Source: an optimization exercise on an open RTL-to-GDS flow (aim: small area and a short achievable clock period). Production flows keep margins and buffers that such runs may drop. At most, simulation tests tie the RTL to the original design; equivalence was not proved. Not every run is shown, and edits may drop behaviour that the tests do not exercise. No functional check of the RTL was part of runs 1 to 4, 6 and 7. Power is estimated from default activity; no workload was simulated.

==> run_1/wires.png <==
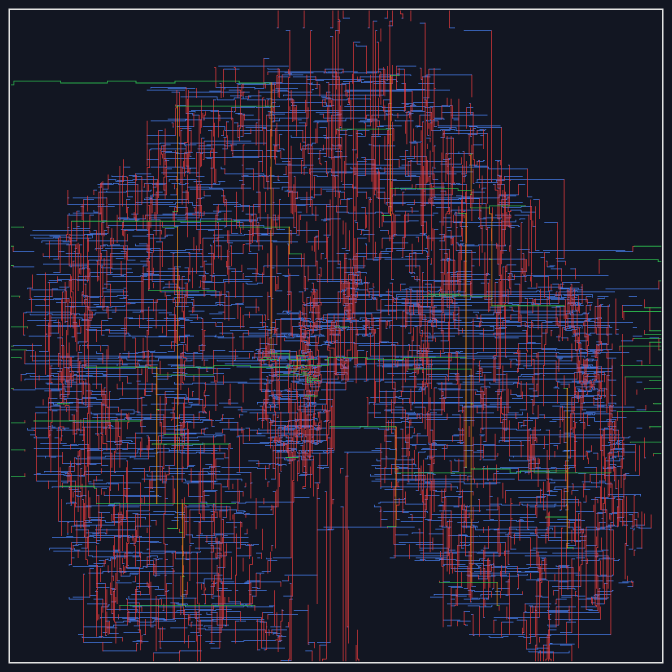
==> run_1/clk_routes.png <==
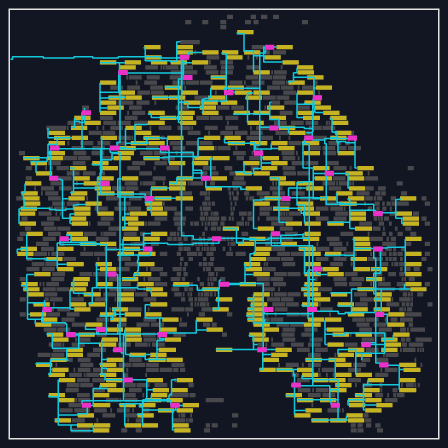
==> run_1/power_grid.png <==
Pins as bars on the die edge. Tap cells in gray.
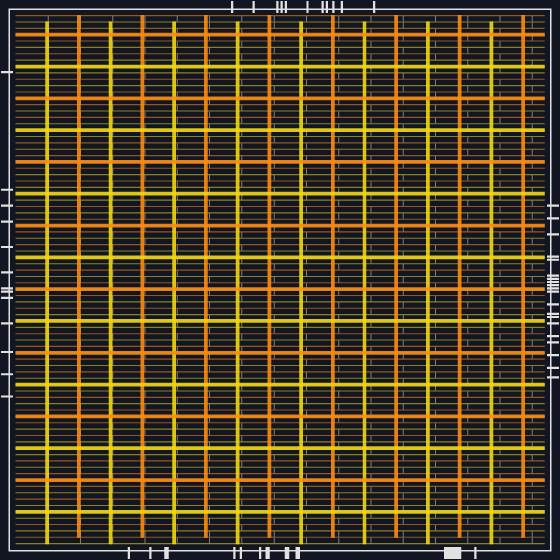
==> design.v <==
module fir_filter (clk, reset, x, y);
  input clk, reset;
  input signed [31:0] x;
  output signed [31:0] y;
  reg [31:0] h0, h1, h2, h3, h4, h5, h6, h7;
  reg [31:0] r0;
  reg [31:0] r1;
  reg [31:0] q0;
  reg [31:0] q1;
  reg [31:0] y_reg;
  wire rs1, rc2;
  fir_fa u_rs1 (.a(h3[0]), .b(~h2[0]), .c(~h4[0]), .s(rs1), .co(rc2));
  wire rs3, rc4;
  fir_fa u_rs3 (.a(h3[0]), .b(h3[1]), .c(h5[0]), .s(rs3), .co(rc4));
  wire rs5, rc6;
  fir_fa u_rs5 (.a(~h2[1]), .b(~h4[1]), .c(~h6[1]), .s(rs5), .co(rc6));
  wire rs7, rc8;
  fir_fa u_rs7 (.a(rc2), .b(rs3), .c(rs5), .s(rs7), .co(rc8));
  wire rs9, rc10;
  fir_fa u_rs9 (.a(h3[1]), .b(h3[2]), .c(h5[1]), .s(rs9), .co(rc10));
  wire rs11, rc12;
  fir_fa u_rs11 (.a(h7[0]), .b(~h2[0]), .c(~h2[2]), .s(rs11), .co(rc12));
  wire rs13, rc14;
  fir_fa u_rs13 (.a(~h4[2]), .b(~h6[2]), .c(rc4), .s(rs13), .co(rc14));
  wire rs15, rc16;
  fir_fa u_rs15 (.a(rc6), .b(rs9), .c(rs11), .s(rs15), .co(rc16));
  wire rs17, rc18;
  fir_fa u_rs17 (.a(rs13), .b(rc8), .c(rs15), .s(rs17), .co(rc18));
  wire rs19, rc20;
  fir_fa u_rs19 (.a(h3[2]), .b(h3[3]), .c(h4[0]), .s(rs19), .co(rc20));
  wire rs21, rc22;
  fir_fa u_rs21 (.a(h5[2]), .b(h7[1]), .c(~h2[1]), .s(rs21), .co(rc22));
  wire rs23, rc24;
  fir_fa u_rs23 (.a(~h2[3]), .b(~h4[3]), .c(~h6[3]), .s(rs23), .co(rc24));
  wire rs25, rc26;
  fir_fa u_rs25 (.a(rc10), .b(rc12), .c(rs19), .s(rs25), .co(rc26));
  wire rs27, rc28;
  fir_fa u_rs27 (.a(rs21), .b(rs23), .c(rc14), .s(rs27), .co(rc28));
  wire rs29, rc30;
  fir_fa u_rs29 (.a(rc16), .b(rs25), .c(rs27), .s(rs29), .co(rc30));
  wire rs31, rc32;
  fir_fa u_rs31 (.a(h3[3]), .b(h3[4]), .c(h4[1]), .s(rs31), .co(rc32));
  wire rs33, rc34;
  fir_fa u_rs33 (.a(h5[3]), .b(h7[2]), .c(~h2[2]), .s(rs33), .co(rc34));
  wire rs35, rc36;
  fir_fa u_rs35 (.a(~h2[4]), .b(~h4[4]), .c(~h6[4]), .s(rs35), .co(rc36));
  wire rs37, rc38;
  fir_fa u_rs37 (.a(rc20), .b(rc22), .c(rc24), .s(rs37), .co(rc38));
  wire rs39, rc40;
  fir_fa u_rs39 (.a(rs31), .b(rs33), .c(rs35), .s(rs39), .co(rc40));
  wire rs41, rc42;
  fir_fa u_rs41 (.a(rc26), .b(rs37), .c(rs39), .s(rs41), .co(rc42));
  wire rs43, rc44;
  fir_fa u_rs43 (.a(rc28), .b(rs41), .c(rc30), .s(rs43), .co(rc44));
  wire rs45, rc46;
  fir_fa u_rs45 (.a(h3[4]), .b(h3[5]), .c(h4[2]), .s(rs45), .co(rc46));
  wire rs47, rc48;
  fir_fa u_rs47 (.a(h5[4]), .b(h7[3]), .c(~h2[3]), .s(rs47), .co(rc48));
  wire rs49, rc50;
  fir_fa u_rs49 (.a(~h2[5]), .b(~h4[5]), .c(~h6[5]), .s(rs49), .co(rc50));
  wire rs51, rc52;
  fir_fa u_rs51 (.a(rc32), .b(rc34), .c(rc36), .s(rs51), .co(rc52));
  wire rs53, rc54;
  fir_fa u_rs53 (.a(rs45), .b(rs47), .c(rs49), .s(rs53), .co(rc54));
  wire rs55, rc56;
  fir_fa u_rs55 (.a(rc38), .b(rc40), .c(rs51), .s(rs55), .co(rc56));
  wire rs57, rc58;
  fir_fa u_rs57 (.a(rs53), .b(rc42), .c(rs55), .s(rs57), .co(rc58));
  wire rs59, rc60;
  fir_fa u_rs59 (.a(h3[5]), .b(h3[6]), .c(h4[3]), .s(rs59), .co(rc60));
  wire rs61, rc62;
  fir_fa u_rs61 (.a(h5[5]), .b(h7[4]), .c(~h2[4]), .s(rs61), .co(rc62));
  wire rs63, rc64;
  fir_fa u_rs63 (.a(~h2[6]), .b(~h4[6]), .c(~h6[6]), .s(rs63), .co(rc64));
  wire rs65, rc66;
  fir_fa u_rs65 (.a(rc46), .b(rc48), .c(rc50), .s(rs65), .co(rc66));
  wire rs67, rc68;
  fir_fa u_rs67 (.a(rs59), .b(rs61), .c(rs63), .s(rs67), .co(rc68));
  wire rs69, rc70;
  fir_fa u_rs69 (.a(rc52), .b(rc54), .c(rs65), .s(rs69), .co(rc70));
  wire rs71, rc72;
  fir_fa u_rs71 (.a(rs67), .b(rc56), .c(rs69), .s(rs71), .co(rc72));
  wire rs73, rc74;
  fir_fa u_rs73 (.a(h3[6]), .b(h3[7]), .c(h4[4]), .s(rs73), .co(rc74));
  wire rs75, rc76;
  fir_fa u_rs75 (.a(h5[6]), .b(h7[5]), .c(~h2[5]), .s(rs75), .co(rc76));
  wire rs77, rc78;
  fir_fa u_rs77 (.a(~h2[7]), .b(~h4[7]), .c(~h6[7]), .s(rs77), .co(rc78));
  wire rs79, rc80;
  fir_fa u_rs79 (.a(rc60), .b(rc62), .c(rc64), .s(rs79), .co(rc80));
  wire rs81, rc82;
  fir_fa u_rs81 (.a(rs73), .b(rs75), .c(rs77), .s(rs81), .co(rc82));
  wire rs83, rc84;
  fir_fa u_rs83 (.a(rc66), .b(rc68), .c(rs79), .s(rs83), .co(rc84));
  wire rs85, rc86;
  fir_fa u_rs85 (.a(rs81), .b(rc70), .c(rs83), .s(rs85), .co(rc86));
  wire rs87, rc88;
  fir_fa u_rs87 (.a(h3[7]), .b(h3[8]), .c(h4[5]), .s(rs87), .co(rc88));
  wire rs89, rc90;
  fir_fa u_rs89 (.a(h5[7]), .b(h7[6]), .c(~h2[6]), .s(rs89), .co(rc90));
  wire rs91, rc92;
  fir_fa u_rs91 (.a(~h2[8]), .b(~h4[8]), .c(~h6[8]), .s(rs91), .co(rc92));
  wire rs93, rc94;
  fir_fa u_rs93 (.a(rc74), .b(rc76), .c(rc78), .s(rs93), .co(rc94));
  wire rs95, rc96;
  fir_fa u_rs95 (.a(rs87), .b(rs89), .c(rs91), .s(rs95), .co(rc96));
  wire rs97, rc98;
  fir_fa u_rs97 (.a(rc80), .b(rc82), .c(rs93), .s(rs97), .co(rc98));
  wire rs99, rc100;
  fir_fa u_rs99 (.a(rs95), .b(rc84), .c(rs97), .s(rs99), .co(rc100));
  wire rs101, rc102;
  fir_fa u_rs101 (.a(h3[8]), .b(h3[9]), .c(h4[6]), .s(rs101), .co(rc102));
  wire rs103, rc104;
  fir_fa u_rs103 (.a(h5[8]), .b(h7[7]), .c(~h2[7]), .s(rs103), .co(rc104));
  wire rs105, rc106;
  fir_fa u_rs105 (.a(~h2[9]), .b(~h4[9]), .c(~h6[9]), .s(rs105), .co(rc106));
  wire rs107, rc108;
  fir_fa u_rs107 (.a(rc88), .b(rc90), .c(rc92), .s(rs107), .co(rc108));
  wire rs109, rc110;
  fir_fa u_rs109 (.a(rs101), .b(rs103), .c(rs105), .s(rs109), .co(rc110));
  wire rs111, rc112;
  fir_fa u_rs111 (.a(rc94), .b(rc96), .c(rs107), .s(rs111), .co(rc112));
  wire rs113, rc114;
  fir_fa u_rs113 (.a(rs109), .b(rc98), .c(rs111), .s(rs113), .co(rc114));
  wire rs115, rc116;
  fir_fa u_rs115 (.a(h3[9]), .b(h3[10]), .c(h4[7]), .s(rs115), .co(rc116));
  wire rs117, rc118;
  fir_fa u_rs117 (.a(h5[9]), .b(h7[8]), .c(~h2[8]), .s(rs117), .co(rc118));
  wire rs119, rc120;
  fir_fa u_rs119 (.a(~h2[10]), .b(~h4[10]), .c(~h6[10]), .s(rs119), .co(rc120));
  wire rs121, rc122;
  fir_fa u_rs121 (.a(rc102), .b(rc104), .c(rc106), .s(rs121), .co(rc122));
  wire rs123, rc124;
  fir_fa u_rs123 (.a(rs115), .b(rs117), .c(rs119), .s(rs123), .co(rc124));
  wire rs125, rc126;
  fir_fa u_rs125 (.a(rc108), .b(rc110), .c(rs121), .s(rs125), .co(rc126));
  wire rs127, rc128;
  fir_fa u_rs127 (.a(rs123), .b(rc112), .c(rs125), .s(rs127), .co(rc128));
  wire rs129, rc130;
  fir_fa u_rs129 (.a(h3[10]), .b(h3[11]), .c(h4[8]), .s(rs129), .co(rc130));
  wire rs131, rc132;
  fir_fa u_rs131 (.a(h5[10]), .b(h7[9]), .c(~h2[9]), .s(rs131), .co(rc132));
  wire rs133, rc134;
  fir_fa u_rs133 (.a(~h2[11]), .b(~h4[11]), .c(~h6[11]), .s(rs133), .co(rc134));
  wire rs135, rc136;
  fir_fa u_rs135 (.a(rc116), .b(rc118), .c(rc120), .s(rs135), .co(rc136));
  wire rs137, rc138;
  fir_fa u_rs137 (.a(rs129), .b(rs131), .c(rs133), .s(rs137), .co(rc138));
  wire rs139, rc140;
  fir_fa u_rs139 (.a(rc122), .b(rc124), .c(rs135), .s(rs139), .co(rc140));
  wire rs141, rc142;
  fir_fa u_rs141 (.a(rs137), .b(rc126), .c(rs139), .s(rs141), .co(rc142));
  wire rs143, rc144;
  fir_fa u_rs143 (.a(h3[11]), .b(h3[12]), .c(h4[9]), .s(rs143), .co(rc144));
  wire rs145, rc146;
  fir_fa u_rs145 (.a(h5[11]), .b(h7[10]), .c(~h2[10]), .s(rs145), .co(rc146));
  wire rs147, rc148;
  fir_fa u_rs147 (.a(~h2[12]), .b(~h4[12]), .c(~h6[12]), .s(rs147), .co(rc148));
  wire rs149, rc150;
  fir_fa u_rs149 (.a(rc130), .b(rc132), .c(rc134), .s(rs149), .co(rc150));
  wire rs151, rc152;
  fir_fa u_rs151 (.a(rs143), .b(rs145), .c(rs147), .s(rs151), .co(rc152));
  wire rs153, rc154;
  fir_fa u_rs153 (.a(rc136), .b(rc138), .c(rs149), .s(rs153), .co(rc154));
  wire rs155, rc156;
  fir_fa u_rs155 (.a(rs151), .b(rc140), .c(rs153), .s(rs155), .co(rc156));
  wire rs157, rc158;
  fir_fa u_rs157 (.a(h3[12]), .b(h3[13]), .c(h4[10]), .s(rs157), .co(rc158));
  wire rs159, rc160;
  fir_fa u_rs159 (.a(h5[12]), .b(h7[11]), .c(~h2[11]), .s(rs159), .co(rc160));
  wire rs161, rc162;
  fir_fa u_rs161 (.a(~h2[13]), .b(~h4[13]), .c(~h6[13]), .s(rs161), .co(rc162));
  wire rs163, rc164;
  fir_fa u_rs163 (.a(rc144), .b(rc146), .c(rc148), .s(rs163), .co(rc164));
  wire rs165, rc166;
  fir_fa u_rs165 (.a(rs157), .b(rs159), .c(rs161), .s(rs165), .co(rc166));
  wire rs167, rc168;
  fir_fa u_rs167 (.a(rc150), .b(rc152), .c(rs163), .s(rs167), .co(rc168));
  wire rs169, rc170;
  fir_fa u_rs169 (.a(rs165), .b(rc154), .c(rs167), .s(rs169), .co(rc170));
  wire rs171, rc172;
  fir_fa u_rs171 (.a(h3[13]), .b(h3[14]), .c(h4[11]), .s(rs171), .co(rc172));
  wire rs173, rc174;
  fir_fa u_rs173 (.a(h5[13]), .b(h7[12]), .c(~h2[12]), .s(rs173), .co(rc174));
  wire rs175, rc176;
  fir_fa u_rs175 (.a(~h2[14]), .b(~h4[14]), .c(~h6[14]), .s(rs175), .co(rc176));
  wire rs177, rc178;
  fir_fa u_rs177 (.a(rc158), .b(rc160), .c(rc162), .s(rs177), .co(rc178));
  wire rs179, rc180;
  fir_fa u_rs179 (.a(rs171), .b(rs173), .c(rs175), .s(rs179), .co(rc180));
  wire rs181, rc182;
  fir_fa u_rs181 (.a(rc164), .b(rc166), .c(rs177), .s(rs181), .co(rc182));
  wire rs183, rc184;
  fir_fa u_rs183 (.a(rs179), .b(rc168), .c(rs181), .s(rs183), .co(rc184));
  wire rs185, rc186;
  fir_fa u_rs185 (.a(h3[14]), .b(h3[15]), .c(h4[12]), .s(rs185), .co(rc186));
  wire rs187, rc188;
  fir_fa u_rs187 (.a(h5[14]), .b(h7[13]), .c(~h2[13]), .s(rs187), .co(rc188));
  wire rs189, rc190;
  fir_fa u_rs189 (.a(~h2[15]), .b(~h4[15]), .c(~h6[15]), .s(rs189), .co(rc190));
  wire rs191, rc192;
  fir_fa u_rs191 (.a(rc172), .b(rc174), .c(rc176), .s(rs191), .co(rc192));
  wire rs193, rc194;
  fir_fa u_rs193 (.a(rs185), .b(rs187), .c(rs189), .s(rs193), .co(rc194));
  wire rs195, rc196;
  fir_fa u_rs195 (.a(rc178), .b(rc180), .c(rs191), .s(rs195), .co(rc196));
  wire rs197, rc198;
  fir_fa u_rs197 (.a(rs193), .b(rc182), .c(rs195), .s(rs197), .co(rc198));
  wire rs199, rc200;
  fir_fa u_rs199 (.a(h3[15]), .b(h3[16]), .c(h4[13]), .s(rs199), .co(rc200));
  wire rs201, rc202;
  fir_fa u_rs201 (.a(h5[15]), .b(h7[14]), .c(~h2[14]), .s(rs201), .co(rc202));
  wire rs203, rc204;
  fir_fa u_rs203 (.a(~h2[16]), .b(~h4[16]), .c(~h6[16]), .s(rs203), .co(rc204));
  wire rs205, rc206;
  fir_fa u_rs205 (.a(rc186), .b(rc188), .c(rc190), .s(rs205), .co(rc206));
  wire rs207, rc208;
  fir_fa u_rs207 (.a(rs199), .b(rs201), .c(rs203), .s(rs207), .co(rc208));
  wire rs209, rc210;
  fir_fa u_rs209 (.a(rc192), .b(rc194), .c(rs205), .s(rs209), .co(rc210));
  wire rs211, rc212;
  fir_fa u_rs211 (.a(rs207), .b(rc196), .c(rs209), .s(rs211), .co(rc212));
  wire rs213, rc214;
  fir_fa u_rs213 (.a(h3[16]), .b(h3[17]), .c(h4[14]), .s(rs213), .co(rc214));
  wire rs215, rc216;
  fir_fa u_rs215 (.a(h5[16]), .b(h7[15]), .c(~h2[15]), .s(rs215), .co(rc216));
  wire rs217, rc218;
  fir_fa u_rs217 (.a(~h2[17]), .b(~h4[17]), .c(~h6[17]), .s(rs217), .co(rc218));
  wire rs219, rc220;
  fir_fa u_rs219 (.a(rc200), .b(rc202), .c(rc204), .s(rs219), .co(rc220));
  wire rs221, rc222;
  fir_fa u_rs221 (.a(rs213), .b(rs215), .c(rs217), .s(rs221), .co(rc222));
  wire rs223, rc224;
  fir_fa u_rs223 (.a(rc206), .b(rc208), .c(rs219), .s(rs223), .co(rc224));
  wire rs225, rc226;
  fir_fa u_rs225 (.a(rs221), .b(rc210), .c(rs223), .s(rs225), .co(rc226));
  wire rs227, rc228;
  fir_fa u_rs227 (.a(h3[17]), .b(h3[18]), .c(h4[15]), .s(rs227), .co(rc228));
  wire rs229, rc230;
  fir_fa u_rs229 (.a(h5[17]), .b(h7[16]), .c(~h2[16]), .s(rs229), .co(rc230));
  wire rs231, rc232;
  fir_fa u_rs231 (.a(~h2[18]), .b(~h4[18]), .c(~h6[18]), .s(rs231), .co(rc232));
  wire rs233, rc234;
  fir_fa u_rs233 (.a(rc214), .b(rc216), .c(rc218), .s(rs233), .co(rc234));
  wire rs235, rc236;
  fir_fa u_rs235 (.a(rs227), .b(rs229), .c(rs231), .s(rs235), .co(rc236));
  wire rs237, rc238;
  fir_fa u_rs237 (.a(rc220), .b(rc222), .c(rs233), .s(rs237), .co(rc238));
  wire rs239, rc240;
  fir_fa u_rs239 (.a(rs235), .b(rc224), .c(rs237), .s(rs239), .co(rc240));
  wire rs241, rc242;
  fir_fa u_rs241 (.a(h3[18]), .b(h3[19]), .c(h4[16]), .s(rs241), .co(rc242));
  wire rs243, rc244;
  fir_fa u_rs243 (.a(h5[18]), .b(h7[17]), .c(~h2[17]), .s(rs243), .co(rc244));
  wire rs245, rc246;
  fir_fa u_rs245 (.a(~h2[19]), .b(~h4[19]), .c(~h6[19]), .s(rs245), .co(rc246));
  wire rs247, rc248;
  fir_fa u_rs247 (.a(rc228), .b(rc230), .c(rc232), .s(rs247), .co(rc248));
  wire rs249, rc250;
  fir_fa u_rs249 (.a(rs241), .b(rs243), .c(rs245), .s(rs249), .co(rc250));
  wire rs251, rc252;
  fir_fa u_rs251 (.a(rc234), .b(rc236), .c(rs247), .s(rs251), .co(rc252));
  wire rs253, rc254;
  fir_fa u_rs253 (.a(rs249), .b(rc238), .c(rs251), .s(rs253), .co(rc254));
  wire rs255, rc256;
  fir_fa u_rs255 (.a(h3[19]), .b(h3[20]), .c(h4[17]), .s(rs255), .co(rc256));
  wire rs257, rc258;
  fir_fa u_rs257 (.a(h5[19]), .b(h7[18]), .c(~h2[18]), .s(rs257), .co(rc258));
  wire rs259, rc260;
  fir_fa u_rs259 (.a(~h2[20]), .b(~h4[20]), .c(~h6[20]), .s(rs259), .co(rc260));
  wire rs261, rc262;
  fir_fa u_rs261 (.a(rc242), .b(rc244), .c(rc246), .s(rs261), .co(rc262));
  wire rs263, rc264;
  fir_fa u_rs263 (.a(rs255), .b(rs257), .c(rs259), .s(rs263), .co(rc264));
  wire rs265, rc266;
  fir_fa u_rs265 (.a(rc248), .b(rc250), .c(rs261), .s(rs265), .co(rc266));
  wire rs267, rc268;
  fir_fa u_rs267 (.a(rs263), .b(rc252), .c(rs265), .s(rs267), .co(rc268));
  wire rs269, rc270;
  fir_fa u_rs269 (.a(h3[20]), .b(h3[21]), .c(h4[18]), .s(rs269), .co(rc270));
  wire rs271, rc272;
  fir_fa u_rs271 (.a(h5[20]), .b(h7[19]), .c(~h2[19]), .s(rs271), .co(rc272));
  wire rs273, rc274;
  fir_fa u_rs273 (.a(~h2[21]), .b(~h4[21]), .c(~h6[21]), .s(rs273), .co(rc274));
  wire rs275, rc276;
  fir_fa u_rs275 (.a(rc256), .b(rc258), .c(rc260), .s(rs275), .co(rc276));
  wire rs277, rc278;
  fir_fa u_rs277 (.a(rs269), .b(rs271), .c(rs273), .s(rs277), .co(rc278));
  wire rs279, rc280;
  fir_fa u_rs279 (.a(rc262), .b(rc264), .c(rs275), .s(rs279), .co(rc280));
  wire rs281, rc282;
  fir_fa u_rs281 (.a(rs277), .b(rc266), .c(rs279), .s(rs281), .co(rc282));
  wire rs283, rc284;
  fir_fa u_rs283 (.a(h3[21]), .b(h3[22]), .c(h4[19]), .s(rs283), .co(rc284));
  wire rs285, rc286;
  fir_fa u_rs285 (.a(h5[21]), .b(h7[20]), .c(~h2[20]), .s(rs285), .co(rc286));
  wire rs287, rc288;
  fir_fa u_rs287 (.a(~h2[22]), .b(~h4[22]), .c(~h6[22]), .s(rs287), .co(rc288));
  wire rs289, rc290;
  fir_fa u_rs289 (.a(rc270), .b(rc272), .c(rc274), .s(rs289), .co(rc290));
  wire rs291, rc292;
  fir_fa u_rs291 (.a(rs283), .b(rs285), .c(rs287), .s(rs291), .co(rc292));
  wire rs293, rc294;
  fir_fa u_rs293 (.a(rc276), .b(rc278), .c(rs289), .s(rs293), .co(rc294));
  wire rs295, rc296;
  fir_fa u_rs295 (.a(rs291), .b(rc280), .c(rs293), .s(rs295), .co(rc296));
  wire rs297, rc298;
  fir_fa u_rs297 (.a(h3[22]), .b(h3[23]), .c(h4[20]), .s(rs297), .co(rc298));
  wire rs299, rc300;
  fir_fa u_rs299 (.a(h5[22]), .b(h7[21]), .c(~h2[21]), .s(rs299), .co(rc300));
  wire rs301, rc302;
  fir_fa u_rs301 (.a(~h2[23]), .b(~h4[23]), .c(~h6[23]), .s(rs301), .co(rc302));
  wire rs303, rc304;
  fir_fa u_rs303 (.a(rc284), .b(rc286), .c(rc288), .s(rs303), .co(rc304));
  wire rs305, rc306;
  fir_fa u_rs305 (.a(rs297), .b(rs299), .c(rs301), .s(rs305), .co(rc306));
  wire rs307, rc308;
  fir_fa u_rs307 (.a(rc290), .b(rc292), .c(rs303), .s(rs307), .co(rc308));
  wire rs309, rc310;
  fir_fa u_rs309 (.a(rs305), .b(rc294), .c(rs307), .s(rs309), .co(rc310));
  wire rs311, rc312;
  fir_fa u_rs311 (.a(h3[23]), .b(h3[24]), .c(h4[21]), .s(rs311), .co(rc312));
  wire rs313, rc314;
  fir_fa u_rs313 (.a(h5[23]), .b(h7[22]), .c(~h2[22]), .s(rs313), .co(rc314));
  wire rs315, rc316;
  fir_fa u_rs315 (.a(~h2[24]), .b(~h4[24]), .c(~h6[24]), .s(rs315), .co(rc316));
  wire rs317, rc318;
  fir_fa u_rs317 (.a(rc298), .b(rc300), .c(rc302), .s(rs317), .co(rc318));
  wire rs319, rc320;
  fir_fa u_rs319 (.a(rs311), .b(rs313), .c(rs315), .s(rs319), .co(rc320));
  wire rs321, rc322;
  fir_fa u_rs321 (.a(rc304), .b(rc306), .c(rs317), .s(rs321), .co(rc322));
  wire rs323, rc324;
  fir_fa u_rs323 (.a(rs319), .b(rc308), .c(rs321), .s(rs323), .co(rc324));
  wire rs325, rc326;
  fir_fa u_rs325 (.a(h3[24]), .b(h3[25]), .c(h4[22]), .s(rs325), .co(rc326));
  wire rs327, rc328;
  fir_fa u_rs327 (.a(h5[24]), .b(h7[23]), .c(~h2[23]), .s(rs327), .co(rc328));
  wire rs329, rc330;
  fir_fa u_rs329 (.a(~h2[25]), .b(~h4[25]), .c(~h6[25]), .s(rs329), .co(rc330));
  wire rs331, rc332;
  fir_fa u_rs331 (.a(rc312), .b(rc314), .c(rc316), .s(rs331), .co(rc332));
  wire rs333, rc334;
  fir_fa u_rs333 (.a(rs325), .b(rs327), .c(rs329), .s(rs333), .co(rc334));
  wire rs335, rc336;
  fir_fa u_rs335 (.a(rc318), .b(rc320), .c(rs331), .s(rs335), .co(rc336));
  wire rs337, rc338;
  fir_fa u_rs337 (.a(rs333), .b(rc322), .c(rs335), .s(rs337), .co(rc338));
  wire rs339, rc340;
  fir_fa u_rs339 (.a(h3[25]), .b(h3[26]), .c(h4[23]), .s(rs339), .co(rc340));
  wire rs341, rc342;
  fir_fa u_rs341 (.a(h5[25]), .b(h7[24]), .c(~h2[24]), .s(rs341), .co(rc342));
  wire rs343, rc344;
  fir_fa u_rs343 (.a(~h2[26]), .b(~h4[26]), .c(~h6[26]), .s(rs343), .co(rc344));
  wire rs345, rc346;
  fir_fa u_rs345 (.a(rc326), .b(rc328), .c(rc330), .s(rs345), .co(rc346));
  wire rs347, rc348;
  fir_fa u_rs347 (.a(rs339), .b(rs341), .c(rs343), .s(rs347), .co(rc348));
  wire rs349, rc350;
  fir_fa u_rs349 (.a(rc332), .b(rc334), .c(rs345), .s(rs349), .co(rc350));
  wire rs351, rc352;
  fir_fa u_rs351 (.a(rs347), .b(rc336), .c(rs349), .s(rs351), .co(rc352));
  wire rs353, rc354;
  fir_fa u_rs353 (.a(h3[26]), .b(h3[27]), .c(h4[24]), .s(rs353), .co(rc354));
  wire rs355, rc356;
  fir_fa u_rs355 (.a(h5[26]), .b(h7[25]), .c(~h2[25]), .s(rs355), .co(rc356));
  wire rs357, rc358;
  fir_fa u_rs357 (.a(~h2[27]), .b(~h4[27]), .c(~h6[27]), .s(rs357), .co(rc358));
  wire rs359, rc360;
  fir_fa u_rs359 (.a(rc340), .b(rc342), .c(rc344), .s(rs359), .co(rc360));
  wire rs361, rc362;
  fir_fa u_rs361 (.a(rs353), .b(rs355), .c(rs357), .s(rs361), .co(rc362));
  wire rs363, rc364;
  fir_fa u_rs363 (.a(rc346), .b(rc348), .c(rs359), .s(rs363), .co(rc364));
  wire rs365, rc366;
  fir_fa u_rs365 (.a(rs361), .b(rc350), .c(rs363), .s(rs365), .co(rc366));
  wire rs367, rc368;
  fir_fa u_rs367 (.a(h3[27]), .b(h3[28]), .c(h4[25]), .s(rs367), .co(rc368));
  wire rs369, rc370;
  fir_fa u_rs369 (.a(h5[27]), .b(h7[26]), .c(~h2[26]), .s(rs369), .co(rc370));
  wire rs371, rc372;
  fir_fa u_rs371 (.a(~h2[28]), .b(~h4[28]), .c(~h6[28]), .s(rs371), .co(rc372));
  wire rs373, rc374;
  fir_fa u_rs373 (.a(rc354), .b(rc356), .c(rc358), .s(rs373), .co(rc374));
  wire rs375, rc376;
  fir_fa u_rs375 (.a(rs367), .b(rs369), .c(rs371), .s(rs375), .co(rc376));
  wire rs377, rc378;
  fir_fa u_rs377 (.a(rc360), .b(rc362), .c(rs373), .s(rs377), .co(rc378));
  wire rs379, rc380;
  fir_fa u_rs379 (.a(rs375), .b(rc364), .c(rs377), .s(rs379), .co(rc380));
  wire rs381, rc382;
  fir_fa u_rs381 (.a(h3[28]), .b(h3[29]), .c(h4[26]), .s(rs381), .co(rc382));
  wire rs383, rc384;
  fir_fa u_rs383 (.a(h5[28]), .b(h7[27]), .c(~h2[27]), .s(rs383), .co(rc384));
  wire rs385, rc386;
  fir_fa u_rs385 (.a(~h2[29]), .b(~h4[29]), .c(~h6[29]), .s(rs385), .co(rc386));
  wire rs387, rc388;
  fir_fa u_rs387 (.a(rc368), .b(rc370), .c(rc372), .s(rs387), .co(rc388));
  wire rs389, rc390;
  fir_fa u_rs389 (.a(rs381), .b(rs383), .c(rs385), .s(rs389), .co(rc390));
  wire rs391, rc392;
  fir_fa u_rs391 (.a(rc374), .b(rc376), .c(rs387), .s(rs391), .co(rc392));
  wire rs393, rc394;
  fir_fa u_rs393 (.a(rs389), .b(rc378), .c(rs391), .s(rs393), .co(rc394));
  wire rs395, rc396;
  fir_fa u_rs395 (.a(h3[29]), .b(h3[30]), .c(h4[27]), .s(rs395), .co(rc396));
  wire rs397, rc398;
  fir_fa u_rs397 (.a(h5[29]), .b(h7[28]), .c(~h2[28]), .s(rs397), .co(rc398));
  wire rs399, rc400;
  fir_fa u_rs399 (.a(~h2[30]), .b(~h4[30]), .c(~h6[30]), .s(rs399), .co(rc400));
  wire rs401, rc402;
  fir_fa u_rs401 (.a(rc382), .b(rc384), .c(rc386), .s(rs401), .co(rc402));
  wire rs403, rc404;
  fir_fa u_rs403 (.a(rs395), .b(rs397), .c(rs399), .s(rs403), .co(rc404));
  wire rs405, rc406;
  fir_fa u_rs405 (.a(rc388), .b(rc390), .c(rs401), .s(rs405), .co(rc406));
  wire rs407, rc408;
  fir_fa u_rs407 (.a(rs403), .b(rc392), .c(rs405), .s(rs407), .co(rc408));
  wire rs409, rc410;
  fir_fa u_rs409 (.a(h3[30]), .b(h3[31]), .c(h4[28]), .s(rs409), .co(rc410));
  wire rs411, rc412;
  fir_fa u_rs411 (.a(h5[30]), .b(h7[29]), .c(~h2[29]), .s(rs411), .co(rc412));
  wire rs413, rc414;
  fir_fa u_rs413 (.a(~h2[31]), .b(~h4[31]), .c(~h6[31]), .s(rs413), .co(rc414));
  wire rs415, rc416;
  fir_fa u_rs415 (.a(rc396), .b(rc398), .c(rc400), .s(rs415), .co(rc416));
  wire rs417, rc418;
  fir_fa u_rs417 (.a(rs409), .b(rs411), .c(rs413), .s(rs417), .co(rc418));
  wire rs419, rc420;
  fir_fa u_rs419 (.a(rc402), .b(rc404), .c(rs415), .s(rs419), .co(rc420));
  wire rs421, rc422;
  fir_fa u_rs421 (.a(rs417), .b(rc406), .c(rs419), .s(rs421), .co(rc422));
  wire qs423, qc424;
  fir_fa u_qs423 (.a(r0[0]), .b(r1[0]), .c(~x[0]), .s(qs423), .co(qc424));
  wire qs425, qc426;
  fir_fa u_qs425 (.a(h1[0]), .b(r0[1]), .c(~h2[0]), .s(qs425), .co(qc426));
  wire qs427, qc428;
  fir_fa u_qs427 (.a(qs425), .b(~x[1]), .c(qc424), .s(qs427), .co(qc428));
  wire qs429, qc430;
  fir_fa u_qs429 (.a(h0[0]), .b(h1[0]), .c(h1[1]), .s(qs429), .co(qc430));
  wire qs431, qc432;
  fir_fa u_qs431 (.a(r0[2]), .b(~h2[1]), .c(qc426), .s(qs431), .co(qc432));
  wire qs433, qc434;
  fir_fa u_qs433 (.a(qs429), .b(~x[2]), .c(qs431), .s(qs433), .co(qc434));
  wire qs435, qc436;
  fir_fa u_qs435 (.a(h0[1]), .b(h1[1]), .c(h1[2]), .s(qs435), .co(qc436));
  wire qs437, qc438;
  fir_fa u_qs437 (.a(r0[3]), .b(r1[3]), .c(~h2[2]), .s(qs437), .co(qc438));
  wire qs439, qc440;
  fir_fa u_qs439 (.a(qc430), .b(qs435), .c(qs437), .s(qs439), .co(qc440));
  wire qs441, qc442;
  fir_fa u_qs441 (.a(qc432), .b(~x[3]), .c(qs439), .s(qs441), .co(qc442));
  wire qs443, qc444;
  fir_fa u_qs443 (.a(h0[2]), .b(h1[2]), .c(h1[3]), .s(qs443), .co(qc444));
  wire qs445, qc446;
  fir_fa u_qs445 (.a(r0[4]), .b(~h2[3]), .c(qc436), .s(qs445), .co(qc446));
  wire qs447, qc448;
  fir_fa u_qs447 (.a(qc438), .b(qs443), .c(qs445), .s(qs447), .co(qc448));
  wire qs449, qc450;
  fir_fa u_qs449 (.a(~x[4]), .b(qc440), .c(qs447), .s(qs449), .co(qc450));
  wire qs451, qc452;
  fir_fa u_qs451 (.a(h0[3]), .b(h1[3]), .c(h1[4]), .s(qs451), .co(qc452));
  wire qs453, qc454;
  fir_fa u_qs453 (.a(r0[5]), .b(r1[5]), .c(~h2[4]), .s(qs453), .co(qc454));
  wire qs455, qc456;
  fir_fa u_qs455 (.a(qc444), .b(qs451), .c(qs453), .s(qs455), .co(qc456));
  wire qs457, qc458;
  fir_fa u_qs457 (.a(qc446), .b(~x[5]), .c(qs455), .s(qs457), .co(qc458));
  wire qs459, qc460;
  fir_fa u_qs459 (.a(qc448), .b(qs457), .c(qc450), .s(qs459), .co(qc460));
  wire qs461, qc462;
  fir_fa u_qs461 (.a(h0[4]), .b(h1[4]), .c(h1[5]), .s(qs461), .co(qc462));
  wire qs463, qc464;
  fir_fa u_qs463 (.a(r0[6]), .b(r1[6]), .c(~h2[5]), .s(qs463), .co(qc464));
  wire qs465, qc466;
  fir_fa u_qs465 (.a(qc452), .b(qc454), .c(qs461), .s(qs465), .co(qc466));
  wire qs467, qc468;
  fir_fa u_qs467 (.a(qs463), .b(~x[6]), .c(qc456), .s(qs467), .co(qc468));
  wire qs469, qc470;
  fir_fa u_qs469 (.a(qs465), .b(qc458), .c(qs467), .s(qs469), .co(qc470));
  wire qs471, qc472;
  fir_fa u_qs471 (.a(h0[5]), .b(h1[5]), .c(h1[6]), .s(qs471), .co(qc472));
  wire qs473, qc474;
  fir_fa u_qs473 (.a(r0[7]), .b(r1[7]), .c(~h2[6]), .s(qs473), .co(qc474));
  wire qs475, qc476;
  fir_fa u_qs475 (.a(qc462), .b(qc464), .c(qs471), .s(qs475), .co(qc476));
  wire qs477, qc478;
  fir_fa u_qs477 (.a(qs473), .b(qc466), .c(~x[7]), .s(qs477), .co(qc478));
  wire qs479, qc480;
  fir_fa u_qs479 (.a(qs475), .b(qc468), .c(qs477), .s(qs479), .co(qc480));
  wire qs481, qc482;
  fir_fa u_qs481 (.a(h0[6]), .b(h1[6]), .c(h1[7]), .s(qs481), .co(qc482));
  wire qs483, qc484;
  fir_fa u_qs483 (.a(r0[8]), .b(r1[8]), .c(~h2[7]), .s(qs483), .co(qc484));
  wire qs485, qc486;
  fir_fa u_qs485 (.a(qc472), .b(qc474), .c(qs481), .s(qs485), .co(qc486));
  wire qs487, qc488;
  fir_fa u_qs487 (.a(qs483), .b(qc476), .c(~x[8]), .s(qs487), .co(qc488));
  wire qs489, qc490;
  fir_fa u_qs489 (.a(qs485), .b(qc478), .c(qs487), .s(qs489), .co(qc490));
  wire qs491, qc492;
  fir_fa u_qs491 (.a(h0[7]), .b(h1[7]), .c(h1[8]), .s(qs491), .co(qc492));
  wire qs493, qc494;
  fir_fa u_qs493 (.a(r0[9]), .b(r1[9]), .c(~h2[8]), .s(qs493), .co(qc494));
  wire qs495, qc496;
  fir_fa u_qs495 (.a(qc482), .b(qc484), .c(qs491), .s(qs495), .co(qc496));
  wire qs497, qc498;
  fir_fa u_qs497 (.a(qs493), .b(qc486), .c(~x[9]), .s(qs497), .co(qc498));
  wire qs499, qc500;
  fir_fa u_qs499 (.a(qs495), .b(qc488), .c(qs497), .s(qs499), .co(qc500));
  wire qs501, qc502;
  fir_fa u_qs501 (.a(h0[8]), .b(h1[8]), .c(h1[9]), .s(qs501), .co(qc502));
  wire qs503, qc504;
  fir_fa u_qs503 (.a(r0[10]), .b(r1[10]), .c(~h2[9]), .s(qs503), .co(qc504));
  wire qs505, qc506;
  fir_fa u_qs505 (.a(qc492), .b(qc494), .c(qs501), .s(qs505), .co(qc506));
  wire qs507, qc508;
  fir_fa u_qs507 (.a(qs503), .b(qc496), .c(~x[10]), .s(qs507), .co(qc508));
  wire qs509, qc510;
  fir_fa u_qs509 (.a(qs505), .b(qc498), .c(qs507), .s(qs509), .co(qc510));
  wire qs511, qc512;
  fir_fa u_qs511 (.a(h0[9]), .b(h1[9]), .c(h1[10]), .s(qs511), .co(qc512));
  wire qs513, qc514;
  fir_fa u_qs513 (.a(r0[11]), .b(r1[11]), .c(~h2[10]), .s(qs513), .co(qc514));
  wire qs515, qc516;
  fir_fa u_qs515 (.a(qc502), .b(qc504), .c(qs511), .s(qs515), .co(qc516));
  wire qs517, qc518;
  fir_fa u_qs517 (.a(qs513), .b(qc506), .c(~x[11]), .s(qs517), .co(qc518));
  wire qs519, qc520;
  fir_fa u_qs519 (.a(qs515), .b(qc508), .c(qs517), .s(qs519), .co(qc520));
  wire qs521, qc522;
  fir_fa u_qs521 (.a(h0[10]), .b(h1[10]), .c(h1[11]), .s(qs521), .co(qc522));
  wire qs523, qc524;
  fir_fa u_qs523 (.a(r0[12]), .b(r1[12]), .c(~h2[11]), .s(qs523), .co(qc524));
  wire qs525, qc526;
  fir_fa u_qs525 (.a(qc512), .b(qc514), .c(qs521), .s(qs525), .co(qc526));
  wire qs527, qc528;
  fir_fa u_qs527 (.a(qs523), .b(qc516), .c(~x[12]), .s(qs527), .co(qc528));
  wire qs529, qc530;
  fir_fa u_qs529 (.a(qs525), .b(qc518), .c(qs527), .s(qs529), .co(qc530));
  wire qs531, qc532;
  fir_fa u_qs531 (.a(h0[11]), .b(h1[11]), .c(h1[12]), .s(qs531), .co(qc532));
  wire qs533, qc534;
  fir_fa u_qs533 (.a(r0[13]), .b(r1[13]), .c(~h2[12]), .s(qs533), .co(qc534));
  wire qs535, qc536;
  fir_fa u_qs535 (.a(qc522), .b(qc524), .c(qs531), .s(qs535), .co(qc536));
  wire qs537, qc538;
  fir_fa u_qs537 (.a(qs533), .b(qc526), .c(~x[13]), .s(qs537), .co(qc538));
  wire qs539, qc540;
  fir_fa u_qs539 (.a(qs535), .b(qc528), .c(qs537), .s(qs539), .co(qc540));
  wire qs541, qc542;
  fir_fa u_qs541 (.a(h0[12]), .b(h1[12]), .c(h1[13]), .s(qs541), .co(qc542));
  wire qs543, qc544;
  fir_fa u_qs543 (.a(r0[14]), .b(r1[14]), .c(~h2[13]), .s(qs543), .co(qc544));
  wire qs545, qc546;
  fir_fa u_qs545 (.a(qc532), .b(qc534), .c(qs541), .s(qs545), .co(qc546));
  wire qs547, qc548;
  fir_fa u_qs547 (.a(qs543), .b(qc536), .c(~x[14]), .s(qs547), .co(qc548));
  wire qs549, qc550;
  fir_fa u_qs549 (.a(qs545), .b(qc538), .c(qs547), .s(qs549), .co(qc550));
  wire qs551, qc552;
  fir_fa u_qs551 (.a(h0[13]), .b(h1[13]), .c(h1[14]), .s(qs551), .co(qc552));
  wire qs553, qc554;
  fir_fa u_qs553 (.a(r0[15]), .b(r1[15]), .c(~h2[14]), .s(qs553), .co(qc554));
  wire qs555, qc556;
  fir_fa u_qs555 (.a(qc542), .b(qc544), .c(qs551), .s(qs555), .co(qc556));
  wire qs557, qc558;
  fir_fa u_qs557 (.a(qs553), .b(qc546), .c(~x[15]), .s(qs557), .co(qc558));
  wire qs559, qc560;
  fir_fa u_qs559 (.a(qs555), .b(qc548), .c(qs557), .s(qs559), .co(qc560));
  wire qs561, qc562;
  fir_fa u_qs561 (.a(h0[14]), .b(h1[14]), .c(h1[15]), .s(qs561), .co(qc562));
  wire qs563, qc564;
  fir_fa u_qs563 (.a(r0[16]), .b(r1[16]), .c(~h2[15]), .s(qs563), .co(qc564));
  wire qs565, qc566;
  fir_fa u_qs565 (.a(qc552), .b(qc554), .c(qs561), .s(qs565), .co(qc566));
  wire qs567, qc568;
  fir_fa u_qs567 (.a(qs563), .b(qc556), .c(~x[16]), .s(qs567), .co(qc568));
  wire qs569, qc570;
  fir_fa u_qs569 (.a(qs565), .b(qc558), .c(qs567), .s(qs569), .co(qc570));
  wire qs571, qc572;
  fir_fa u_qs571 (.a(h0[15]), .b(h1[15]), .c(h1[16]), .s(qs571), .co(qc572));
  wire qs573, qc574;
  fir_fa u_qs573 (.a(r0[17]), .b(r1[17]), .c(~h2[16]), .s(qs573), .co(qc574));
  wire qs575, qc576;
  fir_fa u_qs575 (.a(qc562), .b(qc564), .c(qs571), .s(qs575), .co(qc576));
  wire qs577, qc578;
  fir_fa u_qs577 (.a(qs573), .b(qc566), .c(~x[17]), .s(qs577), .co(qc578));
  wire qs579, qc580;
  fir_fa u_qs579 (.a(qs575), .b(qc568), .c(qs577), .s(qs579), .co(qc580));
  wire qs581, qc582;
  fir_fa u_qs581 (.a(h0[16]), .b(h1[16]), .c(h1[17]), .s(qs581), .co(qc582));
  wire qs583, qc584;
  fir_fa u_qs583 (.a(r0[18]), .b(r1[18]), .c(~h2[17]), .s(qs583), .co(qc584));
  wire qs585, qc586;
  fir_fa u_qs585 (.a(qc572), .b(qc574), .c(qs581), .s(qs585), .co(qc586));
  wire qs587, qc588;
  fir_fa u_qs587 (.a(qs583), .b(qc576), .c(~x[18]), .s(qs587), .co(qc588));
  wire qs589, qc590;
  fir_fa u_qs589 (.a(qs585), .b(qc578), .c(qs587), .s(qs589), .co(qc590));
  wire qs591, qc592;
  fir_fa u_qs591 (.a(h0[17]), .b(h1[17]), .c(h1[18]), .s(qs591), .co(qc592));
  wire qs593, qc594;
  fir_fa u_qs593 (.a(r0[19]), .b(r1[19]), .c(~h2[18]), .s(qs593), .co(qc594));
  wire qs595, qc596;
  fir_fa u_qs595 (.a(qc582), .b(qc584), .c(qs591), .s(qs595), .co(qc596));
  wire qs597, qc598;
  fir_fa u_qs597 (.a(qs593), .b(qc586), .c(~x[19]), .s(qs597), .co(qc598));
  wire qs599, qc600;
  fir_fa u_qs599 (.a(qs595), .b(qc588), .c(qs597), .s(qs599), .co(qc600));
  wire qs601, qc602;
  fir_fa u_qs601 (.a(h0[18]), .b(h1[18]), .c(h1[19]), .s(qs601), .co(qc602));
  wire qs603, qc604;
  fir_fa u_qs603 (.a(r0[20]), .b(r1[20]), .c(~h2[19]), .s(qs603), .co(qc604));
  wire qs605, qc606;
  fir_fa u_qs605 (.a(qc592), .b(qc594), .c(qs601), .s(qs605), .co(qc606));
  wire qs607, qc608;
  fir_fa u_qs607 (.a(qs603), .b(qc596), .c(~x[20]), .s(qs607), .co(qc608));
  wire qs609, qc610;
  fir_fa u_qs609 (.a(qs605), .b(qc598), .c(qs607), .s(qs609), .co(qc610));
  wire qs611, qc612;
  fir_fa u_qs611 (.a(h0[19]), .b(h1[19]), .c(h1[20]), .s(qs611), .co(qc612));
  wire qs613, qc614;
  fir_fa u_qs613 (.a(r0[21]), .b(r1[21]), .c(~h2[20]), .s(qs613), .co(qc614));
  wire qs615, qc616;
  fir_fa u_qs615 (.a(qc602), .b(qc604), .c(qs611), .s(qs615), .co(qc616));
  wire qs617, qc618;
  fir_fa u_qs617 (.a(qs613), .b(qc606), .c(~x[21]), .s(qs617), .co(qc618));
  wire qs619, qc620;
  fir_fa u_qs619 (.a(qs615), .b(qc608), .c(qs617), .s(qs619), .co(qc620));
  wire qs621, qc622;
  fir_fa u_qs621 (.a(h0[20]), .b(h1[20]), .c(h1[21]), .s(qs621), .co(qc622));
  wire qs623, qc624;
  fir_fa u_qs623 (.a(r0[22]), .b(r1[22]), .c(~h2[21]), .s(qs623), .co(qc624));
  wire qs625, qc626;
  fir_fa u_qs625 (.a(qc612), .b(qc614), .c(qs621), .s(qs625), .co(qc626));
  wire qs627, qc628;
  fir_fa u_qs627 (.a(qs623), .b(qc616), .c(~x[22]), .s(qs627), .co(qc628));
  wire qs629, qc630;
  fir_fa u_qs629 (.a(qs625), .b(qc618), .c(qs627), .s(qs629), .co(qc630));
  wire qs631, qc632;
  fir_fa u_qs631 (.a(h0[21]), .b(h1[21]), .c(h1[22]), .s(qs631), .co(qc632));
  wire qs633, qc634;
  fir_fa u_qs633 (.a(r0[23]), .b(r1[23]), .c(~h2[22]), .s(qs633), .co(qc634));
  wire qs635, qc636;
  fir_fa u_qs635 (.a(qc622), .b(qc624), .c(qs631), .s(qs635), .co(qc636));
  wire qs637, qc638;
  fir_fa u_qs637 (.a(qs633), .b(qc626), .c(~x[23]), .s(qs637), .co(qc638));
  wire qs639, qc640;
  fir_fa u_qs639 (.a(qs635), .b(qc628), .c(qs637), .s(qs639), .co(qc640));
  wire qs641, qc642;
  fir_fa u_qs641 (.a(h0[22]), .b(h1[22]), .c(h1[23]), .s(qs641), .co(qc642));
  wire qs643, qc644;
  fir_fa u_qs643 (.a(r0[24]), .b(r1[24]), .c(~h2[23]), .s(qs643), .co(qc644));
  wire qs645, qc646;
  fir_fa u_qs645 (.a(qc632), .b(qc634), .c(qs641), .s(qs645), .co(qc646));
  wire qs647, qc648;
  fir_fa u_qs647 (.a(qs643), .b(qc636), .c(~x[24]), .s(qs647), .co(qc648));
  wire qs649, qc650;
  fir_fa u_qs649 (.a(qs645), .b(qc638), .c(qs647), .s(qs649), .co(qc650));
  wire qs651, qc652;
  fir_fa u_qs651 (.a(h0[23]), .b(h1[23]), .c(h1[24]), .s(qs651), .co(qc652));
  wire qs653, qc654;
  fir_fa u_qs653 (.a(r0[25]), .b(r1[25]), .c(~h2[24]), .s(qs653), .co(qc654));
  wire qs655, qc656;
  fir_fa u_qs655 (.a(qc642), .b(qc644), .c(qs651), .s(qs655), .co(qc656));
  wire qs657, qc658;
  fir_fa u_qs657 (.a(qs653), .b(qc646), .c(~x[25]), .s(qs657), .co(qc658));
  wire qs659, qc660;
  fir_fa u_qs659 (.a(qs655), .b(qc648), .c(qs657), .s(qs659), .co(qc660));
  wire qs661, qc662;
  fir_fa u_qs661 (.a(h0[24]), .b(h1[24]), .c(h1[25]), .s(qs661), .co(qc662));
  wire qs663, qc664;
  fir_fa u_qs663 (.a(r0[26]), .b(r1[26]), .c(~h2[25]), .s(qs663), .co(qc664));
  wire qs665, qc666;
  fir_fa u_qs665 (.a(qc652), .b(qc654), .c(qs661), .s(qs665), .co(qc666));
  wire qs667, qc668;
  fir_fa u_qs667 (.a(qs663), .b(qc656), .c(~x[26]), .s(qs667), .co(qc668));
  wire qs669, qc670;
  fir_fa u_qs669 (.a(qs665), .b(qc658), .c(qs667), .s(qs669), .co(qc670));
  wire qs671, qc672;
  fir_fa u_qs671 (.a(h0[25]), .b(h1[25]), .c(h1[26]), .s(qs671), .co(qc672));
  wire qs673, qc674;
  fir_fa u_qs673 (.a(r0[27]), .b(r1[27]), .c(~h2[26]), .s(qs673), .co(qc674));
  wire qs675, qc676;
  fir_fa u_qs675 (.a(qc662), .b(qc664), .c(qs671), .s(qs675), .co(qc676));
  wire qs677, qc678;
  fir_fa u_qs677 (.a(qs673), .b(qc666), .c(~x[27]), .s(qs677), .co(qc678));
  wire qs679, qc680;
  fir_fa u_qs679 (.a(qs675), .b(qc668), .c(qs677), .s(qs679), .co(qc680));
  wire qs681, qc682;
  fir_fa u_qs681 (.a(h0[26]), .b(h1[26]), .c(h1[27]), .s(qs681), .co(qc682));
  wire qs683, qc684;
  fir_fa u_qs683 (.a(r0[28]), .b(r1[28]), .c(~h2[27]), .s(qs683), .co(qc684));
  wire qs685, qc686;
  fir_fa u_qs685 (.a(qc672), .b(qc674), .c(qs681), .s(qs685), .co(qc686));
  wire qs687, qc688;
  fir_fa u_qs687 (.a(qs683), .b(qc676), .c(~x[28]), .s(qs687), .co(qc688));
  wire qs689, qc690;
  fir_fa u_qs689 (.a(qs685), .b(qc678), .c(qs687), .s(qs689), .co(qc690));
  wire qs691, qc692;
  fir_fa u_qs691 (.a(h0[27]), .b(h1[27]), .c(h1[28]), .s(qs691), .co(qc692));
  wire qs693, qc694;
  fir_fa u_qs693 (.a(r0[29]), .b(r1[29]), .c(~h2[28]), .s(qs693), .co(qc694));
  wire qs695, qc696;
  fir_fa u_qs695 (.a(qc682), .b(qc684), .c(qs691), .s(qs695), .co(qc696));
  wire qs697, qc698;
  fir_fa u_qs697 (.a(qs693), .b(qc686), .c(~x[29]), .s(qs697), .co(qc698));
  wire qs699, qc700;
  fir_fa u_qs699 (.a(qs695), .b(qc688), .c(qs697), .s(qs699), .co(qc700));
  wire qs701, qc702;
  fir_fa u_qs701 (.a(h0[28]), .b(h1[28]), .c(h1[29]), .s(qs701), .co(qc702));
  wire qs703, qc704;
  fir_fa u_qs703 (.a(r0[30]), .b(r1[30]), .c(~h2[29]), .s(qs703), .co(qc704));
  wire qs705, qc706;
  fir_fa u_qs705 (.a(qc692), .b(qc694), .c(qs701), .s(qs705), .co(qc706));
  wire qs707, qc708;
  fir_fa u_qs707 (.a(qs703), .b(qc696), .c(~x[30]), .s(qs707), .co(qc708));
  wire qs709, qc710;
  fir_fa u_qs709 (.a(qs705), .b(qc698), .c(qs707), .s(qs709), .co(qc710));
  wire qs711, qc712;
  fir_fa u_qs711 (.a(h0[29]), .b(h1[29]), .c(h1[30]), .s(qs711), .co(qc712));
  wire qs713, qc714;
  fir_fa u_qs713 (.a(r0[31]), .b(r1[31]), .c(~h2[30]), .s(qs713), .co(qc714));
  wire qs715, qc716;
  fir_fa u_qs715 (.a(qc702), .b(qc704), .c(qs711), .s(qs715), .co(qc716));
  wire qs717, qc718;
  fir_fa u_qs717 (.a(qs713), .b(qc706), .c(~x[31]), .s(qs717), .co(qc718));
  wire qs719, qc720;
  fir_fa u_qs719 (.a(qs715), .b(qc708), .c(qs717), .s(qs719), .co(qc720));
  wire ys721 = ~(q0[2] ^ q1[2]);
  wire yc722 = q0[2] | q1[2];
  wire ys723 = ~(q0[3] ^ q1[3]);
  wire yc724 = q0[3] | q1[3];
  wire ys725, yc726;
  fir_fa u_ys725 (.a(~h0[2]), .b(yc722), .c(ys723), .s(ys725), .co(yc726));
  wire ys727, yc728;
  fir_fa u_ys727 (.a(q0[4]), .b(q1[4]), .c(~h0[3]), .s(ys727), .co(yc728));
  wire ys729, yc730;
  fir_fa u_ys729 (.a(yc724), .b(ys727), .c(yc726), .s(ys729), .co(yc730));
  wire ys731, yc732;
  fir_fa u_ys731 (.a(q0[5]), .b(~h0[4]), .c(yc728), .s(ys731), .co(yc732));
  wire ys733, yc734;
  fir_fa u_ys733 (.a(q0[6]), .b(q1[6]), .c(~h0[5]), .s(ys733), .co(yc734));
  wire ys735, yc736;
  fir_fa u_ys735 (.a(q0[7]), .b(q1[7]), .c(~h0[6]), .s(ys735), .co(yc736));
  wire ys737, yc738;
  fir_fa u_ys737 (.a(q0[8]), .b(q1[8]), .c(~h0[7]), .s(ys737), .co(yc738));
  wire ys739, yc740;
  fir_fa u_ys739 (.a(q0[9]), .b(q1[9]), .c(~h0[8]), .s(ys739), .co(yc740));
  wire ys741, yc742;
  fir_fa u_ys741 (.a(q0[10]), .b(q1[10]), .c(~h0[9]), .s(ys741), .co(yc742));
  wire ys743, yc744;
  fir_fa u_ys743 (.a(q0[11]), .b(q1[11]), .c(~h0[10]), .s(ys743), .co(yc744));
  wire ys745, yc746;
  fir_fa u_ys745 (.a(q0[12]), .b(q1[12]), .c(~h0[11]), .s(ys745), .co(yc746));
  wire ys747, yc748;
  fir_fa u_ys747 (.a(q0[13]), .b(q1[13]), .c(~h0[12]), .s(ys747), .co(yc748));
  wire ys749, yc750;
  fir_fa u_ys749 (.a(q0[14]), .b(q1[14]), .c(~h0[13]), .s(ys749), .co(yc750));
  wire ys751, yc752;
  fir_fa u_ys751 (.a(q0[15]), .b(q1[15]), .c(~h0[14]), .s(ys751), .co(yc752));
  wire ys753, yc754;
  fir_fa u_ys753 (.a(q0[16]), .b(q1[16]), .c(~h0[15]), .s(ys753), .co(yc754));
  wire ys755, yc756;
  fir_fa u_ys755 (.a(q0[17]), .b(q1[17]), .c(~h0[16]), .s(ys755), .co(yc756));
  wire ys757, yc758;
  fir_fa u_ys757 (.a(q0[18]), .b(q1[18]), .c(~h0[17]), .s(ys757), .co(yc758));
  wire ys759, yc760;
  fir_fa u_ys759 (.a(q0[19]), .b(q1[19]), .c(~h0[18]), .s(ys759), .co(yc760));
  wire ys761, yc762;
  fir_fa u_ys761 (.a(q0[20]), .b(q1[20]), .c(~h0[19]), .s(ys761), .co(yc762));
  wire ys763, yc764;
  fir_fa u_ys763 (.a(q0[21]), .b(q1[21]), .c(~h0[20]), .s(ys763), .co(yc764));
  wire ys765, yc766;
  fir_fa u_ys765 (.a(q0[22]), .b(q1[22]), .c(~h0[21]), .s(ys765), .co(yc766));
  wire ys767, yc768;
  fir_fa u_ys767 (.a(q0[23]), .b(q1[23]), .c(~h0[22]), .s(ys767), .co(yc768));
  wire ys769, yc770;
  fir_fa u_ys769 (.a(q0[24]), .b(q1[24]), .c(~h0[23]), .s(ys769), .co(yc770));
  wire ys771, yc772;
  fir_fa u_ys771 (.a(q0[25]), .b(q1[25]), .c(~h0[24]), .s(ys771), .co(yc772));
  wire ys773, yc774;
  fir_fa u_ys773 (.a(q0[26]), .b(q1[26]), .c(~h0[25]), .s(ys773), .co(yc774));
  wire ys775, yc776;
  fir_fa u_ys775 (.a(q0[27]), .b(q1[27]), .c(~h0[26]), .s(ys775), .co(yc776));
  wire ys777, yc778;
  fir_fa u_ys777 (.a(q0[28]), .b(q1[28]), .c(~h0[27]), .s(ys777), .co(yc778));
  wire ys779, yc780;
  fir_fa u_ys779 (.a(q0[29]), .b(q1[29]), .c(~h0[28]), .s(ys779), .co(yc780));
  wire ys781, yc782;
  fir_fa u_ys781 (.a(q0[30]), .b(q1[30]), .c(~h0[29]), .s(ys781), .co(yc782));
  wire ys783, yc784;
  fir_fa u_ys783 (.a(q0[31]), .b(q1[31]), .c(~h0[30]), .s(ys783), .co(yc784));
  wire [31:0] r0_d = {rc408, rc394, rc380, rc366, rc352, rc338, rc324, rc310, rc296, rc282, rc268, rc254, rc240, rc226, rc212, rc198, rc184, rc170, rc156, rc142, rc128, rc114, rc100, rc86, rc72, rc58, rc44, rs43, rc18, rs17, rs7, ~h6[0]};
  wire [31:0] r1_d = {rs421, rs407, rs393, rs379, rs365, rs351, rs337, rs323, rs309, rs295, rs281, rs267, rs253, rs239, rs225, rs211, rs197, rs183, rs169, rs155, rs141, rs127, rs113, rs99, rs85, rs71, rs57, 1'b0, rs29, 1'b0, 1'b0, rs1};
  wire [31:0] q0_d = {qc710, qc700, qc690, qc680, qc670, qc660, qc650, qc640, qc630, qc620, qc610, qc600, qc590, qc580, qc570, qc560, qc550, qc540, qc530, qc520, qc510, qc500, qc490, qc480, qc470, qc460, qs459, qc442, qc434, qc428, qs427, qs423};
  wire [31:0] q1_d = {qs719, qs709, qs699, qs689, qs679, qs669, qs659, qs649, qs639, qs629, qs619, qs609, qs599, qs589, qs579, qs569, qs559, qs549, qs539, qs529, qs519, qs509, qs499, qs489, qs479, qs469, 1'b0, qs449, qs441, qs433, 1'b0, 1'b0};
  wire [31:0] ya = {yc782, yc780, yc778, yc776, yc774, yc772, yc770, yc768, yc766, yc764, yc762, yc760, yc758, yc756, yc754, yc752, yc750, yc748, yc746, yc744, yc742, yc740, yc738, yc736, yc734, yc732, yc730, ys729, ys725, ~h0[1], ~h0[0], q0[0]};
  wire [31:0] yb = {ys783, ys781, ys779, ys777, ys775, ys773, ys771, ys769, ys767, ys765, ys763, ys761, ys759, ys757, ys755, ys753, ys751, ys749, ys747, ys745, ys743, ys741, ys739, ys737, ys735, ys733, ys731, 1'b0, 1'b0, ys721, q0[1], 1'b0};
  wire [31:0] y_d = ya + yb;
  always @(posedge clk or posedge reset) begin
    if (reset) begin
      h0 <= 32'd0; h1 <= 32'd0; h2 <= 32'd0; h3 <= 32'd0; h4 <= 32'd0; h5 <= 32'd0; h6 <= 32'd0; h7 <= 32'd0;
      r0 <= 32'h00000039;
      r1 <= 32'hffffffc0;
      q0 <= 32'hffffffae;
      q1 <= 32'h00000048;
      y_reg <= 32'd0;
    end else begin
      h0 <= x; h1 <= h0; h2 <= h1; h3 <= h2; h4 <= h3; h5 <= h4; h6 <= h5; h7 <= h6;
      r0 <= r0_d;
      r1 <= r1_d;
      q0 <= q0_d;
      q1 <= q1_d;
      y_reg <= y_d;
    end
  end
  assign y = y_reg;
endmodule
module fir_fa (a, b, c, s, co);
  input a, b, c;
  output s, co;
  assign s = a ^ b ^ c;
  assign co = (a & b) | (a & c) | (b & c);
endmodule
==> run.sh <==
#!/bin/bash
# synth_recipe.tcl (not shown) runs the flow's synth.tcl, then flattens the netlist and writes it again
# the make line also repeats each setting of config.mk as NAME=value (left out here)
make -C /OpenROAD-flow-scripts/flow DESIGN_CONFIG=/design/flow/config.mk WORK_HOME=/design/flow/orfs CLKGATE_MAP_FILE= SYNTH_SCRIPT=/design/flow/synth_recipe.tcl finish
==> config.mk <==
export PLATFORM = sky130hd
export DESIGN_NAME = fir_filter
export DESIGN_NICKNAME = fir_filter
export VERILOG_FILES = /design/flow/design.v
export SDC_FILE = /design/flow/constraint.sdc
export NUM_CORES = 4
export LEC_CHECK = 0
export ABC_CLOCK_PERIOD_IN_PS = 2500
export CAP_MARGIN = 20
export CORE_MARGIN = 2
export CORE_UTILIZATION = 40
export CTS_BUF_LIST = sky130_fd_sc_hd__clkbuf_4 sky130_fd_sc_hd__clkbuf_8
export CTS_CLUSTER_DIAMETER = 50
export CTS_CLUSTER_SIZE = 16
export SETUP_SLACK_MARGIN = 5.0
export SLEW_MARGIN = 20
export SYNTH_HIERARCHICAL = 1
export SYNTH_MINIMUM_KEEP_SIZE = 0
==> constraint.sdc <==
create_clock -name core_clock -period 8.0 [get_ports {clk}]
set_input_delay 1.6000 -clock core_clock [delete_from_list [all_inputs] [get_ports {clk}]]
set_output_delay 1.6000 -clock core_clock [all_outputs]
set_load 0.01 [all_outputs]
==> notes.md, run 1 <==
- Final WS setup: 4.80 ns
- Hold Startpoint: h0[31]$_DFF_PP0_
- Switching share of power: 39.9%
- Synth top area cells: dfrtp_1 42%, fa_1 38%, dfstp_2 7.8%, inv_1 3.2%, ha_1 1.8%
- Worst Hold End: h1[31]$_DFF_PP0_
- DRC viols: 0
- Post-Place Worst Slack: 4.00 ns
- Hold crit path type: register to register
- Die area: 53300 µm²
- Cell Chain, Critical Path: inv_2 -> ha_4 -> inv_2 -> fa_2 -> fa_2 -> ha_4 -> nand2_2 -> o211a_4 -> o211ai_4 -> nand3_2 -> buf_6 -> a21o_1 -> o311a_1
- Mux cell area share after synthesis: 0.0486%
- Commonest cells post-synth: 391 x fa_1, 347 x dfrtp_1, 176 x inv_1, 61 x dfstp_2, 31 x a21oi_1
- Post-Route Setup TNS: 0 ns
- Top sig layer: met4
- Worst path buffer plus inverter count: 3
- Mapped Area: 20600 µm²
- Pin count of the biggest net entering global routing: 177
- Worst-Margin Slew: 0.971 ns
- Final setup fails: 0
- WS Path Type: register to register
- H-tree levels: 2
- Sequential share of power: 30.7%
- R2R Path End: y_reg[23]$_DFF_PP0_
- Routing usage on met1: 21.2%
- EDFF count, synth: 0
- Rel. slew slack: 35.3%
- Total gr overflow: 0
- Met2 wire length: 17900 µm
- Synth Register Bits: 408
- Clk buf depth: 3
- Number of port buffers: 65
- Critical path arrival: 3.71 ns
- Comb pwr share: 53.2%
- Largest power group: combinational logic
- Initial Utilization: 40.3%
- Cell Count Post-Placement: 1955
- FF-to-FF setup slack: 4.80 ns
- Worst Path Max Fanout: 6
- Ys Warns: 7
- Static leakage: 0.0101 µW
- Pwr dens: 425 nW/µm²
- Cell family with most CP delay: adder cells
- Yosys top cell by area: dfrtp_1
- Mean Syn Cell Area: 16.9 µm²
- Crit path launch type: register
- Vias in the first global route: 11400
- Final core utilization: 45.7%
- Top FF cell, synth: dfrtp_1
- RSZ-0062 raised after global routing: true
- Ratio of final minimum period to clock period: 40.0%
- Met2 Resource Use GR: 24.0%
- Post-Route M1 WL: 16200 µm
- Tmin final: 3.20 ns
- Final hold vios: 0
- Worst setup endpoint: y_reg[23]$_DFF_PP0_
- DR WL met3: 1170 µm
- Synth Area in XOR/XNOR: 1.02%
- Top-count cell post-synth: fa_1
- Top Usage Layer GRT: met2
- Final ANT Viol Nets: 0
- Pint: 5970 µW
- Slowest CP cell: dfstp_2
- Async SR Flop Fraction: 100%
- Via/cell ratio: 4.52
- Root buffer cell: clkbuf_8
- First-pass GRT wire length: 61000 µm
- Worst reg-to-reg path cell count: 13
- Comb. pwr: 5280 µW
- Fin area: 23300 µm²
- FP Rows: 83
- Max Slew Vio Count: 0
- Crit. End Element: register
- Area growth syn-to-layout: 13.4%
- Detail Placement HPWL: 27700 µm
- Synth Area in Adders: 39.8%
- Post-synthesis simple-gate area fraction: 2.11%
- Clock transition at the registers of the reported paths: 0.09 ns
- DRT Pass-1 Iters: 4
- CTS buffer count: 45
- Crit. Startpoint: q1[3]$_DFF_PP1_
- Seq/Total Area, Yosys: 50.0%
- Status: finished clean
- Synth top area share: 42.2%
- Sink Count: 408
- Antenna Cells: 0
- Max_cap viols: 0
- Syn nets: 1674
- Placed cell area: 22000 µm²
- Largest family of logic cells by synthesized area: adder cells
- CP required: 8.51 ns
- Crit-path max cell delay: 0.53 ns
- Synth Instances: 1219
- GP Congestion: 0.808
- Switch Pwr: 3960 µW
- Hold Path Depth: 0
- Reg2reg start: q1[3]$_DFF_PP1_
- Sequential Power: 3040 µW
- Share of layout cells above drive strength 1: 15.0%
- Nets: 1787
- Tot Pwr: 9930 µW
- Fmax: 313 MHz
- CTS tree: done
- Complex-gate fraction of the synthesized area: 3.25%
- Levels on crit path: 13
- Layout Cells excl Fill: 2049
- Antenna violations before repair: 0
- Synth unique cells: 62
- Hold_ws: 0.359 ns
- Met3 usage: 2.37%
- Initial drt markers: 532
- IO Pins: 66
About wires.png:
[metal 4] orange | wire length: 703 µm
[metal 1] blue | wire length: 16200 µm
[metal 2] red | wire length: 17900 µm
[metal 3] green | wire length: 1170 µm
vias post-DR: 9270
total wire length: 35900 µm
routed length per placed instance: 17.5 µm
gr usage total: 14.9%

About clk_routes.png:
[flip-flops] yellow | count: 408
[clock drivers] magenta | count: 45
[clock wires] cyan | length: 5120 µm
flops lie: all over the die
routed clock nets: 46
clock share of power: 16.1%
Skew-Pair Late Insertion Delay: 0.64 ns
Setup Skew: 0.0412 ns
clock network power: 1600 µW

About power_grid.png:
[VSS] yellow
[VDD] orange
tap cells: 680
signal pins: 66
met5 straps: 16
met1 rails: 84
Worst VDD drop: 0.181 mV
Die Width: 231 µm
Core Box Area: 51100 µm²
Die Y: 231 µm

==> run 1: worst reg2reg max path, delay by kind of cell, from the launching register on <==
kind / cells / cell delay [ns]
adder cells (fa/ha/maj): 4 / 1.24
flip-flops: 1 / 0.53
AO/OA/AOI/OAI: 4 / 0.86
buffers and inverters: 3 / 0.23
AND/OR/NAND/NOR: 2 / 0.20
==> run 1: cells in the final DEF (no fill, tap or decap), types with 9 or more instances in the layout <==
cell type        instances
a21o_1                  13
a21oi_1                 28
clkbuf_4                 9
clkbuf_8                50
clkdlybuf4s15_1         10
clkdlybuf4s50_1         33
dfrtp_1                347
dfstp_2                 61
dlygate4sd2_1           22
fa_1                   389
ha_1                    28
inv_1                  172
nand2_1                 20
nor2_1                  17
xnor2_1                 12
==> run 1: final cells by class <==
type	count	area (µm²)
Tap cell	680	851
Clock inverter	25	314
Timing Repair Buffer	79	771
Clock buffer	59	756
Fill cell	4518	27700
Multi-Input combinational cell	622	9700
Sequential cell	408	10300
Inverter	176	664
==> run 1: repair_timing <==
action                     CTS  global route
hold buffers                 0             0
setup buffers                5             5
gates resized for setup     75            12
setup endpoints to repair  132            98
pin swaps                   25            13
==> run_1/placement_by_type.png <==
Bar = 50 µm.
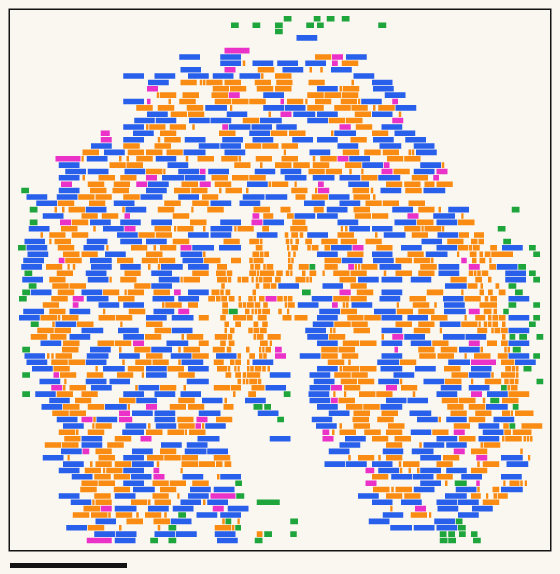

==> run 2: a larger rewrite; changed files in full <==
==> design.v <==
module fir_filter (clk, reset, x, y);
  input clk, reset;
  input signed [31:0] x;
  output signed [31:0] y;
  reg [31:0] h0, h1, h2, h3, h4, h5, h6, h7;
  reg [31:0] r0;
  reg [31:0] r1;
  reg [31:0] q0;
  reg [31:0] q1;
  reg [31:0] y_reg;
  wire rs1, rc2;
  fir_fa u_rs1 (.a(h3[0]), .b(~h2[0]), .c(~h4[0]), .s(rs1), .co(rc2));
  wire rs3 = ~(~h6[0] ^ rs1);
  wire rc4 = ~h6[0] | rs1;
  wire rs5, rc6;
  fir_fa u_rs5 (.a(h3[0]), .b(h3[1]), .c(h5[0]), .s(rs5), .co(rc6));
  wire rs7, rc8;
  fir_fa u_rs7 (.a(~h2[1]), .b(~h4[1]), .c(~h6[1]), .s(rs7), .co(rc8));
  wire rs9, rc10;
  fir_fa u_rs9 (.a(rc2), .b(rs5), .c(rs7), .s(rs9), .co(rc10));
  wire rs11, rc12;
  fir_fa u_rs11 (.a(h3[1]), .b(h3[2]), .c(h5[1]), .s(rs11), .co(rc12));
  wire rs13, rc14;
  fir_fa u_rs13 (.a(h7[0]), .b(~h2[0]), .c(~h2[2]), .s(rs13), .co(rc14));
  wire rs15 = ~(~h4[2] ^ ~h6[2]);
  wire rc16 = ~h4[2] | ~h6[2];
  wire rs17, rc18;
  fir_fa u_rs17 (.a(rs15), .b(rc6), .c(rc8), .s(rs17), .co(rc18));
  wire rs19, rc20;
  fir_fa u_rs19 (.a(rs11), .b(rs13), .c(rc10), .s(rs19), .co(rc20));
  wire rs21, rc22;
  fir_fa u_rs21 (.a(h3[2]), .b(h3[3]), .c(h4[0]), .s(rs21), .co(rc22));
  wire rs23 = ~(h5[2] ^ h7[1]);
  wire rc24 = h5[2] | h7[1];
  wire rs25, rc26;
  fir_fa u_rs25 (.a(~h2[1]), .b(~h2[3]), .c(~h4[3]), .s(rs25), .co(rc26));
  wire rs27, rc28;
  fir_fa u_rs27 (.a(~h6[3]), .b(rs23), .c(rc16), .s(rs27), .co(rc28));
  wire rs29, rc30;
  fir_fa u_rs29 (.a(rc12), .b(rc14), .c(rs21), .s(rs29), .co(rc30));
  wire rs31, rc32;
  fir_fa u_rs31 (.a(rs25), .b(rs27), .c(rc18), .s(rs31), .co(rc32));
  wire rs33, rc34;
  fir_fa u_rs33 (.a(rs29), .b(rc20), .c(rs31), .s(rs33), .co(rc34));
  wire rs35, rc36;
  fir_fa u_rs35 (.a(h3[3]), .b(h3[4]), .c(h4[1]), .s(rs35), .co(rc36));
  wire rs37, rc38;
  fir_fa u_rs37 (.a(h5[3]), .b(h7[2]), .c(~h2[2]), .s(rs37), .co(rc38));
  wire rs39, rc40;
  fir_fa u_rs39 (.a(~h2[4]), .b(~h4[4]), .c(~h6[4]), .s(rs39), .co(rc40));
  wire rs41, rc42;
  fir_fa u_rs41 (.a(rc24), .b(rc22), .c(rc26), .s(rs41), .co(rc42));
  wire rs43, rc44;
  fir_fa u_rs43 (.a(rs35), .b(rs37), .c(rs39), .s(rs43), .co(rc44));
  wire rs45, rc46;
  fir_fa u_rs45 (.a(rc28), .b(rc30), .c(rs41), .s(rs45), .co(rc46));
  wire rs47, rc48;
  fir_fa u_rs47 (.a(rs43), .b(rc32), .c(rs45), .s(rs47), .co(rc48));
  wire rs49, rc50;
  fir_fa u_rs49 (.a(h3[4]), .b(h3[5]), .c(h4[2]), .s(rs49), .co(rc50));
  wire rs51, rc52;
  fir_fa u_rs51 (.a(h5[4]), .b(h7[3]), .c(~h2[3]), .s(rs51), .co(rc52));
  wire rs53, rc54;
  fir_fa u_rs53 (.a(~h2[5]), .b(~h4[5]), .c(~h6[5]), .s(rs53), .co(rc54));
  wire rs55, rc56;
  fir_fa u_rs55 (.a(rc36), .b(rc38), .c(rc40), .s(rs55), .co(rc56));
  wire rs57, rc58;
  fir_fa u_rs57 (.a(rs49), .b(rs51), .c(rs53), .s(rs57), .co(rc58));
  wire rs59, rc60;
  fir_fa u_rs59 (.a(rc42), .b(rc44), .c(rs55), .s(rs59), .co(rc60));
  wire rs61, rc62;
  fir_fa u_rs61 (.a(rs57), .b(rc46), .c(rs59), .s(rs61), .co(rc62));
  wire rs63, rc64;
  fir_fa u_rs63 (.a(h3[5]), .b(h3[6]), .c(h4[3]), .s(rs63), .co(rc64));
  wire rs65, rc66;
  fir_fa u_rs65 (.a(h5[5]), .b(h7[4]), .c(~h2[4]), .s(rs65), .co(rc66));
  wire rs67, rc68;
  fir_fa u_rs67 (.a(~h2[6]), .b(~h4[6]), .c(~h6[6]), .s(rs67), .co(rc68));
  wire rs69, rc70;
  fir_fa u_rs69 (.a(rc50), .b(rc52), .c(rc54), .s(rs69), .co(rc70));
  wire rs71, rc72;
  fir_fa u_rs71 (.a(rs63), .b(rs65), .c(rs67), .s(rs71), .co(rc72));
  wire rs73, rc74;
  fir_fa u_rs73 (.a(rc56), .b(rc58), .c(rs69), .s(rs73), .co(rc74));
  wire rs75, rc76;
  fir_fa u_rs75 (.a(rs71), .b(rc60), .c(rs73), .s(rs75), .co(rc76));
  wire rs77, rc78;
  fir_fa u_rs77 (.a(h3[6]), .b(h3[7]), .c(h4[4]), .s(rs77), .co(rc78));
  wire rs79, rc80;
  fir_fa u_rs79 (.a(h5[6]), .b(h7[5]), .c(~h2[5]), .s(rs79), .co(rc80));
  wire rs81, rc82;
  fir_fa u_rs81 (.a(~h2[7]), .b(~h4[7]), .c(~h6[7]), .s(rs81), .co(rc82));
  wire rs83, rc84;
  fir_fa u_rs83 (.a(rc64), .b(rc66), .c(rc68), .s(rs83), .co(rc84));
  wire rs85, rc86;
  fir_fa u_rs85 (.a(rs77), .b(rs79), .c(rs81), .s(rs85), .co(rc86));
  wire rs87, rc88;
  fir_fa u_rs87 (.a(rc70), .b(rc72), .c(rs83), .s(rs87), .co(rc88));
  wire rs89, rc90;
  fir_fa u_rs89 (.a(rs85), .b(rc74), .c(rs87), .s(rs89), .co(rc90));
  wire rs91, rc92;
  fir_fa u_rs91 (.a(h3[7]), .b(h3[8]), .c(h4[5]), .s(rs91), .co(rc92));
  wire rs93, rc94;
  fir_fa u_rs93 (.a(h5[7]), .b(h7[6]), .c(~h2[6]), .s(rs93), .co(rc94));
  wire rs95, rc96;
  fir_fa u_rs95 (.a(~h2[8]), .b(~h4[8]), .c(~h6[8]), .s(rs95), .co(rc96));
  wire rs97, rc98;
  fir_fa u_rs97 (.a(rc78), .b(rc80), .c(rc82), .s(rs97), .co(rc98));
  wire rs99, rc100;
  fir_fa u_rs99 (.a(rs91), .b(rs93), .c(rs95), .s(rs99), .co(rc100));
  wire rs101, rc102;
  fir_fa u_rs101 (.a(rc84), .b(rc86), .c(rs97), .s(rs101), .co(rc102));
  wire rs103, rc104;
  fir_fa u_rs103 (.a(rs99), .b(rc88), .c(rs101), .s(rs103), .co(rc104));
  wire rs105, rc106;
  fir_fa u_rs105 (.a(h3[8]), .b(h3[9]), .c(h4[6]), .s(rs105), .co(rc106));
  wire rs107, rc108;
  fir_fa u_rs107 (.a(h5[8]), .b(h7[7]), .c(~h2[7]), .s(rs107), .co(rc108));
  wire rs109, rc110;
  fir_fa u_rs109 (.a(~h2[9]), .b(~h4[9]), .c(~h6[9]), .s(rs109), .co(rc110));
  wire rs111, rc112;
  fir_fa u_rs111 (.a(rc92), .b(rc94), .c(rc96), .s(rs111), .co(rc112));
  wire rs113, rc114;
  fir_fa u_rs113 (.a(rs105), .b(rs107), .c(rs109), .s(rs113), .co(rc114));
  wire rs115, rc116;
  fir_fa u_rs115 (.a(rc98), .b(rc100), .c(rs111), .s(rs115), .co(rc116));
  wire rs117, rc118;
  fir_fa u_rs117 (.a(rs113), .b(rc102), .c(rs115), .s(rs117), .co(rc118));
  wire rs119, rc120;
  fir_fa u_rs119 (.a(h3[9]), .b(h3[10]), .c(h4[7]), .s(rs119), .co(rc120));
  wire rs121, rc122;
  fir_fa u_rs121 (.a(h5[9]), .b(h7[8]), .c(~h2[8]), .s(rs121), .co(rc122));
  wire rs123, rc124;
  fir_fa u_rs123 (.a(~h2[10]), .b(~h4[10]), .c(~h6[10]), .s(rs123), .co(rc124));
  wire rs125, rc126;
  fir_fa u_rs125 (.a(rc106), .b(rc108), .c(rc110), .s(rs125), .co(rc126));
  wire rs127, rc128;
  fir_fa u_rs127 (.a(rs119), .b(rs121), .c(rs123), .s(rs127), .co(rc128));
  wire rs129, rc130;
  fir_fa u_rs129 (.a(rc112), .b(rc114), .c(rs125), .s(rs129), .co(rc130));
  wire rs131, rc132;
  fir_fa u_rs131 (.a(rs127), .b(rc116), .c(rs129), .s(rs131), .co(rc132));
  wire rs133, rc134;
  fir_fa u_rs133 (.a(h3[10]), .b(h3[11]), .c(h4[8]), .s(rs133), .co(rc134));
  wire rs135, rc136;
  fir_fa u_rs135 (.a(h5[10]), .b(h7[9]), .c(~h2[9]), .s(rs135), .co(rc136));
  wire rs137, rc138;
  fir_fa u_rs137 (.a(~h2[11]), .b(~h4[11]), .c(~h6[11]), .s(rs137), .co(rc138));
  wire rs139, rc140;
  fir_fa u_rs139 (.a(rc120), .b(rc122), .c(rc124), .s(rs139), .co(rc140));
  wire rs141, rc142;
  fir_fa u_rs141 (.a(rs133), .b(rs135), .c(rs137), .s(rs141), .co(rc142));
  wire rs143, rc144;
  fir_fa u_rs143 (.a(rc126), .b(rc128), .c(rs139), .s(rs143), .co(rc144));
  wire rs145, rc146;
  fir_fa u_rs145 (.a(rs141), .b(rc130), .c(rs143), .s(rs145), .co(rc146));
  wire rs147, rc148;
  fir_fa u_rs147 (.a(h3[11]), .b(h3[12]), .c(h4[9]), .s(rs147), .co(rc148));
  wire rs149, rc150;
  fir_fa u_rs149 (.a(h5[11]), .b(h7[10]), .c(~h2[10]), .s(rs149), .co(rc150));
  wire rs151, rc152;
  fir_fa u_rs151 (.a(~h2[12]), .b(~h4[12]), .c(~h6[12]), .s(rs151), .co(rc152));
  wire rs153, rc154;
  fir_fa u_rs153 (.a(rc134), .b(rc136), .c(rc138), .s(rs153), .co(rc154));
  wire rs155, rc156;
  fir_fa u_rs155 (.a(rs147), .b(rs149), .c(rs151), .s(rs155), .co(rc156));
  wire rs157, rc158;
  fir_fa u_rs157 (.a(rc140), .b(rc142), .c(rs153), .s(rs157), .co(rc158));
  wire rs159, rc160;
  fir_fa u_rs159 (.a(rs155), .b(rc144), .c(rs157), .s(rs159), .co(rc160));
  wire rs161, rc162;
  fir_fa u_rs161 (.a(h3[12]), .b(h3[13]), .c(h4[10]), .s(rs161), .co(rc162));
  wire rs163, rc164;
  fir_fa u_rs163 (.a(h5[12]), .b(h7[11]), .c(~h2[11]), .s(rs163), .co(rc164));
  wire rs165, rc166;
  fir_fa u_rs165 (.a(~h2[13]), .b(~h4[13]), .c(~h6[13]), .s(rs165), .co(rc166));
  wire rs167, rc168;
  fir_fa u_rs167 (.a(rc148), .b(rc150), .c(rc152), .s(rs167), .co(rc168));
  wire rs169, rc170;
  fir_fa u_rs169 (.a(rs161), .b(rs163), .c(rs165), .s(rs169), .co(rc170));
  wire rs171, rc172;
  fir_fa u_rs171 (.a(rc154), .b(rc156), .c(rs167), .s(rs171), .co(rc172));
  wire rs173, rc174;
  fir_fa u_rs173 (.a(rs169), .b(rc158), .c(rs171), .s(rs173), .co(rc174));
  wire rs175, rc176;
  fir_fa u_rs175 (.a(h3[13]), .b(h3[14]), .c(h4[11]), .s(rs175), .co(rc176));
  wire rs177, rc178;
  fir_fa u_rs177 (.a(h5[13]), .b(h7[12]), .c(~h2[12]), .s(rs177), .co(rc178));
  wire rs179, rc180;
  fir_fa u_rs179 (.a(~h2[14]), .b(~h4[14]), .c(~h6[14]), .s(rs179), .co(rc180));
  wire rs181, rc182;
  fir_fa u_rs181 (.a(rc162), .b(rc164), .c(rc166), .s(rs181), .co(rc182));
  wire rs183, rc184;
  fir_fa u_rs183 (.a(rs175), .b(rs177), .c(rs179), .s(rs183), .co(rc184));
  wire rs185, rc186;
  fir_fa u_rs185 (.a(rc168), .b(rc170), .c(rs181), .s(rs185), .co(rc186));
  wire rs187, rc188;
  fir_fa u_rs187 (.a(rs183), .b(rc172), .c(rs185), .s(rs187), .co(rc188));
  wire rs189, rc190;
  fir_fa u_rs189 (.a(h3[14]), .b(h3[15]), .c(h4[12]), .s(rs189), .co(rc190));
  wire rs191, rc192;
  fir_fa u_rs191 (.a(h5[14]), .b(h7[13]), .c(~h2[13]), .s(rs191), .co(rc192));
  wire rs193, rc194;
  fir_fa u_rs193 (.a(~h2[15]), .b(~h4[15]), .c(~h6[15]), .s(rs193), .co(rc194));
  wire rs195, rc196;
  fir_fa u_rs195 (.a(rc176), .b(rc178), .c(rc180), .s(rs195), .co(rc196));
  wire rs197, rc198;
  fir_fa u_rs197 (.a(rs189), .b(rs191), .c(rs193), .s(rs197), .co(rc198));
  wire rs199, rc200;
  fir_fa u_rs199 (.a(rc182), .b(rc184), .c(rs195), .s(rs199), .co(rc200));
  wire rs201, rc202;
  fir_fa u_rs201 (.a(rs197), .b(rc186), .c(rs199), .s(rs201), .co(rc202));
  wire rs203, rc204;
  fir_fa u_rs203 (.a(h3[15]), .b(h3[16]), .c(h4[13]), .s(rs203), .co(rc204));
  wire rs205, rc206;
  fir_fa u_rs205 (.a(h5[15]), .b(h7[14]), .c(~h2[14]), .s(rs205), .co(rc206));
  wire rs207, rc208;
  fir_fa u_rs207 (.a(~h2[16]), .b(~h4[16]), .c(~h6[16]), .s(rs207), .co(rc208));
  wire rs209, rc210;
  fir_fa u_rs209 (.a(rc190), .b(rc192), .c(rc194), .s(rs209), .co(rc210));
  wire rs211, rc212;
  fir_fa u_rs211 (.a(rs203), .b(rs205), .c(rs207), .s(rs211), .co(rc212));
  wire rs213, rc214;
  fir_fa u_rs213 (.a(rc196), .b(rc198), .c(rs209), .s(rs213), .co(rc214));
  wire rs215, rc216;
  fir_fa u_rs215 (.a(rs211), .b(rc200), .c(rs213), .s(rs215), .co(rc216));
  wire rs217, rc218;
  fir_fa u_rs217 (.a(h3[16]), .b(h3[17]), .c(h4[14]), .s(rs217), .co(rc218));
  wire rs219, rc220;
  fir_fa u_rs219 (.a(h5[16]), .b(h7[15]), .c(~h2[15]), .s(rs219), .co(rc220));
  wire rs221, rc222;
  fir_fa u_rs221 (.a(~h2[17]), .b(~h4[17]), .c(~h6[17]), .s(rs221), .co(rc222));
  wire rs223, rc224;
  fir_fa u_rs223 (.a(rc204), .b(rc206), .c(rc208), .s(rs223), .co(rc224));
  wire rs225, rc226;
  fir_fa u_rs225 (.a(rs217), .b(rs219), .c(rs221), .s(rs225), .co(rc226));
  wire rs227, rc228;
  fir_fa u_rs227 (.a(rc210), .b(rc212), .c(rs223), .s(rs227), .co(rc228));
  wire rs229, rc230;
  fir_fa u_rs229 (.a(rs225), .b(rc214), .c(rs227), .s(rs229), .co(rc230));
  wire rs231, rc232;
  fir_fa u_rs231 (.a(h3[17]), .b(h3[18]), .c(h4[15]), .s(rs231), .co(rc232));
  wire rs233, rc234;
  fir_fa u_rs233 (.a(h5[17]), .b(h7[16]), .c(~h2[16]), .s(rs233), .co(rc234));
  wire rs235, rc236;
  fir_fa u_rs235 (.a(~h2[18]), .b(~h4[18]), .c(~h6[18]), .s(rs235), .co(rc236));
  wire rs237, rc238;
  fir_fa u_rs237 (.a(rc218), .b(rc220), .c(rc222), .s(rs237), .co(rc238));
  wire rs239, rc240;
  fir_fa u_rs239 (.a(rs231), .b(rs233), .c(rs235), .s(rs239), .co(rc240));
  wire rs241, rc242;
  fir_fa u_rs241 (.a(rc224), .b(rc226), .c(rs237), .s(rs241), .co(rc242));
  wire rs243, rc244;
  fir_fa u_rs243 (.a(rs239), .b(rc228), .c(rs241), .s(rs243), .co(rc244));
  wire rs245, rc246;
  fir_fa u_rs245 (.a(h3[18]), .b(h3[19]), .c(h4[16]), .s(rs245), .co(rc246));
  wire rs247, rc248;
  fir_fa u_rs247 (.a(h5[18]), .b(h7[17]), .c(~h2[17]), .s(rs247), .co(rc248));
  wire rs249, rc250;
  fir_fa u_rs249 (.a(~h2[19]), .b(~h4[19]), .c(~h6[19]), .s(rs249), .co(rc250));
  wire rs251, rc252;
  fir_fa u_rs251 (.a(rc232), .b(rc234), .c(rc236), .s(rs251), .co(rc252));
  wire rs253, rc254;
  fir_fa u_rs253 (.a(rs245), .b(rs247), .c(rs249), .s(rs253), .co(rc254));
  wire rs255, rc256;
  fir_fa u_rs255 (.a(rc238), .b(rc240), .c(rs251), .s(rs255), .co(rc256));
  wire rs257, rc258;
  fir_fa u_rs257 (.a(rs253), .b(rc242), .c(rs255), .s(rs257), .co(rc258));
  wire rs259, rc260;
  fir_fa u_rs259 (.a(h3[19]), .b(h3[20]), .c(h4[17]), .s(rs259), .co(rc260));
  wire rs261, rc262;
  fir_fa u_rs261 (.a(h5[19]), .b(h7[18]), .c(~h2[18]), .s(rs261), .co(rc262));
  wire rs263, rc264;
  fir_fa u_rs263 (.a(~h2[20]), .b(~h4[20]), .c(~h6[20]), .s(rs263), .co(rc264));
  wire rs265, rc266;
  fir_fa u_rs265 (.a(rc246), .b(rc248), .c(rc250), .s(rs265), .co(rc266));
  wire rs267, rc268;
  fir_fa u_rs267 (.a(rs259), .b(rs261), .c(rs263), .s(rs267), .co(rc268));
  wire rs269, rc270;
  fir_fa u_rs269 (.a(rc252), .b(rc254), .c(rs265), .s(rs269), .co(rc270));
  wire rs271, rc272;
  fir_fa u_rs271 (.a(rs267), .b(rc256), .c(rs269), .s(rs271), .co(rc272));
  wire rs273, rc274;
  fir_fa u_rs273 (.a(h3[20]), .b(h3[21]), .c(h4[18]), .s(rs273), .co(rc274));
  wire rs275, rc276;
  fir_fa u_rs275 (.a(h5[20]), .b(h7[19]), .c(~h2[19]), .s(rs275), .co(rc276));
  wire rs277, rc278;
  fir_fa u_rs277 (.a(~h2[21]), .b(~h4[21]), .c(~h6[21]), .s(rs277), .co(rc278));
  wire rs279, rc280;
  fir_fa u_rs279 (.a(rc260), .b(rc262), .c(rc264), .s(rs279), .co(rc280));
  wire rs281, rc282;
  fir_fa u_rs281 (.a(rs273), .b(rs275), .c(rs277), .s(rs281), .co(rc282));
  wire rs283, rc284;
  fir_fa u_rs283 (.a(rc266), .b(rc268), .c(rs279), .s(rs283), .co(rc284));
  wire rs285, rc286;
  fir_fa u_rs285 (.a(rs281), .b(rc270), .c(rs283), .s(rs285), .co(rc286));
  wire rs287, rc288;
  fir_fa u_rs287 (.a(h3[21]), .b(h3[22]), .c(h4[19]), .s(rs287), .co(rc288));
  wire rs289, rc290;
  fir_fa u_rs289 (.a(h5[21]), .b(h7[20]), .c(~h2[20]), .s(rs289), .co(rc290));
  wire rs291, rc292;
  fir_fa u_rs291 (.a(~h2[22]), .b(~h4[22]), .c(~h6[22]), .s(rs291), .co(rc292));
  wire rs293, rc294;
  fir_fa u_rs293 (.a(rc274), .b(rc276), .c(rc278), .s(rs293), .co(rc294));
  wire rs295, rc296;
  fir_fa u_rs295 (.a(rs287), .b(rs289), .c(rs291), .s(rs295), .co(rc296));
  wire rs297, rc298;
  fir_fa u_rs297 (.a(rc280), .b(rc282), .c(rs293), .s(rs297), .co(rc298));
  wire rs299, rc300;
  fir_fa u_rs299 (.a(rs295), .b(rc284), .c(rs297), .s(rs299), .co(rc300));
  wire rs301, rc302;
  fir_fa u_rs301 (.a(h3[22]), .b(h3[23]), .c(h4[20]), .s(rs301), .co(rc302));
  wire rs303, rc304;
  fir_fa u_rs303 (.a(h5[22]), .b(h7[21]), .c(~h2[21]), .s(rs303), .co(rc304));
  wire rs305, rc306;
  fir_fa u_rs305 (.a(~h2[23]), .b(~h4[23]), .c(~h6[23]), .s(rs305), .co(rc306));
  wire rs307, rc308;
  fir_fa u_rs307 (.a(rc288), .b(rc290), .c(rc292), .s(rs307), .co(rc308));
  wire rs309, rc310;
  fir_fa u_rs309 (.a(rs301), .b(rs303), .c(rs305), .s(rs309), .co(rc310));
  wire rs311, rc312;
  fir_fa u_rs311 (.a(rc294), .b(rc296), .c(rs307), .s(rs311), .co(rc312));
  wire rs313, rc314;
  fir_fa u_rs313 (.a(rs309), .b(rc298), .c(rs311), .s(rs313), .co(rc314));
  wire rs315, rc316;
  fir_fa u_rs315 (.a(h3[23]), .b(h3[24]), .c(h4[21]), .s(rs315), .co(rc316));
  wire rs317, rc318;
  fir_fa u_rs317 (.a(h5[23]), .b(h7[22]), .c(~h2[22]), .s(rs317), .co(rc318));
  wire rs319, rc320;
  fir_fa u_rs319 (.a(~h2[24]), .b(~h4[24]), .c(~h6[24]), .s(rs319), .co(rc320));
  wire rs321, rc322;
  fir_fa u_rs321 (.a(rc302), .b(rc304), .c(rc306), .s(rs321), .co(rc322));
  wire rs323, rc324;
  fir_fa u_rs323 (.a(rs315), .b(rs317), .c(rs319), .s(rs323), .co(rc324));
  wire rs325, rc326;
  fir_fa u_rs325 (.a(rc308), .b(rc310), .c(rs321), .s(rs325), .co(rc326));
  wire rs327, rc328;
  fir_fa u_rs327 (.a(rs323), .b(rc312), .c(rs325), .s(rs327), .co(rc328));
  wire rs329, rc330;
  fir_fa u_rs329 (.a(h3[24]), .b(h3[25]), .c(h4[22]), .s(rs329), .co(rc330));
  wire rs331, rc332;
  fir_fa u_rs331 (.a(h5[24]), .b(h7[23]), .c(~h2[23]), .s(rs331), .co(rc332));
  wire rs333, rc334;
  fir_fa u_rs333 (.a(~h2[25]), .b(~h4[25]), .c(~h6[25]), .s(rs333), .co(rc334));
  wire rs335, rc336;
  fir_fa u_rs335 (.a(rc316), .b(rc318), .c(rc320), .s(rs335), .co(rc336));
  wire rs337, rc338;
  fir_fa u_rs337 (.a(rs329), .b(rs331), .c(rs333), .s(rs337), .co(rc338));
  wire rs339, rc340;
  fir_fa u_rs339 (.a(rc322), .b(rc324), .c(rs335), .s(rs339), .co(rc340));
  wire rs341, rc342;
  fir_fa u_rs341 (.a(rs337), .b(rc326), .c(rs339), .s(rs341), .co(rc342));
  wire rs343, rc344;
  fir_fa u_rs343 (.a(h3[25]), .b(h3[26]), .c(h4[23]), .s(rs343), .co(rc344));
  wire rs345, rc346;
  fir_fa u_rs345 (.a(h5[25]), .b(h7[24]), .c(~h2[24]), .s(rs345), .co(rc346));
  wire rs347, rc348;
  fir_fa u_rs347 (.a(~h2[26]), .b(~h4[26]), .c(~h6[26]), .s(rs347), .co(rc348));
  wire rs349, rc350;
  fir_fa u_rs349 (.a(rc330), .b(rc332), .c(rc334), .s(rs349), .co(rc350));
  wire rs351, rc352;
  fir_fa u_rs351 (.a(rs343), .b(rs345), .c(rs347), .s(rs351), .co(rc352));
  wire rs353, rc354;
  fir_fa u_rs353 (.a(rc336), .b(rc338), .c(rs349), .s(rs353), .co(rc354));
  wire rs355, rc356;
  fir_fa u_rs355 (.a(rs351), .b(rc340), .c(rs353), .s(rs355), .co(rc356));
  wire rs357, rc358;
  fir_fa u_rs357 (.a(h3[26]), .b(h3[27]), .c(h4[24]), .s(rs357), .co(rc358));
  wire rs359, rc360;
  fir_fa u_rs359 (.a(h5[26]), .b(h7[25]), .c(~h2[25]), .s(rs359), .co(rc360));
  wire rs361, rc362;
  fir_fa u_rs361 (.a(~h2[27]), .b(~h4[27]), .c(~h6[27]), .s(rs361), .co(rc362));
  wire rs363, rc364;
  fir_fa u_rs363 (.a(rc344), .b(rc346), .c(rc348), .s(rs363), .co(rc364));
  wire rs365, rc366;
  fir_fa u_rs365 (.a(rs357), .b(rs359), .c(rs361), .s(rs365), .co(rc366));
  wire rs367, rc368;
  fir_fa u_rs367 (.a(rc350), .b(rc352), .c(rs363), .s(rs367), .co(rc368));
  wire rs369, rc370;
  fir_fa u_rs369 (.a(rs365), .b(rc354), .c(rs367), .s(rs369), .co(rc370));
  wire rs371, rc372;
  fir_fa u_rs371 (.a(h3[27]), .b(h3[28]), .c(h4[25]), .s(rs371), .co(rc372));
  wire rs373, rc374;
  fir_fa u_rs373 (.a(h5[27]), .b(h7[26]), .c(~h2[26]), .s(rs373), .co(rc374));
  wire rs375, rc376;
  fir_fa u_rs375 (.a(~h2[28]), .b(~h4[28]), .c(~h6[28]), .s(rs375), .co(rc376));
  wire rs377, rc378;
  fir_fa u_rs377 (.a(rc358), .b(rc360), .c(rc362), .s(rs377), .co(rc378));
  wire rs379, rc380;
  fir_fa u_rs379 (.a(rs371), .b(rs373), .c(rs375), .s(rs379), .co(rc380));
  wire rs381, rc382;
  fir_fa u_rs381 (.a(rc364), .b(rc366), .c(rs377), .s(rs381), .co(rc382));
  wire rs383, rc384;
  fir_fa u_rs383 (.a(rs379), .b(rc368), .c(rs381), .s(rs383), .co(rc384));
  wire rs385, rc386;
  fir_fa u_rs385 (.a(h3[28]), .b(h3[29]), .c(h4[26]), .s(rs385), .co(rc386));
  wire rs387, rc388;
  fir_fa u_rs387 (.a(h5[28]), .b(h7[27]), .c(~h2[27]), .s(rs387), .co(rc388));
  wire rs389, rc390;
  fir_fa u_rs389 (.a(~h2[29]), .b(~h4[29]), .c(~h6[29]), .s(rs389), .co(rc390));
  wire rs391, rc392;
  fir_fa u_rs391 (.a(rc372), .b(rc374), .c(rc376), .s(rs391), .co(rc392));
  wire rs393, rc394;
  fir_fa u_rs393 (.a(rs385), .b(rs387), .c(rs389), .s(rs393), .co(rc394));
  wire rs395, rc396;
  fir_fa u_rs395 (.a(rc378), .b(rc380), .c(rs391), .s(rs395), .co(rc396));
  wire rs397, rc398;
  fir_fa u_rs397 (.a(rs393), .b(rc382), .c(rs395), .s(rs397), .co(rc398));
  wire rs399, rc400;
  fir_fa u_rs399 (.a(h3[29]), .b(h3[30]), .c(h4[27]), .s(rs399), .co(rc400));
  wire rs401, rc402;
  fir_fa u_rs401 (.a(h5[29]), .b(h7[28]), .c(~h2[28]), .s(rs401), .co(rc402));
  wire rs403, rc404;
  fir_fa u_rs403 (.a(~h2[30]), .b(~h4[30]), .c(~h6[30]), .s(rs403), .co(rc404));
  wire rs405, rc406;
  fir_fa u_rs405 (.a(rc386), .b(rc388), .c(rc390), .s(rs405), .co(rc406));
  wire rs407, rc408;
  fir_fa u_rs407 (.a(rs399), .b(rs401), .c(rs403), .s(rs407), .co(rc408));
  wire rs409, rc410;
  fir_fa u_rs409 (.a(rc392), .b(rc394), .c(rs405), .s(rs409), .co(rc410));
  wire rs411, rc412;
  fir_fa u_rs411 (.a(rs407), .b(rc396), .c(rs409), .s(rs411), .co(rc412));
  wire rs413, rc414;
  fir_fa u_rs413 (.a(h3[30]), .b(h3[31]), .c(h4[28]), .s(rs413), .co(rc414));
  wire rs415, rc416;
  fir_fa u_rs415 (.a(h5[30]), .b(h7[29]), .c(~h2[29]), .s(rs415), .co(rc416));
  wire rs417, rc418;
  fir_fa u_rs417 (.a(~h2[31]), .b(~h4[31]), .c(~h6[31]), .s(rs417), .co(rc418));
  wire rs419, rc420;
  fir_fa u_rs419 (.a(rc400), .b(rc402), .c(rc404), .s(rs419), .co(rc420));
  wire rs421, rc422;
  fir_fa u_rs421 (.a(rs413), .b(rs415), .c(rs417), .s(rs421), .co(rc422));
  wire rs423, rc424;
  fir_fa u_rs423 (.a(rc406), .b(rc408), .c(rs419), .s(rs423), .co(rc424));
  wire rs425, rc426;
  fir_fa u_rs425 (.a(rs421), .b(rc410), .c(rs423), .s(rs425), .co(rc426));
  wire qs427, qc428;
  fir_fa u_qs427 (.a(h1[0]), .b(r0[1]), .c(r1[1]), .s(qs427), .co(qc428));
  wire qhs429 = ~h2[0] ^ qs427;
  wire qhc430 = ~h2[0] & qs427;
  wire qs431, qc432;
  fir_fa u_qs431 (.a(h0[0]), .b(h1[0]), .c(h1[1]), .s(qs431), .co(qc432));
  wire qs433, qc434;
  fir_fa u_qs433 (.a(r0[2]), .b(r1[2]), .c(~h2[1]), .s(qs433), .co(qc434));
  wire qs435, qc436;
  fir_fa u_qs435 (.a(qc428), .b(qs431), .c(qs433), .s(qs435), .co(qc436));
  wire qs437, qc438;
  fir_fa u_qs437 (.a(qhc430), .b(x[2]), .c(qs435), .s(qs437), .co(qc438));
  wire qs439, qc440;
  fir_fa u_qs439 (.a(h0[1]), .b(h1[1]), .c(h1[2]), .s(qs439), .co(qc440));
  wire qs441, qc442;
  fir_fa u_qs441 (.a(r0[3]), .b(~h2[2]), .c(qc432), .s(qs441), .co(qc442));
  wire qs443, qc444;
  fir_fa u_qs443 (.a(qc434), .b(qs439), .c(x[3]), .s(qs443), .co(qc444));
  wire qs445, qc446;
  fir_fa u_qs445 (.a(qs441), .b(qc436), .c(qs443), .s(qs445), .co(qc446));
  wire qs447, qc448;
  fir_fa u_qs447 (.a(h0[2]), .b(h1[2]), .c(h1[3]), .s(qs447), .co(qc448));
  wire qs449, qc450;
  fir_fa u_qs449 (.a(r0[4]), .b(r1[4]), .c(~h2[3]), .s(qs449), .co(qc450));
  wire qs451, qc452;
  fir_fa u_qs451 (.a(qc440), .b(qs447), .c(qs449), .s(qs451), .co(qc452));
  wire qs453, qc454;
  fir_fa u_qs453 (.a(qc442), .b(x[4]), .c(qs451), .s(qs453), .co(qc454));
  wire qhs455 = qc444 ^ qs453;
  wire qhc456 = qc444 & qs453;
  wire qs457, qc458;
  fir_fa u_qs457 (.a(h0[3]), .b(h1[3]), .c(h1[4]), .s(qs457), .co(qc458));
  wire qs459, qc460;
  fir_fa u_qs459 (.a(r0[5]), .b(r1[5]), .c(~h2[4]), .s(qs459), .co(qc460));
  wire qs461, qc462;
  fir_fa u_qs461 (.a(qc448), .b(qc450), .c(qs457), .s(qs461), .co(qc462));
  wire qs463, qc464;
  fir_fa u_qs463 (.a(qs459), .b(x[5]), .c(qc452), .s(qs463), .co(qc464));
  wire qs465, qc466;
  fir_fa u_qs465 (.a(qs461), .b(qc454), .c(qs463), .s(qs465), .co(qc466));
  wire qs467, qc468;
  fir_fa u_qs467 (.a(h0[4]), .b(h1[4]), .c(h1[5]), .s(qs467), .co(qc468));
  wire qs469, qc470;
  fir_fa u_qs469 (.a(r0[6]), .b(r1[6]), .c(~h2[5]), .s(qs469), .co(qc470));
  wire qs471, qc472;
  fir_fa u_qs471 (.a(qc458), .b(qc460), .c(qs467), .s(qs471), .co(qc472));
  wire qs473, qc474;
  fir_fa u_qs473 (.a(qs469), .b(x[6]), .c(qc462), .s(qs473), .co(qc474));
  wire qs475, qc476;
  fir_fa u_qs475 (.a(qs471), .b(qc464), .c(qs473), .s(qs475), .co(qc476));
  wire qs477, qc478;
  fir_fa u_qs477 (.a(h0[5]), .b(h1[5]), .c(h1[6]), .s(qs477), .co(qc478));
  wire qs479, qc480;
  fir_fa u_qs479 (.a(r0[7]), .b(r1[7]), .c(~h2[6]), .s(qs479), .co(qc480));
  wire qs481, qc482;
  fir_fa u_qs481 (.a(qc468), .b(qc470), .c(qs477), .s(qs481), .co(qc482));
  wire qs483, qc484;
  fir_fa u_qs483 (.a(qs479), .b(x[7]), .c(qc472), .s(qs483), .co(qc484));
  wire qs485, qc486;
  fir_fa u_qs485 (.a(qs481), .b(qc474), .c(qs483), .s(qs485), .co(qc486));
  wire qs487, qc488;
  fir_fa u_qs487 (.a(h0[6]), .b(h1[6]), .c(h1[7]), .s(qs487), .co(qc488));
  wire qs489, qc490;
  fir_fa u_qs489 (.a(r0[8]), .b(r1[8]), .c(~h2[7]), .s(qs489), .co(qc490));
  wire qs491, qc492;
  fir_fa u_qs491 (.a(qc478), .b(qc480), .c(qs487), .s(qs491), .co(qc492));
  wire qs493, qc494;
  fir_fa u_qs493 (.a(qs489), .b(x[8]), .c(qc482), .s(qs493), .co(qc494));
  wire qs495, qc496;
  fir_fa u_qs495 (.a(qs491), .b(qc484), .c(qs493), .s(qs495), .co(qc496));
  wire qs497, qc498;
  fir_fa u_qs497 (.a(h0[7]), .b(h1[7]), .c(h1[8]), .s(qs497), .co(qc498));
  wire qs499, qc500;
  fir_fa u_qs499 (.a(r0[9]), .b(r1[9]), .c(~h2[8]), .s(qs499), .co(qc500));
  wire qs501, qc502;
  fir_fa u_qs501 (.a(qc488), .b(qc490), .c(qs497), .s(qs501), .co(qc502));
  wire qs503, qc504;
  fir_fa u_qs503 (.a(qs499), .b(x[9]), .c(qc492), .s(qs503), .co(qc504));
  wire qs505, qc506;
  fir_fa u_qs505 (.a(qs501), .b(qc494), .c(qs503), .s(qs505), .co(qc506));
  wire qs507, qc508;
  fir_fa u_qs507 (.a(h0[8]), .b(h1[8]), .c(h1[9]), .s(qs507), .co(qc508));
  wire qs509, qc510;
  fir_fa u_qs509 (.a(r0[10]), .b(r1[10]), .c(~h2[9]), .s(qs509), .co(qc510));
  wire qs511, qc512;
  fir_fa u_qs511 (.a(qc498), .b(qc500), .c(qs507), .s(qs511), .co(qc512));
  wire qs513, qc514;
  fir_fa u_qs513 (.a(qs509), .b(x[10]), .c(qc502), .s(qs513), .co(qc514));
  wire qs515, qc516;
  fir_fa u_qs515 (.a(qs511), .b(qc504), .c(qs513), .s(qs515), .co(qc516));
  wire qs517, qc518;
  fir_fa u_qs517 (.a(h0[9]), .b(h1[9]), .c(h1[10]), .s(qs517), .co(qc518));
  wire qs519, qc520;
  fir_fa u_qs519 (.a(r0[11]), .b(r1[11]), .c(~h2[10]), .s(qs519), .co(qc520));
  wire qs521, qc522;
  fir_fa u_qs521 (.a(qc508), .b(qc510), .c(qs517), .s(qs521), .co(qc522));
  wire qs523, qc524;
  fir_fa u_qs523 (.a(qs519), .b(x[11]), .c(qc512), .s(qs523), .co(qc524));
  wire qs525, qc526;
  fir_fa u_qs525 (.a(qs521), .b(qc514), .c(qs523), .s(qs525), .co(qc526));
  wire qs527, qc528;
  fir_fa u_qs527 (.a(h0[10]), .b(h1[10]), .c(h1[11]), .s(qs527), .co(qc528));
  wire qs529, qc530;
  fir_fa u_qs529 (.a(r0[12]), .b(r1[12]), .c(~h2[11]), .s(qs529), .co(qc530));
  wire qs531, qc532;
  fir_fa u_qs531 (.a(qc518), .b(qc520), .c(qs527), .s(qs531), .co(qc532));
  wire qs533, qc534;
  fir_fa u_qs533 (.a(qs529), .b(x[12]), .c(qc522), .s(qs533), .co(qc534));
  wire qs535, qc536;
  fir_fa u_qs535 (.a(qs531), .b(qc524), .c(qs533), .s(qs535), .co(qc536));
  wire qs537, qc538;
  fir_fa u_qs537 (.a(h0[11]), .b(h1[11]), .c(h1[12]), .s(qs537), .co(qc538));
  wire qs539, qc540;
  fir_fa u_qs539 (.a(r0[13]), .b(r1[13]), .c(~h2[12]), .s(qs539), .co(qc540));
  wire qs541, qc542;
  fir_fa u_qs541 (.a(qc528), .b(qc530), .c(qs537), .s(qs541), .co(qc542));
  wire qs543, qc544;
  fir_fa u_qs543 (.a(qs539), .b(x[13]), .c(qc532), .s(qs543), .co(qc544));
  wire qs545, qc546;
  fir_fa u_qs545 (.a(qs541), .b(qc534), .c(qs543), .s(qs545), .co(qc546));
  wire qs547, qc548;
  fir_fa u_qs547 (.a(h0[12]), .b(h1[12]), .c(h1[13]), .s(qs547), .co(qc548));
  wire qs549, qc550;
  fir_fa u_qs549 (.a(r0[14]), .b(r1[14]), .c(~h2[13]), .s(qs549), .co(qc550));
  wire qs551, qc552;
  fir_fa u_qs551 (.a(qc538), .b(qc540), .c(qs547), .s(qs551), .co(qc552));
  wire qs553, qc554;
  fir_fa u_qs553 (.a(qs549), .b(x[14]), .c(qc542), .s(qs553), .co(qc554));
  wire qs555, qc556;
  fir_fa u_qs555 (.a(qs551), .b(qc544), .c(qs553), .s(qs555), .co(qc556));
  wire qs557, qc558;
  fir_fa u_qs557 (.a(h0[13]), .b(h1[13]), .c(h1[14]), .s(qs557), .co(qc558));
  wire qs559, qc560;
  fir_fa u_qs559 (.a(r0[15]), .b(r1[15]), .c(~h2[14]), .s(qs559), .co(qc560));
  wire qs561, qc562;
  fir_fa u_qs561 (.a(qc548), .b(qc550), .c(qs557), .s(qs561), .co(qc562));
  wire qs563, qc564;
  fir_fa u_qs563 (.a(qs559), .b(x[15]), .c(qc552), .s(qs563), .co(qc564));
  wire qs565, qc566;
  fir_fa u_qs565 (.a(qs561), .b(qc554), .c(qs563), .s(qs565), .co(qc566));
  wire qs567, qc568;
  fir_fa u_qs567 (.a(h0[14]), .b(h1[14]), .c(h1[15]), .s(qs567), .co(qc568));
  wire qs569, qc570;
  fir_fa u_qs569 (.a(r0[16]), .b(r1[16]), .c(~h2[15]), .s(qs569), .co(qc570));
  wire qs571, qc572;
  fir_fa u_qs571 (.a(qc558), .b(qc560), .c(qs567), .s(qs571), .co(qc572));
  wire qs573, qc574;
  fir_fa u_qs573 (.a(qs569), .b(x[16]), .c(qc562), .s(qs573), .co(qc574));
  wire qs575, qc576;
  fir_fa u_qs575 (.a(qs571), .b(qc564), .c(qs573), .s(qs575), .co(qc576));
  wire qs577, qc578;
  fir_fa u_qs577 (.a(h0[15]), .b(h1[15]), .c(h1[16]), .s(qs577), .co(qc578));
  wire qs579, qc580;
  fir_fa u_qs579 (.a(r0[17]), .b(r1[17]), .c(~h2[16]), .s(qs579), .co(qc580));
  wire qs581, qc582;
  fir_fa u_qs581 (.a(qc568), .b(qc570), .c(qs577), .s(qs581), .co(qc582));
  wire qs583, qc584;
  fir_fa u_qs583 (.a(qs579), .b(x[17]), .c(qc572), .s(qs583), .co(qc584));
  wire qs585, qc586;
  fir_fa u_qs585 (.a(qs581), .b(qc574), .c(qs583), .s(qs585), .co(qc586));
  wire qs587, qc588;
  fir_fa u_qs587 (.a(h0[16]), .b(h1[16]), .c(h1[17]), .s(qs587), .co(qc588));
  wire qs589, qc590;
  fir_fa u_qs589 (.a(r0[18]), .b(r1[18]), .c(~h2[17]), .s(qs589), .co(qc590));
  wire qs591, qc592;
  fir_fa u_qs591 (.a(qc578), .b(qc580), .c(qs587), .s(qs591), .co(qc592));
  wire qs593, qc594;
  fir_fa u_qs593 (.a(qs589), .b(x[18]), .c(qc582), .s(qs593), .co(qc594));
  wire qs595, qc596;
  fir_fa u_qs595 (.a(qs591), .b(qc584), .c(qs593), .s(qs595), .co(qc596));
  wire qs597, qc598;
  fir_fa u_qs597 (.a(h0[17]), .b(h1[17]), .c(h1[18]), .s(qs597), .co(qc598));
  wire qs599, qc600;
  fir_fa u_qs599 (.a(r0[19]), .b(r1[19]), .c(~h2[18]), .s(qs599), .co(qc600));
  wire qs601, qc602;
  fir_fa u_qs601 (.a(qc588), .b(qc590), .c(qs597), .s(qs601), .co(qc602));
  wire qs603, qc604;
  fir_fa u_qs603 (.a(qs599), .b(x[19]), .c(qc592), .s(qs603), .co(qc604));
  wire qs605, qc606;
  fir_fa u_qs605 (.a(qs601), .b(qc594), .c(qs603), .s(qs605), .co(qc606));
  wire qs607, qc608;
  fir_fa u_qs607 (.a(h0[18]), .b(h1[18]), .c(h1[19]), .s(qs607), .co(qc608));
  wire qs609, qc610;
  fir_fa u_qs609 (.a(r0[20]), .b(r1[20]), .c(~h2[19]), .s(qs609), .co(qc610));
  wire qs611, qc612;
  fir_fa u_qs611 (.a(qc598), .b(qc600), .c(qs607), .s(qs611), .co(qc612));
  wire qs613, qc614;
  fir_fa u_qs613 (.a(qs609), .b(x[20]), .c(qc602), .s(qs613), .co(qc614));
  wire qs615, qc616;
  fir_fa u_qs615 (.a(qs611), .b(qc604), .c(qs613), .s(qs615), .co(qc616));
  wire qs617, qc618;
  fir_fa u_qs617 (.a(h0[19]), .b(h1[19]), .c(h1[20]), .s(qs617), .co(qc618));
  wire qs619, qc620;
  fir_fa u_qs619 (.a(r0[21]), .b(r1[21]), .c(~h2[20]), .s(qs619), .co(qc620));
  wire qs621, qc622;
  fir_fa u_qs621 (.a(qc608), .b(qc610), .c(qs617), .s(qs621), .co(qc622));
  wire qs623, qc624;
  fir_fa u_qs623 (.a(qs619), .b(x[21]), .c(qc612), .s(qs623), .co(qc624));
  wire qs625, qc626;
  fir_fa u_qs625 (.a(qs621), .b(qc614), .c(qs623), .s(qs625), .co(qc626));
  wire qs627, qc628;
  fir_fa u_qs627 (.a(h0[20]), .b(h1[20]), .c(h1[21]), .s(qs627), .co(qc628));
  wire qs629, qc630;
  fir_fa u_qs629 (.a(r0[22]), .b(r1[22]), .c(~h2[21]), .s(qs629), .co(qc630));
  wire qs631, qc632;
  fir_fa u_qs631 (.a(qc618), .b(qc620), .c(qs627), .s(qs631), .co(qc632));
  wire qs633, qc634;
  fir_fa u_qs633 (.a(qs629), .b(x[22]), .c(qc622), .s(qs633), .co(qc634));
  wire qs635, qc636;
  fir_fa u_qs635 (.a(qs631), .b(qc624), .c(qs633), .s(qs635), .co(qc636));
  wire qs637, qc638;
  fir_fa u_qs637 (.a(h0[21]), .b(h1[21]), .c(h1[22]), .s(qs637), .co(qc638));
  wire qs639, qc640;
  fir_fa u_qs639 (.a(r0[23]), .b(r1[23]), .c(~h2[22]), .s(qs639), .co(qc640));
  wire qs641, qc642;
  fir_fa u_qs641 (.a(qc628), .b(qc630), .c(qs637), .s(qs641), .co(qc642));
  wire qs643, qc644;
  fir_fa u_qs643 (.a(qs639), .b(x[23]), .c(qc632), .s(qs643), .co(qc644));
  wire qs645, qc646;
  fir_fa u_qs645 (.a(qs641), .b(qc634), .c(qs643), .s(qs645), .co(qc646));
  wire qs647, qc648;
  fir_fa u_qs647 (.a(h0[22]), .b(h1[22]), .c(h1[23]), .s(qs647), .co(qc648));
  wire qs649, qc650;
  fir_fa u_qs649 (.a(r0[24]), .b(r1[24]), .c(~h2[23]), .s(qs649), .co(qc650));
  wire qs651, qc652;
  fir_fa u_qs651 (.a(qc638), .b(qc640), .c(qs647), .s(qs651), .co(qc652));
  wire qs653, qc654;
  fir_fa u_qs653 (.a(qs649), .b(x[24]), .c(qc642), .s(qs653), .co(qc654));
  wire qs655, qc656;
  fir_fa u_qs655 (.a(qs651), .b(qc644), .c(qs653), .s(qs655), .co(qc656));
  wire qs657, qc658;
  fir_fa u_qs657 (.a(h0[23]), .b(h1[23]), .c(h1[24]), .s(qs657), .co(qc658));
  wire qs659, qc660;
  fir_fa u_qs659 (.a(r0[25]), .b(r1[25]), .c(~h2[24]), .s(qs659), .co(qc660));
  wire qs661, qc662;
  fir_fa u_qs661 (.a(qc648), .b(qc650), .c(qs657), .s(qs661), .co(qc662));
  wire qs663, qc664;
  fir_fa u_qs663 (.a(qs659), .b(x[25]), .c(qc652), .s(qs663), .co(qc664));
  wire qs665, qc666;
  fir_fa u_qs665 (.a(qs661), .b(qc654), .c(qs663), .s(qs665), .co(qc666));
  wire qs667, qc668;
  fir_fa u_qs667 (.a(h0[24]), .b(h1[24]), .c(h1[25]), .s(qs667), .co(qc668));
  wire qs669, qc670;
  fir_fa u_qs669 (.a(r0[26]), .b(r1[26]), .c(~h2[25]), .s(qs669), .co(qc670));
  wire qs671, qc672;
  fir_fa u_qs671 (.a(qc658), .b(qc660), .c(qs667), .s(qs671), .co(qc672));
  wire qs673, qc674;
  fir_fa u_qs673 (.a(qs669), .b(x[26]), .c(qc662), .s(qs673), .co(qc674));
  wire qs675, qc676;
  fir_fa u_qs675 (.a(qs671), .b(qc664), .c(qs673), .s(qs675), .co(qc676));
  wire qs677, qc678;
  fir_fa u_qs677 (.a(h0[25]), .b(h1[25]), .c(h1[26]), .s(qs677), .co(qc678));
  wire qs679, qc680;
  fir_fa u_qs679 (.a(r0[27]), .b(r1[27]), .c(~h2[26]), .s(qs679), .co(qc680));
  wire qs681, qc682;
  fir_fa u_qs681 (.a(qc668), .b(qc670), .c(qs677), .s(qs681), .co(qc682));
  wire qs683, qc684;
  fir_fa u_qs683 (.a(qs679), .b(x[27]), .c(qc672), .s(qs683), .co(qc684));
  wire qs685, qc686;
  fir_fa u_qs685 (.a(qs681), .b(qc674), .c(qs683), .s(qs685), .co(qc686));
  wire qs687, qc688;
  fir_fa u_qs687 (.a(h0[26]), .b(h1[26]), .c(h1[27]), .s(qs687), .co(qc688));
  wire qs689, qc690;
  fir_fa u_qs689 (.a(r0[28]), .b(r1[28]), .c(~h2[27]), .s(qs689), .co(qc690));
  wire qs691, qc692;
  fir_fa u_qs691 (.a(qc678), .b(qc680), .c(qs687), .s(qs691), .co(qc692));
  wire qs693, qc694;
  fir_fa u_qs693 (.a(qs689), .b(x[28]), .c(qc682), .s(qs693), .co(qc694));
  wire qs695, qc696;
  fir_fa u_qs695 (.a(qs691), .b(qc684), .c(qs693), .s(qs695), .co(qc696));
  wire qs697, qc698;
  fir_fa u_qs697 (.a(h0[27]), .b(h1[27]), .c(h1[28]), .s(qs697), .co(qc698));
  wire qs699, qc700;
  fir_fa u_qs699 (.a(r0[29]), .b(r1[29]), .c(~h2[28]), .s(qs699), .co(qc700));
  wire qs701, qc702;
  fir_fa u_qs701 (.a(qc688), .b(qc690), .c(qs697), .s(qs701), .co(qc702));
  wire qs703, qc704;
  fir_fa u_qs703 (.a(qs699), .b(x[29]), .c(qc692), .s(qs703), .co(qc704));
  wire qs705, qc706;
  fir_fa u_qs705 (.a(qs701), .b(qc694), .c(qs703), .s(qs705), .co(qc706));
  wire qs707, qc708;
  fir_fa u_qs707 (.a(h0[28]), .b(h1[28]), .c(h1[29]), .s(qs707), .co(qc708));
  wire qs709, qc710;
  fir_fa u_qs709 (.a(r0[30]), .b(r1[30]), .c(~h2[29]), .s(qs709), .co(qc710));
  wire qs711, qc712;
  fir_fa u_qs711 (.a(qc698), .b(qc700), .c(qs707), .s(qs711), .co(qc712));
  wire qs713, qc714;
  fir_fa u_qs713 (.a(qs709), .b(x[30]), .c(qc702), .s(qs713), .co(qc714));
  wire qs715, qc716;
  fir_fa u_qs715 (.a(qs711), .b(qc704), .c(qs713), .s(qs715), .co(qc716));
  wire qs717, qc718;
  fir_fa u_qs717 (.a(h0[29]), .b(h1[29]), .c(h1[30]), .s(qs717), .co(qc718));
  wire qs719, qc720;
  fir_fa u_qs719 (.a(r0[31]), .b(r1[31]), .c(~h2[30]), .s(qs719), .co(qc720));
  wire qs721, qc722;
  fir_fa u_qs721 (.a(qc708), .b(qc710), .c(qs717), .s(qs721), .co(qc722));
  wire qs723, qc724;
  fir_fa u_qs723 (.a(qs719), .b(x[31]), .c(qc712), .s(qs723), .co(qc724));
  wire qs725, qc726;
  fir_fa u_qs725 (.a(qs721), .b(qc714), .c(qs723), .s(qs725), .co(qc726));
  wire ys727, yc728;
  fir_fa u_ys727 (.a(q0[3]), .b(q1[3]), .c(~h0[1]), .s(ys727), .co(yc728));
  wire ys729, yc730;
  fir_fa u_ys729 (.a(q0[4]), .b(q1[4]), .c(~h0[2]), .s(ys729), .co(yc730));
  wire ys731, yc732;
  fir_fa u_ys731 (.a(q0[5]), .b(q1[5]), .c(~h0[3]), .s(ys731), .co(yc732));
  wire ys733, yc734;
  fir_fa u_ys733 (.a(q0[6]), .b(q1[6]), .c(~h0[4]), .s(ys733), .co(yc734));
  wire ys735, yc736;
  fir_fa u_ys735 (.a(q0[7]), .b(q1[7]), .c(~h0[5]), .s(ys735), .co(yc736));
  wire ys737, yc738;
  fir_fa u_ys737 (.a(q0[8]), .b(q1[8]), .c(~h0[6]), .s(ys737), .co(yc738));
  wire ys739, yc740;
  fir_fa u_ys739 (.a(q0[9]), .b(q1[9]), .c(~h0[7]), .s(ys739), .co(yc740));
  wire ys741, yc742;
  fir_fa u_ys741 (.a(q0[10]), .b(q1[10]), .c(~h0[8]), .s(ys741), .co(yc742));
  wire ys743, yc744;
  fir_fa u_ys743 (.a(q0[11]), .b(q1[11]), .c(~h0[9]), .s(ys743), .co(yc744));
  wire ys745, yc746;
  fir_fa u_ys745 (.a(q0[12]), .b(q1[12]), .c(~h0[10]), .s(ys745), .co(yc746));
  wire ys747, yc748;
  fir_fa u_ys747 (.a(q0[13]), .b(q1[13]), .c(~h0[11]), .s(ys747), .co(yc748));
  wire ys749, yc750;
  fir_fa u_ys749 (.a(q0[14]), .b(q1[14]), .c(~h0[12]), .s(ys749), .co(yc750));
  wire ys751, yc752;
  fir_fa u_ys751 (.a(q0[15]), .b(q1[15]), .c(~h0[13]), .s(ys751), .co(yc752));
  wire ys753, yc754;
  fir_fa u_ys753 (.a(q0[16]), .b(q1[16]), .c(~h0[14]), .s(ys753), .co(yc754));
  wire ys755, yc756;
  fir_fa u_ys755 (.a(q0[17]), .b(q1[17]), .c(~h0[15]), .s(ys755), .co(yc756));
  wire ys757, yc758;
  fir_fa u_ys757 (.a(q0[18]), .b(q1[18]), .c(~h0[16]), .s(ys757), .co(yc758));
  wire ys759, yc760;
  fir_fa u_ys759 (.a(q0[19]), .b(q1[19]), .c(~h0[17]), .s(ys759), .co(yc760));
  wire ys761, yc762;
  fir_fa u_ys761 (.a(q0[20]), .b(q1[20]), .c(~h0[18]), .s(ys761), .co(yc762));
  wire ys763, yc764;
  fir_fa u_ys763 (.a(q0[21]), .b(q1[21]), .c(~h0[19]), .s(ys763), .co(yc764));
  wire ys765, yc766;
  fir_fa u_ys765 (.a(q0[22]), .b(q1[22]), .c(~h0[20]), .s(ys765), .co(yc766));
  wire ys767, yc768;
  fir_fa u_ys767 (.a(q0[23]), .b(q1[23]), .c(~h0[21]), .s(ys767), .co(yc768));
  wire ys769, yc770;
  fir_fa u_ys769 (.a(q0[24]), .b(q1[24]), .c(~h0[22]), .s(ys769), .co(yc770));
  wire ys771, yc772;
  fir_fa u_ys771 (.a(q0[25]), .b(q1[25]), .c(~h0[23]), .s(ys771), .co(yc772));
  wire ys773, yc774;
  fir_fa u_ys773 (.a(q0[26]), .b(q1[26]), .c(~h0[24]), .s(ys773), .co(yc774));
  wire ys775, yc776;
  fir_fa u_ys775 (.a(q0[27]), .b(q1[27]), .c(~h0[25]), .s(ys775), .co(yc776));
  wire ys777, yc778;
  fir_fa u_ys777 (.a(q0[28]), .b(q1[28]), .c(~h0[26]), .s(ys777), .co(yc778));
  wire ys779, yc780;
  fir_fa u_ys779 (.a(q0[29]), .b(q1[29]), .c(~h0[27]), .s(ys779), .co(yc780));
  wire ys781, yc782;
  fir_fa u_ys781 (.a(q0[30]), .b(q1[30]), .c(~h0[28]), .s(ys781), .co(yc782));
  wire ys783, yc784;
  fir_fa u_ys783 (.a(q0[31]), .b(q1[31]), .c(~h0[29]), .s(ys783), .co(yc784));
  wire [31:0] r0_d = {rc412, rc398, rc384, rc370, rc356, rc342, rc328, rc314, rc300, rc286, rc272, rc258, rc244, rc230, rc216, rc202, rc188, rc174, rc160, rc146, rc132, rc118, rc104, rc90, rc76, rc62, rc48, rc34, rs33, rs17, rc4, rs3};
  wire [31:0] r1_d = {rs425, rs411, rs397, rs383, rs369, rs355, rs341, rs327, rs313, rs299, rs285, rs271, rs257, rs243, rs229, rs215, rs201, rs187, rs173, rs159, rs145, rs131, rs117, rs103, rs89, rs75, rs61, rs47, 1'b0, rs19, rs9, 1'b0};
  wire [31:0] q0_d = {qc716, qc706, qc696, qc686, qc676, qc666, qc656, qc646, qc636, qc626, qc616, qc606, qc596, qc586, qc576, qc566, qc556, qc546, qc536, qc526, qc516, qc506, qc496, qc486, qc476, qc466, qhc456, qc446, qc438, qs437, x[1], x[0]};
  wire [31:0] q1_d = {qs725, qs715, qs705, qs695, qs685, qs675, qs665, qs655, qs645, qs635, qs625, qs615, qs605, qs595, qs585, qs575, qs565, qs555, qs545, qs535, qs525, qs515, qs505, qs495, qs485, qs475, qs465, qhs455, qs445, 1'b0, qhs429, r0[0]};
  wire [31:0] ya = {yc782, yc780, yc778, yc776, yc774, yc772, yc770, yc768, yc766, yc764, yc762, yc760, yc758, yc756, yc754, yc752, yc750, yc748, yc746, yc744, yc742, yc740, yc738, yc736, yc734, yc732, yc730, yc728, ys727, ~h0[0], q0[1], q0[0]};
  wire [31:0] yb = {ys783, ys781, ys779, ys777, ys775, ys773, ys771, ys769, ys767, ys765, ys763, ys761, ys759, ys757, ys755, ys753, ys751, ys749, ys747, ys745, ys743, ys741, ys739, ys737, ys735, ys733, ys731, ys729, 1'b0, q0[2], q1[1], q1[0]};
  wire [31:0] y_d_p, y_d_g;
  fir_pg u_y_d_pg (.a(ya), .b(yb), .p(y_d_p), .g(y_d_g));
  wire y_dG1 = y_d_g[1] | (y_d_p[1] & y_d_g[0]);
  wire y_dG2 = y_d_g[3] | (y_d_p[3] & y_d_g[2]);
  wire y_dP2 = y_d_p[3] & y_d_p[2];
  wire y_dG3 = y_d_g[5] | (y_d_p[5] & y_d_g[4]);
  wire y_dP3 = y_d_p[5] & y_d_p[4];
  wire y_dG4 = y_d_g[7] | (y_d_p[7] & y_d_g[6]);
  wire y_dP4 = y_d_p[7] & y_d_p[6];
  wire y_dG5 = y_d_g[9] | (y_d_p[9] & y_d_g[8]);
  wire y_dP5 = y_d_p[9] & y_d_p[8];
  wire y_dG6 = y_d_g[11] | (y_d_p[11] & y_d_g[10]);
  wire y_dP6 = y_d_p[11] & y_d_p[10];
  wire y_dG7 = y_d_g[13] | (y_d_p[13] & y_d_g[12]);
  wire y_dP7 = y_d_p[13] & y_d_p[12];
  wire y_dG8 = y_d_g[15] | (y_d_p[15] & y_d_g[14]);
  wire y_dP8 = y_d_p[15] & y_d_p[14];
  wire y_dG9 = y_d_g[17] | (y_d_p[17] & y_d_g[16]);
  wire y_dP9 = y_d_p[17] & y_d_p[16];
  wire y_dG10 = y_d_g[19] | (y_d_p[19] & y_d_g[18]);
  wire y_dP10 = y_d_p[19] & y_d_p[18];
  wire y_dG11 = y_d_g[21] | (y_d_p[21] & y_d_g[20]);
  wire y_dP11 = y_d_p[21] & y_d_p[20];
  wire y_dG12 = y_d_g[23] | (y_d_p[23] & y_d_g[22]);
  wire y_dP12 = y_d_p[23] & y_d_p[22];
  wire y_dG13 = y_d_g[25] | (y_d_p[25] & y_d_g[24]);
  wire y_dP13 = y_d_p[25] & y_d_p[24];
  wire y_dG14 = y_d_g[27] | (y_d_p[27] & y_d_g[26]);
  wire y_dP14 = y_d_p[27] & y_d_p[26];
  wire y_dG15 = y_d_g[29] | (y_d_p[29] & y_d_g[28]);
  wire y_dP15 = y_d_p[29] & y_d_p[28];
  wire y_dG16 = y_d_g[2] | (y_d_p[2] & y_dG1);
  wire y_dG17 = y_dG2 | (y_dP2 & y_dG1);
  wire y_dG18 = y_d_g[6] | (y_d_p[6] & y_dG3);
  wire y_dP18 = y_d_p[6] & y_dP3;
  wire y_dG19 = y_dG4 | (y_dP4 & y_dG3);
  wire y_dP19 = y_dP4 & y_dP3;
  wire y_dG20 = y_d_g[10] | (y_d_p[10] & y_dG5);
  wire y_dP20 = y_d_p[10] & y_dP5;
  wire y_dG21 = y_dG6 | (y_dP6 & y_dG5);
  wire y_dP21 = y_dP6 & y_dP5;
  wire y_dG22 = y_d_g[14] | (y_d_p[14] & y_dG7);
  wire y_dP22 = y_d_p[14] & y_dP7;
  wire y_dG23 = y_dG8 | (y_dP8 & y_dG7);
  wire y_dP23 = y_dP8 & y_dP7;
  wire y_dG24 = y_d_g[18] | (y_d_p[18] & y_dG9);
  wire y_dP24 = y_d_p[18] & y_dP9;
  wire y_dG25 = y_dG10 | (y_dP10 & y_dG9);
  wire y_dP25 = y_dP10 & y_dP9;
  wire y_dG26 = y_d_g[22] | (y_d_p[22] & y_dG11);
  wire y_dP26 = y_d_p[22] & y_dP11;
  wire y_dG27 = y_dG12 | (y_dP12 & y_dG11);
  wire y_dP27 = y_dP12 & y_dP11;
  wire y_dG28 = y_d_g[26] | (y_d_p[26] & y_dG13);
  wire y_dP28 = y_d_p[26] & y_dP13;
  wire y_dG29 = y_dG14 | (y_dP14 & y_dG13);
  wire y_dP29 = y_dP14 & y_dP13;
  wire y_dG30 = y_d_g[30] | (y_d_p[30] & y_dG15);
  wire y_dP30 = y_d_p[30] & y_dP15;
  wire y_dG31 = y_d_g[4] | (y_d_p[4] & y_dG17);
  wire y_dG32 = y_dG3 | (y_dP3 & y_dG17);
  wire y_dG33 = y_dG18 | (y_dP18 & y_dG17);
  wire y_dG34 = y_dG19 | (y_dP19 & y_dG17);
  wire y_dG35 = y_d_g[12] | (y_d_p[12] & y_dG21);
  wire y_dP35 = y_d_p[12] & y_dP21;
  wire y_dG36 = y_dG7 | (y_dP7 & y_dG21);
  wire y_dP36 = y_dP7 & y_dP21;
  wire y_dG37 = y_dG22 | (y_dP22 & y_dG21);
  wire y_dP37 = y_dP22 & y_dP21;
  wire y_dG38 = y_dG23 | (y_dP23 & y_dG21);
  wire y_dP38 = y_dP23 & y_dP21;
  wire y_dG39 = y_d_g[20] | (y_d_p[20] & y_dG25);
  wire y_dP39 = y_d_p[20] & y_dP25;
  wire y_dG40 = y_dG11 | (y_dP11 & y_dG25);
  wire y_dP40 = y_dP11 & y_dP25;
  wire y_dG41 = y_dG26 | (y_dP26 & y_dG25);
  wire y_dP41 = y_dP26 & y_dP25;
  wire y_dG42 = y_dG27 | (y_dP27 & y_dG25);
  wire y_dP42 = y_dP27 & y_dP25;
  wire y_dG43 = y_d_g[28] | (y_d_p[28] & y_dG29);
  wire y_dP43 = y_d_p[28] & y_dP29;
  wire y_dG44 = y_dG15 | (y_dP15 & y_dG29);
  wire y_dP44 = y_dP15 & y_dP29;
  wire y_dG45 = y_dG30 | (y_dP30 & y_dG29);
  wire y_dP45 = y_dP30 & y_dP29;
  wire y_dG46 = y_d_g[8] | (y_d_p[8] & y_dG34);
  wire y_dG47 = y_dG5 | (y_dP5 & y_dG34);
  wire y_dG48 = y_dG20 | (y_dP20 & y_dG34);
  wire y_dG49 = y_dG21 | (y_dP21 & y_dG34);
  wire y_dG50 = y_dG35 | (y_dP35 & y_dG34);
  wire y_dG51 = y_dG36 | (y_dP36 & y_dG34);
  wire y_dG52 = y_dG37 | (y_dP37 & y_dG34);
  wire y_dG53 = y_dG38 | (y_dP38 & y_dG34);
  wire y_dG54 = y_d_g[24] | (y_d_p[24] & y_dG42);
  wire y_dP54 = y_d_p[24] & y_dP42;
  wire y_dG55 = y_dG13 | (y_dP13 & y_dG42);
  wire y_dP55 = y_dP13 & y_dP42;
  wire y_dG56 = y_dG28 | (y_dP28 & y_dG42);
  wire y_dP56 = y_dP28 & y_dP42;
  wire y_dG57 = y_dG29 | (y_dP29 & y_dG42);
  wire y_dP57 = y_dP29 & y_dP42;
  wire y_dG58 = y_dG43 | (y_dP43 & y_dG42);
  wire y_dP58 = y_dP43 & y_dP42;
  wire y_dG59 = y_dG44 | (y_dP44 & y_dG42);
  wire y_dP59 = y_dP44 & y_dP42;
  wire y_dG60 = y_dG45 | (y_dP45 & y_dG42);
  wire y_dP60 = y_dP45 & y_dP42;
  wire y_dG61 = y_d_g[16] | (y_d_p[16] & y_dG53);
  wire y_dG62 = y_dG9 | (y_dP9 & y_dG53);
  wire y_dG63 = y_dG24 | (y_dP24 & y_dG53);
  wire y_dG64 = y_dG25 | (y_dP25 & y_dG53);
  wire y_dG65 = y_dG39 | (y_dP39 & y_dG53);
  wire y_dG66 = y_dG40 | (y_dP40 & y_dG53);
  wire y_dG67 = y_dG41 | (y_dP41 & y_dG53);
  wire y_dG68 = y_dG42 | (y_dP42 & y_dG53);
  wire y_dG69 = y_dG54 | (y_dP54 & y_dG53);
  wire y_dG70 = y_dG55 | (y_dP55 & y_dG53);
  wire y_dG71 = y_dG56 | (y_dP56 & y_dG53);
  wire y_dG72 = y_dG57 | (y_dP57 & y_dG53);
  wire y_dG73 = y_dG58 | (y_dP58 & y_dG53);
  wire y_dG74 = y_dG59 | (y_dP59 & y_dG53);
  wire y_dG75 = y_dG60 | (y_dP60 & y_dG53);
  wire [31:0] y_d = {y_d_p[31] ^ y_dG75, y_d_p[30] ^ y_dG74, y_d_p[29] ^ y_dG73, y_d_p[28] ^ y_dG72, y_d_p[27] ^ y_dG71, y_d_p[26] ^ y_dG70, y_d_p[25] ^ y_dG69, y_d_p[24] ^ y_dG68, y_d_p[23] ^ y_dG67, y_d_p[22] ^ y_dG66, y_d_p[21] ^ y_dG65, y_d_p[20] ^ y_dG64, y_d_p[19] ^ y_dG63, y_d_p[18] ^ y_dG62, y_d_p[17] ^ y_dG61, y_d_p[16] ^ y_dG53, y_d_p[15] ^ y_dG52, y_d_p[14] ^ y_dG51, y_d_p[13] ^ y_dG50, y_d_p[12] ^ y_dG49, y_d_p[11] ^ y_dG48, y_d_p[10] ^ y_dG47, y_d_p[9] ^ y_dG46, y_d_p[8] ^ y_dG34, y_d_p[7] ^ y_dG33, y_d_p[6] ^ y_dG32, y_d_p[5] ^ y_dG31, y_d_p[4] ^ y_dG17, y_d_p[3] ^ y_dG16, y_d_p[2] ^ y_dG1, y_d_p[1] ^ y_d_g[0], y_d_p[0]};
  always @(posedge clk or posedge reset) begin
    if (reset) begin
      h0 <= 32'd0; h1 <= 32'd0; h2 <= 32'd0; h3 <= 32'd0; h4 <= 32'd0; h5 <= 32'd0; h6 <= 32'd0; h7 <= 32'd0;
      r0 <= 32'h00000012;
      r1 <= 32'hfffffff4;
      q0 <= 32'h00000014;
      q1 <= 32'hfffffff0;
      y_reg <= 32'd0;
    end else begin
      h0 <= x; h1 <= h0; h2 <= h1; h3 <= h2; h4 <= h3; h5 <= h4; h6 <= h5; h7 <= h6;
      r0 <= r0_d;
      r1 <= r1_d;
      q0 <= q0_d;
      q1 <= q1_d;
      y_reg <= y_d;
    end
  end
  assign y = y_reg;
endmodule
module fir_fa (a, b, c, s, co);
  input a, b, c;
  output s, co;
  assign s = a ^ b ^ c;
  assign co = (a & b) | (a & c) | (b & c);
endmodule
module fir_pg (a, b, p, g);
  input [31:0] a, b;
  output [31:0] p, g;
  assign p = a ^ b;
  assign g = a & b;
endmodule
==> run_2/placement_by_type.png <==
Bar = 50 µm.
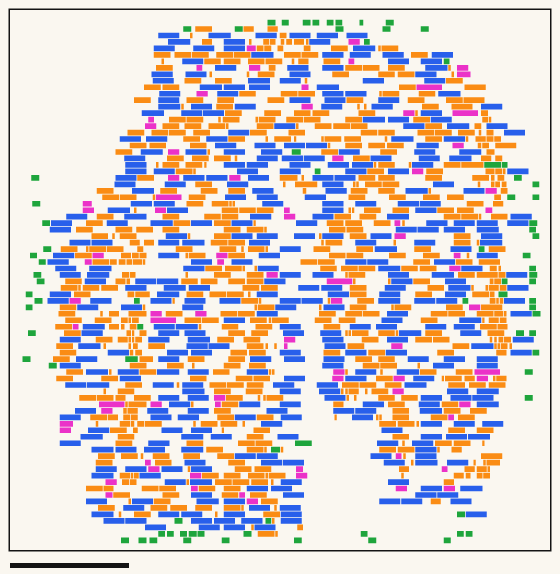
[sequential cells] blue | cells: 409
[remaining buffers and delay cells] green | cells: 81
[combinational and other logic] orange | cells: 674
[clock drivers and dummy loads] magenta | cells: 78
FP Rows: 81
final core utilization: 46.4%
sequential share of cell area: 45.3%
fin area: 22800 µm²

==> run_2/wires.png <==
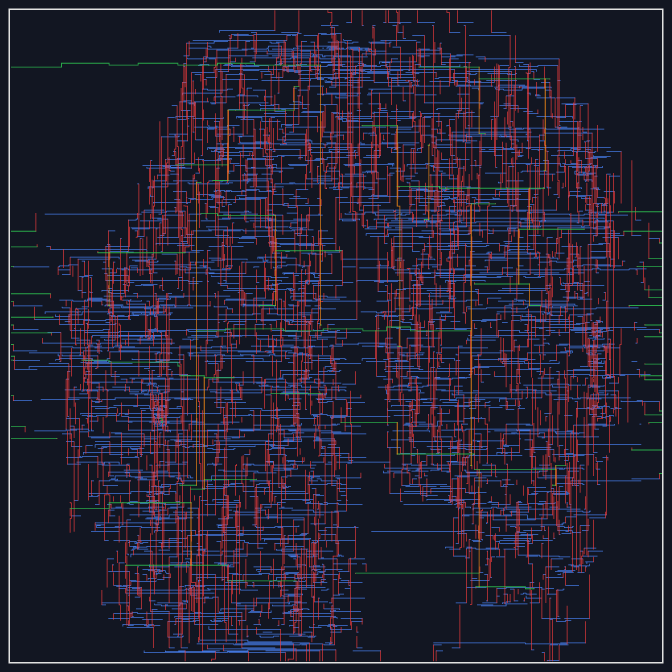
[metal 3] green | wire length: 1070 µm
[metal 2] red | wire length: 15700 µm
[metal 4] orange | wire length: 688 µm
[metal 1] blue | wire length: 16300 µm
routed length per placed instance: 17.7 µm
gr usage total: 15.0%
vias post-DR: 8316

==> run 2 against run 1 <==
Clock skew grew 0.0082 ns. Flip-flop and latch count grew 1. Area after synthesis shrank 3.4%. Critical endpoint is now y_reg[31]$_DFF_PP0_. Largest power group unchanged. Highest routed layer unchanged.
==> notes.md, run 2 <==
- Hold Path Depth: 0
- Area of the multi-input gates: 9240 µm²
- H-tree levels: 2
- Vias in the first global route: 10300
- Layout fillers: 4242
- Comb. pwr: 4370 µW
- Cell family with most CP delay: adder cells
- CTS Hold Buffers Added: 0
- Nets: 1672
- Dominant kind of cell: registers
- Signal buffers: 81
- Sequential Area: 10300 µm²
- Ys Warns: 7
- Yosys top cell by area: dfrtp_1
- Final ANT Viol Nets: 0
- Worst path buffer plus inverter count: 1
- Comb pwr share: 48.3%
- Commonest cells after routing, fill and taps aside: 387 x fa_1, 346 x dfrtp_1, 141 x inv_1, 61 x dfstp_2, 46 x clkbuf_8
- Largest power group: combinational logic
- Inverters: 142
- Sink Count: 409
- CTS buffer count: 43
- Resized Gates After CTS: 63
- Mux cell area share after synthesis: 0%
- Die area: 51500 µm²
- Complex-gate fraction of the synthesized area: 1.81%
- Share of layout cells above drive strength 1: 15.9%
- Hold crit path type: register to register
- # Taps: 664
- Syn nets: 1546
- Switching share of power: 37.4%
- Status: finished clean
- Synth Register Bits: 409
- Hold Startpoint: h6[4]$_DFF_PP0_
- Die Width: 227 µm
- Post-synthesis simple-gate area fraction: 0.875%
- Core Box Area: 49100 µm²
- Top FF cell, synth: dfrtp_1
- First-pass GRT wire length: 58000 µm
- Post-Place Worst Slack: 4.21 ns
- Ratio of final minimum period to clock period: 37.8%
- FF-to-FF setup slack: 4.98 ns
- Die Y: 227 µm
- Synth Area in XOR/XNOR: 1.15%
- FF+latch count: 409
- Pint: 5670 µW
- Worst Hold End: h7[4]$_DFF_PP0_
- Async SR Flop Fraction: 100%
- Synth unique cells: 38
- EDFF count, synth: 0
- Via/cell ratio: 4.36
- Sequential share of power: 33.8%
- Antenna Cells: 0
- Crit. End Element: register
- Crit path launch type: register
- Data buffer area share: 3.41%
- Post-Route Setup TNS: 0 ns
- Reg2reg start: q1[9]$_DFF_PP1_
- RSZ-0062 raised after global routing: true
- Synth top area cells: dfrtp_1 44%, fa_1 39%, dfstp_2 8.1%, inv_1 2.7%, ha_1 2.6%
- Sequential Power: 3060 µW
- Synth Instances: 1083
- GP Congestion: 0.748
- Clock share of power: 18.0%
- Total gr overflow: 0
- Skew-Pair Late Insertion Delay: 0.63 ns
- Synth top area share: 43.8%
- Final hold vios: 0
- Multi-input gates: 532
- Max Slew Vio Count: 0
- Fmax: 331 MHz
- Clock-cell share of area: 4.67%
- Worst-Margin Slew: 0.973 ns
- Critical path arrival: 3.51 ns
- Pwr dens: 398 nW/µm²
- Max_cap viols: 0
- Setup Skew: 0.0495 ns
- Rel. slew slack: 35.1%
- Initial drt markers: 316
- Area growth syn-to-layout: 14.5%
- Placed cell area: 21400 µm²
- DRT Pass-1 Iters: 4
- Cell Chain, Critical Path: fa_1 -> ha_4 -> nand4_1 -> buf_4 -> nor2_4 -> o2111ai_4 -> o211ai_4 -> nand3_4 -> o211ai_2 -> a31oi_1 -> xnor2_1
- Clock transition at the registers of the reported paths: 0.10 ns
- Hold_ws: 0.341 ns
- Clk buf depth: 3
- Initial Utilization: 40.5%
- Root buffer cell: clkbuf_8
- Postcts setup bufs: 6
- Clock network power: 1630 µW
- Total wire length: 33700 µm
- R2R Path End: y_reg[31]$_DFF_PP0_
- Tot Pwr: 9060 µW
- Multi-input combinational area share: 40.6%
- CP required: 8.49 ns
- Worst VDD drop: 0.172 mV
- WS Path Type: register to register
- Clock buffers: 51
- DRC viols: 0
- Slowest CP cell: dfstp_2
- Worst Path Max Fanout: 4
- Detail Placement HPWL: 26000 µm
- Crit-path max cell delay: 0.53 ns
- Antenna violations before repair: 0
- Switch Pwr: 3380 µW
- Top-count cell post-synth: fa_1
- Mean Syn Cell Area: 18.4 µm²
- Seq/Total Area, Yosys: 51.9%
- Layout Cells excl Fill: 1906
- Pin count of the biggest net entering global routing: 171
- Static leakage: 0.00979 µW
- Final WS setup: 4.98 ns
- CTS tree: done
- Commonest cells post-synth: 387 x fa_1, 348 x dfrtp_1, 142 x inv_1, 61 x dfstp_2, 42 x ha_1
- Tmin final: 3.02 ns
- Mapped Area: 19900 µm²
- IO Pins: 66
- Worst reg-to-reg path cell count: 11
- Number of port buffers: 65
- Final setup fails: 0
- Most common cell after layout, fill and taps aside: fa_1
- Largest family of logic cells by synthesized area: adder cells
- Cell Count Post-Placement: 1817
- Synth Area in Adders: 41.6%
[run 2: changes by cell type in the layout (fill, tap and decap cells not counted), moves of 7 or more]
cell,previous run,this run
a21o_1,13,5
a21oi_1,28,6
a21oi_2,2,9
inv_1,172,141
nand2_1,20,8
nor2_1,17,7
[run 2: worst max-delay path by stage]
| stage | from | end | slack (ns) | cells after the start |
|---|---|---|---|---|
| 2_1_floorplan | reset | h0[10]$_DFF_PP0_ | 0.94 | 1 |
| 3_3_place_gp | reset | y_reg[30]$_DFF_PP0_ | 4.21 | 4 |
| 5_1_grt | q1[9]$_DFF_PP1_ | y_reg[31]$_DFF_PP0_ | 4.91 | 11 |
| 6_report | q1[9]$_DFF_PP1_ | y_reg[31]$_DFF_PP0_ | 4.98 | 11 |
| 4_1_cts | q1[8]$_DFF_PP1_ | y_reg[31]$_DFF_PP0_ | 4.99 | 11 |
| 3_5_place_dp | reset | h0[20]$_DFF_PP0_ | 4.21 | 4 |
[run 2: routing by layer]
metal / up-vias / part of all wire (%) / global-route usage (%)
met5: - / 0 / 0
met1: 4644 / 48 / 23.1
li1: 3532 / - / -
met4: 0 / 2.0 / 4.49
met2: 93 / 46 / 22.3
met3: 47 / 3.2 / 2.54
==> run_2/clk_routes.png <==
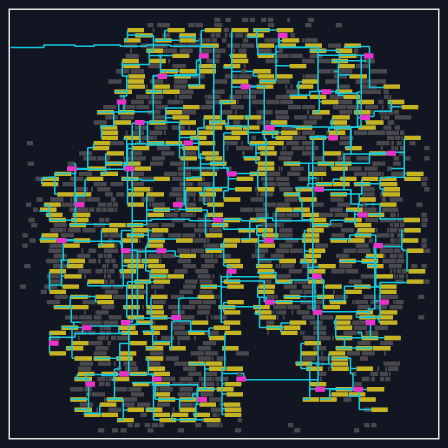

==> run 2 -> run 3 <==
--- a/design.v
+++ b/design.v
@@ -831,94 +831,48 @@
   wire y_dP15 = y_d_p[29] & y_d_p[28];
-  wire y_dG16 = y_d_g[2] | (y_d_p[2] & y_dG1);
-  wire y_dG17 = y_dG2 | (y_dP2 & y_dG1);
-  wire y_dG18 = y_d_g[6] | (y_d_p[6] & y_dG3);
-  wire y_dP18 = y_d_p[6] & y_dP3;
-  wire y_dG19 = y_dG4 | (y_dP4 & y_dG3);
-  wire y_dP19 = y_dP4 & y_dP3;
-  wire y_dG20 = y_d_g[10] | (y_d_p[10] & y_dG5);
-  wire y_dP20 = y_d_p[10] & y_dP5;
-  wire y_dG21 = y_dG6 | (y_dP6 & y_dG5);
-  wire y_dP21 = y_dP6 & y_dP5;
-  wire y_dG22 = y_d_g[14] | (y_d_p[14] & y_dG7);
-  wire y_dP22 = y_d_p[14] & y_dP7;
-  wire y_dG23 = y_dG8 | (y_dP8 & y_dG7);
-  wire y_dP23 = y_dP8 & y_dP7;
-  wire y_dG24 = y_d_g[18] | (y_d_p[18] & y_dG9);
-  wire y_dP24 = y_d_p[18] & y_dP9;
-  wire y_dG25 = y_dG10 | (y_dP10 & y_dG9);
-  wire y_dP25 = y_dP10 & y_dP9;
-  wire y_dG26 = y_d_g[22] | (y_d_p[22] & y_dG11);
-  wire y_dP26 = y_d_p[22] & y_dP11;
-  wire y_dG27 = y_dG12 | (y_dP12 & y_dG11);
-  wire y_dP27 = y_dP12 & y_dP11;
-  wire y_dG28 = y_d_g[26] | (y_d_p[26] & y_dG13);
-  wire y_dP28 = y_d_p[26] & y_dP13;
-  wire y_dG29 = y_dG14 | (y_dP14 & y_dG13);
-  wire y_dP29 = y_dP14 & y_dP13;
-  wire y_dG30 = y_d_g[30] | (y_d_p[30] & y_dG15);
-  wire y_dP30 = y_d_p[30] & y_dP15;
-  wire y_dG31 = y_d_g[4] | (y_d_p[4] & y_dG17);
-  wire y_dG32 = y_dG3 | (y_dP3 & y_dG17);
-  wire y_dG33 = y_dG18 | (y_dP18 & y_dG17);
-  wire y_dG34 = y_dG19 | (y_dP19 & y_dG17);
-  wire y_dG35 = y_d_g[12] | (y_d_p[12] & y_dG21);
-  wire y_dP35 = y_d_p[12] & y_dP21;
-  wire y_dG36 = y_dG7 | (y_dP7 & y_dG21);
-  wire y_dP36 = y_dP7 & y_dP21;
-  wire y_dG37 = y_dG22 | (y_dP22 & y_dG21);
-  wire y_dP37 = y_dP22 & y_dP21;
-  wire y_dG38 = y_dG23 | (y_dP23 & y_dG21);
-  wire y_dP38 = y_dP23 & y_dP21;
-  wire y_dG39 = y_d_g[20] | (y_d_p[20] & y_dG25);
-  wire y_dP39 = y_d_p[20] & y_dP25;
-  wire y_dG40 = y_dG11 | (y_dP11 & y_dG25);
-  wire y_dP40 = y_dP11 & y_dP25;
-  wire y_dG41 = y_dG26 | (y_dP26 & y_dG25);
-  wire y_dP41 = y_dP26 & y_dP25;
-  wire y_dG42 = y_dG27 | (y_dP27 & y_dG25);
-  wire y_dP42 = y_dP27 & y_dP25;
-  wire y_dG43 = y_d_g[28] | (y_d_p[28] & y_dG29);
-  wire y_dP43 = y_d_p[28] & y_dP29;
-  wire y_dG44 = y_dG15 | (y_dP15 & y_dG29);
-  wire y_dP44 = y_dP15 & y_dP29;
-  wire y_dG45 = y_dG30 | (y_dP30 & y_dG29);
-  wire y_dP45 = y_dP30 & y_dP29;
-  wire y_dG46 = y_d_g[8] | (y_d_p[8] & y_dG34);
-  wire y_dG47 = y_dG5 | (y_dP5 & y_dG34);
-  wire y_dG48 = y_dG20 | (y_dP20 & y_dG34);
-  wire y_dG49 = y_dG21 | (y_dP21 & y_dG34);
-  wire y_dG50 = y_dG35 | (y_dP35 & y_dG34);
-  wire y_dG51 = y_dG36 | (y_dP36 & y_dG34);
-  wire y_dG52 = y_dG37 | (y_dP37 & y_dG34);
-  wire y_dG53 = y_dG38 | (y_dP38 & y_dG34);
-  wire y_dG54 = y_d_g[24] | (y_d_p[24] & y_dG42);
-  wire y_dP54 = y_d_p[24] & y_dP42;
-  wire y_dG55 = y_dG13 | (y_dP13 & y_dG42);
-  wire y_dP55 = y_dP13 & y_dP42;
-  wire y_dG56 = y_dG28 | (y_dP28 & y_dG42);
-  wire y_dP56 = y_dP28 & y_dP42;
-  wire y_dG57 = y_dG29 | (y_dP29 & y_dG42);
-  wire y_dP57 = y_dP29 & y_dP42;
-  wire y_dG58 = y_dG43 | (y_dP43 & y_dG42);
-  wire y_dP58 = y_dP43 & y_dP42;
-  wire y_dG59 = y_dG44 | (y_dP44 & y_dG42);
-  wire y_dP59 = y_dP44 & y_dP42;
-  wire y_dG60 = y_dG45 | (y_dP45 & y_dG42);
-  wire y_dP60 = y_dP45 & y_dP42;
-  wire y_dG61 = y_d_g[16] | (y_d_p[16] & y_dG53);
-  wire y_dG62 = y_dG9 | (y_dP9 & y_dG53);
-  wire y_dG63 = y_dG24 | (y_dP24 & y_dG53);
-  wire y_dG64 = y_dG25 | (y_dP25 & y_dG53);
-  wire y_dG65 = y_dG39 | (y_dP39 & y_dG53);
-  wire y_dG66 = y_dG40 | (y_dP40 & y_dG53);
-  wire y_dG67 = y_dG41 | (y_dP41 & y_dG53);
-  wire y_dG68 = y_dG42 | (y_dP42 & y_dG53);
-  wire y_dG69 = y_dG54 | (y_dP54 & y_dG53);
-  wire y_dG70 = y_dG55 | (y_dP55 & y_dG53);
-  wire y_dG71 = y_dG56 | (y_dP56 & y_dG53);
-  wire y_dG72 = y_dG57 | (y_dP57 & y_dG53);
-  wire y_dG73 = y_dG58 | (y_dP58 & y_dG53);
-  wire y_dG74 = y_dG59 | (y_dP59 & y_dG53);
-  wire y_dG75 = y_dG60 | (y_dP60 & y_dG53);
-  wire [31:0] y_d = {y_d_p[31] ^ y_dG75, y_d_p[30] ^ y_dG74, y_d_p[29] ^ y_dG73, y_d_p[28] ^ y_dG72, y_d_p[27] ^ y_dG71, y_d_p[26] ^ y_dG70, y_d_p[25] ^ y_dG69, y_d_p[24] ^ y_dG68, y_d_p[23] ^ y_dG67, y_d_p[22] ^ y_dG66, y_d_p[21] ^ y_dG65, y_d_p[20] ^ y_dG64, y_d_p[19] ^ y_dG63, y_d_p[18] ^ y_dG62, y_d_p[17] ^ y_dG61, y_d_p[16] ^ y_dG53, y_d_p[15] ^ y_dG52, y_d_p[14] ^ y_dG51, y_d_p[13] ^ y_dG50, y_d_p[12] ^ y_dG49, y_d_p[11] ^ y_dG48, y_d_p[10] ^ y_dG47, y_d_p[9] ^ y_dG46, y_d_p[8] ^ y_dG34, y_d_p[7] ^ y_dG33, y_d_p[6] ^ y_dG32, y_d_p[5] ^ y_dG31, y_d_p[4] ^ y_dG17, y_d_p[3] ^ y_dG16, y_d_p[2] ^ y_dG1, y_d_p[1] ^ y_d_g[0], y_d_p[0]};
+  wire y_dG16 = y_dG2 | (y_dP2 & y_dG1);
+  wire y_dG17 = y_dG4 | (y_dP4 & y_dG3);
+  wire y_dP17 = y_dP4 & y_dP3;
+  wire y_dG18 = y_dG6 | (y_dP6 & y_dG5);
+  wire y_dP18 = y_dP6 & y_dP5;
+  wire y_dG19 = y_dG8 | (y_dP8 & y_dG7);
+  wire y_dP19 = y_dP8 & y_dP7;
+  wire y_dG20 = y_dG10 | (y_dP10 & y_dG9);
+  wire y_dP20 = y_dP10 & y_dP9;
+  wire y_dG21 = y_dG12 | (y_dP12 & y_dG11);
+  wire y_dP21 = y_dP12 & y_dP11;
+  wire y_dG22 = y_dG14 | (y_dP14 & y_dG13);
+  wire y_dP22 = y_dP14 & y_dP13;
+  wire y_dG23 = y_dG17 | (y_dP17 & y_dG16);
+  wire y_dG24 = y_dG19 | (y_dP19 & y_dG18);
+  wire y_dP24 = y_dP19 & y_dP18;
+  wire y_dG25 = y_dG21 | (y_dP21 & y_dG20);
+  wire y_dP25 = y_dP21 & y_dP20;
+  wire y_dG26 = y_dG24 | (y_dP24 & y_dG23);
+  wire y_dG27 = y_dG25 | (y_dP25 & y_dG26);
+  wire y_dG28 = y_dG18 | (y_dP18 & y_dG23);
+  wire y_dG29 = y_dG20 | (y_dP20 & y_dG26);
+  wire y_dG30 = y_dG22 | (y_dP22 & y_dG27);
+  wire y_dG31 = y_dG3 | (y_dP3 & y_dG16);
+  wire y_dG32 = y_dG5 | (y_dP5 & y_dG23);
+  wire y_dG33 = y_dG7 | (y_dP7 & y_dG28);
+  wire y_dG34 = y_dG9 | (y_dP9 & y_dG26);
+  wire y_dG35 = y_dG11 | (y_dP11 & y_dG29);
+  wire y_dG36 = y_dG13 | (y_dP13 & y_dG27);
+  wire y_dG37 = y_dG15 | (y_dP15 & y_dG30);
+  wire y_dG38 = y_d_g[2] | (y_d_p[2] & y_dG1);
+  wire y_dG39 = y_d_g[4] | (y_d_p[4] & y_dG16);
+  wire y_dG40 = y_d_g[6] | (y_d_p[6] & y_dG31);
+  wire y_dG41 = y_d_g[8] | (y_d_p[8] & y_dG23);
+  wire y_dG42 = y_d_g[10] | (y_d_p[10] & y_dG32);
+  wire y_dG43 = y_d_g[12] | (y_d_p[12] & y_dG28);
+  wire y_dG44 = y_d_g[14] | (y_d_p[14] & y_dG33);
+  wire y_dG45 = y_d_g[16] | (y_d_p[16] & y_dG26);
+  wire y_dG46 = y_d_g[18] | (y_d_p[18] & y_dG34);
+  wire y_dG47 = y_d_g[20] | (y_d_p[20] & y_dG29);
+  wire y_dG48 = y_d_g[22] | (y_d_p[22] & y_dG35);
+  wire y_dG49 = y_d_g[24] | (y_d_p[24] & y_dG27);
+  wire y_dG50 = y_d_g[26] | (y_d_p[26] & y_dG36);
+  wire y_dG51 = y_d_g[28] | (y_d_p[28] & y_dG30);
+  wire y_dG52 = y_d_g[30] | (y_d_p[30] & y_dG37);
+  wire [31:0] y_d = {y_d_p[31] ^ y_dG52, y_d_p[30] ^ y_dG37, y_d_p[29] ^ y_dG51, y_d_p[28] ^ y_dG30, y_d_p[27] ^ y_dG50, y_d_p[26] ^ y_dG36, y_d_p[25] ^ y_dG49, y_d_p[24] ^ y_dG27, y_d_p[23] ^ y_dG48, y_d_p[22] ^ y_dG35, y_d_p[21] ^ y_dG47, y_d_p[20] ^ y_dG29, y_d_p[19] ^ y_dG46, y_d_p[18] ^ y_dG34, y_d_p[17] ^ y_dG45, y_d_p[16] ^ y_dG26, y_d_p[15] ^ y_dG44, y_d_p[14] ^ y_dG33, y_d_p[13] ^ y_dG43, y_d_p[12] ^ y_dG28, y_d_p[11] ^ y_dG42, y_d_p[10] ^ y_dG32, y_d_p[9] ^ y_dG41, y_d_p[8] ^ y_dG23, y_d_p[7] ^ y_dG40, y_d_p[6] ^ y_dG31, y_d_p[5] ^ y_dG39, y_d_p[4] ^ y_dG16, y_d_p[3] ^ y_dG38, y_d_p[2] ^ y_dG1, y_d_p[1] ^ y_d_g[0], y_d_p[0]};
   always @(posedge clk or posedge reset) begin
@@ -926,6 +880,6 @@
       h0 <= 32'd0; h1 <= 32'd0; h2 <= 32'd0; h3 <= 32'd0; h4 <= 32'd0; h5 <= 32'd0; h6 <= 32'd0; h7 <= 32'd0;
-      r0 <= 32'h00000012;
-      r1 <= 32'hfffffff4;
-      q0 <= 32'h00000014;
-      q1 <= 32'hfffffff0;
+      r0 <= 32'h00000006;
+      r1 <= 32'h00000000;
+      q0 <= 32'h00000004;
+      q1 <= 32'h00000000;
       y_reg <= 32'd0;
==> run_3/clk_routes.png <==
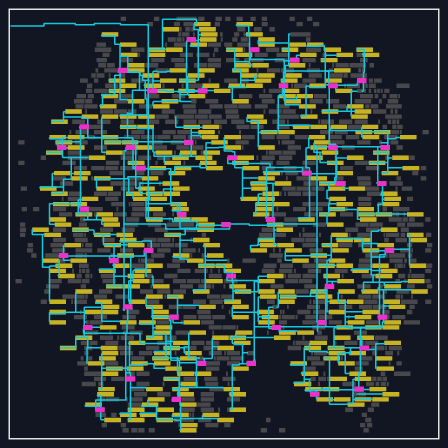
clock share of power: 17.8%
clock network power: 1620 µW
Setup Skew: 0.0257 ns
Skew-Pair Late Insertion Delay: 0.62 ns

==> run_3/wires.png <==
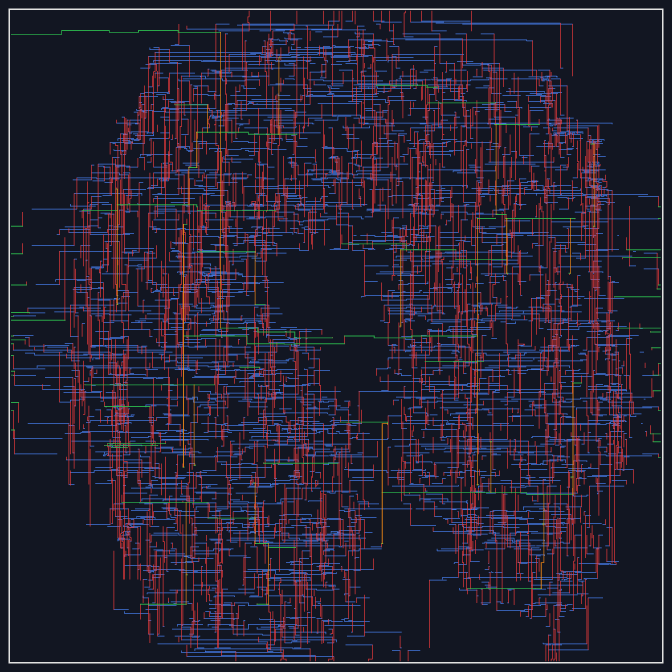
[metal 4] orange | wire length: 763 µm
[metal 1] blue | wire length: 15300 µm
[metal 2] red | wire length: 16400 µm
[metal 3] green | wire length: 1010 µm
routed length per placed instance: 17.5 µm
gr usage total: 15.1%
vias post-DR: 8457
total wire length: 33500 µm

==> run 3 against run 2 <==
Final cell count rose by 0.68%. Critical path type unchanged. First-iteration DRC count up 31%. Still clean. Count of clock-buffer cells in the layout decreased by 1. Combinational power rose by 4.6%.
==> notes.md, run 3 <==
- Pint: 5700 µW
- Rel. slew slack: 40.2%
- CTS buffer count: 44
- Commonest cells after routing, fill and taps aside: 405 x dfrtp_1, 386 x fa_1, 129 x inv_1, 48 x clkbuf_8, 36 x ha_1
- Sequential Area: 10200 µm²
- Area growth syn-to-layout: 15.7%
- IO Pins: 66
- Vias in the first global route: 10700
- Crit-path max cell delay: 0.59 ns
- Clock transition at the registers of the reported paths: 0.11 ns
- Clock buffers: 50
- Status: finished clean
- Hold crit path type: register to register
- Clk buf depth: 3
- Total gr overflow: 0
- Cell Chain, Critical Path: inv_2 -> fa_1 -> ha_4 -> a21oi_4 -> nor4b_4 -> a211oi_2 -> o21ai_4 -> buf_12 -> buf_6 -> buf_6 -> a21o_4 -> ha_4 -> nor2_4 -> xnor2_2
- Final setup fails: 0
- Die Width: 226 µm
- Multi-input gates: 536
- FF+latch count: 409
- Fin area: 22900 µm²
- Synth Instances: 1080
- Yosys top cell by area: dfrtp_1
- Mapped Area: 19800 µm²
- Sink Count: 409
- R2R Path End: y_reg[21]$_DFF_PP0_
- Pwr dens: 398 nW/µm²
- Core Box Area: 48800 µm²
- Hold Path Depth: 0
- Hold_ws: 0.358 ns
- Initial Utilization: 40.5%
- Comb pwr share: 50.1%
- Signal buffers: 94
- Critical path arrival: 3.53 ns
- Placed cell area: 21300 µm²
- Top sig layer: met4
- Die Y: 226 µm
- Via/cell ratio: 4.41
- Met3 usage: 2.31%
- First-pass GRT wire length: 59100 µm
- Hold Startpoint: r0[0]$_DFF_PP0_
- Post-Place Worst Slack: 4.55 ns
- Nets: 1694
- Routing usage on met1: 22.2%
- Area of the multi-input gates: 9360 µm²
- Seq/Total Area, Yosys: 51.7%
- DRC viols: 0
- Sequential Power: 2920 µW
- Static leakage: 0.00994 µW
- Top-count cell post-synth: dfrtp_1
- Synth Register Bits: 409
- Post-Route M1 WL: 15300 µm
- WS Path Type: register to register
- Clock-cell share of area: 4.68%
- Slowest CP cell: fa_1
- Commonest cells post-synth: 406 x dfrtp_1, 387 x fa_1, 135 x inv_1, 53 x ha_1, 18 x nor2_1
- Antenna Cells: 0
- Fmax: 334 MHz
- Worst Path Max Fanout: 4
- Sequential share of cell area: 44.7%
- CTS tree: done
- Largest power group: combinational logic
- Ys Warns: 7
- Worst VDD drop: 0.179 mV
- Inverters: 135
- Root buffer cell: clkbuf_8
- FF-to-FF setup slack: 5.01 ns
- Post-Route Setup TNS: 0 ns
- Number of port buffers: 65
- Mean Syn Cell Area: 18.3 µm²
- Synth top area share: 51.3%
- Met2 Resource Use GR: 23.8%
- Met2 wire length: 16400 µm
- Syn nets: 1554
- Most common cell after layout, fill and taps aside: dfrtp_1
- Tot Pwr: 9120 µW
- Worst setup endpoint: y_reg[21]$_DFF_PP0_
- CP required: 8.54 ns
- Synth top area cells: dfrtp_1 51%, fa_1 39%, ha_1 3.4%, inv_1 2.6%, xnor2_1 0.66%
- Sequential share of power: 32.1%
- RSZ-0062 raised after global routing: true
- Synth unique cells: 34
- DR WL met3: 1010 µm
- FP Rows: 81
- Top Usage Layer GRT: met2
- Final hold vios: 0
- Switching share of power: 37.5%
- Detail Placement HPWL: 25400 µm
- Worst Hold End: q1[0]$_DFF_PP0_
- H-tree levels: 2
- Max Slew Vio Count: 0
- Antenna violations before repair: 0
- Multi-input combinational area share: 40.9%
- Max_cap viols: 0
- Data buffer area share: 3.84%
- Pin count of the biggest net entering global routing: 142
- Crit. End Element: register
- Share of layout cells above drive strength 1: 13.6%
- Comb. pwr: 4570 µW
- Worst reg-to-reg path cell count: 14
- Initial drt markers: 413
- Top FF cell, synth: dfrtp_1
- Layout Cells excl Fill: 1919
- DRT Pass-1 Iters: 4
- Final WS setup: 5.01 ns
- Async SR Flop Fraction: 100%
- Reg2reg start: h0[5]$_DFF_PP0_
- Switch Pwr: 3420 µW
- Crit. Startpoint: h0[5]$_DFF_PP0_
- Final ANT Viol Nets: 0
- Dominant kind of cell: registers
- Ratio of final minimum period to clock period: 37.4%
- GP Congestion: 0.743
- Final core utilization: 46.9%
- Worst-Margin Slew: 0.897 ns
- Layout fillers: 4264
- # Taps: 664
- Crit path launch type: register
- EDFF count, synth: 0
- Tmin final: 2.99 ns
- Die area: 51300 µm²
- Cell Count Post-Placement: 1814
[run 3: cell types whose count changed after synthesis, moves of 7 or more]
cell and delta:
dfrtp_1 +58, dfstp_2 -58, ha_1 +11, nor2_1 +10, inv_1 -7, xor2_1 -7
[run 3: repair_timing]
action / 4_1_cts / 5_1_grt
pin swaps: 13 / 30
setup endpoints to repair: 48 / 13
endpoints found under the hold margin: 0 / 0
hold buffers: 0 / 0
gates resized for setup: 61 / 37
buffers inserted: 16 / 8
[run 3: worst max-delay path: cells and delay by family, from the launching register on]
family                     cells  cell delay (ns)
AOI/OAI and AO/OA              4             0.80
xor gates and xnor gates       1             0.12
adders and majority gates      3             0.98
buffers and inverters          4             0.43
DFF                            1             0.38
and+or+nand+nor                2             0.18
[run 3: modules after synthesis (local to each module, per instance)]
module      flip-flops and latches  cells
fir_pg                           0     32
fir_fa                           0      1
fir_filter                     409    661
[run 3: cell families after synthesis]
kind of cell	Yosys count	share of synthesized area, %
other	1	0.0190
adders and majority gates	440	42.5
AOI/OAI and AO/OA	38	1.42
xor gates and xnor gates	15	0.664
and+or+nand+nor	42	1.09
buffers and inverters	135	2.56
DFF	409	51.7
==> run_3/placement_by_type.png <==
Bar = 50 µm.
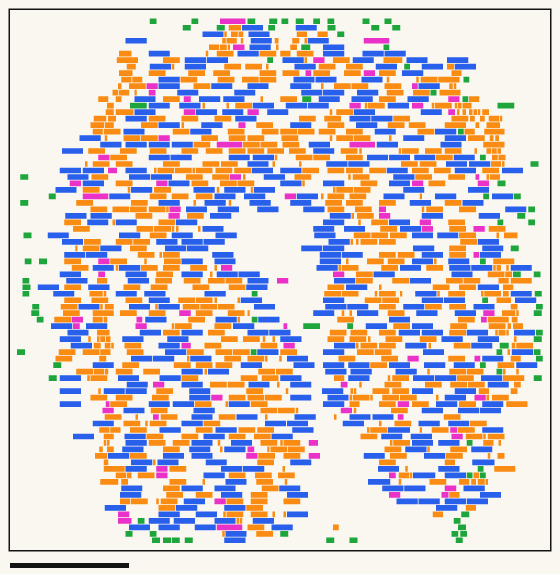

==> run 3 -> run 4 <==
==> flow/run.sh (new file) <==
#!/bin/bash
set -euo pipefail
MARGIN=5.4
sed "s/\"\\\${@:-finish}\"/SETUP_SLACK_MARGIN=$MARGIN \"\${@:-finish}\"/" standard.sh > standard_tight.sh
grep -q "SETUP_SLACK_MARGIN=$MARGIN" standard_tight.sh
bash standard_tight.sh > make_finish.log 2>&1
==> standard.sh (new file) <==
#!/bin/bash
# synth_recipe.tcl (not shown) runs the flow's synth.tcl, then flattens the netlist and writes it again
# the make line also repeats each setting of config.mk as NAME=value (left out here)
make -C /OpenROAD-flow-scripts/flow DESIGN_CONFIG=/design/flow/config.mk WORK_HOME=/design/flow/orfs CLKGATE_MAP_FILE= SYNTH_SCRIPT=/design/flow/synth_recipe.tcl "${@:-finish}"
removed: run.sh
==> run_4/placement_by_type.png <==
Bar = 50 µm.
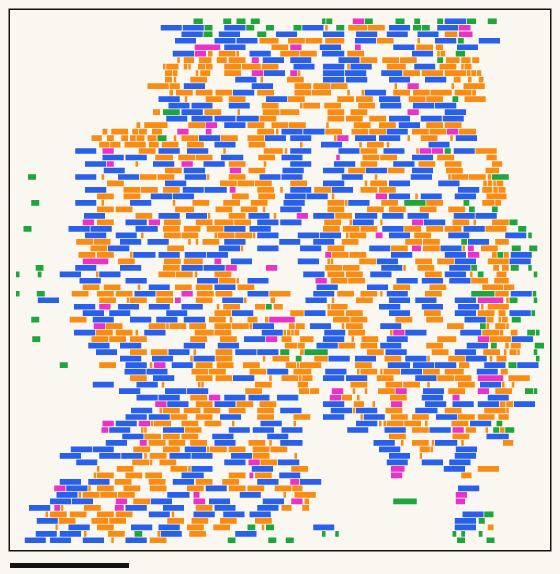
final core utilization: 47.2%
fin area: 23100 µm²
sequential share of cell area: 44.4%

==> run_4/clk_routes.png <==
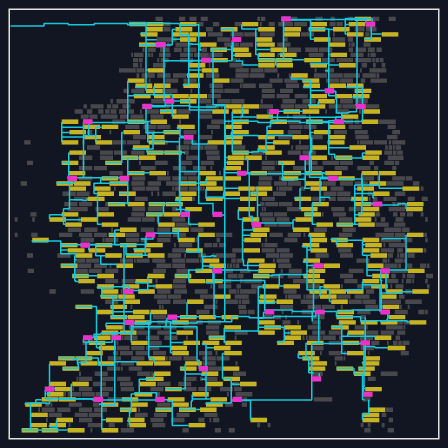
[clock drivers] magenta | count: 43
[flip-flops] yellow | count: 409
[clock wires] cyan | length: 5400 µm
flops lie: all over the die
routed clock nets: 44
Skew-Pair Late Insertion Delay: 0.63 ns
clock network power: 1600 µW

==> run 4 against run 3 <==
Setup slack got worse by 0.047 ns. Non-clock buffer count increased by 1. First-iteration DRC count is 13% higher. Count of clock-buffer cells in the layout increased by 4. Critical path depth unchanged. Area after synthesis unchanged. Die area unchanged. Clock power about the same. Sequential power about the same. Wire length increased by 4.1%. Critical path type unchanged.
==> notes.md, run 4 <==
- Status: finished clean
- Final hold vios: 0
- Worst VDD drop: 0.175 mV
- Setup Skew: 0.0393 ns
- Nets: 1694
- Static leakage: 0.00992 µW
- CP required: 8.54 ns
- Core Box Area: 48800 µm²
- Crit-path max cell delay: 0.62 ns
- Worst path buffer plus inverter count: 3
- Commonest cells post-synth: 406 x dfrtp_1, 387 x fa_1, 135 x inv_1, 53 x ha_1, 18 x nor2_1
- Post-synthesis simple-gate area fraction: 1.09%
- Number of port buffers: 65
- Ys Warns: 7
- IO Pins: 66
- Worst reg-to-reg path cell count: 14
- Mux cell area share after synthesis: 0%
- Total wire length: 34900 µm
- Synth Area in XOR/XNOR: 0.664%
- Worst Hold End: q1[0]$_DFF_PP0_
- Final setup fails: 0
- Layout fillers: 4164
- Fmax: 329 MHz
- Most common cell after layout, fill and taps aside: dfrtp_1
- Hold Path Depth: 0
- Hold_ws: 0.353 ns
- Die Y: 226 µm
- Top FF cell, synth: dfrtp_1
- R2R Path End: y_reg[29]$_DFF_PP0_
- Post-Place Worst Slack: 4.30 ns
- GP Congestion: 0.778
- Worst setup endpoint: y_reg[29]$_DFF_PP0_
- Synth top area share: 51.3%
- Via/cell ratio: 4.39
- DRT Pass-1 Iters: 4
- Top-count cell post-synth: dfrtp_1
- Synth Instances: 1080
- Cell Chain, Critical Path: fa_2 -> ha_4 -> and4_4 -> nor4b_4 -> a211oi_2 -> o21ai_4 -> buf_12 -> a31oi_4 -> buf_12 -> buf_4 -> o21ai_2 -> ha_4 -> nor2_4 -> xnor2_2
- Critical path arrival: 3.58 ns
- Root buffer cell: clkbuf_8
- Vias in the first global route: 10600
- Synth Register Bits: 409
- Antenna Cells: 0
- Seq/Total Area, Yosys: 51.7%
- Max_cap viols: 0
- Worst Path Max Fanout: 4
- Detail Placement HPWL: 26100 µm
- Clk buf depth: 3
- CTS tree: done
- Pwr dens: 412 nW/µm²
- FF-to-FF setup slack: 4.96 ns
- Placed cell area: 21400 µm²
- Cell family with most CP delay: adder cells
- CTS Hold Buffers Added: 0
- DRC viols: 0
- Ratio of final minimum period to clock period: 38.0%
- Tmin final: 3.04 ns
- Rel. slew slack: 62.8%
- H-tree levels: 2
- Yosys top cell by area: dfrtp_1
- Layout Cells excl Fill: 1917
- CTS buffer count: 43
- Largest family of logic cells by synthesized area: adder cells
- Reg2reg start: q1[15]$_DFF_PP0_
- Syn nets: 1554
- Die area: 51300 µm²
- Synth top area cells: dfrtp_1 51%, fa_1 39%, ha_1 3.4%, inv_1 2.6%, xnor2_1 0.66%
- Synth Area in Adders: 42.5%
- Post-Route Setup TNS: 0 ns
- Die Width: 226 µm
- RSZ-0062 raised after global routing: true
- Clock transition at the registers of the reported paths: 0.09 ns
- Mean Syn Cell Area: 18.3 µm²
- Slowest CP cell: fa_2
- Levels on crit path: 14
- Async SR Flop Fraction: 100%
- Max Slew Vio Count: 0
- Antenna violations before repair: 0
- Share of layout cells above drive strength 1: 21.4%
- Pin count of the biggest net entering global routing: 136
- Tot Pwr: 9500 µW
- Hold crit path type: register to register
- Final WS setup: 4.96 ns
- Complex-gate fraction of the synthesized area: 1.42%
- Crit. End Element: register
- Total gr overflow: 0
- Hold Startpoint: r0[0]$_DFF_PP0_
- Sink Count: 409
- Crit. Startpoint: q1[15]$_DFF_PP0_
- Final ANT Viol Nets: 0
- Synth unique cells: 34
[run 4: cell families after synthesis]
group | count (synthesis)
other cells | 1
buf+inv | 135
flops | 409
xor+xnor | 15
compound gates | 38
simple gates | 42
fa+ha+maj | 440
[run 4: repair_timing]
item                                    in CTS  in global routing
gates cloned                                 1                  1
hold endpoints to repair                     0                  0
pin swaps                                   29                 27
buffers inserted                            18                  6
gates resized for setup                    191                 80
endpoints found under the setup margin     384                262
[run 4: metal layers]
metal | part of all wire (%) | wire length [µm] | global-route usage, %
met3 | 4.2 | 1460 | 3.28
met4 | 2.1 | 723 | 4.07
met5 | 0 | 0 | 0
met1 | 47 | 16500 | 22.8
met2 | 47 | 16300 | 23.0
[run 4: layout make-up]
type                       count  area [µm²]  share of cell area [%]
inverter                     135         513                    2.22
clock inverter                24         330                    1.43
clock buffer                  54         712                    3.09
timing repair buffer          95         911                    3.95
tap                          664         831                    3.60
sequential                   409       10300                    44.4
multi-input combinational    536        9520                    41.3
[run 4: report_power, final]
group / total (µW) / switching, µW / internal (µW)
clock network: 1600 / 812 / 785
logic: 4960 / 2480 / 2480
registers: 2940 / 291 / 2650
total: 9500 / 3580 / 5910
==> run_4/wires.png <==
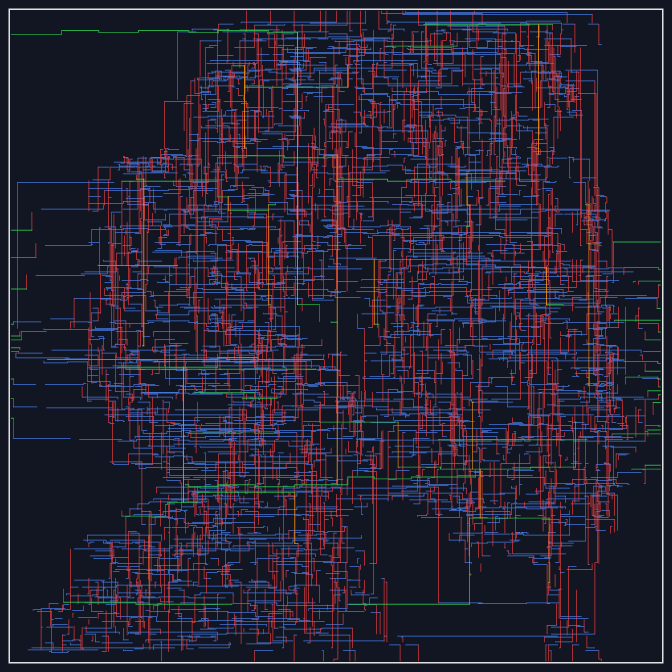

==> run 4 -> run 5 <==
--- a/design.v
+++ b/design.v
@@ -880,6 +880,6 @@
       h0 <= 32'd0; h1 <= 32'd0; h2 <= 32'd0; h3 <= 32'd0; h4 <= 32'd0; h5 <= 32'd0; h6 <= 32'd0; h7 <= 32'd0;
-      r0 <= 32'h00000006;
-      r1 <= 32'h00000000;
-      q0 <= 32'h00000004;
-      q1 <= 32'h00000000;
+      r0 <= 32'h00000012;
+      r1 <= 32'hfffffff4;
+      q0 <= 32'h00000014;
+      q1 <= 32'hfffffff0;
       y_reg <= 32'd0;
==> run.sh (new file) <==
#!/bin/bash
# synth_recipe.tcl (not shown) runs the flow's synth.tcl, then flattens the netlist and writes it again
# the make line also repeats each setting of config.mk as NAME=value (left out here)
make -C /OpenROAD-flow-scripts/flow DESIGN_CONFIG=/design/flow/config.mk WORK_HOME=/design/flow/orfs CLKGATE_MAP_FILE= SYNTH_SCRIPT=/design/flow/synth_recipe.tcl finish
removed: flow/run.sh
removed: standard.sh
==> run_5/wires.png <==
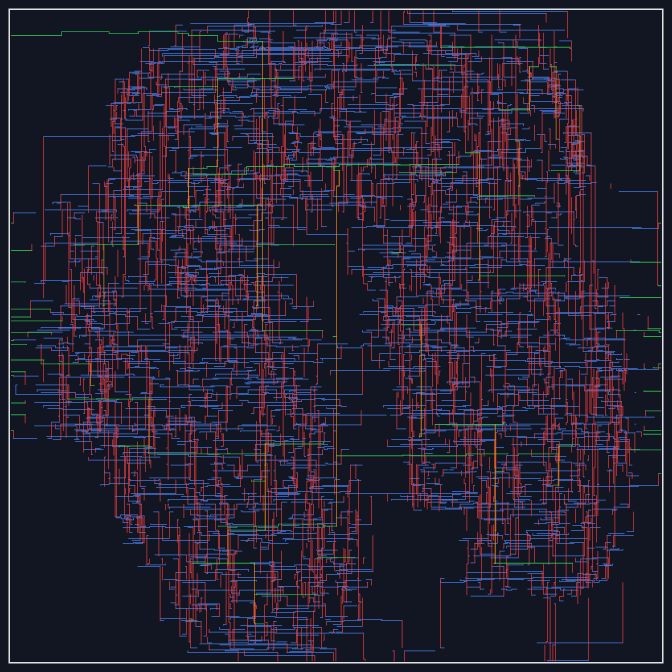
[metal 2] red | wire length: 16400 µm
[metal 1] blue | wire length: 15600 µm
[metal 3] green | wire length: 1120 µm
[metal 4] orange | wire length: 651 µm
vias post-DR: 8383
routed length per placed instance: 17.6 µm

==> run 5 against run 4 <==
Still clean. Wire length fell by 3.4%. Combinational power fell by 9.1%. First-iteration DRC count shrank 9.5%. Clock skew decreased by 0.0021 ns. Synthesized cell count unchanged. Critical path depth decreased by 1. Global-route usage decreased by 0.50 points. Clock power fell by 5%. Sequential share of layout area up 0.68 points.
==> notes.md, run 5 <==
- Status: finished clean
- IO Pins: 66
- Final core utilization: 46.7%
- RSZ-0062 raised after global routing: true
- Worst Hold End: q1[0]$_DFF_PP0_
- Share of layout cells above drive strength 1: 17.0%
- Most common cell after layout, fill and taps aside: fa_1
- Detail Placement HPWL: 25300 µm
- EDFF count, synth: 0
- Crit. Startpoint: q1[15]$_DFF_PP1_
- Crit. End Element: register
- Syn nets: 1554
- Clk buf depth: 3
- Tot Pwr: 9080 µW
- Top-count cell post-synth: fa_1
- Number of port buffers: 65
- Resized Gates After CTS: 68
- Initial drt markers: 421
- Fmax: 335 MHz
- Initial Utilization: 40.6%
- Postcts setup bufs: 8
- CTS Hold Buffers Added: 0
- Seq/Total Area, Yosys: 51.9%
- Critical path arrival: 3.52 ns
- Post-Route Setup TNS: 0 ns
- Hold Path Depth: 0
- Via/cell ratio: 4.39
- Cell family with most CP delay: adder cells
- WS Path Type: register to register
- Ratio of final minimum period to clock period: 37.4%
- Final hold vios: 0
- Crit-path max cell delay: 0.54 ns
- Synth top area cells: dfrtp_1 44%, fa_1 39%, dfstp_2 8.1%, ha_1 3.3%, inv_1 2.6%
- Total gr overflow: 0
- Antenna Cells: 0
- Async SR Flop Fraction: 100%
- Slowest CP cell: dfstp_2
- Final WS setup: 5.01 ns
- DRC viols: 0
- Pin count of the biggest net entering global routing: 196
- GP Congestion: 0.747
- Cell Count Post-Placement: 1814
- Hold Startpoint: r0[0]$_DFF_PP0_
- Ys Warns: 7
- Synth Instances: 1080
- Setup Skew: 0.0372 ns
- Hold crit path type: register to register
- Pwr dens: 397 nW/µm²
- Mean Syn Cell Area: 18.4 µm²
- FF-to-FF setup slack: 5.01 ns
- Placed cell area: 21400 µm²
- Worst setup endpoint: y_reg[25]$_DFF_PP0_
- Max_cap viols: 0
- Die Width: 227 µm
- Root buffer cell: clkbuf_8
- Mapped Area: 19900 µm²
- Levels on crit path: 13
- Worst-Margin Slew: 0.843 ns
- Worst Path Max Fanout: 4
- Gr usage total: 14.8%
- Synth unique cells: 34
- Tmin final: 2.99 ns
- Cell mode on critical path: buf_12
- Die area: 51400 µm²
- R2R Path End: y_reg[25]$_DFF_PP0_
- Final setup fails: 0
- Total wire length: 33700 µm
- Fin area: 22900 µm²
- Rel. slew slack: 43.8%
- CTS buffer count: 42
- Commonest cells post-synth: 387 x fa_1, 348 x dfrtp_1, 135 x inv_1, 61 x dfstp_2, 53 x ha_1
- Clock transition at the registers of the reported paths: 0.09 ns
- Crit path launch type: register
- DRT Pass-1 Iters: 4
- Post-Place Worst Slack: 4.47 ns
- Antenna violations before repair: 0
- Commonest cells after routing, fill and taps aside: 387 x fa_1, 347 x dfrtp_1, 133 x inv_1, 61 x dfstp_2, 47 x clkbuf_8
- Hold_ws: 0.352 ns
- H-tree levels: 2
- Cell Chain, Critical Path: fa_1 -> ha_4 -> and4_4 -> nor4b_4 -> a211oi_2 -> o21ai_4 -> buf_12 -> a31oi_4 -> buf_12 -> inv_1 -> ha_1 -> nor2_2 -> xnor2_2
- Worst reg-to-reg path cell count: 13
- First-pass GRT wire length: 57700 µm
- Reg2reg start: q1[15]$_DFF_PP1_
- Vias in the first global route: 10500
- Yosys top cell by area: dfrtp_1
- Area growth syn-to-layout: 15.1%
- Top FF cell, synth: dfrtp_1
- Core Box Area: 49000 µm²
- Max Slew Vio Count: 0
- Worst path buffer plus inverter count: 3
- CTS tree: done
- Sink Count: 409
- Synth top area share: 43.9%
- Nets: 1688
- FP Rows: 81
- Layout Cells excl Fill: 1911
- Static leakage: 0.00983 µW
- CP required: 8.53 ns
- Final ANT Viol Nets: 0
- Synth Register Bits: 409
- Skew-Pair Late Insertion Delay: 0.62 ns
==> run_5/power_grid.png <==
Pins as bars on the die edge. Tap cells in gray.
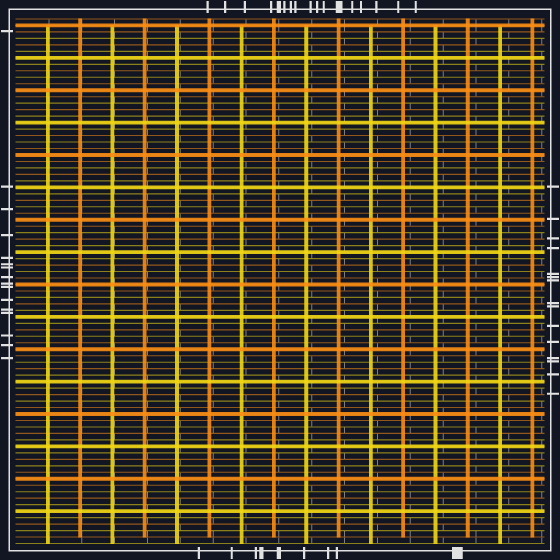
[VDD] orange
[VSS] yellow
rows: 81
met5 straps: 16
met4 straps: 16
Die Y: 227 µm
Worst VDD drop: 0.175 mV

run 5: cell types whose count changed after synthesis:
| cell | before | now |
|---|---|---|
| dfrtp_1 | 406 | 348 |
| dfstp_2 | 3 | 61 |
run 5: cell type report:
class | instances | area, µm²
multi-input cells | 536 | 9320
clock inverters | 26 | 304
inverters | 135 | 510
clock buffers | 51 | 677
flip-flops and latches | 409 | 10300
fillers | 4161 | 26100
repair buffers | 90 | 897
well taps | 664 | 831
run 5: where the power goes:
part / internal, µW / total (µW) / switching [µW]
Combinational: 2210 / 4510 / 2300
Sequential: 2780 / 3050 / 273
Clock: 725 / 1520 / 796
run 5: metal layers:
metal	part of all wire [%]	wire length, µm	track usage (%)
met2	49	16400	22.7
met4	1.9	651	4.01
met1	46	15600	21.7
met5	0	0	0
met3	3.3	1120	2.86
run 5: cells by family after synthesis:
| logic type | after synthesis | share of synthesized area, % |
|---|---|---|
| AOI/OAI and AO/OA | 38 | 1.41 |
| xor gates and xnor gates | 15 | 0.662 |
| adders and majority gates | 440 | 42.4 |
| buffers and inverters | 135 | 2.55 |
| DFF | 409 | 51.9 |
| other | 1 | 0.0189 |
| and+or+nand+nor | 42 | 1.08 |
==> run_5/clk_routes.png <==
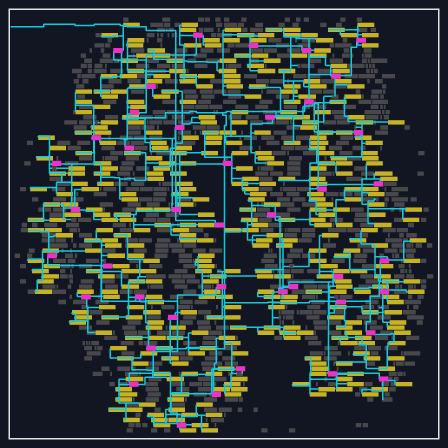

## Run 6: large edit since run 5, in outline
design.v: 908 -> 916 lines; modules unchanged: 2
  fir_filter: edited, 896 -> 904 lines
==> flow/run.sh (new file) <==
#!/bin/bash
set -euo pipefail
export SETUP_SLACK_MARGIN=5.5
export BUFFER_PORTS_ARGS="-buffer_cell sky130_fd_sc_hd__buf_2"
bash standard.sh > make_finish.log 2>&1
==> standard.sh (new file) <==
#!/bin/bash
# synth_recipe.tcl (not shown) runs the flow's synth.tcl, then flattens the netlist and writes it again
# the make line also repeats each setting of config.mk as NAME=value (left out here)
make -C /OpenROAD-flow-scripts/flow DESIGN_CONFIG=/design/flow/config.mk WORK_HOME=/design/flow/orfs CLKGATE_MAP_FILE= SYNTH_SCRIPT=/design/flow/synth_recipe.tcl "${@:-finish}"
--- a/config.mk
+++ b/config.mk
@@ -13,5 +13,4 @@
 export CTS_CLUSTER_DIAMETER = 50
 export CTS_CLUSTER_SIZE = 16
-export SETUP_SLACK_MARGIN = 5.0
 export SLEW_MARGIN = 20
 export SYNTH_HIERARCHICAL = 1
removed: run.sh
==> run_6/clk_routes.png <==
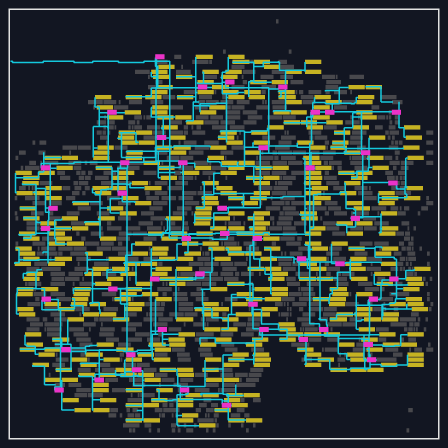
[flip-flops] yellow | count: 439
[clock wires] cyan | length: 5650 µm
[clock drivers] magenta | count: 46
flops lie: all over the die
routed clock nets: 47
Setup Skew: 0.0255 ns
clock share of power: 19.4%

==> run 6 against run 5 <==
Synthesized cell count rose by 2.8%. Area after synthesis up 3.4%. Die area increased by 3.3%. Count of clock-buffer cells in the layout grew 3. Cell area grew 5.1%. First-iteration DRC count up 8.6%. Flip-flop and latch count rose by 30. Critical endpoint is now y[23]. Critical path depth shrank 12. Power decreased by 2.7%.
==> notes.md, run 6 <==
- Synth Instances: 1110
- Tot Pwr: 8830 µW
- Worst setup endpoint: y[23]
- Largest power group: combinational logic
- Mux cell area share after synthesis: 0%
- Nets: 1752
- Post-synthesis simple-gate area fraction: 1.04%
- Rel. slew slack: 53.6%
- DRC viols: 0
- Static leakage: 0.0102 µW
- Ys Warns: 7
- RSZ-0062 raised after global routing: true
- Top-count cell post-synth: dfrtp_1
- CTS Hold Buffers Added: 0
- Max Slew Vio Count: 0
- Cell Chain, Critical Path: buf_6
- Commonest cells after routing, fill and taps aside: 397 x dfrtp_1, 242 x fa_1, 145 x fa_2, 95 x inv_1
- Clock network power: 1710 µW
- Seq/Total Area, Yosys: 53.5%
- Worst path buffer plus inverter count: 1
- Die Y: 231 µm
- Cell family with most CP delay: flip-flops
- Sequential share of power: 37.0%
- Post-Route Setup TNS: 0 ns
- Share of layout cells above drive strength 1: 35.8%
- Die Width: 231 µm
- DRT Pass-1 Iters: 4
- Most common cell after layout, fill and taps aside: dfrtp_1
- Sink Count: 439
- Crit path launch type: register
- Synth Area in Adders: 41.0%
- Layout Cells excl Fill: 1993
- Critical path arrival: 1.24 ns
- Clock transition at the registers of the reported paths: 0.10 ns
- Hold Path Depth: 0
- Initial drt markers: 457
- Status: finished clean
- Post-Place Worst Slack: 4.50 ns
- Vias in the first global route: 10800
- H-tree levels: 2
- Area growth syn-to-layout: 17.0%
- Slowest CP cell: dfrtp_2
- Max_cap viols: 0
- Top FF cell, synth: dfrtp_1
- Ratio of final minimum period to clock period: 35.5%
- Crit. End Element: output pin
- Detail Placement HPWL: 25800 µm
- Routed length per placed instance: 17.5 µm
- Complex-gate fraction of the synthesized area: 1.35%
- Antenna violations before repair: 0
- Hold Startpoint: t0[0]$_DFF_PP0_
- Layout fillers: 4273
- GP Congestion: 0.744
- CTS buffer count: 46
- Switching share of power: 36.0%
- Synth Register Bits: 439
- Skew-Pair Late Insertion Delay: 0.63 ns
- Worst-Margin Slew: 0.696 ns
- Crit-path max cell delay: 0.47 ns
- WS Path Type: register to output pin
- Placed cell area: 21800 µm²
- Syn nets: 1584
- Comb pwr share: 43.6%
- Fmax: 352 MHz
- Mapped Area: 20500 µm²
- Vias post-DR: 8754
- Crit. Startpoint: y_reg[23]$_DFF_PP0_
- Levels on crit path: 1
- Synth unique cells: 33
- Clk buf depth: 3
- Cell Count Post-Placement: 1860
- Sequential Power: 3270 µW
- Mean Syn Cell Area: 18.5 µm²
- Total gr overflow: 0
- Initial Utilization: 40.3%
- Comb. pwr: 3850 µW
- Final ANT Viol Nets: 0
- Commonest cells post-synth: 436 x dfrtp_1, 387 x fa_1, 135 x inv_1, 53 x ha_1, 18 x nor2_1
- Switch Pwr: 3180 µW
- Synth top area share: 53.1%
- Worst Hold End: r0[0]$_DFF_PP0_
- FF-to-FF setup slack: 5.45 ns
- Largest family of logic cells by synthesized area: adder cells
- Final WS setup: 5.16 ns
- Pint: 5650 µW
- Yosys top cell by area: dfrtp_1
- Root buffer cell: clkbuf_8
- Tmin final: 2.84 ns
- Reg2reg start: q1[1]$_DFF_PP0_
- CP required: 6.40 ns
- Antenna Cells: 0
- Synth Area in XOR/XNOR: 0.640%
- Hold crit path type: register to register
- EDFF count, synth: 0
- Async SR Flop Fraction: 100%
- Worst Path Max Fanout: 1
- Pin count of the biggest net entering global routing: 94
- Number of port buffers: 65
- Synth top area cells: dfrtp_1 53%, fa_1 38%, ha_1 3.2%, inv_1 2.5%, xnor2_1 0.64%
- Die area: 53200 µm²
- CTS tree: done
- Total wire length: 34900 µm
- R2R Path End: y_reg[31]$_DFF_PP0_
- First-pass GRT wire length: 60100 µm
- Final hold vios: 0
- Hold_ws: 0.344 ns
- Via/cell ratio: 4.39
- Gr usage total: 14.7%
- Final setup fails: 0
- Worst VDD drop: 0.200 mV
- Worst reg-to-reg path cell count: 14
- IO Pins: 66
- Pwr dens: 368 nW/µm²
==> run_6/placement_by_type.png <==
Bar = 50 µm.
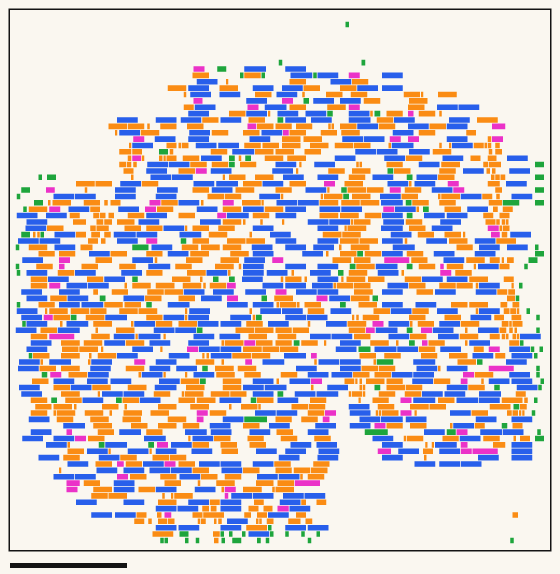
[sequential cells] blue | cells: 439
[combinational and other logic] orange | cells: 671
[remaining buffers and delay cells] green | cells: 120
[clock drivers and dummy loads] magenta | cells: 83
FP Rows: 83
fin area: 24000 µm²
final core utilization: 47.1%
Core Box Area: 51000 µm²

## run 6: per-module statistics from Yosys (local to each module, per instance)
module,area [µm²],copies in the design,flip-flops and latches,cells
fir_fa,20.0,387,0,1
fir_filter,12400,1,439,691
fir_pg,400,1,0,32
## run 6: cells by family after synthesis
logic type / count (synthesis)
flops: 439
fa+ha+maj: 440
other cells: 1
xor+xnor: 15
buf+inv: 135
compound gates: 38
simple gates: 42
## run 6: area by class of cell
class	instances	area [µm²]	share of cell area, %
multi-input cells	536	9580	39.9
flip-flops and latches	439	11000	46.0
clock buffers	54	724	3.02
inverters	135	515	2.15
repair buffers	120	918	3.82
well taps	680	851	3.54
clock inverters	29	394	1.64
## run 6: repair_timing
item | 4_1_cts | 5_1_grt
buffers inserted | 18 | 31
cloned | 1 | 0
endpoints found under the setup margin | 427 | 336
resized for setup | 140 | 126
pin swaps | 31 | 55
## run 6: metal layers
metal	track usage (%)	wire, µm	vias up
met5	0	0	-
li1	-	-	3711
met1	21.1	15600	4892
met4	4.50	742	0
met2	23.5	17600	108
met3	2.29	1030	43
==> run_6/power_grid.png <==
Pins as bars on the die edge. Tap cells in gray.
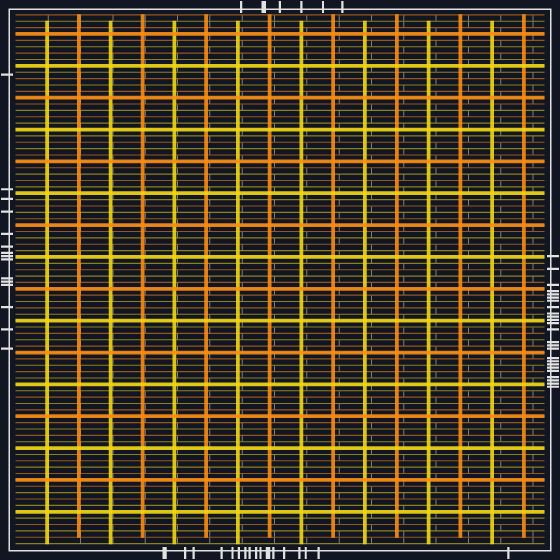

--- run 7: outline of the changes from run 6 ---
design.v: 916 -> 916 lines; modules unchanged: 2
  fir_filter: edited, 904 -> 904 lines
==> run_7/power_grid.png <==
Pins as bars on the die edge. Tap cells in gray.
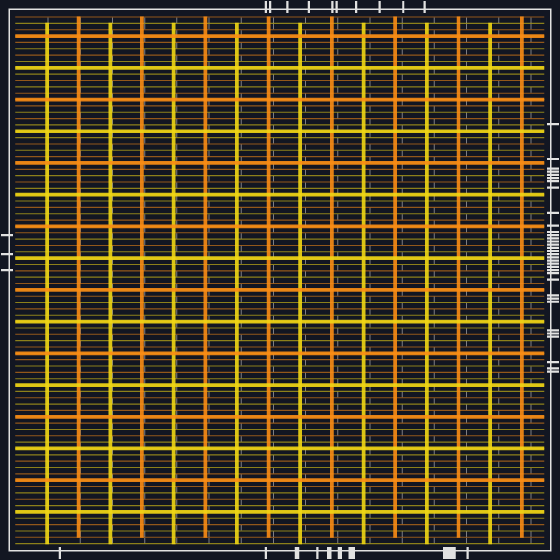
[VDD] orange
[VSS] yellow
rows: 83
tap cells: 680
Die Y: 232 µm
Die Width: 232 µm
Core Box Area: 51200 µm²
Worst VDD drop: 0.125 mV

==> run 7 against run 6 <==
Still clean. Clock power shrank 4%. Utilization shrank 1.1 points. Critical path depth is the same. Power shrank 0.36%. Critical endpoint is now y[6]. Largest cell class unchanged. Largest power group unchanged.
==> notes.md, run 7 <==
- Status: finished clean
- Max Slew Vio Count: 0
- Share of layout cells above drive strength 1: 25.8%
- Placed cell area: 22000 µm²
- Setup Skew: 0.0241 ns
- Met3 usage: 2.76%
- EDFF count, synth: 0
- Top Usage Layer GRT: met2
- Crit. End Element: output pin
- Antenna violations before repair: 4
- Cell Chain, Critical Path: buf_2
- Most common cell after layout, fill and taps aside: dfrtp_1
- Worst path buffer plus inverter count: 1
- Commonest cells after routing, fill and taps aside: 350 x dfrtp_1, 342 x fa_1, 167 x inv_1, 58 x buf_2, 57 x dfrtp_2
- Synth top area share: 49.2%
- Root buffer cell: clkbuf_8
- GP Congestion: 0.763
- Clock transition at the registers of the reported paths: 0.09 ns
- Critical path arrival: 1.17 ns
- Area growth syn-to-layout: 13.8%
- Yosys top cell by area: dfrtp_1
- Pwr dens: 373 nW/µm²
- Via/cell ratio: 4.40
- Routing usage on met1: 21.5%
- Ys Warns: 7
- Top FF cell, synth: dfrtp_1
- Cell Count Post-Placement: 1895
- Clk buf depth: 3
- Layout Cells excl Fill: 1993
- Slowest CP cell: dfrtp_1
- Sequential Area: 11100 µm²
- Signal buffers: 87
- Post-Route M1 WL: 16800 µm
- Switch Pwr: 3140 µW
- Worst-Margin Slew: 0.594 ns
- Clock buffers: 52
- Synth Instances: 1146
- Top-count cell post-synth: dfrtp_1
- Total wire length: 35700 µm
- Syn nets: 1620
- Seq/Total Area, Yosys: 53.3%
- Comb pwr share: 43.9%
- Initial drt markers: 425
- Ratio of final minimum period to clock period: 34.6%
- CTS tree: done
- Crit path launch type: register
- DRC viols: 0
- RSZ-0062 raised after global routing: true
- Routed length per placed instance: 17.9 µm
- Clock-cell share of area: 4.47%
- Number of port buffers: 65
- Tmin final: 2.77 ns
- Die area: 53600 µm²
- Hold Path Depth: 0
- Gr usage total: 14.5%
- Data buffer area share: 2.65%
- IO Pins: 66
- Async SR Flop Fraction: 100%
- FP Rows: 83
- Postcts setup bufs: 5
- WS Path Type: register to output pin
- Multi-input gates: 536
- FF+latch count: 439
- Fmax: 361 MHz
- Tot Pwr: 8800 µW
- Initial Utilization: 40.4%
- Crit-path max cell delay: 0.41 ns
==> run_7/placement_by_type.png <==
Bar = 50 µm.
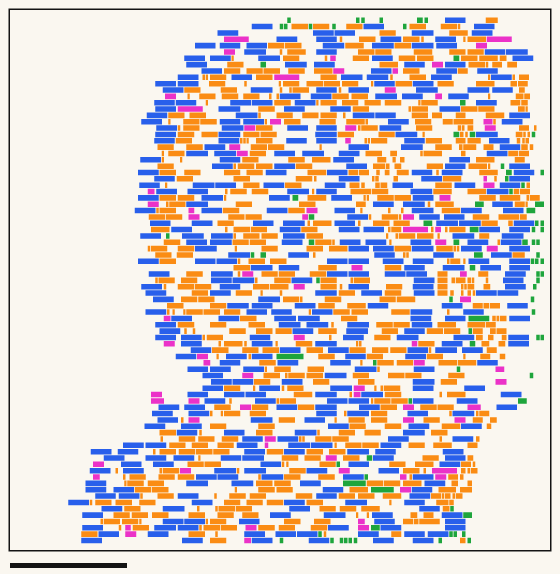
[combinational and other logic] orange | cells: 707
[remaining buffers and delay cells] green | cells: 87
[sequential cells] blue | cells: 439
[clock drivers and dummy loads] magenta | cells: 78
fin area: 23600 µm²
final core utilization: 46.0%
sequential share of cell area: 47.1%

-- run 7: worst max path at each step --
stage          slack (ns)               start               end  cells past startpoint
2_1_floorplan        0.49               reset  h0[10]$_DFF_PP0_                      1
3_3_place_gp         4.56               reset   h5[8]$_DFF_PP0_                      4
3_5_place_dp         4.48               reset   h4[7]$_DFF_PP0_                      4
4_1_cts              5.17  y_reg[6]$_DFF_PP0_              y[6]                      1
5_1_grt              5.18  y_reg[0]$_DFF_PP0_              y[0]                      1
6_report             5.23  y_reg[6]$_DFF_PP0_              y[6]                      1
-- run 7: power groups by stage --
| stage | combinational (µW) | sequential [µW] | clock (µW) |
|---|---|---|---|
| after floorplan | 2650 | 3300 | 0 |
| after global placement | 3620 | 3330 | 0 |
| after global routing | 4570 | 3370 | 1800 |
| final | 3860 | 3300 | 1640 |
| after CTS | 3880 | 3310 | 1710 |
| after detailed placement | 3760 | 3350 | 0 |
-- run 7: kinds of logic (layout without fill, tap and decap cells) --
family,count (synthesis),count (layout),share of synthesized area [%]
fa+ha+maj,440,440,40.6
flops,439,439,53.3
buf+inv,171,336,3.10
simple gates,42,42,1.03
compound gates,38,38,1.34
xor+xnor,15,15,0.635
other cells,1,3,0.0181
==> run_7/clk_routes.png <==
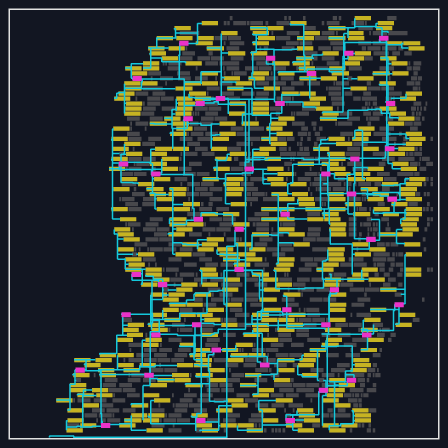

==> run 7 -> run 8 <==
--- a/design.v
+++ b/design.v
@@ -884,4 +884,4 @@
       h0 <= 32'd0; h1 <= 32'd0; h2 <= 32'd0; h3 <= 32'd0; h4 <= 32'd0; h5 <= 32'd0; h6 <= 32'd0;
-      t0 <= 32'hffffffd8;
-      t1 <= 32'h00000032;
+      t0 <= 32'h0000000a;
+      t1 <= 32'h00000000;
       r0 <= 32'h00000004;
--- a/config.mk
+++ b/config.mk
@@ -11,5 +11,5 @@
 export CORE_UTILIZATION = 40
-export CTS_BUF_LIST = sky130_fd_sc_hd__clkbuf_4 sky130_fd_sc_hd__clkbuf_8
+export CTS_BUF_LIST = sky130_fd_sc_hd__clkbuf_8 sky130_fd_sc_hd__clkbuf_16
 export CTS_CLUSTER_DIAMETER = 50
-export CTS_CLUSTER_SIZE = 16
+export CTS_CLUSTER_SIZE = 20
 export SLEW_MARGIN = 20
==> run_8/clk_routes.png <==
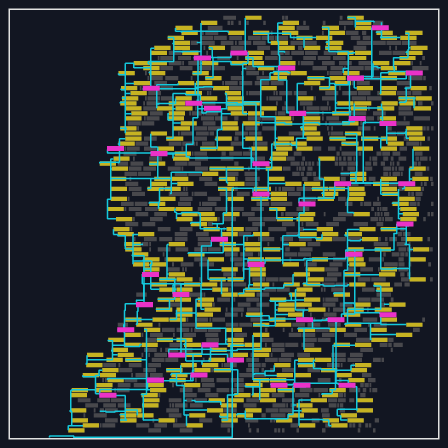
clock network power: 1970 µW
clock share of power: 21.9%

==> run_8/wires.png <==
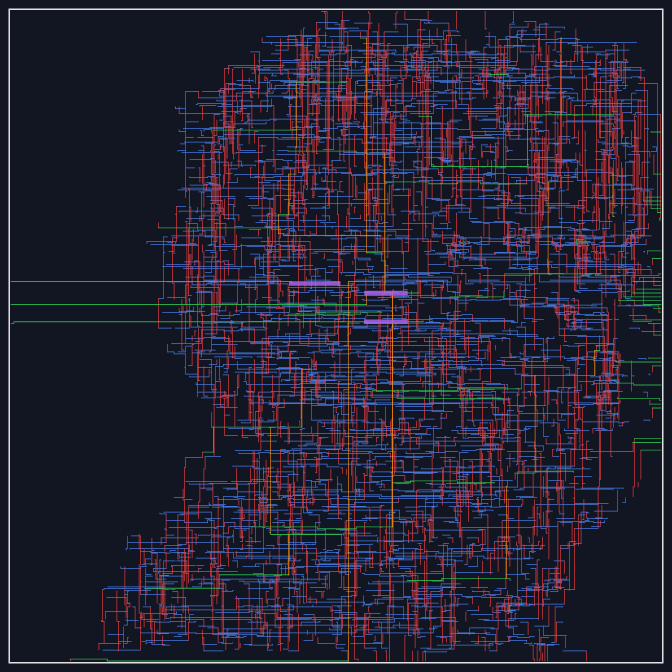
[metal 5] purple | wire length: 44.2 µm
[metal 4] orange | wire length: 658 µm
[metal 2] red | wire length: 15900 µm
[metal 3] green | wire length: 1530 µm
[metal 1] blue | wire length: 16900 µm
gr usage total: 14.4%
total wire length: 35000 µm
vias post-DR: 8680
routed length per placed instance: 17.7 µm

==> run 8 against run 7 <==
Still clean. Clock power grew about 20%. Fmax is 2.5% higher. Synthesized cell count unchanged. Non-clock buffer count decreased by 3. Utilization increased by 0.34 points. Final cell count down 0.55%. Power grew 1.9%. Cell area grew 0.74%. Sequential share of layout area fell by 0.52 points. Largest cell class unchanged.
==> notes.md, run 8 <==
- Antenna violations before repair: 3
- Top sig layer: met5
- Crit path launch type: register
- Hold Path Depth: 0
- Die Width: 231 µm
- Commonest cells post-synth: 436 x dfrtp_1, 387 x fa_1, 171 x inv_1, 53 x ha_1, 18 x nor2_1
- Rel. slew slack: 55.7%
- Yosys top cell by area: dfrtp_1
- Cell family with most CP delay: flip-flops
- Die area: 53500 µm²
- FP Rows: 83
- Fin area: 23700 µm²
- Worst-Margin Slew: 0.664 ns
- DRT Pass-1 Iters: 4
- Commonest cells after routing, fill and taps aside: 383 x dfrtp_1, 343 x fa_1, 168 x inv_1, 59 x buf_2, 53 x dfrtp_2
- Met3 usage: 3.38%
- Crit-path max cell delay: 0.39 ns
- Slowest CP cell: dfrtp_1
- Post-Route Setup TNS: 0 ns
- Mean Syn Cell Area: 18.0 µm²
- Core Box Area: 51200 µm²
- GP Congestion: 0.751
- Detail Placement HPWL: 26600 µm
- CTS Hold Buffers Added: 0
- Number of port buffers: 65
- Area of the multi-input gates: 9230 µm²
- Final hold vios: 0
- Top-count cell post-synth: dfrtp_1
- Via/cell ratio: 4.38
- Initial drt markers: 436
- H-tree levels: 2
- Worst path buffer plus inverter count: 1
- DR WL met3: 1530 µm
- Die Y: 231 µm
- Worst VDD drop: 0.165 mV
- CP required: 6.40 ns
- Skew-Pair Late Insertion Delay: 0.57 ns
- First-pass GRT wire length: 59000 µm
- Pin count of the biggest net entering global routing: 124
- Share of layout cells above drive strength 1: 22.2%
- Final setup fails: 0
- Worst setup endpoint: y[11]
- Sequential share of power: 36.4%
- Hold_ws: 0.352 ns
- Mapped Area: 20700 µm²
- Reg2reg start: q0[1]$_DFF_PP0_
- Final WS setup: 5.30 ns
- RSZ-0062 raised after global routing: true
- FF-to-FF setup slack: 5.53 ns
- Setup Skew: 0.0192 ns
- Initial Utilization: 40.4%
- DRC viols: 0
- IO Pins: 66
- Layout Cells excl Fill: 1982
- Sink Count: 439
- CTS tree: done
- Synth top area share: 52.8%
- Antenna Cells: 0
- Synth top area cells: dfrtp_1 53%, fa_1 37%, ha_1 3.2%, inv_1 3.1%, xnor2_1 0.64%
- Max_cap viols: 0
- Total gr overflow: 0
- Sequential Power: 3260 µW
- Status: finished clean
- Hold crit path type: register to register
- Tot Pwr: 8960 µW
- EDFF count, synth: 0
- Placed cell area: 22000 µm²
- Top FF cell, synth: dfrtp_1
- Comb pwr share: 41.7%
- WS Path Type: register to output pin
- Async SR Flop Fraction: 100%
- Cell Chain, Critical Path: buf_2
- Layout fillers: 4337
- Pint: 5790 µW
- Largest power group: combinational logic
- Ratio of final minimum period to clock period: 33.8%
- Worst Hold End: h5[31]$_DFF_PP0_
- Fmax: 370 MHz
- Ys Warns: 7
- Nets: 1745
- Root buffer cell: clkbuf_16
- Critical path arrival: 1.10 ns
- Worst reg-to-reg path cell count: 11
- Seq/Total Area, Yosys: 53.2%
- Met2 Resource Use GR: 21.2%
- R2R Path End: y_reg[31]$_DFF_PP0_
- Pwr dens: 378 nW/µm²
- CTS buffer count: 39
- Cell Count Post-Placement: 1895
- Max Slew Vio Count: 0
- Top Usage Layer GRT: met1
- Hold Startpoint: h4[31]$_DFF_PP0_
- Synth unique cells: 33
- Static leakage: 0.0104 µW
- Levels on crit path: 1
- Post-Route M1 WL: 16900 µm
- Synth Instances: 1146
- Clock transition at the registers of the reported paths: 0.07 ns
- Sequential Area: 11100 µm²
- Final core utilization: 46.4%
- Most common cell after layout, fill and taps aside: dfrtp_1
- Vias in the first global route: 10600
- Crit. End Element: output pin
- Met2 wire length: 15900 µm
- Tmin final: 2.70 ns
- Post-Place Worst Slack: 4.61 ns
- Syn nets: 1620
- Comb. pwr: 3740 µW
- Switch Pwr: 3170 µW
- Worst Path Max Fanout: 1
- Routing usage on met1: 21.6%
- Switching share of power: 35.4%
- Crit. Startpoint: y_reg[11]$_DFF_PP0_
- Synth Register Bits: 439
- Final ANT Viol Nets: 0
- Clk buf depth: 3
- Area growth syn-to-layout: 14.8%
==> run 8: changes by cell type in the layout (fill, tap and decap cells not counted), sizes merged <==
cell,change
inv,+7
dfrtp,+29
clkbuf,-10
clkinvlp,-1
diode,-2
buf,-2
bufinv,-5
clkinv,+2
dfstp,-29
==> run 8: timing repair <==
| action | CTS | global route |
|---|---|---|
| setup buffers | 3 | 10 |
| setup endpoints to repair | 253 | 86 |
| resized for setup | 30 | 76 |
| pin swaps | 10 | 19 |
| cloned | 1 | 0 |
==> run 8: logic make-up (layout without fill, tap and decap cells) <==
| kind of cell | count (synthesis) | in the layout | synth area share, % |
|---|---|---|---|
| DFF | 439 | 439 | 53.2 |
| adders and majority gates | 440 | 440 | 40.7 |
| buffers and inverters | 171 | 327 | 3.11 |
| AOI/OAI and AO/OA | 38 | 38 | 1.34 |
| other | 1 | 1 | 0.0181 |
| xor gates and xnor gates | 15 | 15 | 0.636 |
| and+or+nand+nor | 42 | 42 | 1.03 |
==> run 8: cell type report <==
class                           instances  area share (%)
Clock buffer                           43            4.39
Inverter                              171            2.72
Timing Repair Buffer                   84            2.44
Clock inverter                         29            1.40
Multi-Input combinational cell        536            38.9
Sequential cell                       439            46.6
Tap cell                              680            3.59
==> run_8/placement_by_type.png <==
Bar = 50 µm.
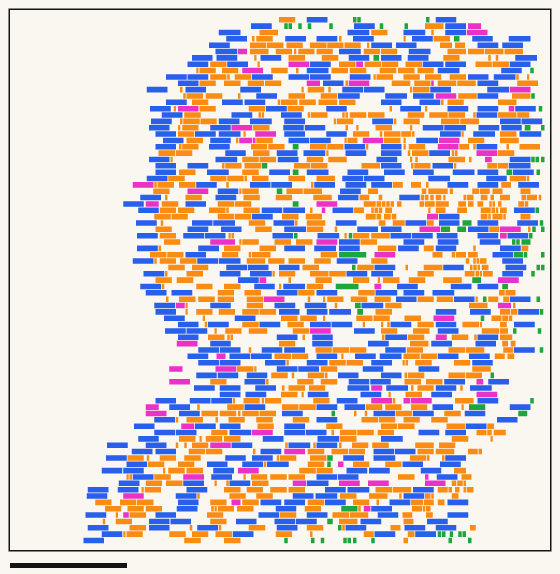

==> run 8 -> run 9 <==
--- a/config.mk
+++ b/config.mk
@@ -11,5 +11,5 @@
 export CORE_UTILIZATION = 40
-export CTS_BUF_LIST = sky130_fd_sc_hd__clkbuf_8 sky130_fd_sc_hd__clkbuf_16
-export CTS_CLUSTER_DIAMETER = 50
-export CTS_CLUSTER_SIZE = 20
+export CTS_BUF_LIST = sky130_fd_sc_hd__clkbuf_16
+export CTS_CLUSTER_DIAMETER = 60
+export CTS_CLUSTER_SIZE = 24
 export SLEW_MARGIN = 20
==> run_9/placement_by_type.png <==
Bar = 50 µm.
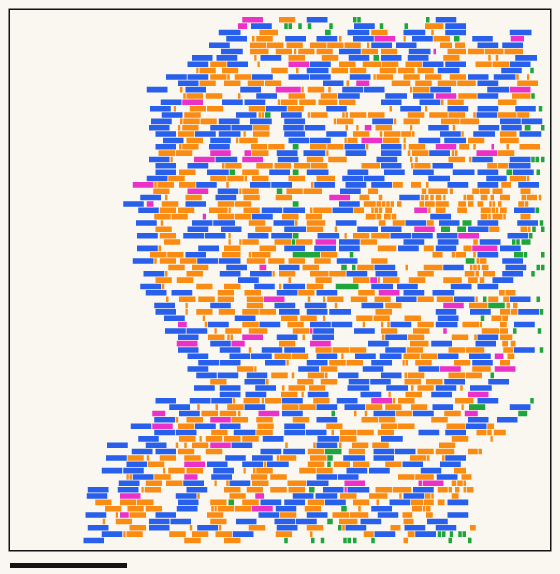
[remaining buffers and delay cells] green | cells: 89
[sequential cells] blue | cells: 439
[clock drivers and dummy loads] magenta | cells: 63
[combinational and other logic] orange | cells: 707
sequential share of cell area: 46.7%
fin area: 23700 µm²
final core utilization: 46.2%

==> run 9 against run 8 <==
Still clean on timing, DRC and antenna. Synthesized cell count stayed put. Final cell count decreased by 0.20%. Non-clock buffer count up 5. Count of clock-buffer cells in the layout shrank 6. Power fell by 0.89%. Combinational power up 1%. Critical endpoint is now y[10].
==> notes.md, run 9 <==
- Status: finished clean
- Via/cell ratio: 4.36
- Hold crit path type: register to register
- Rel. slew slack: 56.8%
- Clock transition at the registers of the reported paths: 0.08 ns
- Cell Chain, Critical Path: buf_6
- Static leakage: 0.0104 µW
- Met2 wire length: 16000 µm
- Clk buf depth: 3
- Initial Utilization: 40.4%
- Dominant kind of cell: registers
- Worst Path Max Fanout: 1
- Mean Syn Cell Area: 18.0 µm²
- First-pass GRT wire length: 59300 µm
- Sequential Power: 3260 µW
- Area growth syn-to-layout: 14.5%
- Crit. End Element: output pin
- Total wire length: 35300 µm
- Hold_ws: 0.354 ns
- Met3 usage: 3.41%
- Root buffer cell: clkbuf_16
- Signal buffers: 89
- CTS Hold Buffers Added: 0
- Sink Count: 439
- Final WS setup: 5.31 ns
- Final hold vios: 0
- Most common cell after layout, fill and taps aside: dfrtp_1
- Largest power group: combinational logic
- Sequential Area: 11100 µm²
- H-tree levels: 2
- Syn nets: 1620
- Top-count cell post-synth: dfrtp_1
- DR WL met3: 1490 µm
- Final setup fails: 0
- Routing usage on met1: 21.9%
- Layout fillers: 4357
- Synth top area cells: dfrtp_1 53%, fa_1 37%, ha_1 3.2%, inv_1 3.1%, xnor2_1 0.64%
- Tot Pwr: 8880 µW
- Die Y: 231 µm
- Crit path launch type: register
- Comb pwr share: 42.6%
- Met2 Resource Use GR: 21.3%
- Clock-cell share of area: 5.20%
- Worst path buffer plus inverter count: 1
- Seq/Total Area, Yosys: 53.2%
- Inverters: 171
- Final ANT Viol Nets: 0
- Pin count of the biggest net entering global routing: 124
- Pwr dens: 375 nW/µm²
- DRC viols: 0
- Tmin final: 2.69 ns
- Top sig layer: met5
- Post-Place Worst Slack: 4.61 ns
- Vias post-DR: 8617
- Antenna violations before repair: 3
- Yosys top cell by area: dfrtp_1
- Fmax: 372 MHz
- Top Usage Layer GRT: met1
- CTS tree: done
- Resized Gates After CTS: 34
- IO Pins: 66
- Clock buffers: 37
- Synth top area share: 52.8%
- Commonest cells post-synth: 436 x dfrtp_1, 387 x fa_1, 171 x inv_1, 53 x ha_1, 18 x nor2_1
- EDFF count, synth: 0
- Gr usage total: 14.6%
- Routed length per placed instance: 17.9 µm
- Ys Warns: 7
- Switching share of power: 35.4%
- Pint: 5740 µW
- FF+latch count: 439
- Mapped Area: 20700 µm²
- Nets: 1746
- Top FF cell, synth: dfrtp_1
- CP required: 6.40 ns
- Worst VDD drop: 0.136 mV
- Max_cap viols: 0
- Core Box Area: 51200 µm²
- WS Path Type: register to output pin
- Synth Instances: 1146
- Die Width: 231 µm
- Multi-input combinational area share: 39.1%
- Area of the multi-input gates: 9250 µm²
- RSZ-0062 raised after global routing: true
- Slowest CP cell: dfrtp_1
- Antenna Cells: 0
- CTS buffer count: 35
- DRT Pass-1 Iters: 6
- Switch Pwr: 3150 µW
- Async SR Flop Fraction: 100%
- Cell Count Post-Placement: 1895
- Cell family with most CP delay: flip-flops
- Synth Register Bits: 439
- Detail Placement HPWL: 26600 µm
- Commonest cells after routing, fill and taps aside: 380 x dfrtp_1, 338 x fa_1, 164 x inv_1, 59 x buf_2, 56 x dfrtp_2
- Crit-path max cell delay: 0.40 ns
- Die area: 53500 µm²
- Synth unique cells: 33
- Data buffer area share: 2.66%
- Post-Route Setup TNS: 0 ns
- Multi-input gates: 536
- Number of port buffers: 65
- Worst-Margin Slew: 0.649 ns
- Initial drt markers: 420
- Sequential share of power: 36.7%
- Ratio of final minimum period to clock period: 33.6%
- FP Rows: 83
- Comb. pwr: 3780 µW
- Postcts setup bufs: 4
- Post-Route M1 WL: 17000 µm
- Share of layout cells above drive strength 1: 23.0%
- Vias in the first global route: 10500
- Total gr overflow: 0
- # Taps: 680
- Max Slew Vio Count: 0
- Layout Cells excl Fill: 1978
- Placed cell area: 22000 µm²
- GP Congestion: 0.751
- Critical path arrival: 1.09 ns
==> run_9/clk_routes.png <==
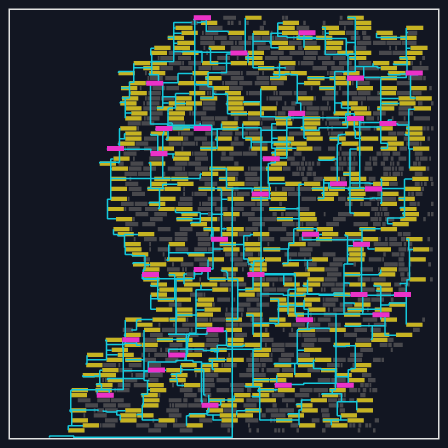
clock network power: 1840 µW
Skew-Pair Late Insertion Delay: 0.56 ns
clock share of power: 20.7%
Setup Skew: 0.0215 ns

==> run 9: Yosys stat by module, one instance, submodules excluded <==
module / cells inside / cell area (µm²)
fir_filter: 727 / 12500
fir_fa: 1 / 20.0
fir_pg: 32 / 400
==> run 9: cell families after synthesis <==
logic type               share of synthesized area, %
adder cells (fa/ha/maj)                          40.7
flip-flops                                       53.2
buffers and inverters                            3.11
AND/OR/NAND/NOR                                  1.03
AO/OA/AOI/OAI                                    1.34
XOR/XNOR                                        0.636
other                                          0.0181
==> run 9: final timing paths <==
path,depth (start not counted),slack (ns),startpoint,to
setup reg to reg,11,5.54,q0[1]$_DFF_PP0_,y_reg[31]$_DFF_PP0_
max in group asynchronous,4,5.74,reset,h0[5]$_DFF_PP0_
setup / recovery,1,5.31,y_reg[10]$_DFF_PP0_,y[10]
min in group asynchronous,2,1.02,reset,y_reg[29]$_DFF_PP0_
hold reg to reg,0,0.35,h4[31]$_DFF_PP0_,h5[31]$_DFF_PP0_
hold / removal,0,0.35,h4[31]$_DFF_PP0_,h5[31]$_DFF_PP0_
==> run_9/wires.png <==
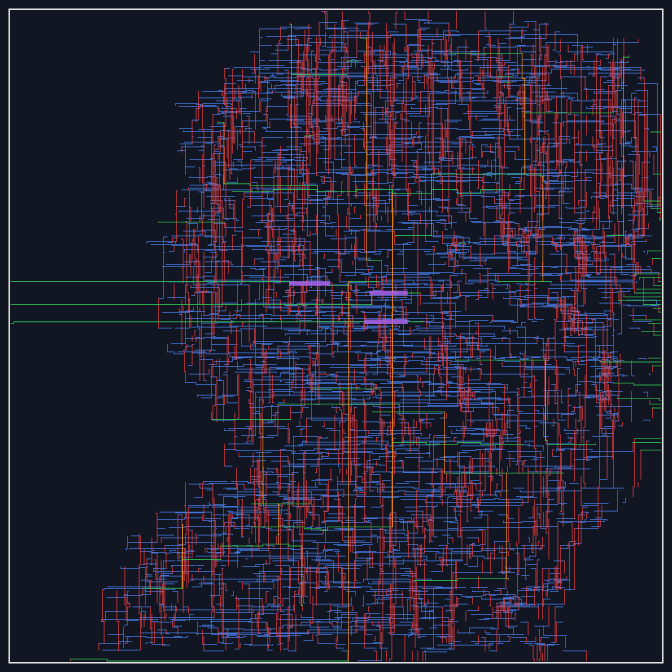

==> run 9 -> run 10 <==
--- a/config.mk
+++ b/config.mk
@@ -10,3 +10,3 @@
 export CORE_MARGIN = 2
-export CORE_UTILIZATION = 40
+export CORE_UTILIZATION = 65
 export CTS_BUF_LIST = sky130_fd_sc_hd__clkbuf_16
==> run_10/wires.png <==
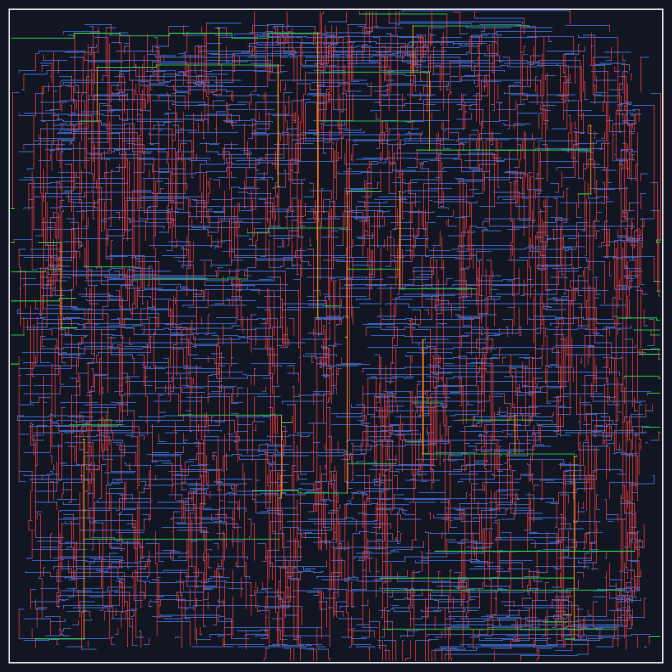
[metal 1] blue | wire length: 15200 µm
[metal 4] orange | wire length: 501 µm
[metal 3] green | wire length: 1040 µm
[metal 2] red | wire length: 17400 µm
vias post-DR: 8762
gr usage total: 23.6%
total wire length: 34200 µm
routed length per placed instance: 20.1 µm

==> run 10 against run 9 <==
Final cell count shrank 14%. Critical path depth unchanged. Cell area is 1.1% lower. Synthesized cell count unchanged. Clock skew is 0.0012 ns higher. Non-clock buffer count is 3 lower. Power up 2.1%. Area after synthesis unchanged. Register-to-register slack got worse by 0.16 ns. Largest cell class unchanged. Largest power group unchanged. Highest routed layer is now met4.
==> notes.md, run 10 <==
- Crit. Startpoint: y_reg[26]$_DFF_PP0_
- Mapped Area: 20700 µm²
- Antenna violations before repair: 0
- Synth Register Bits: 439
- Worst Hold End: h5[31]$_DFF_PP0_
- EDFF count, synth: 0
- Initial Utilization: 65.8%
- Max_cap viols: 0
- Post-Route Setup TNS: 0 ns
- Total gr overflow: 0
- Vias in the first global route: 10800
- Post-Place Worst Slack: 4.64 ns
- Number of port buffers: 65
- Async SR Flop Fraction: 100%
- GP Congestion: 0.812
- Top FF cell, synth: dfrtp_1
- CTS buffer count: 36
- Levels on crit path: 1
- Pwr dens: 387 nW/µm²
- Nets: 1744
- Seq/Total Area, Yosys: 53.2%
- Core Box Area: 31400 µm²
- RSZ-0062 raised after global routing: true
- Worst path buffer plus inverter count: 1
- Die Y: 182 µm
- Final WS setup: 5.30 ns
- Multi-input combinational area share: 39.9%
- Layout fillers: 1899
- Max Slew Vio Count: 0
- Tmin final: 2.70 ns
- Final hold vios: 0
- CTS Hold Buffers Added: 0
- Commonest cells after routing, fill and taps aside: 380 x dfrtp_1, 337 x fa_1, 165 x inv_1, 56 x dfrtp_2, 56 x buf_2
- Signal buffers: 86
- Worst reg-to-reg path cell count: 12
- Ratio of final minimum period to clock period: 33.8%
- Synth top area cells: dfrtp_1 53%, fa_1 37%, ha_1 3.2%, inv_1 3.1%, xnor2_1 0.64%
- Multi-input gates: 536
- Fmax: 370 MHz
- Detail Placement HPWL: 25600 µm
- Die area: 33200 µm²
- Hold Path Depth: 0
- Synth top area share: 52.8%
- Hold crit path type: register to register
- Hold Startpoint: h4[31]$_DFF_PP0_
- IO Pins: 66
- Critical path arrival: 1.10 ns
- Crit-path max cell delay: 0.42 ns
- Via/cell ratio: 5.16
- Pin count of the biggest net entering global routing: 89
- Sequential Area: 11100 µm²
- Worst-Margin Slew: 0.553 ns
- # Taps: 402
- Rel. slew slack: 63.1%
- Synth Instances: 1146
- Ys Warns: 7
- Crit. End Element: output pin
- DRC viols: 0
- WS Path Type: register to output pin
- Hold_ws: 0.349 ns
- Mean Syn Cell Area: 18.0 µm²
- Final core utilization: 74.6%
- First-pass GRT wire length: 58600 µm
- Final ANT Viol Nets: 0
- FP Rows: 65
- Most common cell after layout, fill and taps aside: dfrtp_1
- Cell Chain, Critical Path: buf_2
- R2R Path End: y_reg[31]$_DFF_PP0_
- Data buffer area share: 2.68%
- Antenna Cells: 0
- Commonest cells post-synth: 436 x dfrtp_1, 387 x fa_1, 171 x inv_1, 53 x ha_1, 18 x nor2_1
- Reg2reg start: q0[1]$_DFF_PP0_
- CP required: 6.40 ns
- Top-count cell post-synth: dfrtp_1
- Cell family with most CP delay: flip-flops
- CTS tree: done
- Status: finished clean
- Area growth syn-to-layout: 13.3%
- Tot Pwr: 9070 µW
- Slowest CP cell: dfrtp_1
- Sink Count: 439
- Synth unique cells: 33
- Clock transition at the registers of the reported paths: 0.08 ns
- FF-to-FF setup slack: 5.38 ns
- H-tree levels: 2
- FF+latch count: 439
- Dominant kind of cell: registers
- Final setup fails: 0
- Initial drt markers: 432
- Cell Count Post-Placement: 1618
- Worst Path Max Fanout: 1
- Clock buffers: 37
- Root buffer cell: clkbuf_16
- DRT Pass-1 Iters: 4
- Placed cell area: 21600 µm²
- Die Width: 182 µm
- Crit path launch type: register
- Clock-cell share of area: 5.23%
- Syn nets: 1620
- Yosys top cell by area: dfrtp_1
- Sequential share of cell area: 47.2%
- Layout Cells excl Fill: 1698
- Clk buf depth: 3
- Fin area: 23400 µm²
- Worst VDD drop: 0.233 mV
- Share of layout cells above drive strength 1: 23.4%
- Static leakage: 0.0104 µW
- Area of the multi-input gates: 9350 µm²
- Inverters: 171
- Worst setup endpoint: y[26]
==> run_10/clk_routes.png <==
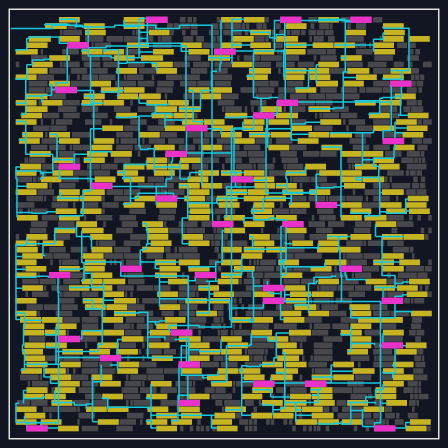
[clock drivers] magenta | count: 36
[clock wires] cyan | length: 4930 µm
[flip-flops] yellow | count: 439
flops lie: all over the die
clock share of power: 20.1%
Skew-Pair Late Insertion Delay: 0.53 ns
Setup Skew: 0.0227 ns

-- run 10: cell counts after synthesis --
Identical to the previous run, type by type.
-- run 10: cell families after synthesis --
kind of cell    count (synthesis)  share of synthesized area (%)
simple gates                   42                           1.03
compound gates                 38                           1.34
other cells                     1                         0.0181
buf+inv                       171                           3.11
xor+xnor                       15                          0.636
flops                         439                           53.2
fa+ha+maj                     440                           40.7
-- run 10: metal layers --
layer,wire length [µm],GRT usage [%]
met4,500,4.81
met3,1040,3.25
met2,17400,38.0
met1,15200,36.2
met5,0,0
-- run 10: modules after synthesis, one instance, submodules excluded --
module / flip-flops and latches / cell area (µm²) / cells inside
fir_filter: 439 / 12500 / 727
fir_pg: 0 / 400 / 32
fir_fa: 0 / 20.0 / 1
-- run 10: report_power, final --
group | internal, µW | total (µW) | switching (µW) | leakage (µW)
Combinational | 1930 | 3980 | 2060 | 0.00473
Sequential | 2940 | 3260 | 324 | 0.00506
Clock | 933 | 1830 | 895 | 0.000598
Total | 5800 | 9070 | 3280 | 0.0104
-- run 10: timing repair --
action | in CTS | in global routing
buffers inserted | 7 | 8
cloned | 1 | 0
pin swaps | 22 | 10
resized for setup | 60 | 87
endpoints found under the setup margin | 393 | 335
==> run_10/placement_by_type.png <==
Bar = 50 µm.
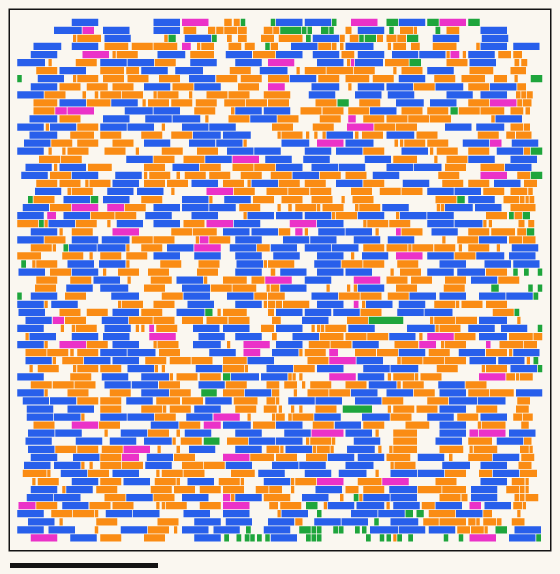

==> run 10 -> run 11 <==
--- a/config.mk
+++ b/config.mk
@@ -10,6 +10,6 @@
 export CORE_MARGIN = 2
-export CORE_UTILIZATION = 65
+export CORE_UTILIZATION = 40
 export CTS_BUF_LIST = sky130_fd_sc_hd__clkbuf_16
-export CTS_CLUSTER_DIAMETER = 60
-export CTS_CLUSTER_SIZE = 24
+export CTS_CLUSTER_DIAMETER = 90
+export CTS_CLUSTER_SIZE = 32
 export SLEW_MARGIN = 20
==> run_11/placement_by_type.png <==
Bar = 50 µm.
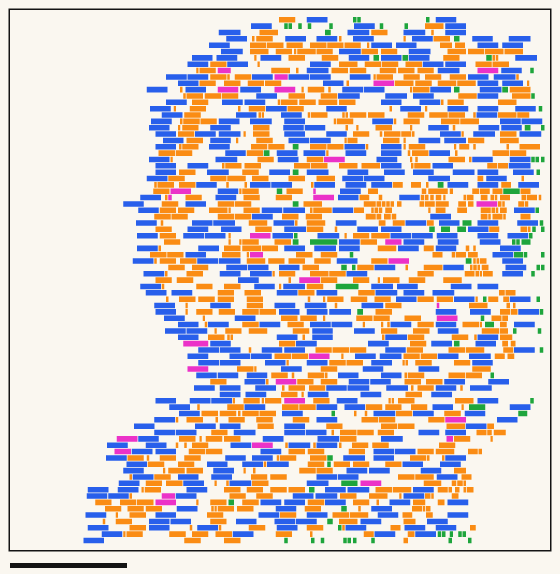
[combinational and other logic] orange | cells: 707
[clock drivers and dummy loads] magenta | cells: 32
[remaining buffers and delay cells] green | cells: 96
[sequential cells] blue | cells: 439
final core utilization: 45.3%
fin area: 23200 µm²

==> run_11/clk_routes.png <==
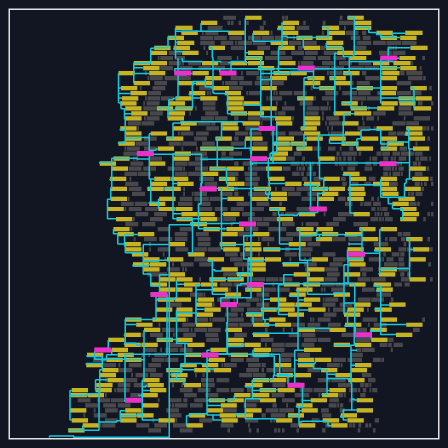
[clock wires] cyan | length: 4780 µm
[clock drivers] magenta | count: 20
[flip-flops] yellow | count: 439
routed clock nets: 21
Setup Skew: 0.0213 ns
clock share of power: 15.4%
clock network power: 1280 µW

==> run 11 against run 10 <==
Still clean. Global-route usage shrank 9.6 points. Die area grew 61%. Fmax about the same. Critical path depth stayed put.
==> notes.md, run 11 <==
- Synth Area in XOR/XNOR: 0.636%
- Root buffer cell: clkbuf_16
- First-pass GRT wire length: 57800 µm
- Clock transition at the registers of the reported paths: 0.11 ns
- Clock-cell share of area: 2.94%
- Commonest cells after routing, fill and taps aside: 381 x dfrtp_1, 337 x fa_1, 167 x inv_1, 59 x buf_2, 55 x dfrtp_2
- Antenna violations before repair: 3
- Post-Place Worst Slack: 4.61 ns
- Via/cell ratio: 4.35
- Synth unique cells: 33
- Mux cell area share after synthesis: 0%
- DRC viols: 0
- Clock buffers: 21
- Top-count cell post-synth: dfrtp_1
- Vias post-DR: 8497
- Tot Pwr: 8310 µW
- Synth Register Bits: 439
- Ratio of final minimum period to clock period: 33.8%
- Die Y: 231 µm
- Worst reg-to-reg path cell count: 11
- Tmin final: 2.70 ns
- Hold crit path type: register to register
- Most common cell after layout, fill and taps aside: dfrtp_1
- Worst setup endpoint: y[10]
- Commonest cells post-synth: 436 x dfrtp_1, 387 x fa_1, 171 x inv_1, 53 x ha_1, 18 x nor2_1
- Syn nets: 1620
- Ys Warns: 7
- Number of port buffers: 65
- Multi-input gates: 536
- Die area: 53500 µm²
- Initial Utilization: 40.4%
- Sequential Power: 3260 µW
- Switch Pwr: 2990 µW
- Top Usage Layer GRT: met1
- Routing usage on met1: 21.6%
- Synth Instances: 1146
- CTS buffer count: 20
- DRT Pass-1 Iters: 4
- Sink Count: 439
- CTS tree: done
- Vias in the first global route: 10300
- Layout Cells excl Fill: 1954
- Sequential share of power: 39.2%
- Synth Area in Adders: 40.7%
- Placed cell area: 22000 µm²
- Die Width: 231 µm
- Mapped Area: 20700 µm²
- Post-Route M1 WL: 16800 µm
- Complex-gate fraction of the synthesized area: 1.34%
- Gr usage total: 14.0%
- Crit. Startpoint: y_reg[10]$_DFF_PP0_
- Pin count of the biggest net entering global routing: 124
- Met2 Resource Use GR: 21.0%
- Seq/Total Area, Yosys: 53.2%
- Sequential share of cell area: 47.7%
- FP Rows: 83
- Switching share of power: 36.0%
- IO Pins: 66
- Worst-Margin Slew: 0.662 ns
- Post-Route Setup TNS: 0 ns
- Synth top area cells: dfrtp_1 53%, fa_1 37%, ha_1 3.2%, inv_1 3.1%, xnor2_1 0.64%
- Largest power group: combinational logic
- Detail Placement HPWL: 26600 µm
- Worst VDD drop: 0.184 mV
- Top sig layer: met5
- Nets: 1738
- Sequential Area: 11100 µm²
- Largest family of logic cells by synthesized area: adder cells
- Post-synthesis simple-gate area fraction: 1.03%
- Pwr dens: 359 nW/µm²
- Initial drt markers: 401
- Share of layout cells above drive strength 1: 21.2%
- Final ANT Viol Nets: 0
- Clk buf depth: 3
- Fmax: 370 MHz
- Area growth syn-to-layout: 12.1%
- WS Path Type: register to output pin
- Crit. End Element: output pin
- R2R Path End: y_reg[31]$_DFF_PP0_
- Comb pwr share: 45.4%
- Final setup fails: 0
- CP required: 6.40 ns
- Critical path arrival: 1.10 ns
- Crit path launch type: register
- Layout fillers: 4406
- FF-to-FF setup slack: 5.52 ns
- RSZ-0062 raised after global routing: true
- Max Slew Vio Count: 0
- Yosys top cell by area: dfrtp_1
- Status: finished clean
- Hold_ws: 0.349 ns
- Met2 wire length: 15800 µm
- Dominant kind of cell: registers
- Total wire length: 34500 µm
- Area of the multi-input gates: 9250 µm²
- Pint: 5310 µW
- Final hold vios: 0
- FF+latch count: 439
- Levels on crit path: 1
- Final WS setup: 5.30 ns
- EDFF count, synth: 0
- Routed length per placed instance: 17.6 µm
- H-tree levels: 1
-- run 11: worst min-delay path by stage --
stage,start,endpoint,slack [ns],cells past startpoint
2_1_floorplan,h0[31]$_DFF_PP0_,h1[31]$_DFF_PP0_,0.33,0
3_3_place_gp,h4[31]$_DFF_PP0_,h5[31]$_DFF_PP0_,0.33,0
3_5_place_dp,h4[31]$_DFF_PP0_,h5[31]$_DFF_PP0_,0.34,0
4_1_cts,h4[31]$_DFF_PP0_,h5[31]$_DFF_PP0_,0.35,0
5_1_grt,r0[0]$_DFF_PP0_,q1[0]$_DFF_PP0_,0.37,0
6_report,h4[31]$_DFF_PP0_,h5[31]$_DFF_PP0_,0.35,0
-- run 11: per-module statistics from Yosys, one instance, submodules excluded --
module | copies in the design | flops+latches | area [µm²]
fir_fa | 387 | 0 | 20.0
fir_filter | 1 | 439 | 12500
fir_pg | 1 | 0 | 400
-- run 11: timing repair --
item / CTS / global route
pin swaps: 12 / 24
cloned: 1 / 0
hold buffers: 0 / 0
setup endpoints to repair: 255 / 93
gates resized for setup: 35 / 80
setup buffers: 5 / 20
==> run_11/wires.png <==
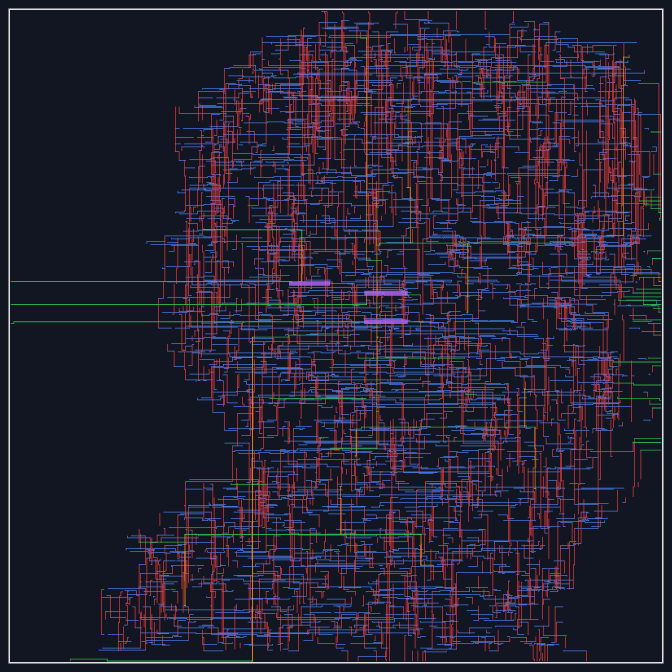

==> run 11 -> run 12 <==
--- a/config.mk
+++ b/config.mk
@@ -12,3 +12,3 @@
 export CTS_BUF_LIST = sky130_fd_sc_hd__clkbuf_16
-export CTS_CLUSTER_DIAMETER = 90
+export CTS_CLUSTER_DIAMETER = 80
 export CTS_CLUSTER_SIZE = 32
==> run_12/wires.png <==
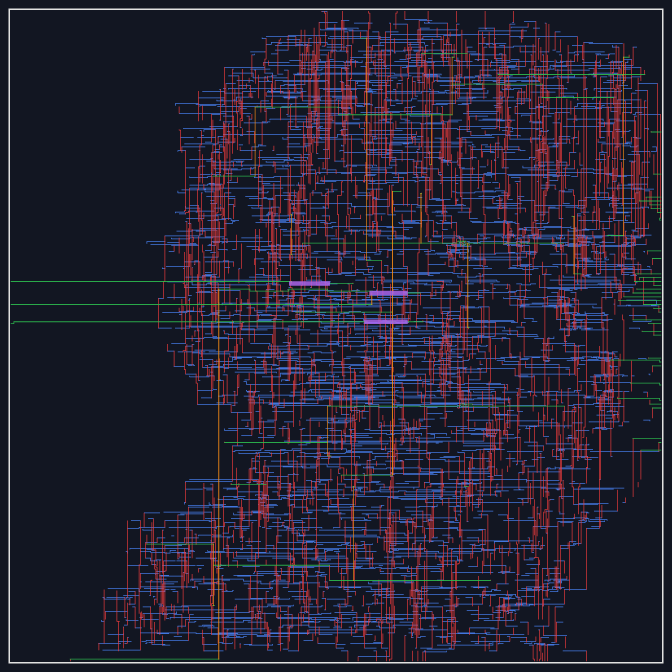
[metal 4] orange | wire length: 596 µm
[metal 3] green | wire length: 1360 µm
[metal 5] purple | wire length: 38.6 µm
[metal 1] blue | wire length: 16700 µm
[metal 2] red | wire length: 16100 µm
gr usage total: 14.1%
vias post-DR: 8586
total wire length: 34700 µm
routed length per placed instance: 17.7 µm

==> run 12 against run 11 <==
Wire length grew 0.79%. Global-route usage grew 0.15 points. Power grew 2.3%. Largest power group unchanged. Highest routed layer unchanged.
==> notes.md, run 12 <==
- Skew-Pair Late Insertion Delay: 0.57 ns
- Switching share of power: 36.1%
- Sequential Area: 11100 µm²
- Synth unique cells: 33
- Cell family with most CP delay: flip-flops
- Cell Chain, Critical Path: buf_2
- Via/cell ratio: 4.38
- Placed cell area: 22000 µm²
- Largest family of logic cells by synthesized area: adder cells
- Complex-gate fraction of the synthesized area: 1.34%
- Mapped Area: 20700 µm²
- Total gr overflow: 0
- Top FF cell, synth: dfrtp_1
- CTS tree: done
- DRT Pass-1 Iters: 4
- Layout Cells excl Fill: 1962
- Synth top area cells: dfrtp_1 53%, fa_1 37%, ha_1 3.2%, inv_1 3.1%, xnor2_1 0.64%
- CP required: 6.40 ns
- Root buffer cell: clkbuf_16
- Antenna violations before repair: 3
- Sequential share of power: 38.3%
- Synth Area in XOR/XNOR: 0.636%
- Initial Utilization: 40.4%
- Pint: 5430 µW
- Fin area: 23400 µm²
- Mean Syn Cell Area: 18.0 µm²
- EDFF count, synth: 0
- Fmax: 367 MHz
- Setup Skew: 0.0226 ns
- Largest power group: combinational logic
- Clock network power: 1490 µW
- H-tree levels: 1
- Critical path arrival: 1.13 ns
- FP Rows: 83
- Worst-Margin Slew: 0.668 ns
- Post-Route Setup TNS: 0 ns
- Crit-path max cell delay: 0.41 ns
- IO Pins: 66
- Tot Pwr: 8490 µW
- Die area: 53500 µm²
- Max_cap viols: 0
- Final core utilization: 45.6%
- Postcts setup bufs: 4
- Crit. End Element: output pin
- Sequential Power: 3260 µW
- Hold crit path type: register to register
- Max Slew Vio Count: 0
- Post-synthesis simple-gate area fraction: 1.03%
- Async SR Flop Fraction: 100%
- Status: finished clean
- Layout fillers: 4394
- Top-count cell post-synth: dfrtp_1
- Rel. slew slack: 55.4%
- Area of the multi-input gates: 9250 µm²
- DRC viols: 0
- Vias in the first global route: 10400
- Final ANT Viol Nets: 0
- Ratio of final minimum period to clock period: 34.1%
- Worst path buffer plus inverter count: 1
- Most common cell after layout, fill and taps aside: dfrtp_1
- Antenna Cells: 0
- Pin count of the biggest net entering global routing: 124
- Ys Warns: 7
- Area growth syn-to-layout: 13.0%
- Clk buf depth: 3
- Hold_ws: 0.356 ns
- RSZ-0062 raised after global routing: true
- Clock share of power: 17.5%
- GP Congestion: 0.751
- Core Box Area: 51200 µm²
- Tmin final: 2.73 ns
- WS Path Type: register to output pin
- Cell Count Post-Placement: 1895
- Clock transition at the registers of the reported paths: 0.11 ns
- CTS buffer count: 24
- Syn nets: 1620
- Final hold vios: 0
- Detail Placement HPWL: 26600 µm
- Comb. pwr: 3750 µW
- Pwr dens: 364 nW/µm²
- Worst Path Max Fanout: 1
- First-pass GRT wire length: 58400 µm
- Sink Count: 439
- Slowest CP cell: dfrtp_1
- Seq/Total Area, Yosys: 53.2%
- Commonest cells after routing, fill and taps aside: 381 x dfrtp_1, 334 x fa_1, 166 x inv_1, 59 x buf_2, 55 x dfrtp_2
- Initial drt markers: 413
- Post-Place Worst Slack: 4.61 ns
- Synth Area in Adders: 40.7%
- CTS Hold Buffers Added: 0
- Synth Instances: 1146
- Synth Register Bits: 439
- Commonest cells post-synth: 436 x dfrtp_1, 387 x fa_1, 171 x inv_1, 53 x ha_1, 18 x nor2_1
- Final setup fails: 0
- Switch Pwr: 3070 µW
- Mux cell area share after synthesis: 0%
- Number of port buffers: 65
- Crit path launch type: register
- Yosys top cell by area: dfrtp_1
- Resized Gates After CTS: 39
- Comb pwr share: 44.2%
- Nets: 1738
- Final WS setup: 5.27 ns
- Synth top area share: 52.8%
- Share of layout cells above drive strength 1: 22.0%
- Static leakage: 0.0102 µW
==> run_12/power_grid.png <==
Pins as bars on the die edge. Tap cells in gray.
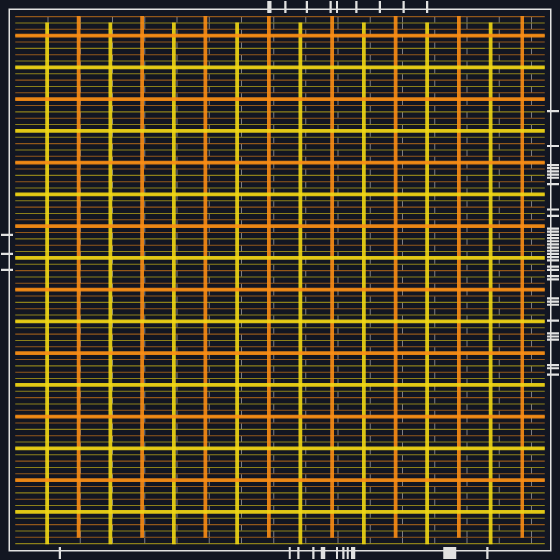
[VDD] orange
[VSS] yellow
met4 straps: 16
signal pins: 66
Die Width: 231 µm
Worst VDD drop: 0.165 mV

## run 12: cell counts after synthesis
No cell type changed its count.
## run 12: final cells by class
| type | instances | area share, % |
|---|---|---|
| repair buffers | 92 | 2.79 |
| multi-input cells | 536 | 39.6 |
| well taps | 680 | 3.64 |
| clock buffers | 25 | 2.68 |
| flip-flops and latches | 439 | 47.4 |
| inverters | 171 | 2.76 |
| clock inverters | 19 | 1.16 |
## run 12: per-layer routing
layer	vias up	wire length [µm]	GRT usage [%]
met4	6	596	3.33
met5	-	38	0
li1	3669	-	-
met1	4777	16700	21.6
met3	38	1360	2.42
met2	96	16100	21.2
## run 12: path summary, 6_finish.rpt
path,start,endpoint,slack (ns),depth (start not counted)
min,h4[31]$_DFF_PP0_,h5[31]$_DFF_PP0_,0.36,0
max,y_reg[11]$_DFF_PP0_,y[11],5.27,1
min reg2reg,h4[31]$_DFF_PP0_,h5[31]$_DFF_PP0_,0.36,0
max in group asynchronous,reset,h0[6]$_DFF_PP0_,5.76,4
min in group asynchronous,reset,y_reg[29]$_DFF_PP0_,1.01,2
max reg2reg,h2[14]$_DFF_PP0_,t1[17]$_DFF_PP0_,5.49,5
==> run_12/placement_by_type.png <==
Bar = 50 µm.
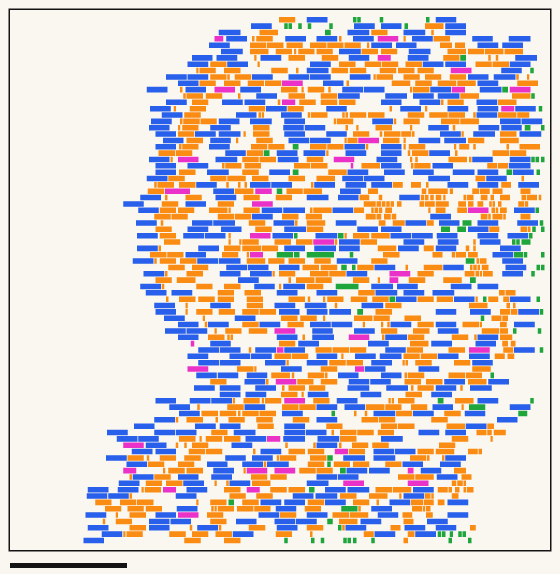

==> run 12 -> run 13 <==
==> flow/run.sh (replaced) <==
#!/bin/bash
set -euo pipefail
export SETUP_SLACK_MARGIN=5.2
export BUFFER_PORTS_ARGS="-buffer_cell sky130_fd_sc_hd__buf_2"
bash standard.sh > make_finish.log 2>&1
--- a/config.mk
+++ b/config.mk
@@ -12,3 +12,3 @@
 export CTS_BUF_LIST = sky130_fd_sc_hd__clkbuf_16
-export CTS_CLUSTER_DIAMETER = 80
+export CTS_CLUSTER_DIAMETER = 90
 export CTS_CLUSTER_SIZE = 32
==> run_13/placement_by_type.png <==
Bar = 50 µm.
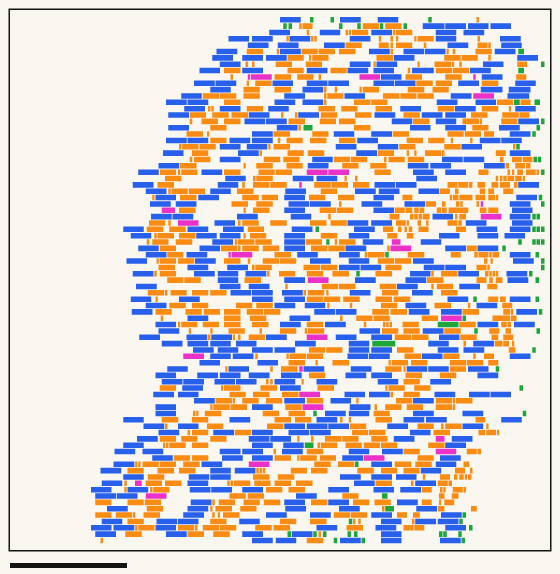
[clock drivers and dummy loads] magenta | cells: 29
[combinational and other logic] orange | cells: 707
[sequential cells] blue | cells: 439
[remaining buffers and delay cells] green | cells: 75
fin area: 22500 µm²
final core utilization: 44.0%

==> run_13/clk_routes.png <==
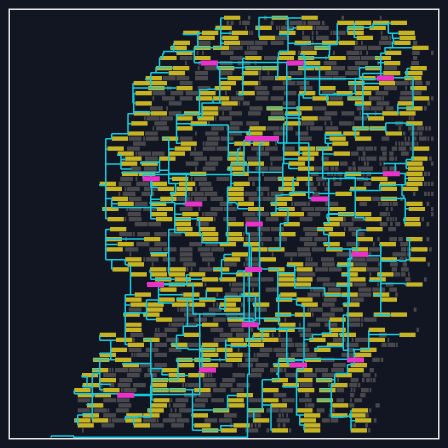
[clock wires] cyan | length: 4850 µm
[flip-flops] yellow | count: 439
[clock drivers] magenta | count: 18
routed clock nets: 19
clock network power: 1140 µW
Setup Skew: 0.0202 ns
clock share of power: 14.4%

==> run 13 against run 12 <==
Die area unchanged. Clock power down 23%. Count of clock-buffer cells in the layout is 6 lower. Synthesized cell count stayed put. Power shrank 7.2%. Via count decreased by 1.6%. Non-clock buffer count fell by 17. Clock skew down 0.0024 ns. Cell area fell by 3.6%. Setup slack improved by 0.040 ns. Largest cell class unchanged. Critical endpoint is now y[15].
==> notes.md, run 13 <==
- Status: finished clean
- Pin count of the biggest net entering global routing: 175
- DRC viols: 0
- CTS buffer count: 18
- H-tree levels: 1
- Switch Pwr: 2820 µW
- Detail Placement HPWL: 25800 µm
- Initial drt markers: 474
- Synth top area cells: dfrtp_1 53%, fa_1 37%, ha_1 3.2%, inv_1 3.1%, xnor2_1 0.64%
- Crit-path max cell delay: 0.41 ns
- Initial Utilization: 40.4%
- Pint: 5060 µW
- Layout Cells excl Fill: 1930
- DRT Pass-1 Iters: 4
- Final hold vios: 0
- Top FF cell, synth: dfrtp_1
- Die Width: 231 µm
- Final WS setup: 5.31 ns
- Tot Pwr: 7880 µW
- Most common cell after layout, fill and taps aside: dfrtp_1
- Die Y: 231 µm
- Post-Route Setup TNS: 0 ns
- Seq/Total Area, Yosys: 53.2%
- Crit. Startpoint: y_reg[15]$_DFF_PP0_
- Skew-Pair Late Insertion Delay: 0.55 ns
- Yosys top cell by area: dfrtp_1
- Top-count cell post-synth: dfrtp_1
- Clk buf depth: 3
- Levels on crit path: 1
- IO Pins: 66
- FF-to-FF setup slack: 5.44 ns
- Worst Hold End: h5[31]$_DFF_PP0_
- Synth Register Bits: 439
- Via/cell ratio: 4.38
- Final setup fails: 0
- CTS Hold Buffers Added: 0
- Ratio of final minimum period to clock period: 33.6%
- Hold Path Depth: 0
- Hold crit path type: register to register
- Antenna Cells: 0
- Routed length per placed instance: 17.1 µm
- Max_cap viols: 0
- Sink Count: 439
- Worst setup endpoint: y[15]
- Crit. End Element: output pin
- Crit path launch type: register
- Worst VDD drop: 0.158 mV
- GP Congestion: 0.736
- Sequential share of power: 41.1%
- Worst Path Max Fanout: 1
- Layout fillers: 4442
- Mean Syn Cell Area: 18.0 µm²
- Worst reg-to-reg path cell count: 11
- Hold_ws: 0.359 ns
- Synth top area share: 52.8%
- Sequential Power: 3240 µW
- R2R Path End: y_reg[13]$_DFF_PP0_
- Area of the multi-input gates: 9040 µm²
- First-pass GRT wire length: 56300 µm
- Max Slew Vio Count: 0
- Core Box Area: 51200 µm²
- Vias post-DR: 8448
- EDFF count, synth: 0
- Cell family with most CP delay: flip-flops
- Comb. pwr: 3510 µW
- Rel. slew slack: 49.3%
- Die area: 53500 µm²
- Worst path buffer plus inverter count: 1
- Root buffer cell: clkbuf_16
- Commonest cells post-synth: 436 x dfrtp_1, 387 x fa_1, 171 x inv_1, 53 x ha_1, 18 x nor2_1
- FP Rows: 83
- Share of layout cells above drive strength 1: 9.12%
- Clock transition at the registers of the reported paths: 0.11 ns
- Placed cell area: 21900 µm²
- Total wire length: 33000 µm
- Ys Warns: 7
- Post-Place Worst Slack: 4.33 ns
- Cell Chain, Critical Path: buf_2
- Static leakage: 0.0101 µW
- Async SR Flop Fraction: 100%
- Hold Startpoint: h4[31]$_DFF_PP0_
- RSZ-0062 raised after global routing: false
- Switching share of power: 35.8%
- Antenna violations before repair: 4
- Vias in the first global route: 10200
- Nets: 1715
- Commonest cells after routing, fill and taps aside: 434 x dfrtp_1, 387 x fa_1, 175 x inv_1, 65 x buf_2, 53 x ha_1
- WS Path Type: register to output pin
- Area growth syn-to-layout: 8.97%
- Critical path arrival: 1.09 ns
- Synth Instances: 1146
- Largest power group: combinational logic
- Sequential Area: 11000 µm²
- Tmin final: 2.69 ns
- Comb pwr share: 44.5%
- Reg2reg start: q0[1]$_DFF_PP0_
- Cell Count Post-Placement: 1896
- Pwr dens: 350 nW/µm²
- CTS tree: done
[run 13: cell counts after synthesis]
Identical to the previous run, type by type.
[run 13: per-layer routing]
metal	vias to the layer above	global-route usage [%]	part of all wire (%)
met2	92	19.4	45
met5	-	0	0.14
met3	35	2.46	4.1
li1	3602	-	-
met4	6	2.70	1.5
met1	4713	21.4	50
[run 13: final cells by class]
cell class	count	share of cell area (%)
inverters	171	2.87
clock inverters	10	0.317
clock buffers	19	2.11
repair buffers	75	1.99
flip-flops and latches	439	48.8
multi-input cells	536	40.1
well taps	680	3.78
[run 13: logic make-up after synthesis]
family,synth area share (%)
xor+xnor,0.636
compound gates,1.34
fa+ha+maj,40.7
simple gates,1.03
flops,53.2
other cells,0.0181
buf+inv,3.11
[run 13: timing repair]
| action | CTS | global route |
|---|---|---|
| gates cloned | 0 | 1 |
| buffers inserted | 0 | 4 |
| pin swaps | 0 | 2 |
| resized for setup | 1 | 5 |
| endpoints found under the hold margin | 0 | 0 |
| endpoints found under the setup margin | 330 | 342 |
[run 13: per-module statistics from Yosys, one instance, submodules excluded]
module,cell area (µm²),flops+latches,copies in the design
fir_filter,12500,439,1
fir_fa,20.0,0,387
fir_pg,400,0,1
==> run_13/wires.png <==
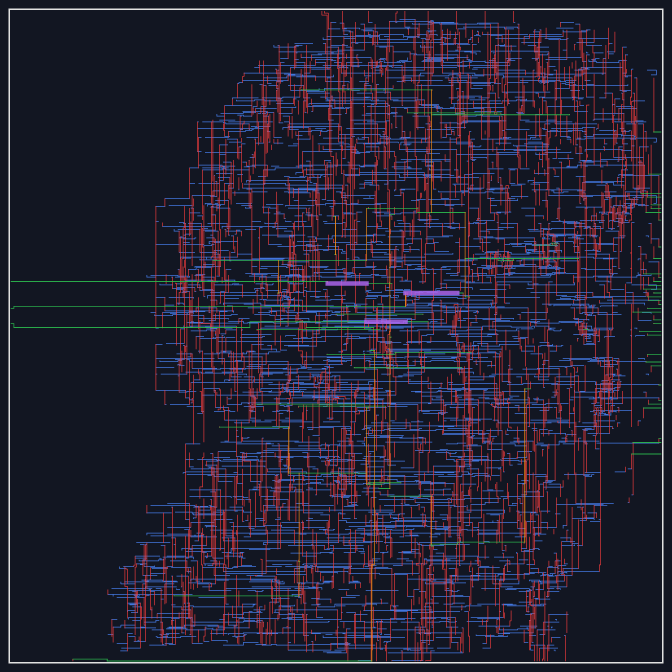

==> run 13 -> run 14 <==
==> flow/run.sh (replaced) <==
#!/bin/bash
set -euo pipefail
export SETUP_SLACK_MARGIN=5.3
export BUFFER_PORTS_ARGS="-buffer_cell sky130_fd_sc_hd__buf_2"
bash standard.sh > make_finish.log 2>&1
--- a/config.mk
+++ b/config.mk
@@ -7,2 +7,3 @@
 export LEC_CHECK = 0
+export ABC_AREA = 1
 export ABC_CLOCK_PERIOD_IN_PS = 2500
==> run_14/wires.png <==
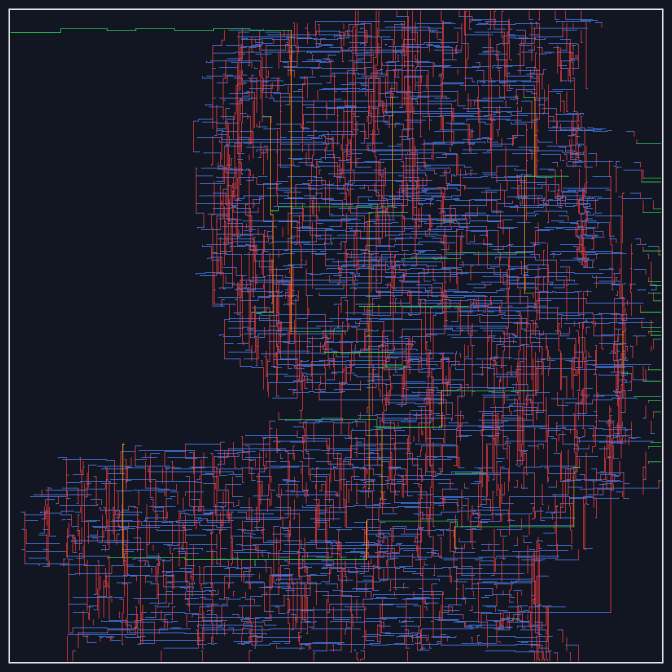
[metal 3] green | wire length: 750 µm
[metal 4] orange | wire length: 518 µm
[metal 2] red | wire length: 14100 µm
[metal 1] blue | wire length: 15800 µm
gr usage total: 12.8%
vias post-DR: 8374
routed length per placed instance: 15.9 µm
total wire length: 31200 µm

==> run 14 against run 13 <==
First-iteration DRC count is 1.7% higher. Flip-flop and latch count is the same. Fmax fell by 1.7%. Critical path type unchanged. Global-route usage down 0.63 points. Die area about the same. Largest power group unchanged. Critical endpoint is now y[11]. Critical path depth unchanged. Sequential share of layout area shrank 0.56 points. Power grew 2.3%. Register-to-register slack improved by 0.04 ns. Non-clock buffer count decreased by 5. Wire length is 5.4% lower.
==> notes.md, run 14 <==
- Multi-input combinational area share: 39.5%
- Pint: 5170 µW
- Hold Startpoint: h0[31]$_DFF_PP0_
- Tmin final: 2.73 ns
- Dominant kind of cell: registers
- Mapped Area: 20700 µm²
- Clk buf depth: 3
- Root buffer cell: clkbuf_16
- Nets: 1735
- DRT Pass-1 Iters: 4
- Sequential Area: 11000 µm²
- Crit-path max cell delay: 0.42 ns
- Inverters: 185
- Top-count cell post-synth: dfrtp_1
- Static leakage: 0.0103 µW
- Worst reg-to-reg path cell count: 5
- Sequential share of power: 40.1%
- Largest power group: combinational logic
- Via/cell ratio: 4.28
- Signal buffers: 70
- Skew-Pair Late Insertion Delay: 0.57 ns
- Yosys top cell by area: dfrtp_1
- Antenna violations before repair: 0
- WS Path Type: register to output pin
- Commonest cells post-synth: 436 x dfrtp_1, 387 x fa_1, 184 x inv_1, 53 x ha_1, 26 x nand2_1
- Levels on crit path: 1
- FF+latch count: 439
- Area of the multi-input gates: 8990 µm²
- Top FF cell, synth: dfrtp_1
- Synth Instances: 1166
- Hold Path Depth: 0
- Max_cap viols: 0
- Die Width: 231 µm
- Hold_ws: 0.360 ns
- Sequential Power: 3230 µW
- Placed cell area: 21900 µm²
- Clock network power: 1410 µW
- Final WS setup: 5.27 ns
- Final hold vios: 0
- Crit path launch type: register
- Slowest CP cell: dfrtp_1
- Die area: 53500 µm²
- CP required: 6.40 ns
- Cell family with most CP delay: flip-flops
- RSZ-0062 raised after global routing: true
- Post-Place Worst Slack: 4.45 ns
- Fmax: 366 MHz
- Switching share of power: 35.8%
- Cell Chain, Critical Path: buf_2
- Most common cell after layout, fill and taps aside: dfrtp_1
- Reg2reg start: h2[11]$_DFF_PP0_
- IO Pins: 66
- GP Congestion: 0.744
- Final ANT Viol Nets: 0
- Complex-gate fraction of the synthesized area: 0.587%
- First-pass GRT wire length: 54100 µm
- Initial Utilization: 40.4%
- Cell Count Post-Placement: 1915
- Data buffer area share: 1.79%
- Share of layout cells above drive strength 1: 10.4%
- Initial drt markers: 482
- Antenna Cells: 0
- Hold crit path type: register to register
- Async SR Flop Fraction: 100%
- Critical path arrival: 1.13 ns
- Vias in the first global route: 10000
- Post-synthesis simple-gate area fraction: 1.59%
- Synth Register Bits: 439
- CTS tree: done
- Detail Placement HPWL: 24000 µm
- CTS Hold Buffers Added: 0
- Worst path buffer plus inverter count: 1
- CTS buffer count: 23
- H-tree levels: 1
- Rel. slew slack: 44.5%
- Largest family of logic cells by synthesized area: adder cells
- Core Box Area: 51200 µm²
- Status: finished clean
- Worst VDD drop: 0.171 mV
- Synth unique cells: 25
- Seq/Total Area, Yosys: 53.1%
- FP Rows: 83
- Commonest cells after routing, fill and taps aside: 435 x dfrtp_1, 387 x fa_1, 185 x inv_1, 63 x buf_2, 53 x ha_1
- Area growth syn-to-layout: 10.2%
- # Taps: 680
- Mux cell area share after synthesis: 0%
- Clock-cell share of area: 3.67%
- Setup Skew: 0.0229 ns
- DRC viols: 0
- Tot Pwr: 8060 µW
- Die Y: 231 µm
- Clock share of power: 17.4%
- Comb pwr share: 42.5%
- Pwr dens: 354 nW/µm²
- Synth top area share: 52.8%
- Final setup fails: 0
- Crit. Startpoint: y_reg[11]$_DFF_PP0_
- Synth Area in XOR/XNOR: 0.635%
- Syn nets: 1640
- Synth Area in Adders: 40.7%
- Clock buffers: 23
- Multi-input gates: 542
- Worst-Margin Slew: 0.832 ns
- Synth top area cells: dfrtp_1 53%, fa_1 37%, inv_1 3.3%, ha_1 3.2%, xnor2_1 0.59%
- Sink Count: 439
- Ys Warns: 7
- Ratio of final minimum period to clock period: 34.2%
- Total gr overflow: 0
- Pin count of the biggest net entering global routing: 154
- Crit. End Element: output pin
- Worst Path Max Fanout: 1
- Comb. pwr: 3420 µW
- Max Slew Vio Count: 0
- Mean Syn Cell Area: 17.7 µm²
- Post-Route Setup TNS: 0 ns
- Number of port buffers: 65
- EDFF count, synth: 0
- Layout Cells excl Fill: 1958
==> run_14/placement_by_type.png <==
Bar = 50 µm.
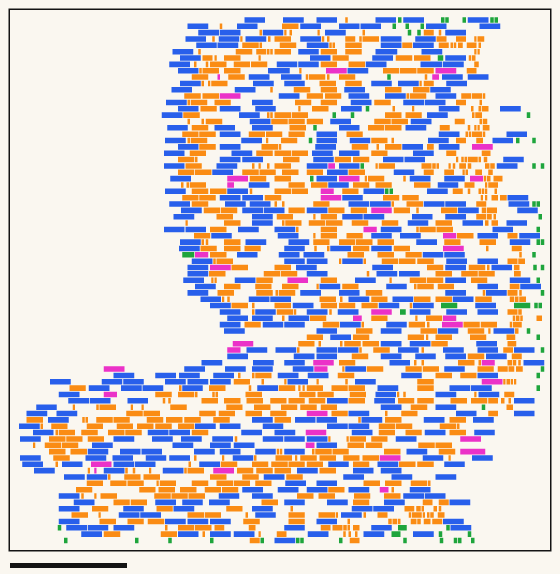
sequential share of cell area: 48.3%
fin area: 22800 µm²
final core utilization: 44.5%

[run 14: changes by cell type in the layout (fill, tap and decap cells not counted), sizes merged, moves of 3 or more]
cell / previous run / this run
a21o: 5 / 2
a31o: 0 / 4
o21ai: 8 / 0
clkinv: 3 / 9
clkbuf: 20 / 23
buf: 74 / 70
inv: 177 / 194
nand2: 10 / 37
a211oi: 4 / 0
[run 14: worst paths after layout]
kind	to	slack, ns
setup / recovery	y[11]	5.27
hold / removal	h1[31]$_DFF_PP0_	0.36
setup reg to reg	r1[15]$_DFF_PP0_	5.48
hold reg to reg	h1[31]$_DFF_PP0_	0.36
max in group asynchronous	t0[3]$_DFF_PP1_	5.56
min in group asynchronous	h2[15]$_DFF_PP0_	0.99
[run 14: per-layer routing]
layer | share of wire (%) | GRT usage (%)
met1 | 51 | 20.6
met2 | 45 | 18.8
met3 | 2.4 | 1.50
met4 | 1.7 | 2.98
met5 | 0 | 0
[run 14: repair_timing]
item                                    in CTS  in global routing
buffers inserted                             0                  1
endpoints found under the setup margin     101                108
resized for setup                            3                  3
==> run_14/power_grid.png <==
Pins as bars on the die edge. Tap cells in gray.
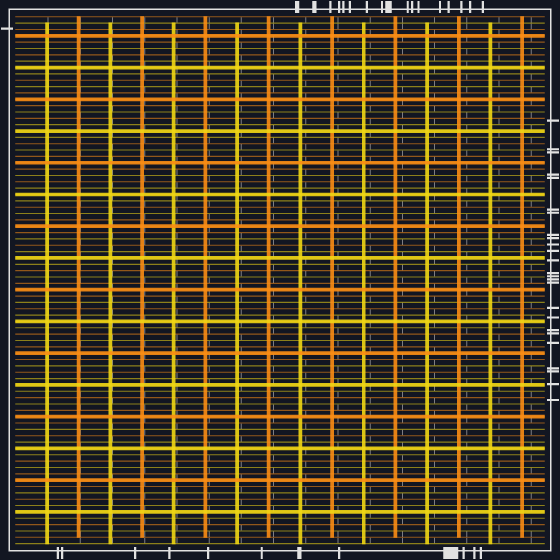

==> run 14 -> run 15 <==
--- a/config.mk
+++ b/config.mk
@@ -7,3 +7,2 @@
 export LEC_CHECK = 0
-export ABC_AREA = 1
 export ABC_CLOCK_PERIOD_IN_PS = 2500
@@ -15,2 +14,3 @@
 export CTS_CLUSTER_SIZE = 32
+export PLACE_DENSITY = 0.75
 export SLEW_MARGIN = 20
==> run_15/power_grid.png <==
Pins as bars on the die edge. Tap cells in gray.
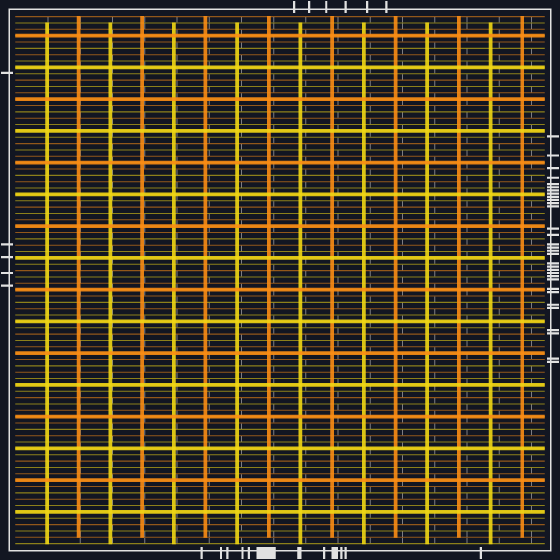
[VSS] yellow
[VDD] orange
tap cells: 680
rows: 83
met4 straps: 16
met1 rails: 84
Worst VDD drop: 0.220 mV
Die Y: 231 µm

==> run 15 against run 14 <==
Critical path depth is the same. Synthesized cell count shrank 1.7%. Sequential share of layout area grew 0.16 points. Hold slack lost 0.0092 ns. Global-route usage grew 0.063 points. Count of clock-buffer cells in the layout shrank 2. Clock skew grew 0.017 ns. Clock power shrank 12%. Combinational power grew 4%. Cell area shrank 0.32%.
==> notes.md, run 15 <==
- Status: finished clean
- Met2 wire length: 15900 µm
- Top-count cell post-synth: dfrtp_1
- Clock transition at the registers of the reported paths: 0.12 ns
- Ratio of final minimum period to clock period: 33.7%
- Cell Chain, Critical Path: buf_2
- Tmin final: 2.70 ns
- Most common cell after layout, fill and taps aside: dfrtp_1
- CTS Hold Buffers Added: 0
- Slowest CP cell: dfrtp_1
- EDFF count, synth: 0
- Worst-Margin Slew: 0.960 ns
- First-pass GRT wire length: 54200 µm
- Synth unique cells: 33
- Final ANT Viol Nets: 0
- RSZ-0062 raised after global routing: true
- Final WS setup: 5.30 ns
- Complex-gate fraction of the synthesized area: 1.34%
- Crit. End Element: output pin
- Post-synthesis simple-gate area fraction: 1.03%
- Rel. slew slack: 35.6%
- Max Slew Vio Count: 0
- Top sig layer: met5
- Static leakage: 0.0101 µW
- CTS buffer count: 20
- Routed length per placed instance: 16.4 µm
- Top Usage Layer GRT: met2
- Post-Route Setup TNS: 0 ns
- Syn nets: 1620
- Largest family of logic cells by synthesized area: adder cells
- CTS tree: done
- Pin count of the biggest net entering global routing: 183
- Total gr overflow: 0
- Mux cell area share after synthesis: 0%
- Tot Pwr: 8010 µW
- Initial drt markers: 535
- Final core utilization: 44.3%
- IO Pins: 66
- Area growth syn-to-layout: 9.86%
- Synth Register Bits: 439
- Seq/Total Area, Yosys: 53.2%
- Die area: 53500 µm²
- Synth Area in Adders: 40.7%
- Placed cell area: 21900 µm²
- Commonest cells post-synth: 436 x dfrtp_1, 387 x fa_1, 171 x inv_1, 53 x ha_1, 18 x nor2_1
- Top FF cell, synth: dfrtp_1
- Final setup fails: 0
- Met3 usage: 1.91%
- Worst Path Max Fanout: 1
- Crit-path max cell delay: 0.39 ns
- Met2 Resource Use GR: 20.9%
- Via/cell ratio: 4.44
- Core Box Area: 51200 µm²
- Pwr dens: 353 nW/µm²
- WS Path Type: register to output pin
- Clk buf depth: 3
- FF-to-FF setup slack: 5.37 ns
- DR WL met3: 1240 µm
- Cell family with most CP delay: flip-flops
- Ys Warns: 7
- Hold crit path type: register to register
- Cell Count Post-Placement: 1895
- Commonest cells after routing, fill and taps aside: 434 x dfrtp_1, 387 x fa_1, 175 x inv_1, 63 x buf_2, 50 x ha_1
- Layout Cells excl Fill: 1939
- Worst path buffer plus inverter count: 1
- Skew-Pair Late Insertion Delay: 0.56 ns
- Die Width: 231 µm
- Vias post-DR: 8610
- Synth top area share: 52.8%
- Post-Route M1 WL: 14100 µm
- Mapped Area: 20700 µm²
- Gr usage total: 12.9%
- DRT Pass-1 Iters: 4
- Critical path arrival: 1.10 ns
- Antenna violations before repair: 6
- Routing usage on met1: 18.7%
- Number of port buffers: 65
- Post-Place Worst Slack: 4.50 ns
- Max_cap viols: 0
- Hold_ws: 0.351 ns
- Root buffer cell: clkbuf_16
- Synth top area cells: dfrtp_1 53%, fa_1 37%, ha_1 3.2%, inv_1 3.1%, xnor2_1 0.64%
- Nets: 1718
- Synth Area in XOR/XNOR: 0.636%
- FP Rows: 83
- H-tree levels: 1
- Final hold vios: 0
- Fin area: 22700 µm²
- Synth Instances: 1146
- Crit path launch type: register
- CP required: 6.40 ns
- GP Congestion: 0.758
- Vias in the first global route: 10300
- Share of layout cells above drive strength 1: 10.2%
- DRC viols: 0
- Detail Placement HPWL: 25000 µm
- Mean Syn Cell Area: 18.0 µm²
- Yosys top cell by area: dfrtp_1
- Fmax: 371 MHz
- Total wire length: 31800 µm
- Sink Count: 439
- Async SR Flop Fraction: 100%
- Initial Utilization: 40.4%
==> run_15/clk_routes.png <==
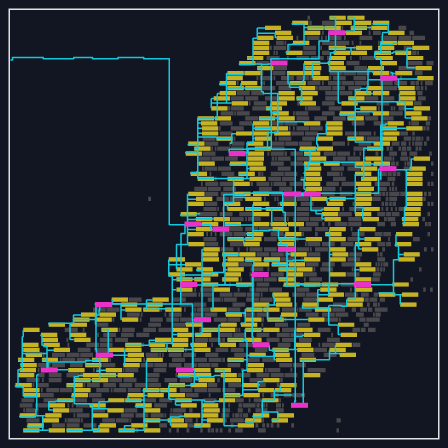
[clock drivers] magenta | count: 20
[flip-flops] yellow | count: 439
[clock wires] cyan | length: 4430 µm
flops lie: all over the die
clock share of power: 15.4%
Setup Skew: 0.0399 ns

run 15: final cells by class:
cell class                      count  area [µm²]
Fill cell                        4324       28500
Sequential cell                   439       11000
Multi-Input combinational cell    536        9080
Tap cell                          680         851
Inverter                          171         646
Clock buffer                       21         526
Timing Repair Buffer               75         453
Clock inverter                     14         144
Timing Repair inverter              1        5.00
Antenna cell                        2        5.00
run 15: path summary, 6_finish.rpt:
kind                                     from                to  depth (start not counted)
min                          h5[12]$_DFF_PP0_  h6[12]$_DFF_PP0_                          0
min reg2reg                  h5[12]$_DFF_PP0_  h6[12]$_DFF_PP0_                          0
max in group asynchronous               reset   h5[4]$_DFF_PP0_                          3
max                        y_reg[3]$_DFF_PP0_              y[3]                          1
min in group asynchronous               reset  q1[22]$_DFF_PP0_                          2
max reg2reg                   q0[1]$_DFF_PP0_   q1[5]$_DFF_PP0_                          6
run 15: repair_timing:
action / in CTS / in global routing
endpoints found under the setup margin: 116 / 406
gates cloned: 0 / 1
buffers inserted: 2 / 4
resized for setup: 8 / 9
pin swaps: 9 / 10
run 15: power breakdown:
group / leakage (µW) / internal [µW] / switching, µW
logic: 0.00469 / 1710 / 1830
clock network: 0.000338 / 515 / 722
registers: 0.00511 / 2930 / 300

port drivers added, routing unchanged:
The flow's constraints put no driver on any port. The routed layouts listed below were extracted and timed again, unchanged, in two steps. Step 1 sets driving cells, clkbuf_16 on the clock port and buf_2 on the other inputs (assumed; they add their load-dependent delay and slew). Step 2, shift: input delay + t, output delay - t, t = (earliest + latest rising clock arrival at the registers) / 2. This alone moves slack from input paths to output paths. Slacks: ideal / step 1 / step 2; pairs: ideal / step 1.
run	t, ns	setup WS [ns]	latest minus earliest clock arrival (ns)	worst register clock-pin slew, ns	worst data-port slew with drivers (ns)
run 1	0.673	4.800 / 4.800 / 4.665	0.044 / 0.044	0.10 / 0.10	0.04
run 2	0.657	4.975 / 4.975 / 4.683	0.054 / 0.054	0.10 / 0.10	0.06
run 3	0.661	5.009 / 5.009 / 4.673	0.025 / 0.026	0.11 / 0.11	0.06
run 4	0.667	4.962 / 4.962 / 4.764	0.040 / 0.040	0.10 / 0.10	0.04
run 5	0.652	5.012 / 5.012 / 4.676	0.040 / 0.040	0.10 / 0.10	0.05
run 6	0.670	5.160 / 5.109 / 5.066	0.041 / 0.041	0.10 / 0.10	0.04
run 7	0.654	5.232 / 5.183 / 5.024	0.030 / 0.030	0.10 / 0.10	0.11
run 8	0.611	5.298 / 5.243 / 5.129	0.023 / 0.023	0.08 / 0.08	0.11
run 9	0.603	5.312 / 5.256 / 5.134	0.022 / 0.022	0.08 / 0.08	0.11
run 10	0.571	5.297 / 5.244 / 5.110	0.023 / 0.022	0.09 / 0.09	0.05
run 11	0.599	5.298 / 5.242 / 5.128	0.032 / 0.032	0.12 / 0.12	0.11
run 12	0.617	5.274 / 5.216 / 5.134	0.031 / 0.031	0.11 / 0.11	0.11
run 13	0.589	5.314 / 5.262 / 4.950	0.022 / 0.022	0.12 / 0.12	0.13
run 14	0.615	5.267 / 5.210 / 4.983	0.027 / 0.027	0.11 / 0.11	0.09
run 15	0.593	5.303 / 5.252 / 5.050	0.050 / 0.050	0.12 / 0.12	0.15
After both steps setup and hold are still met in every run listed. For run 13, which loses most, drivers alone change the setup slack by -0.052 ns; drivers and shift together by -0.364 ns. Setup slack includes reset recovery checks.
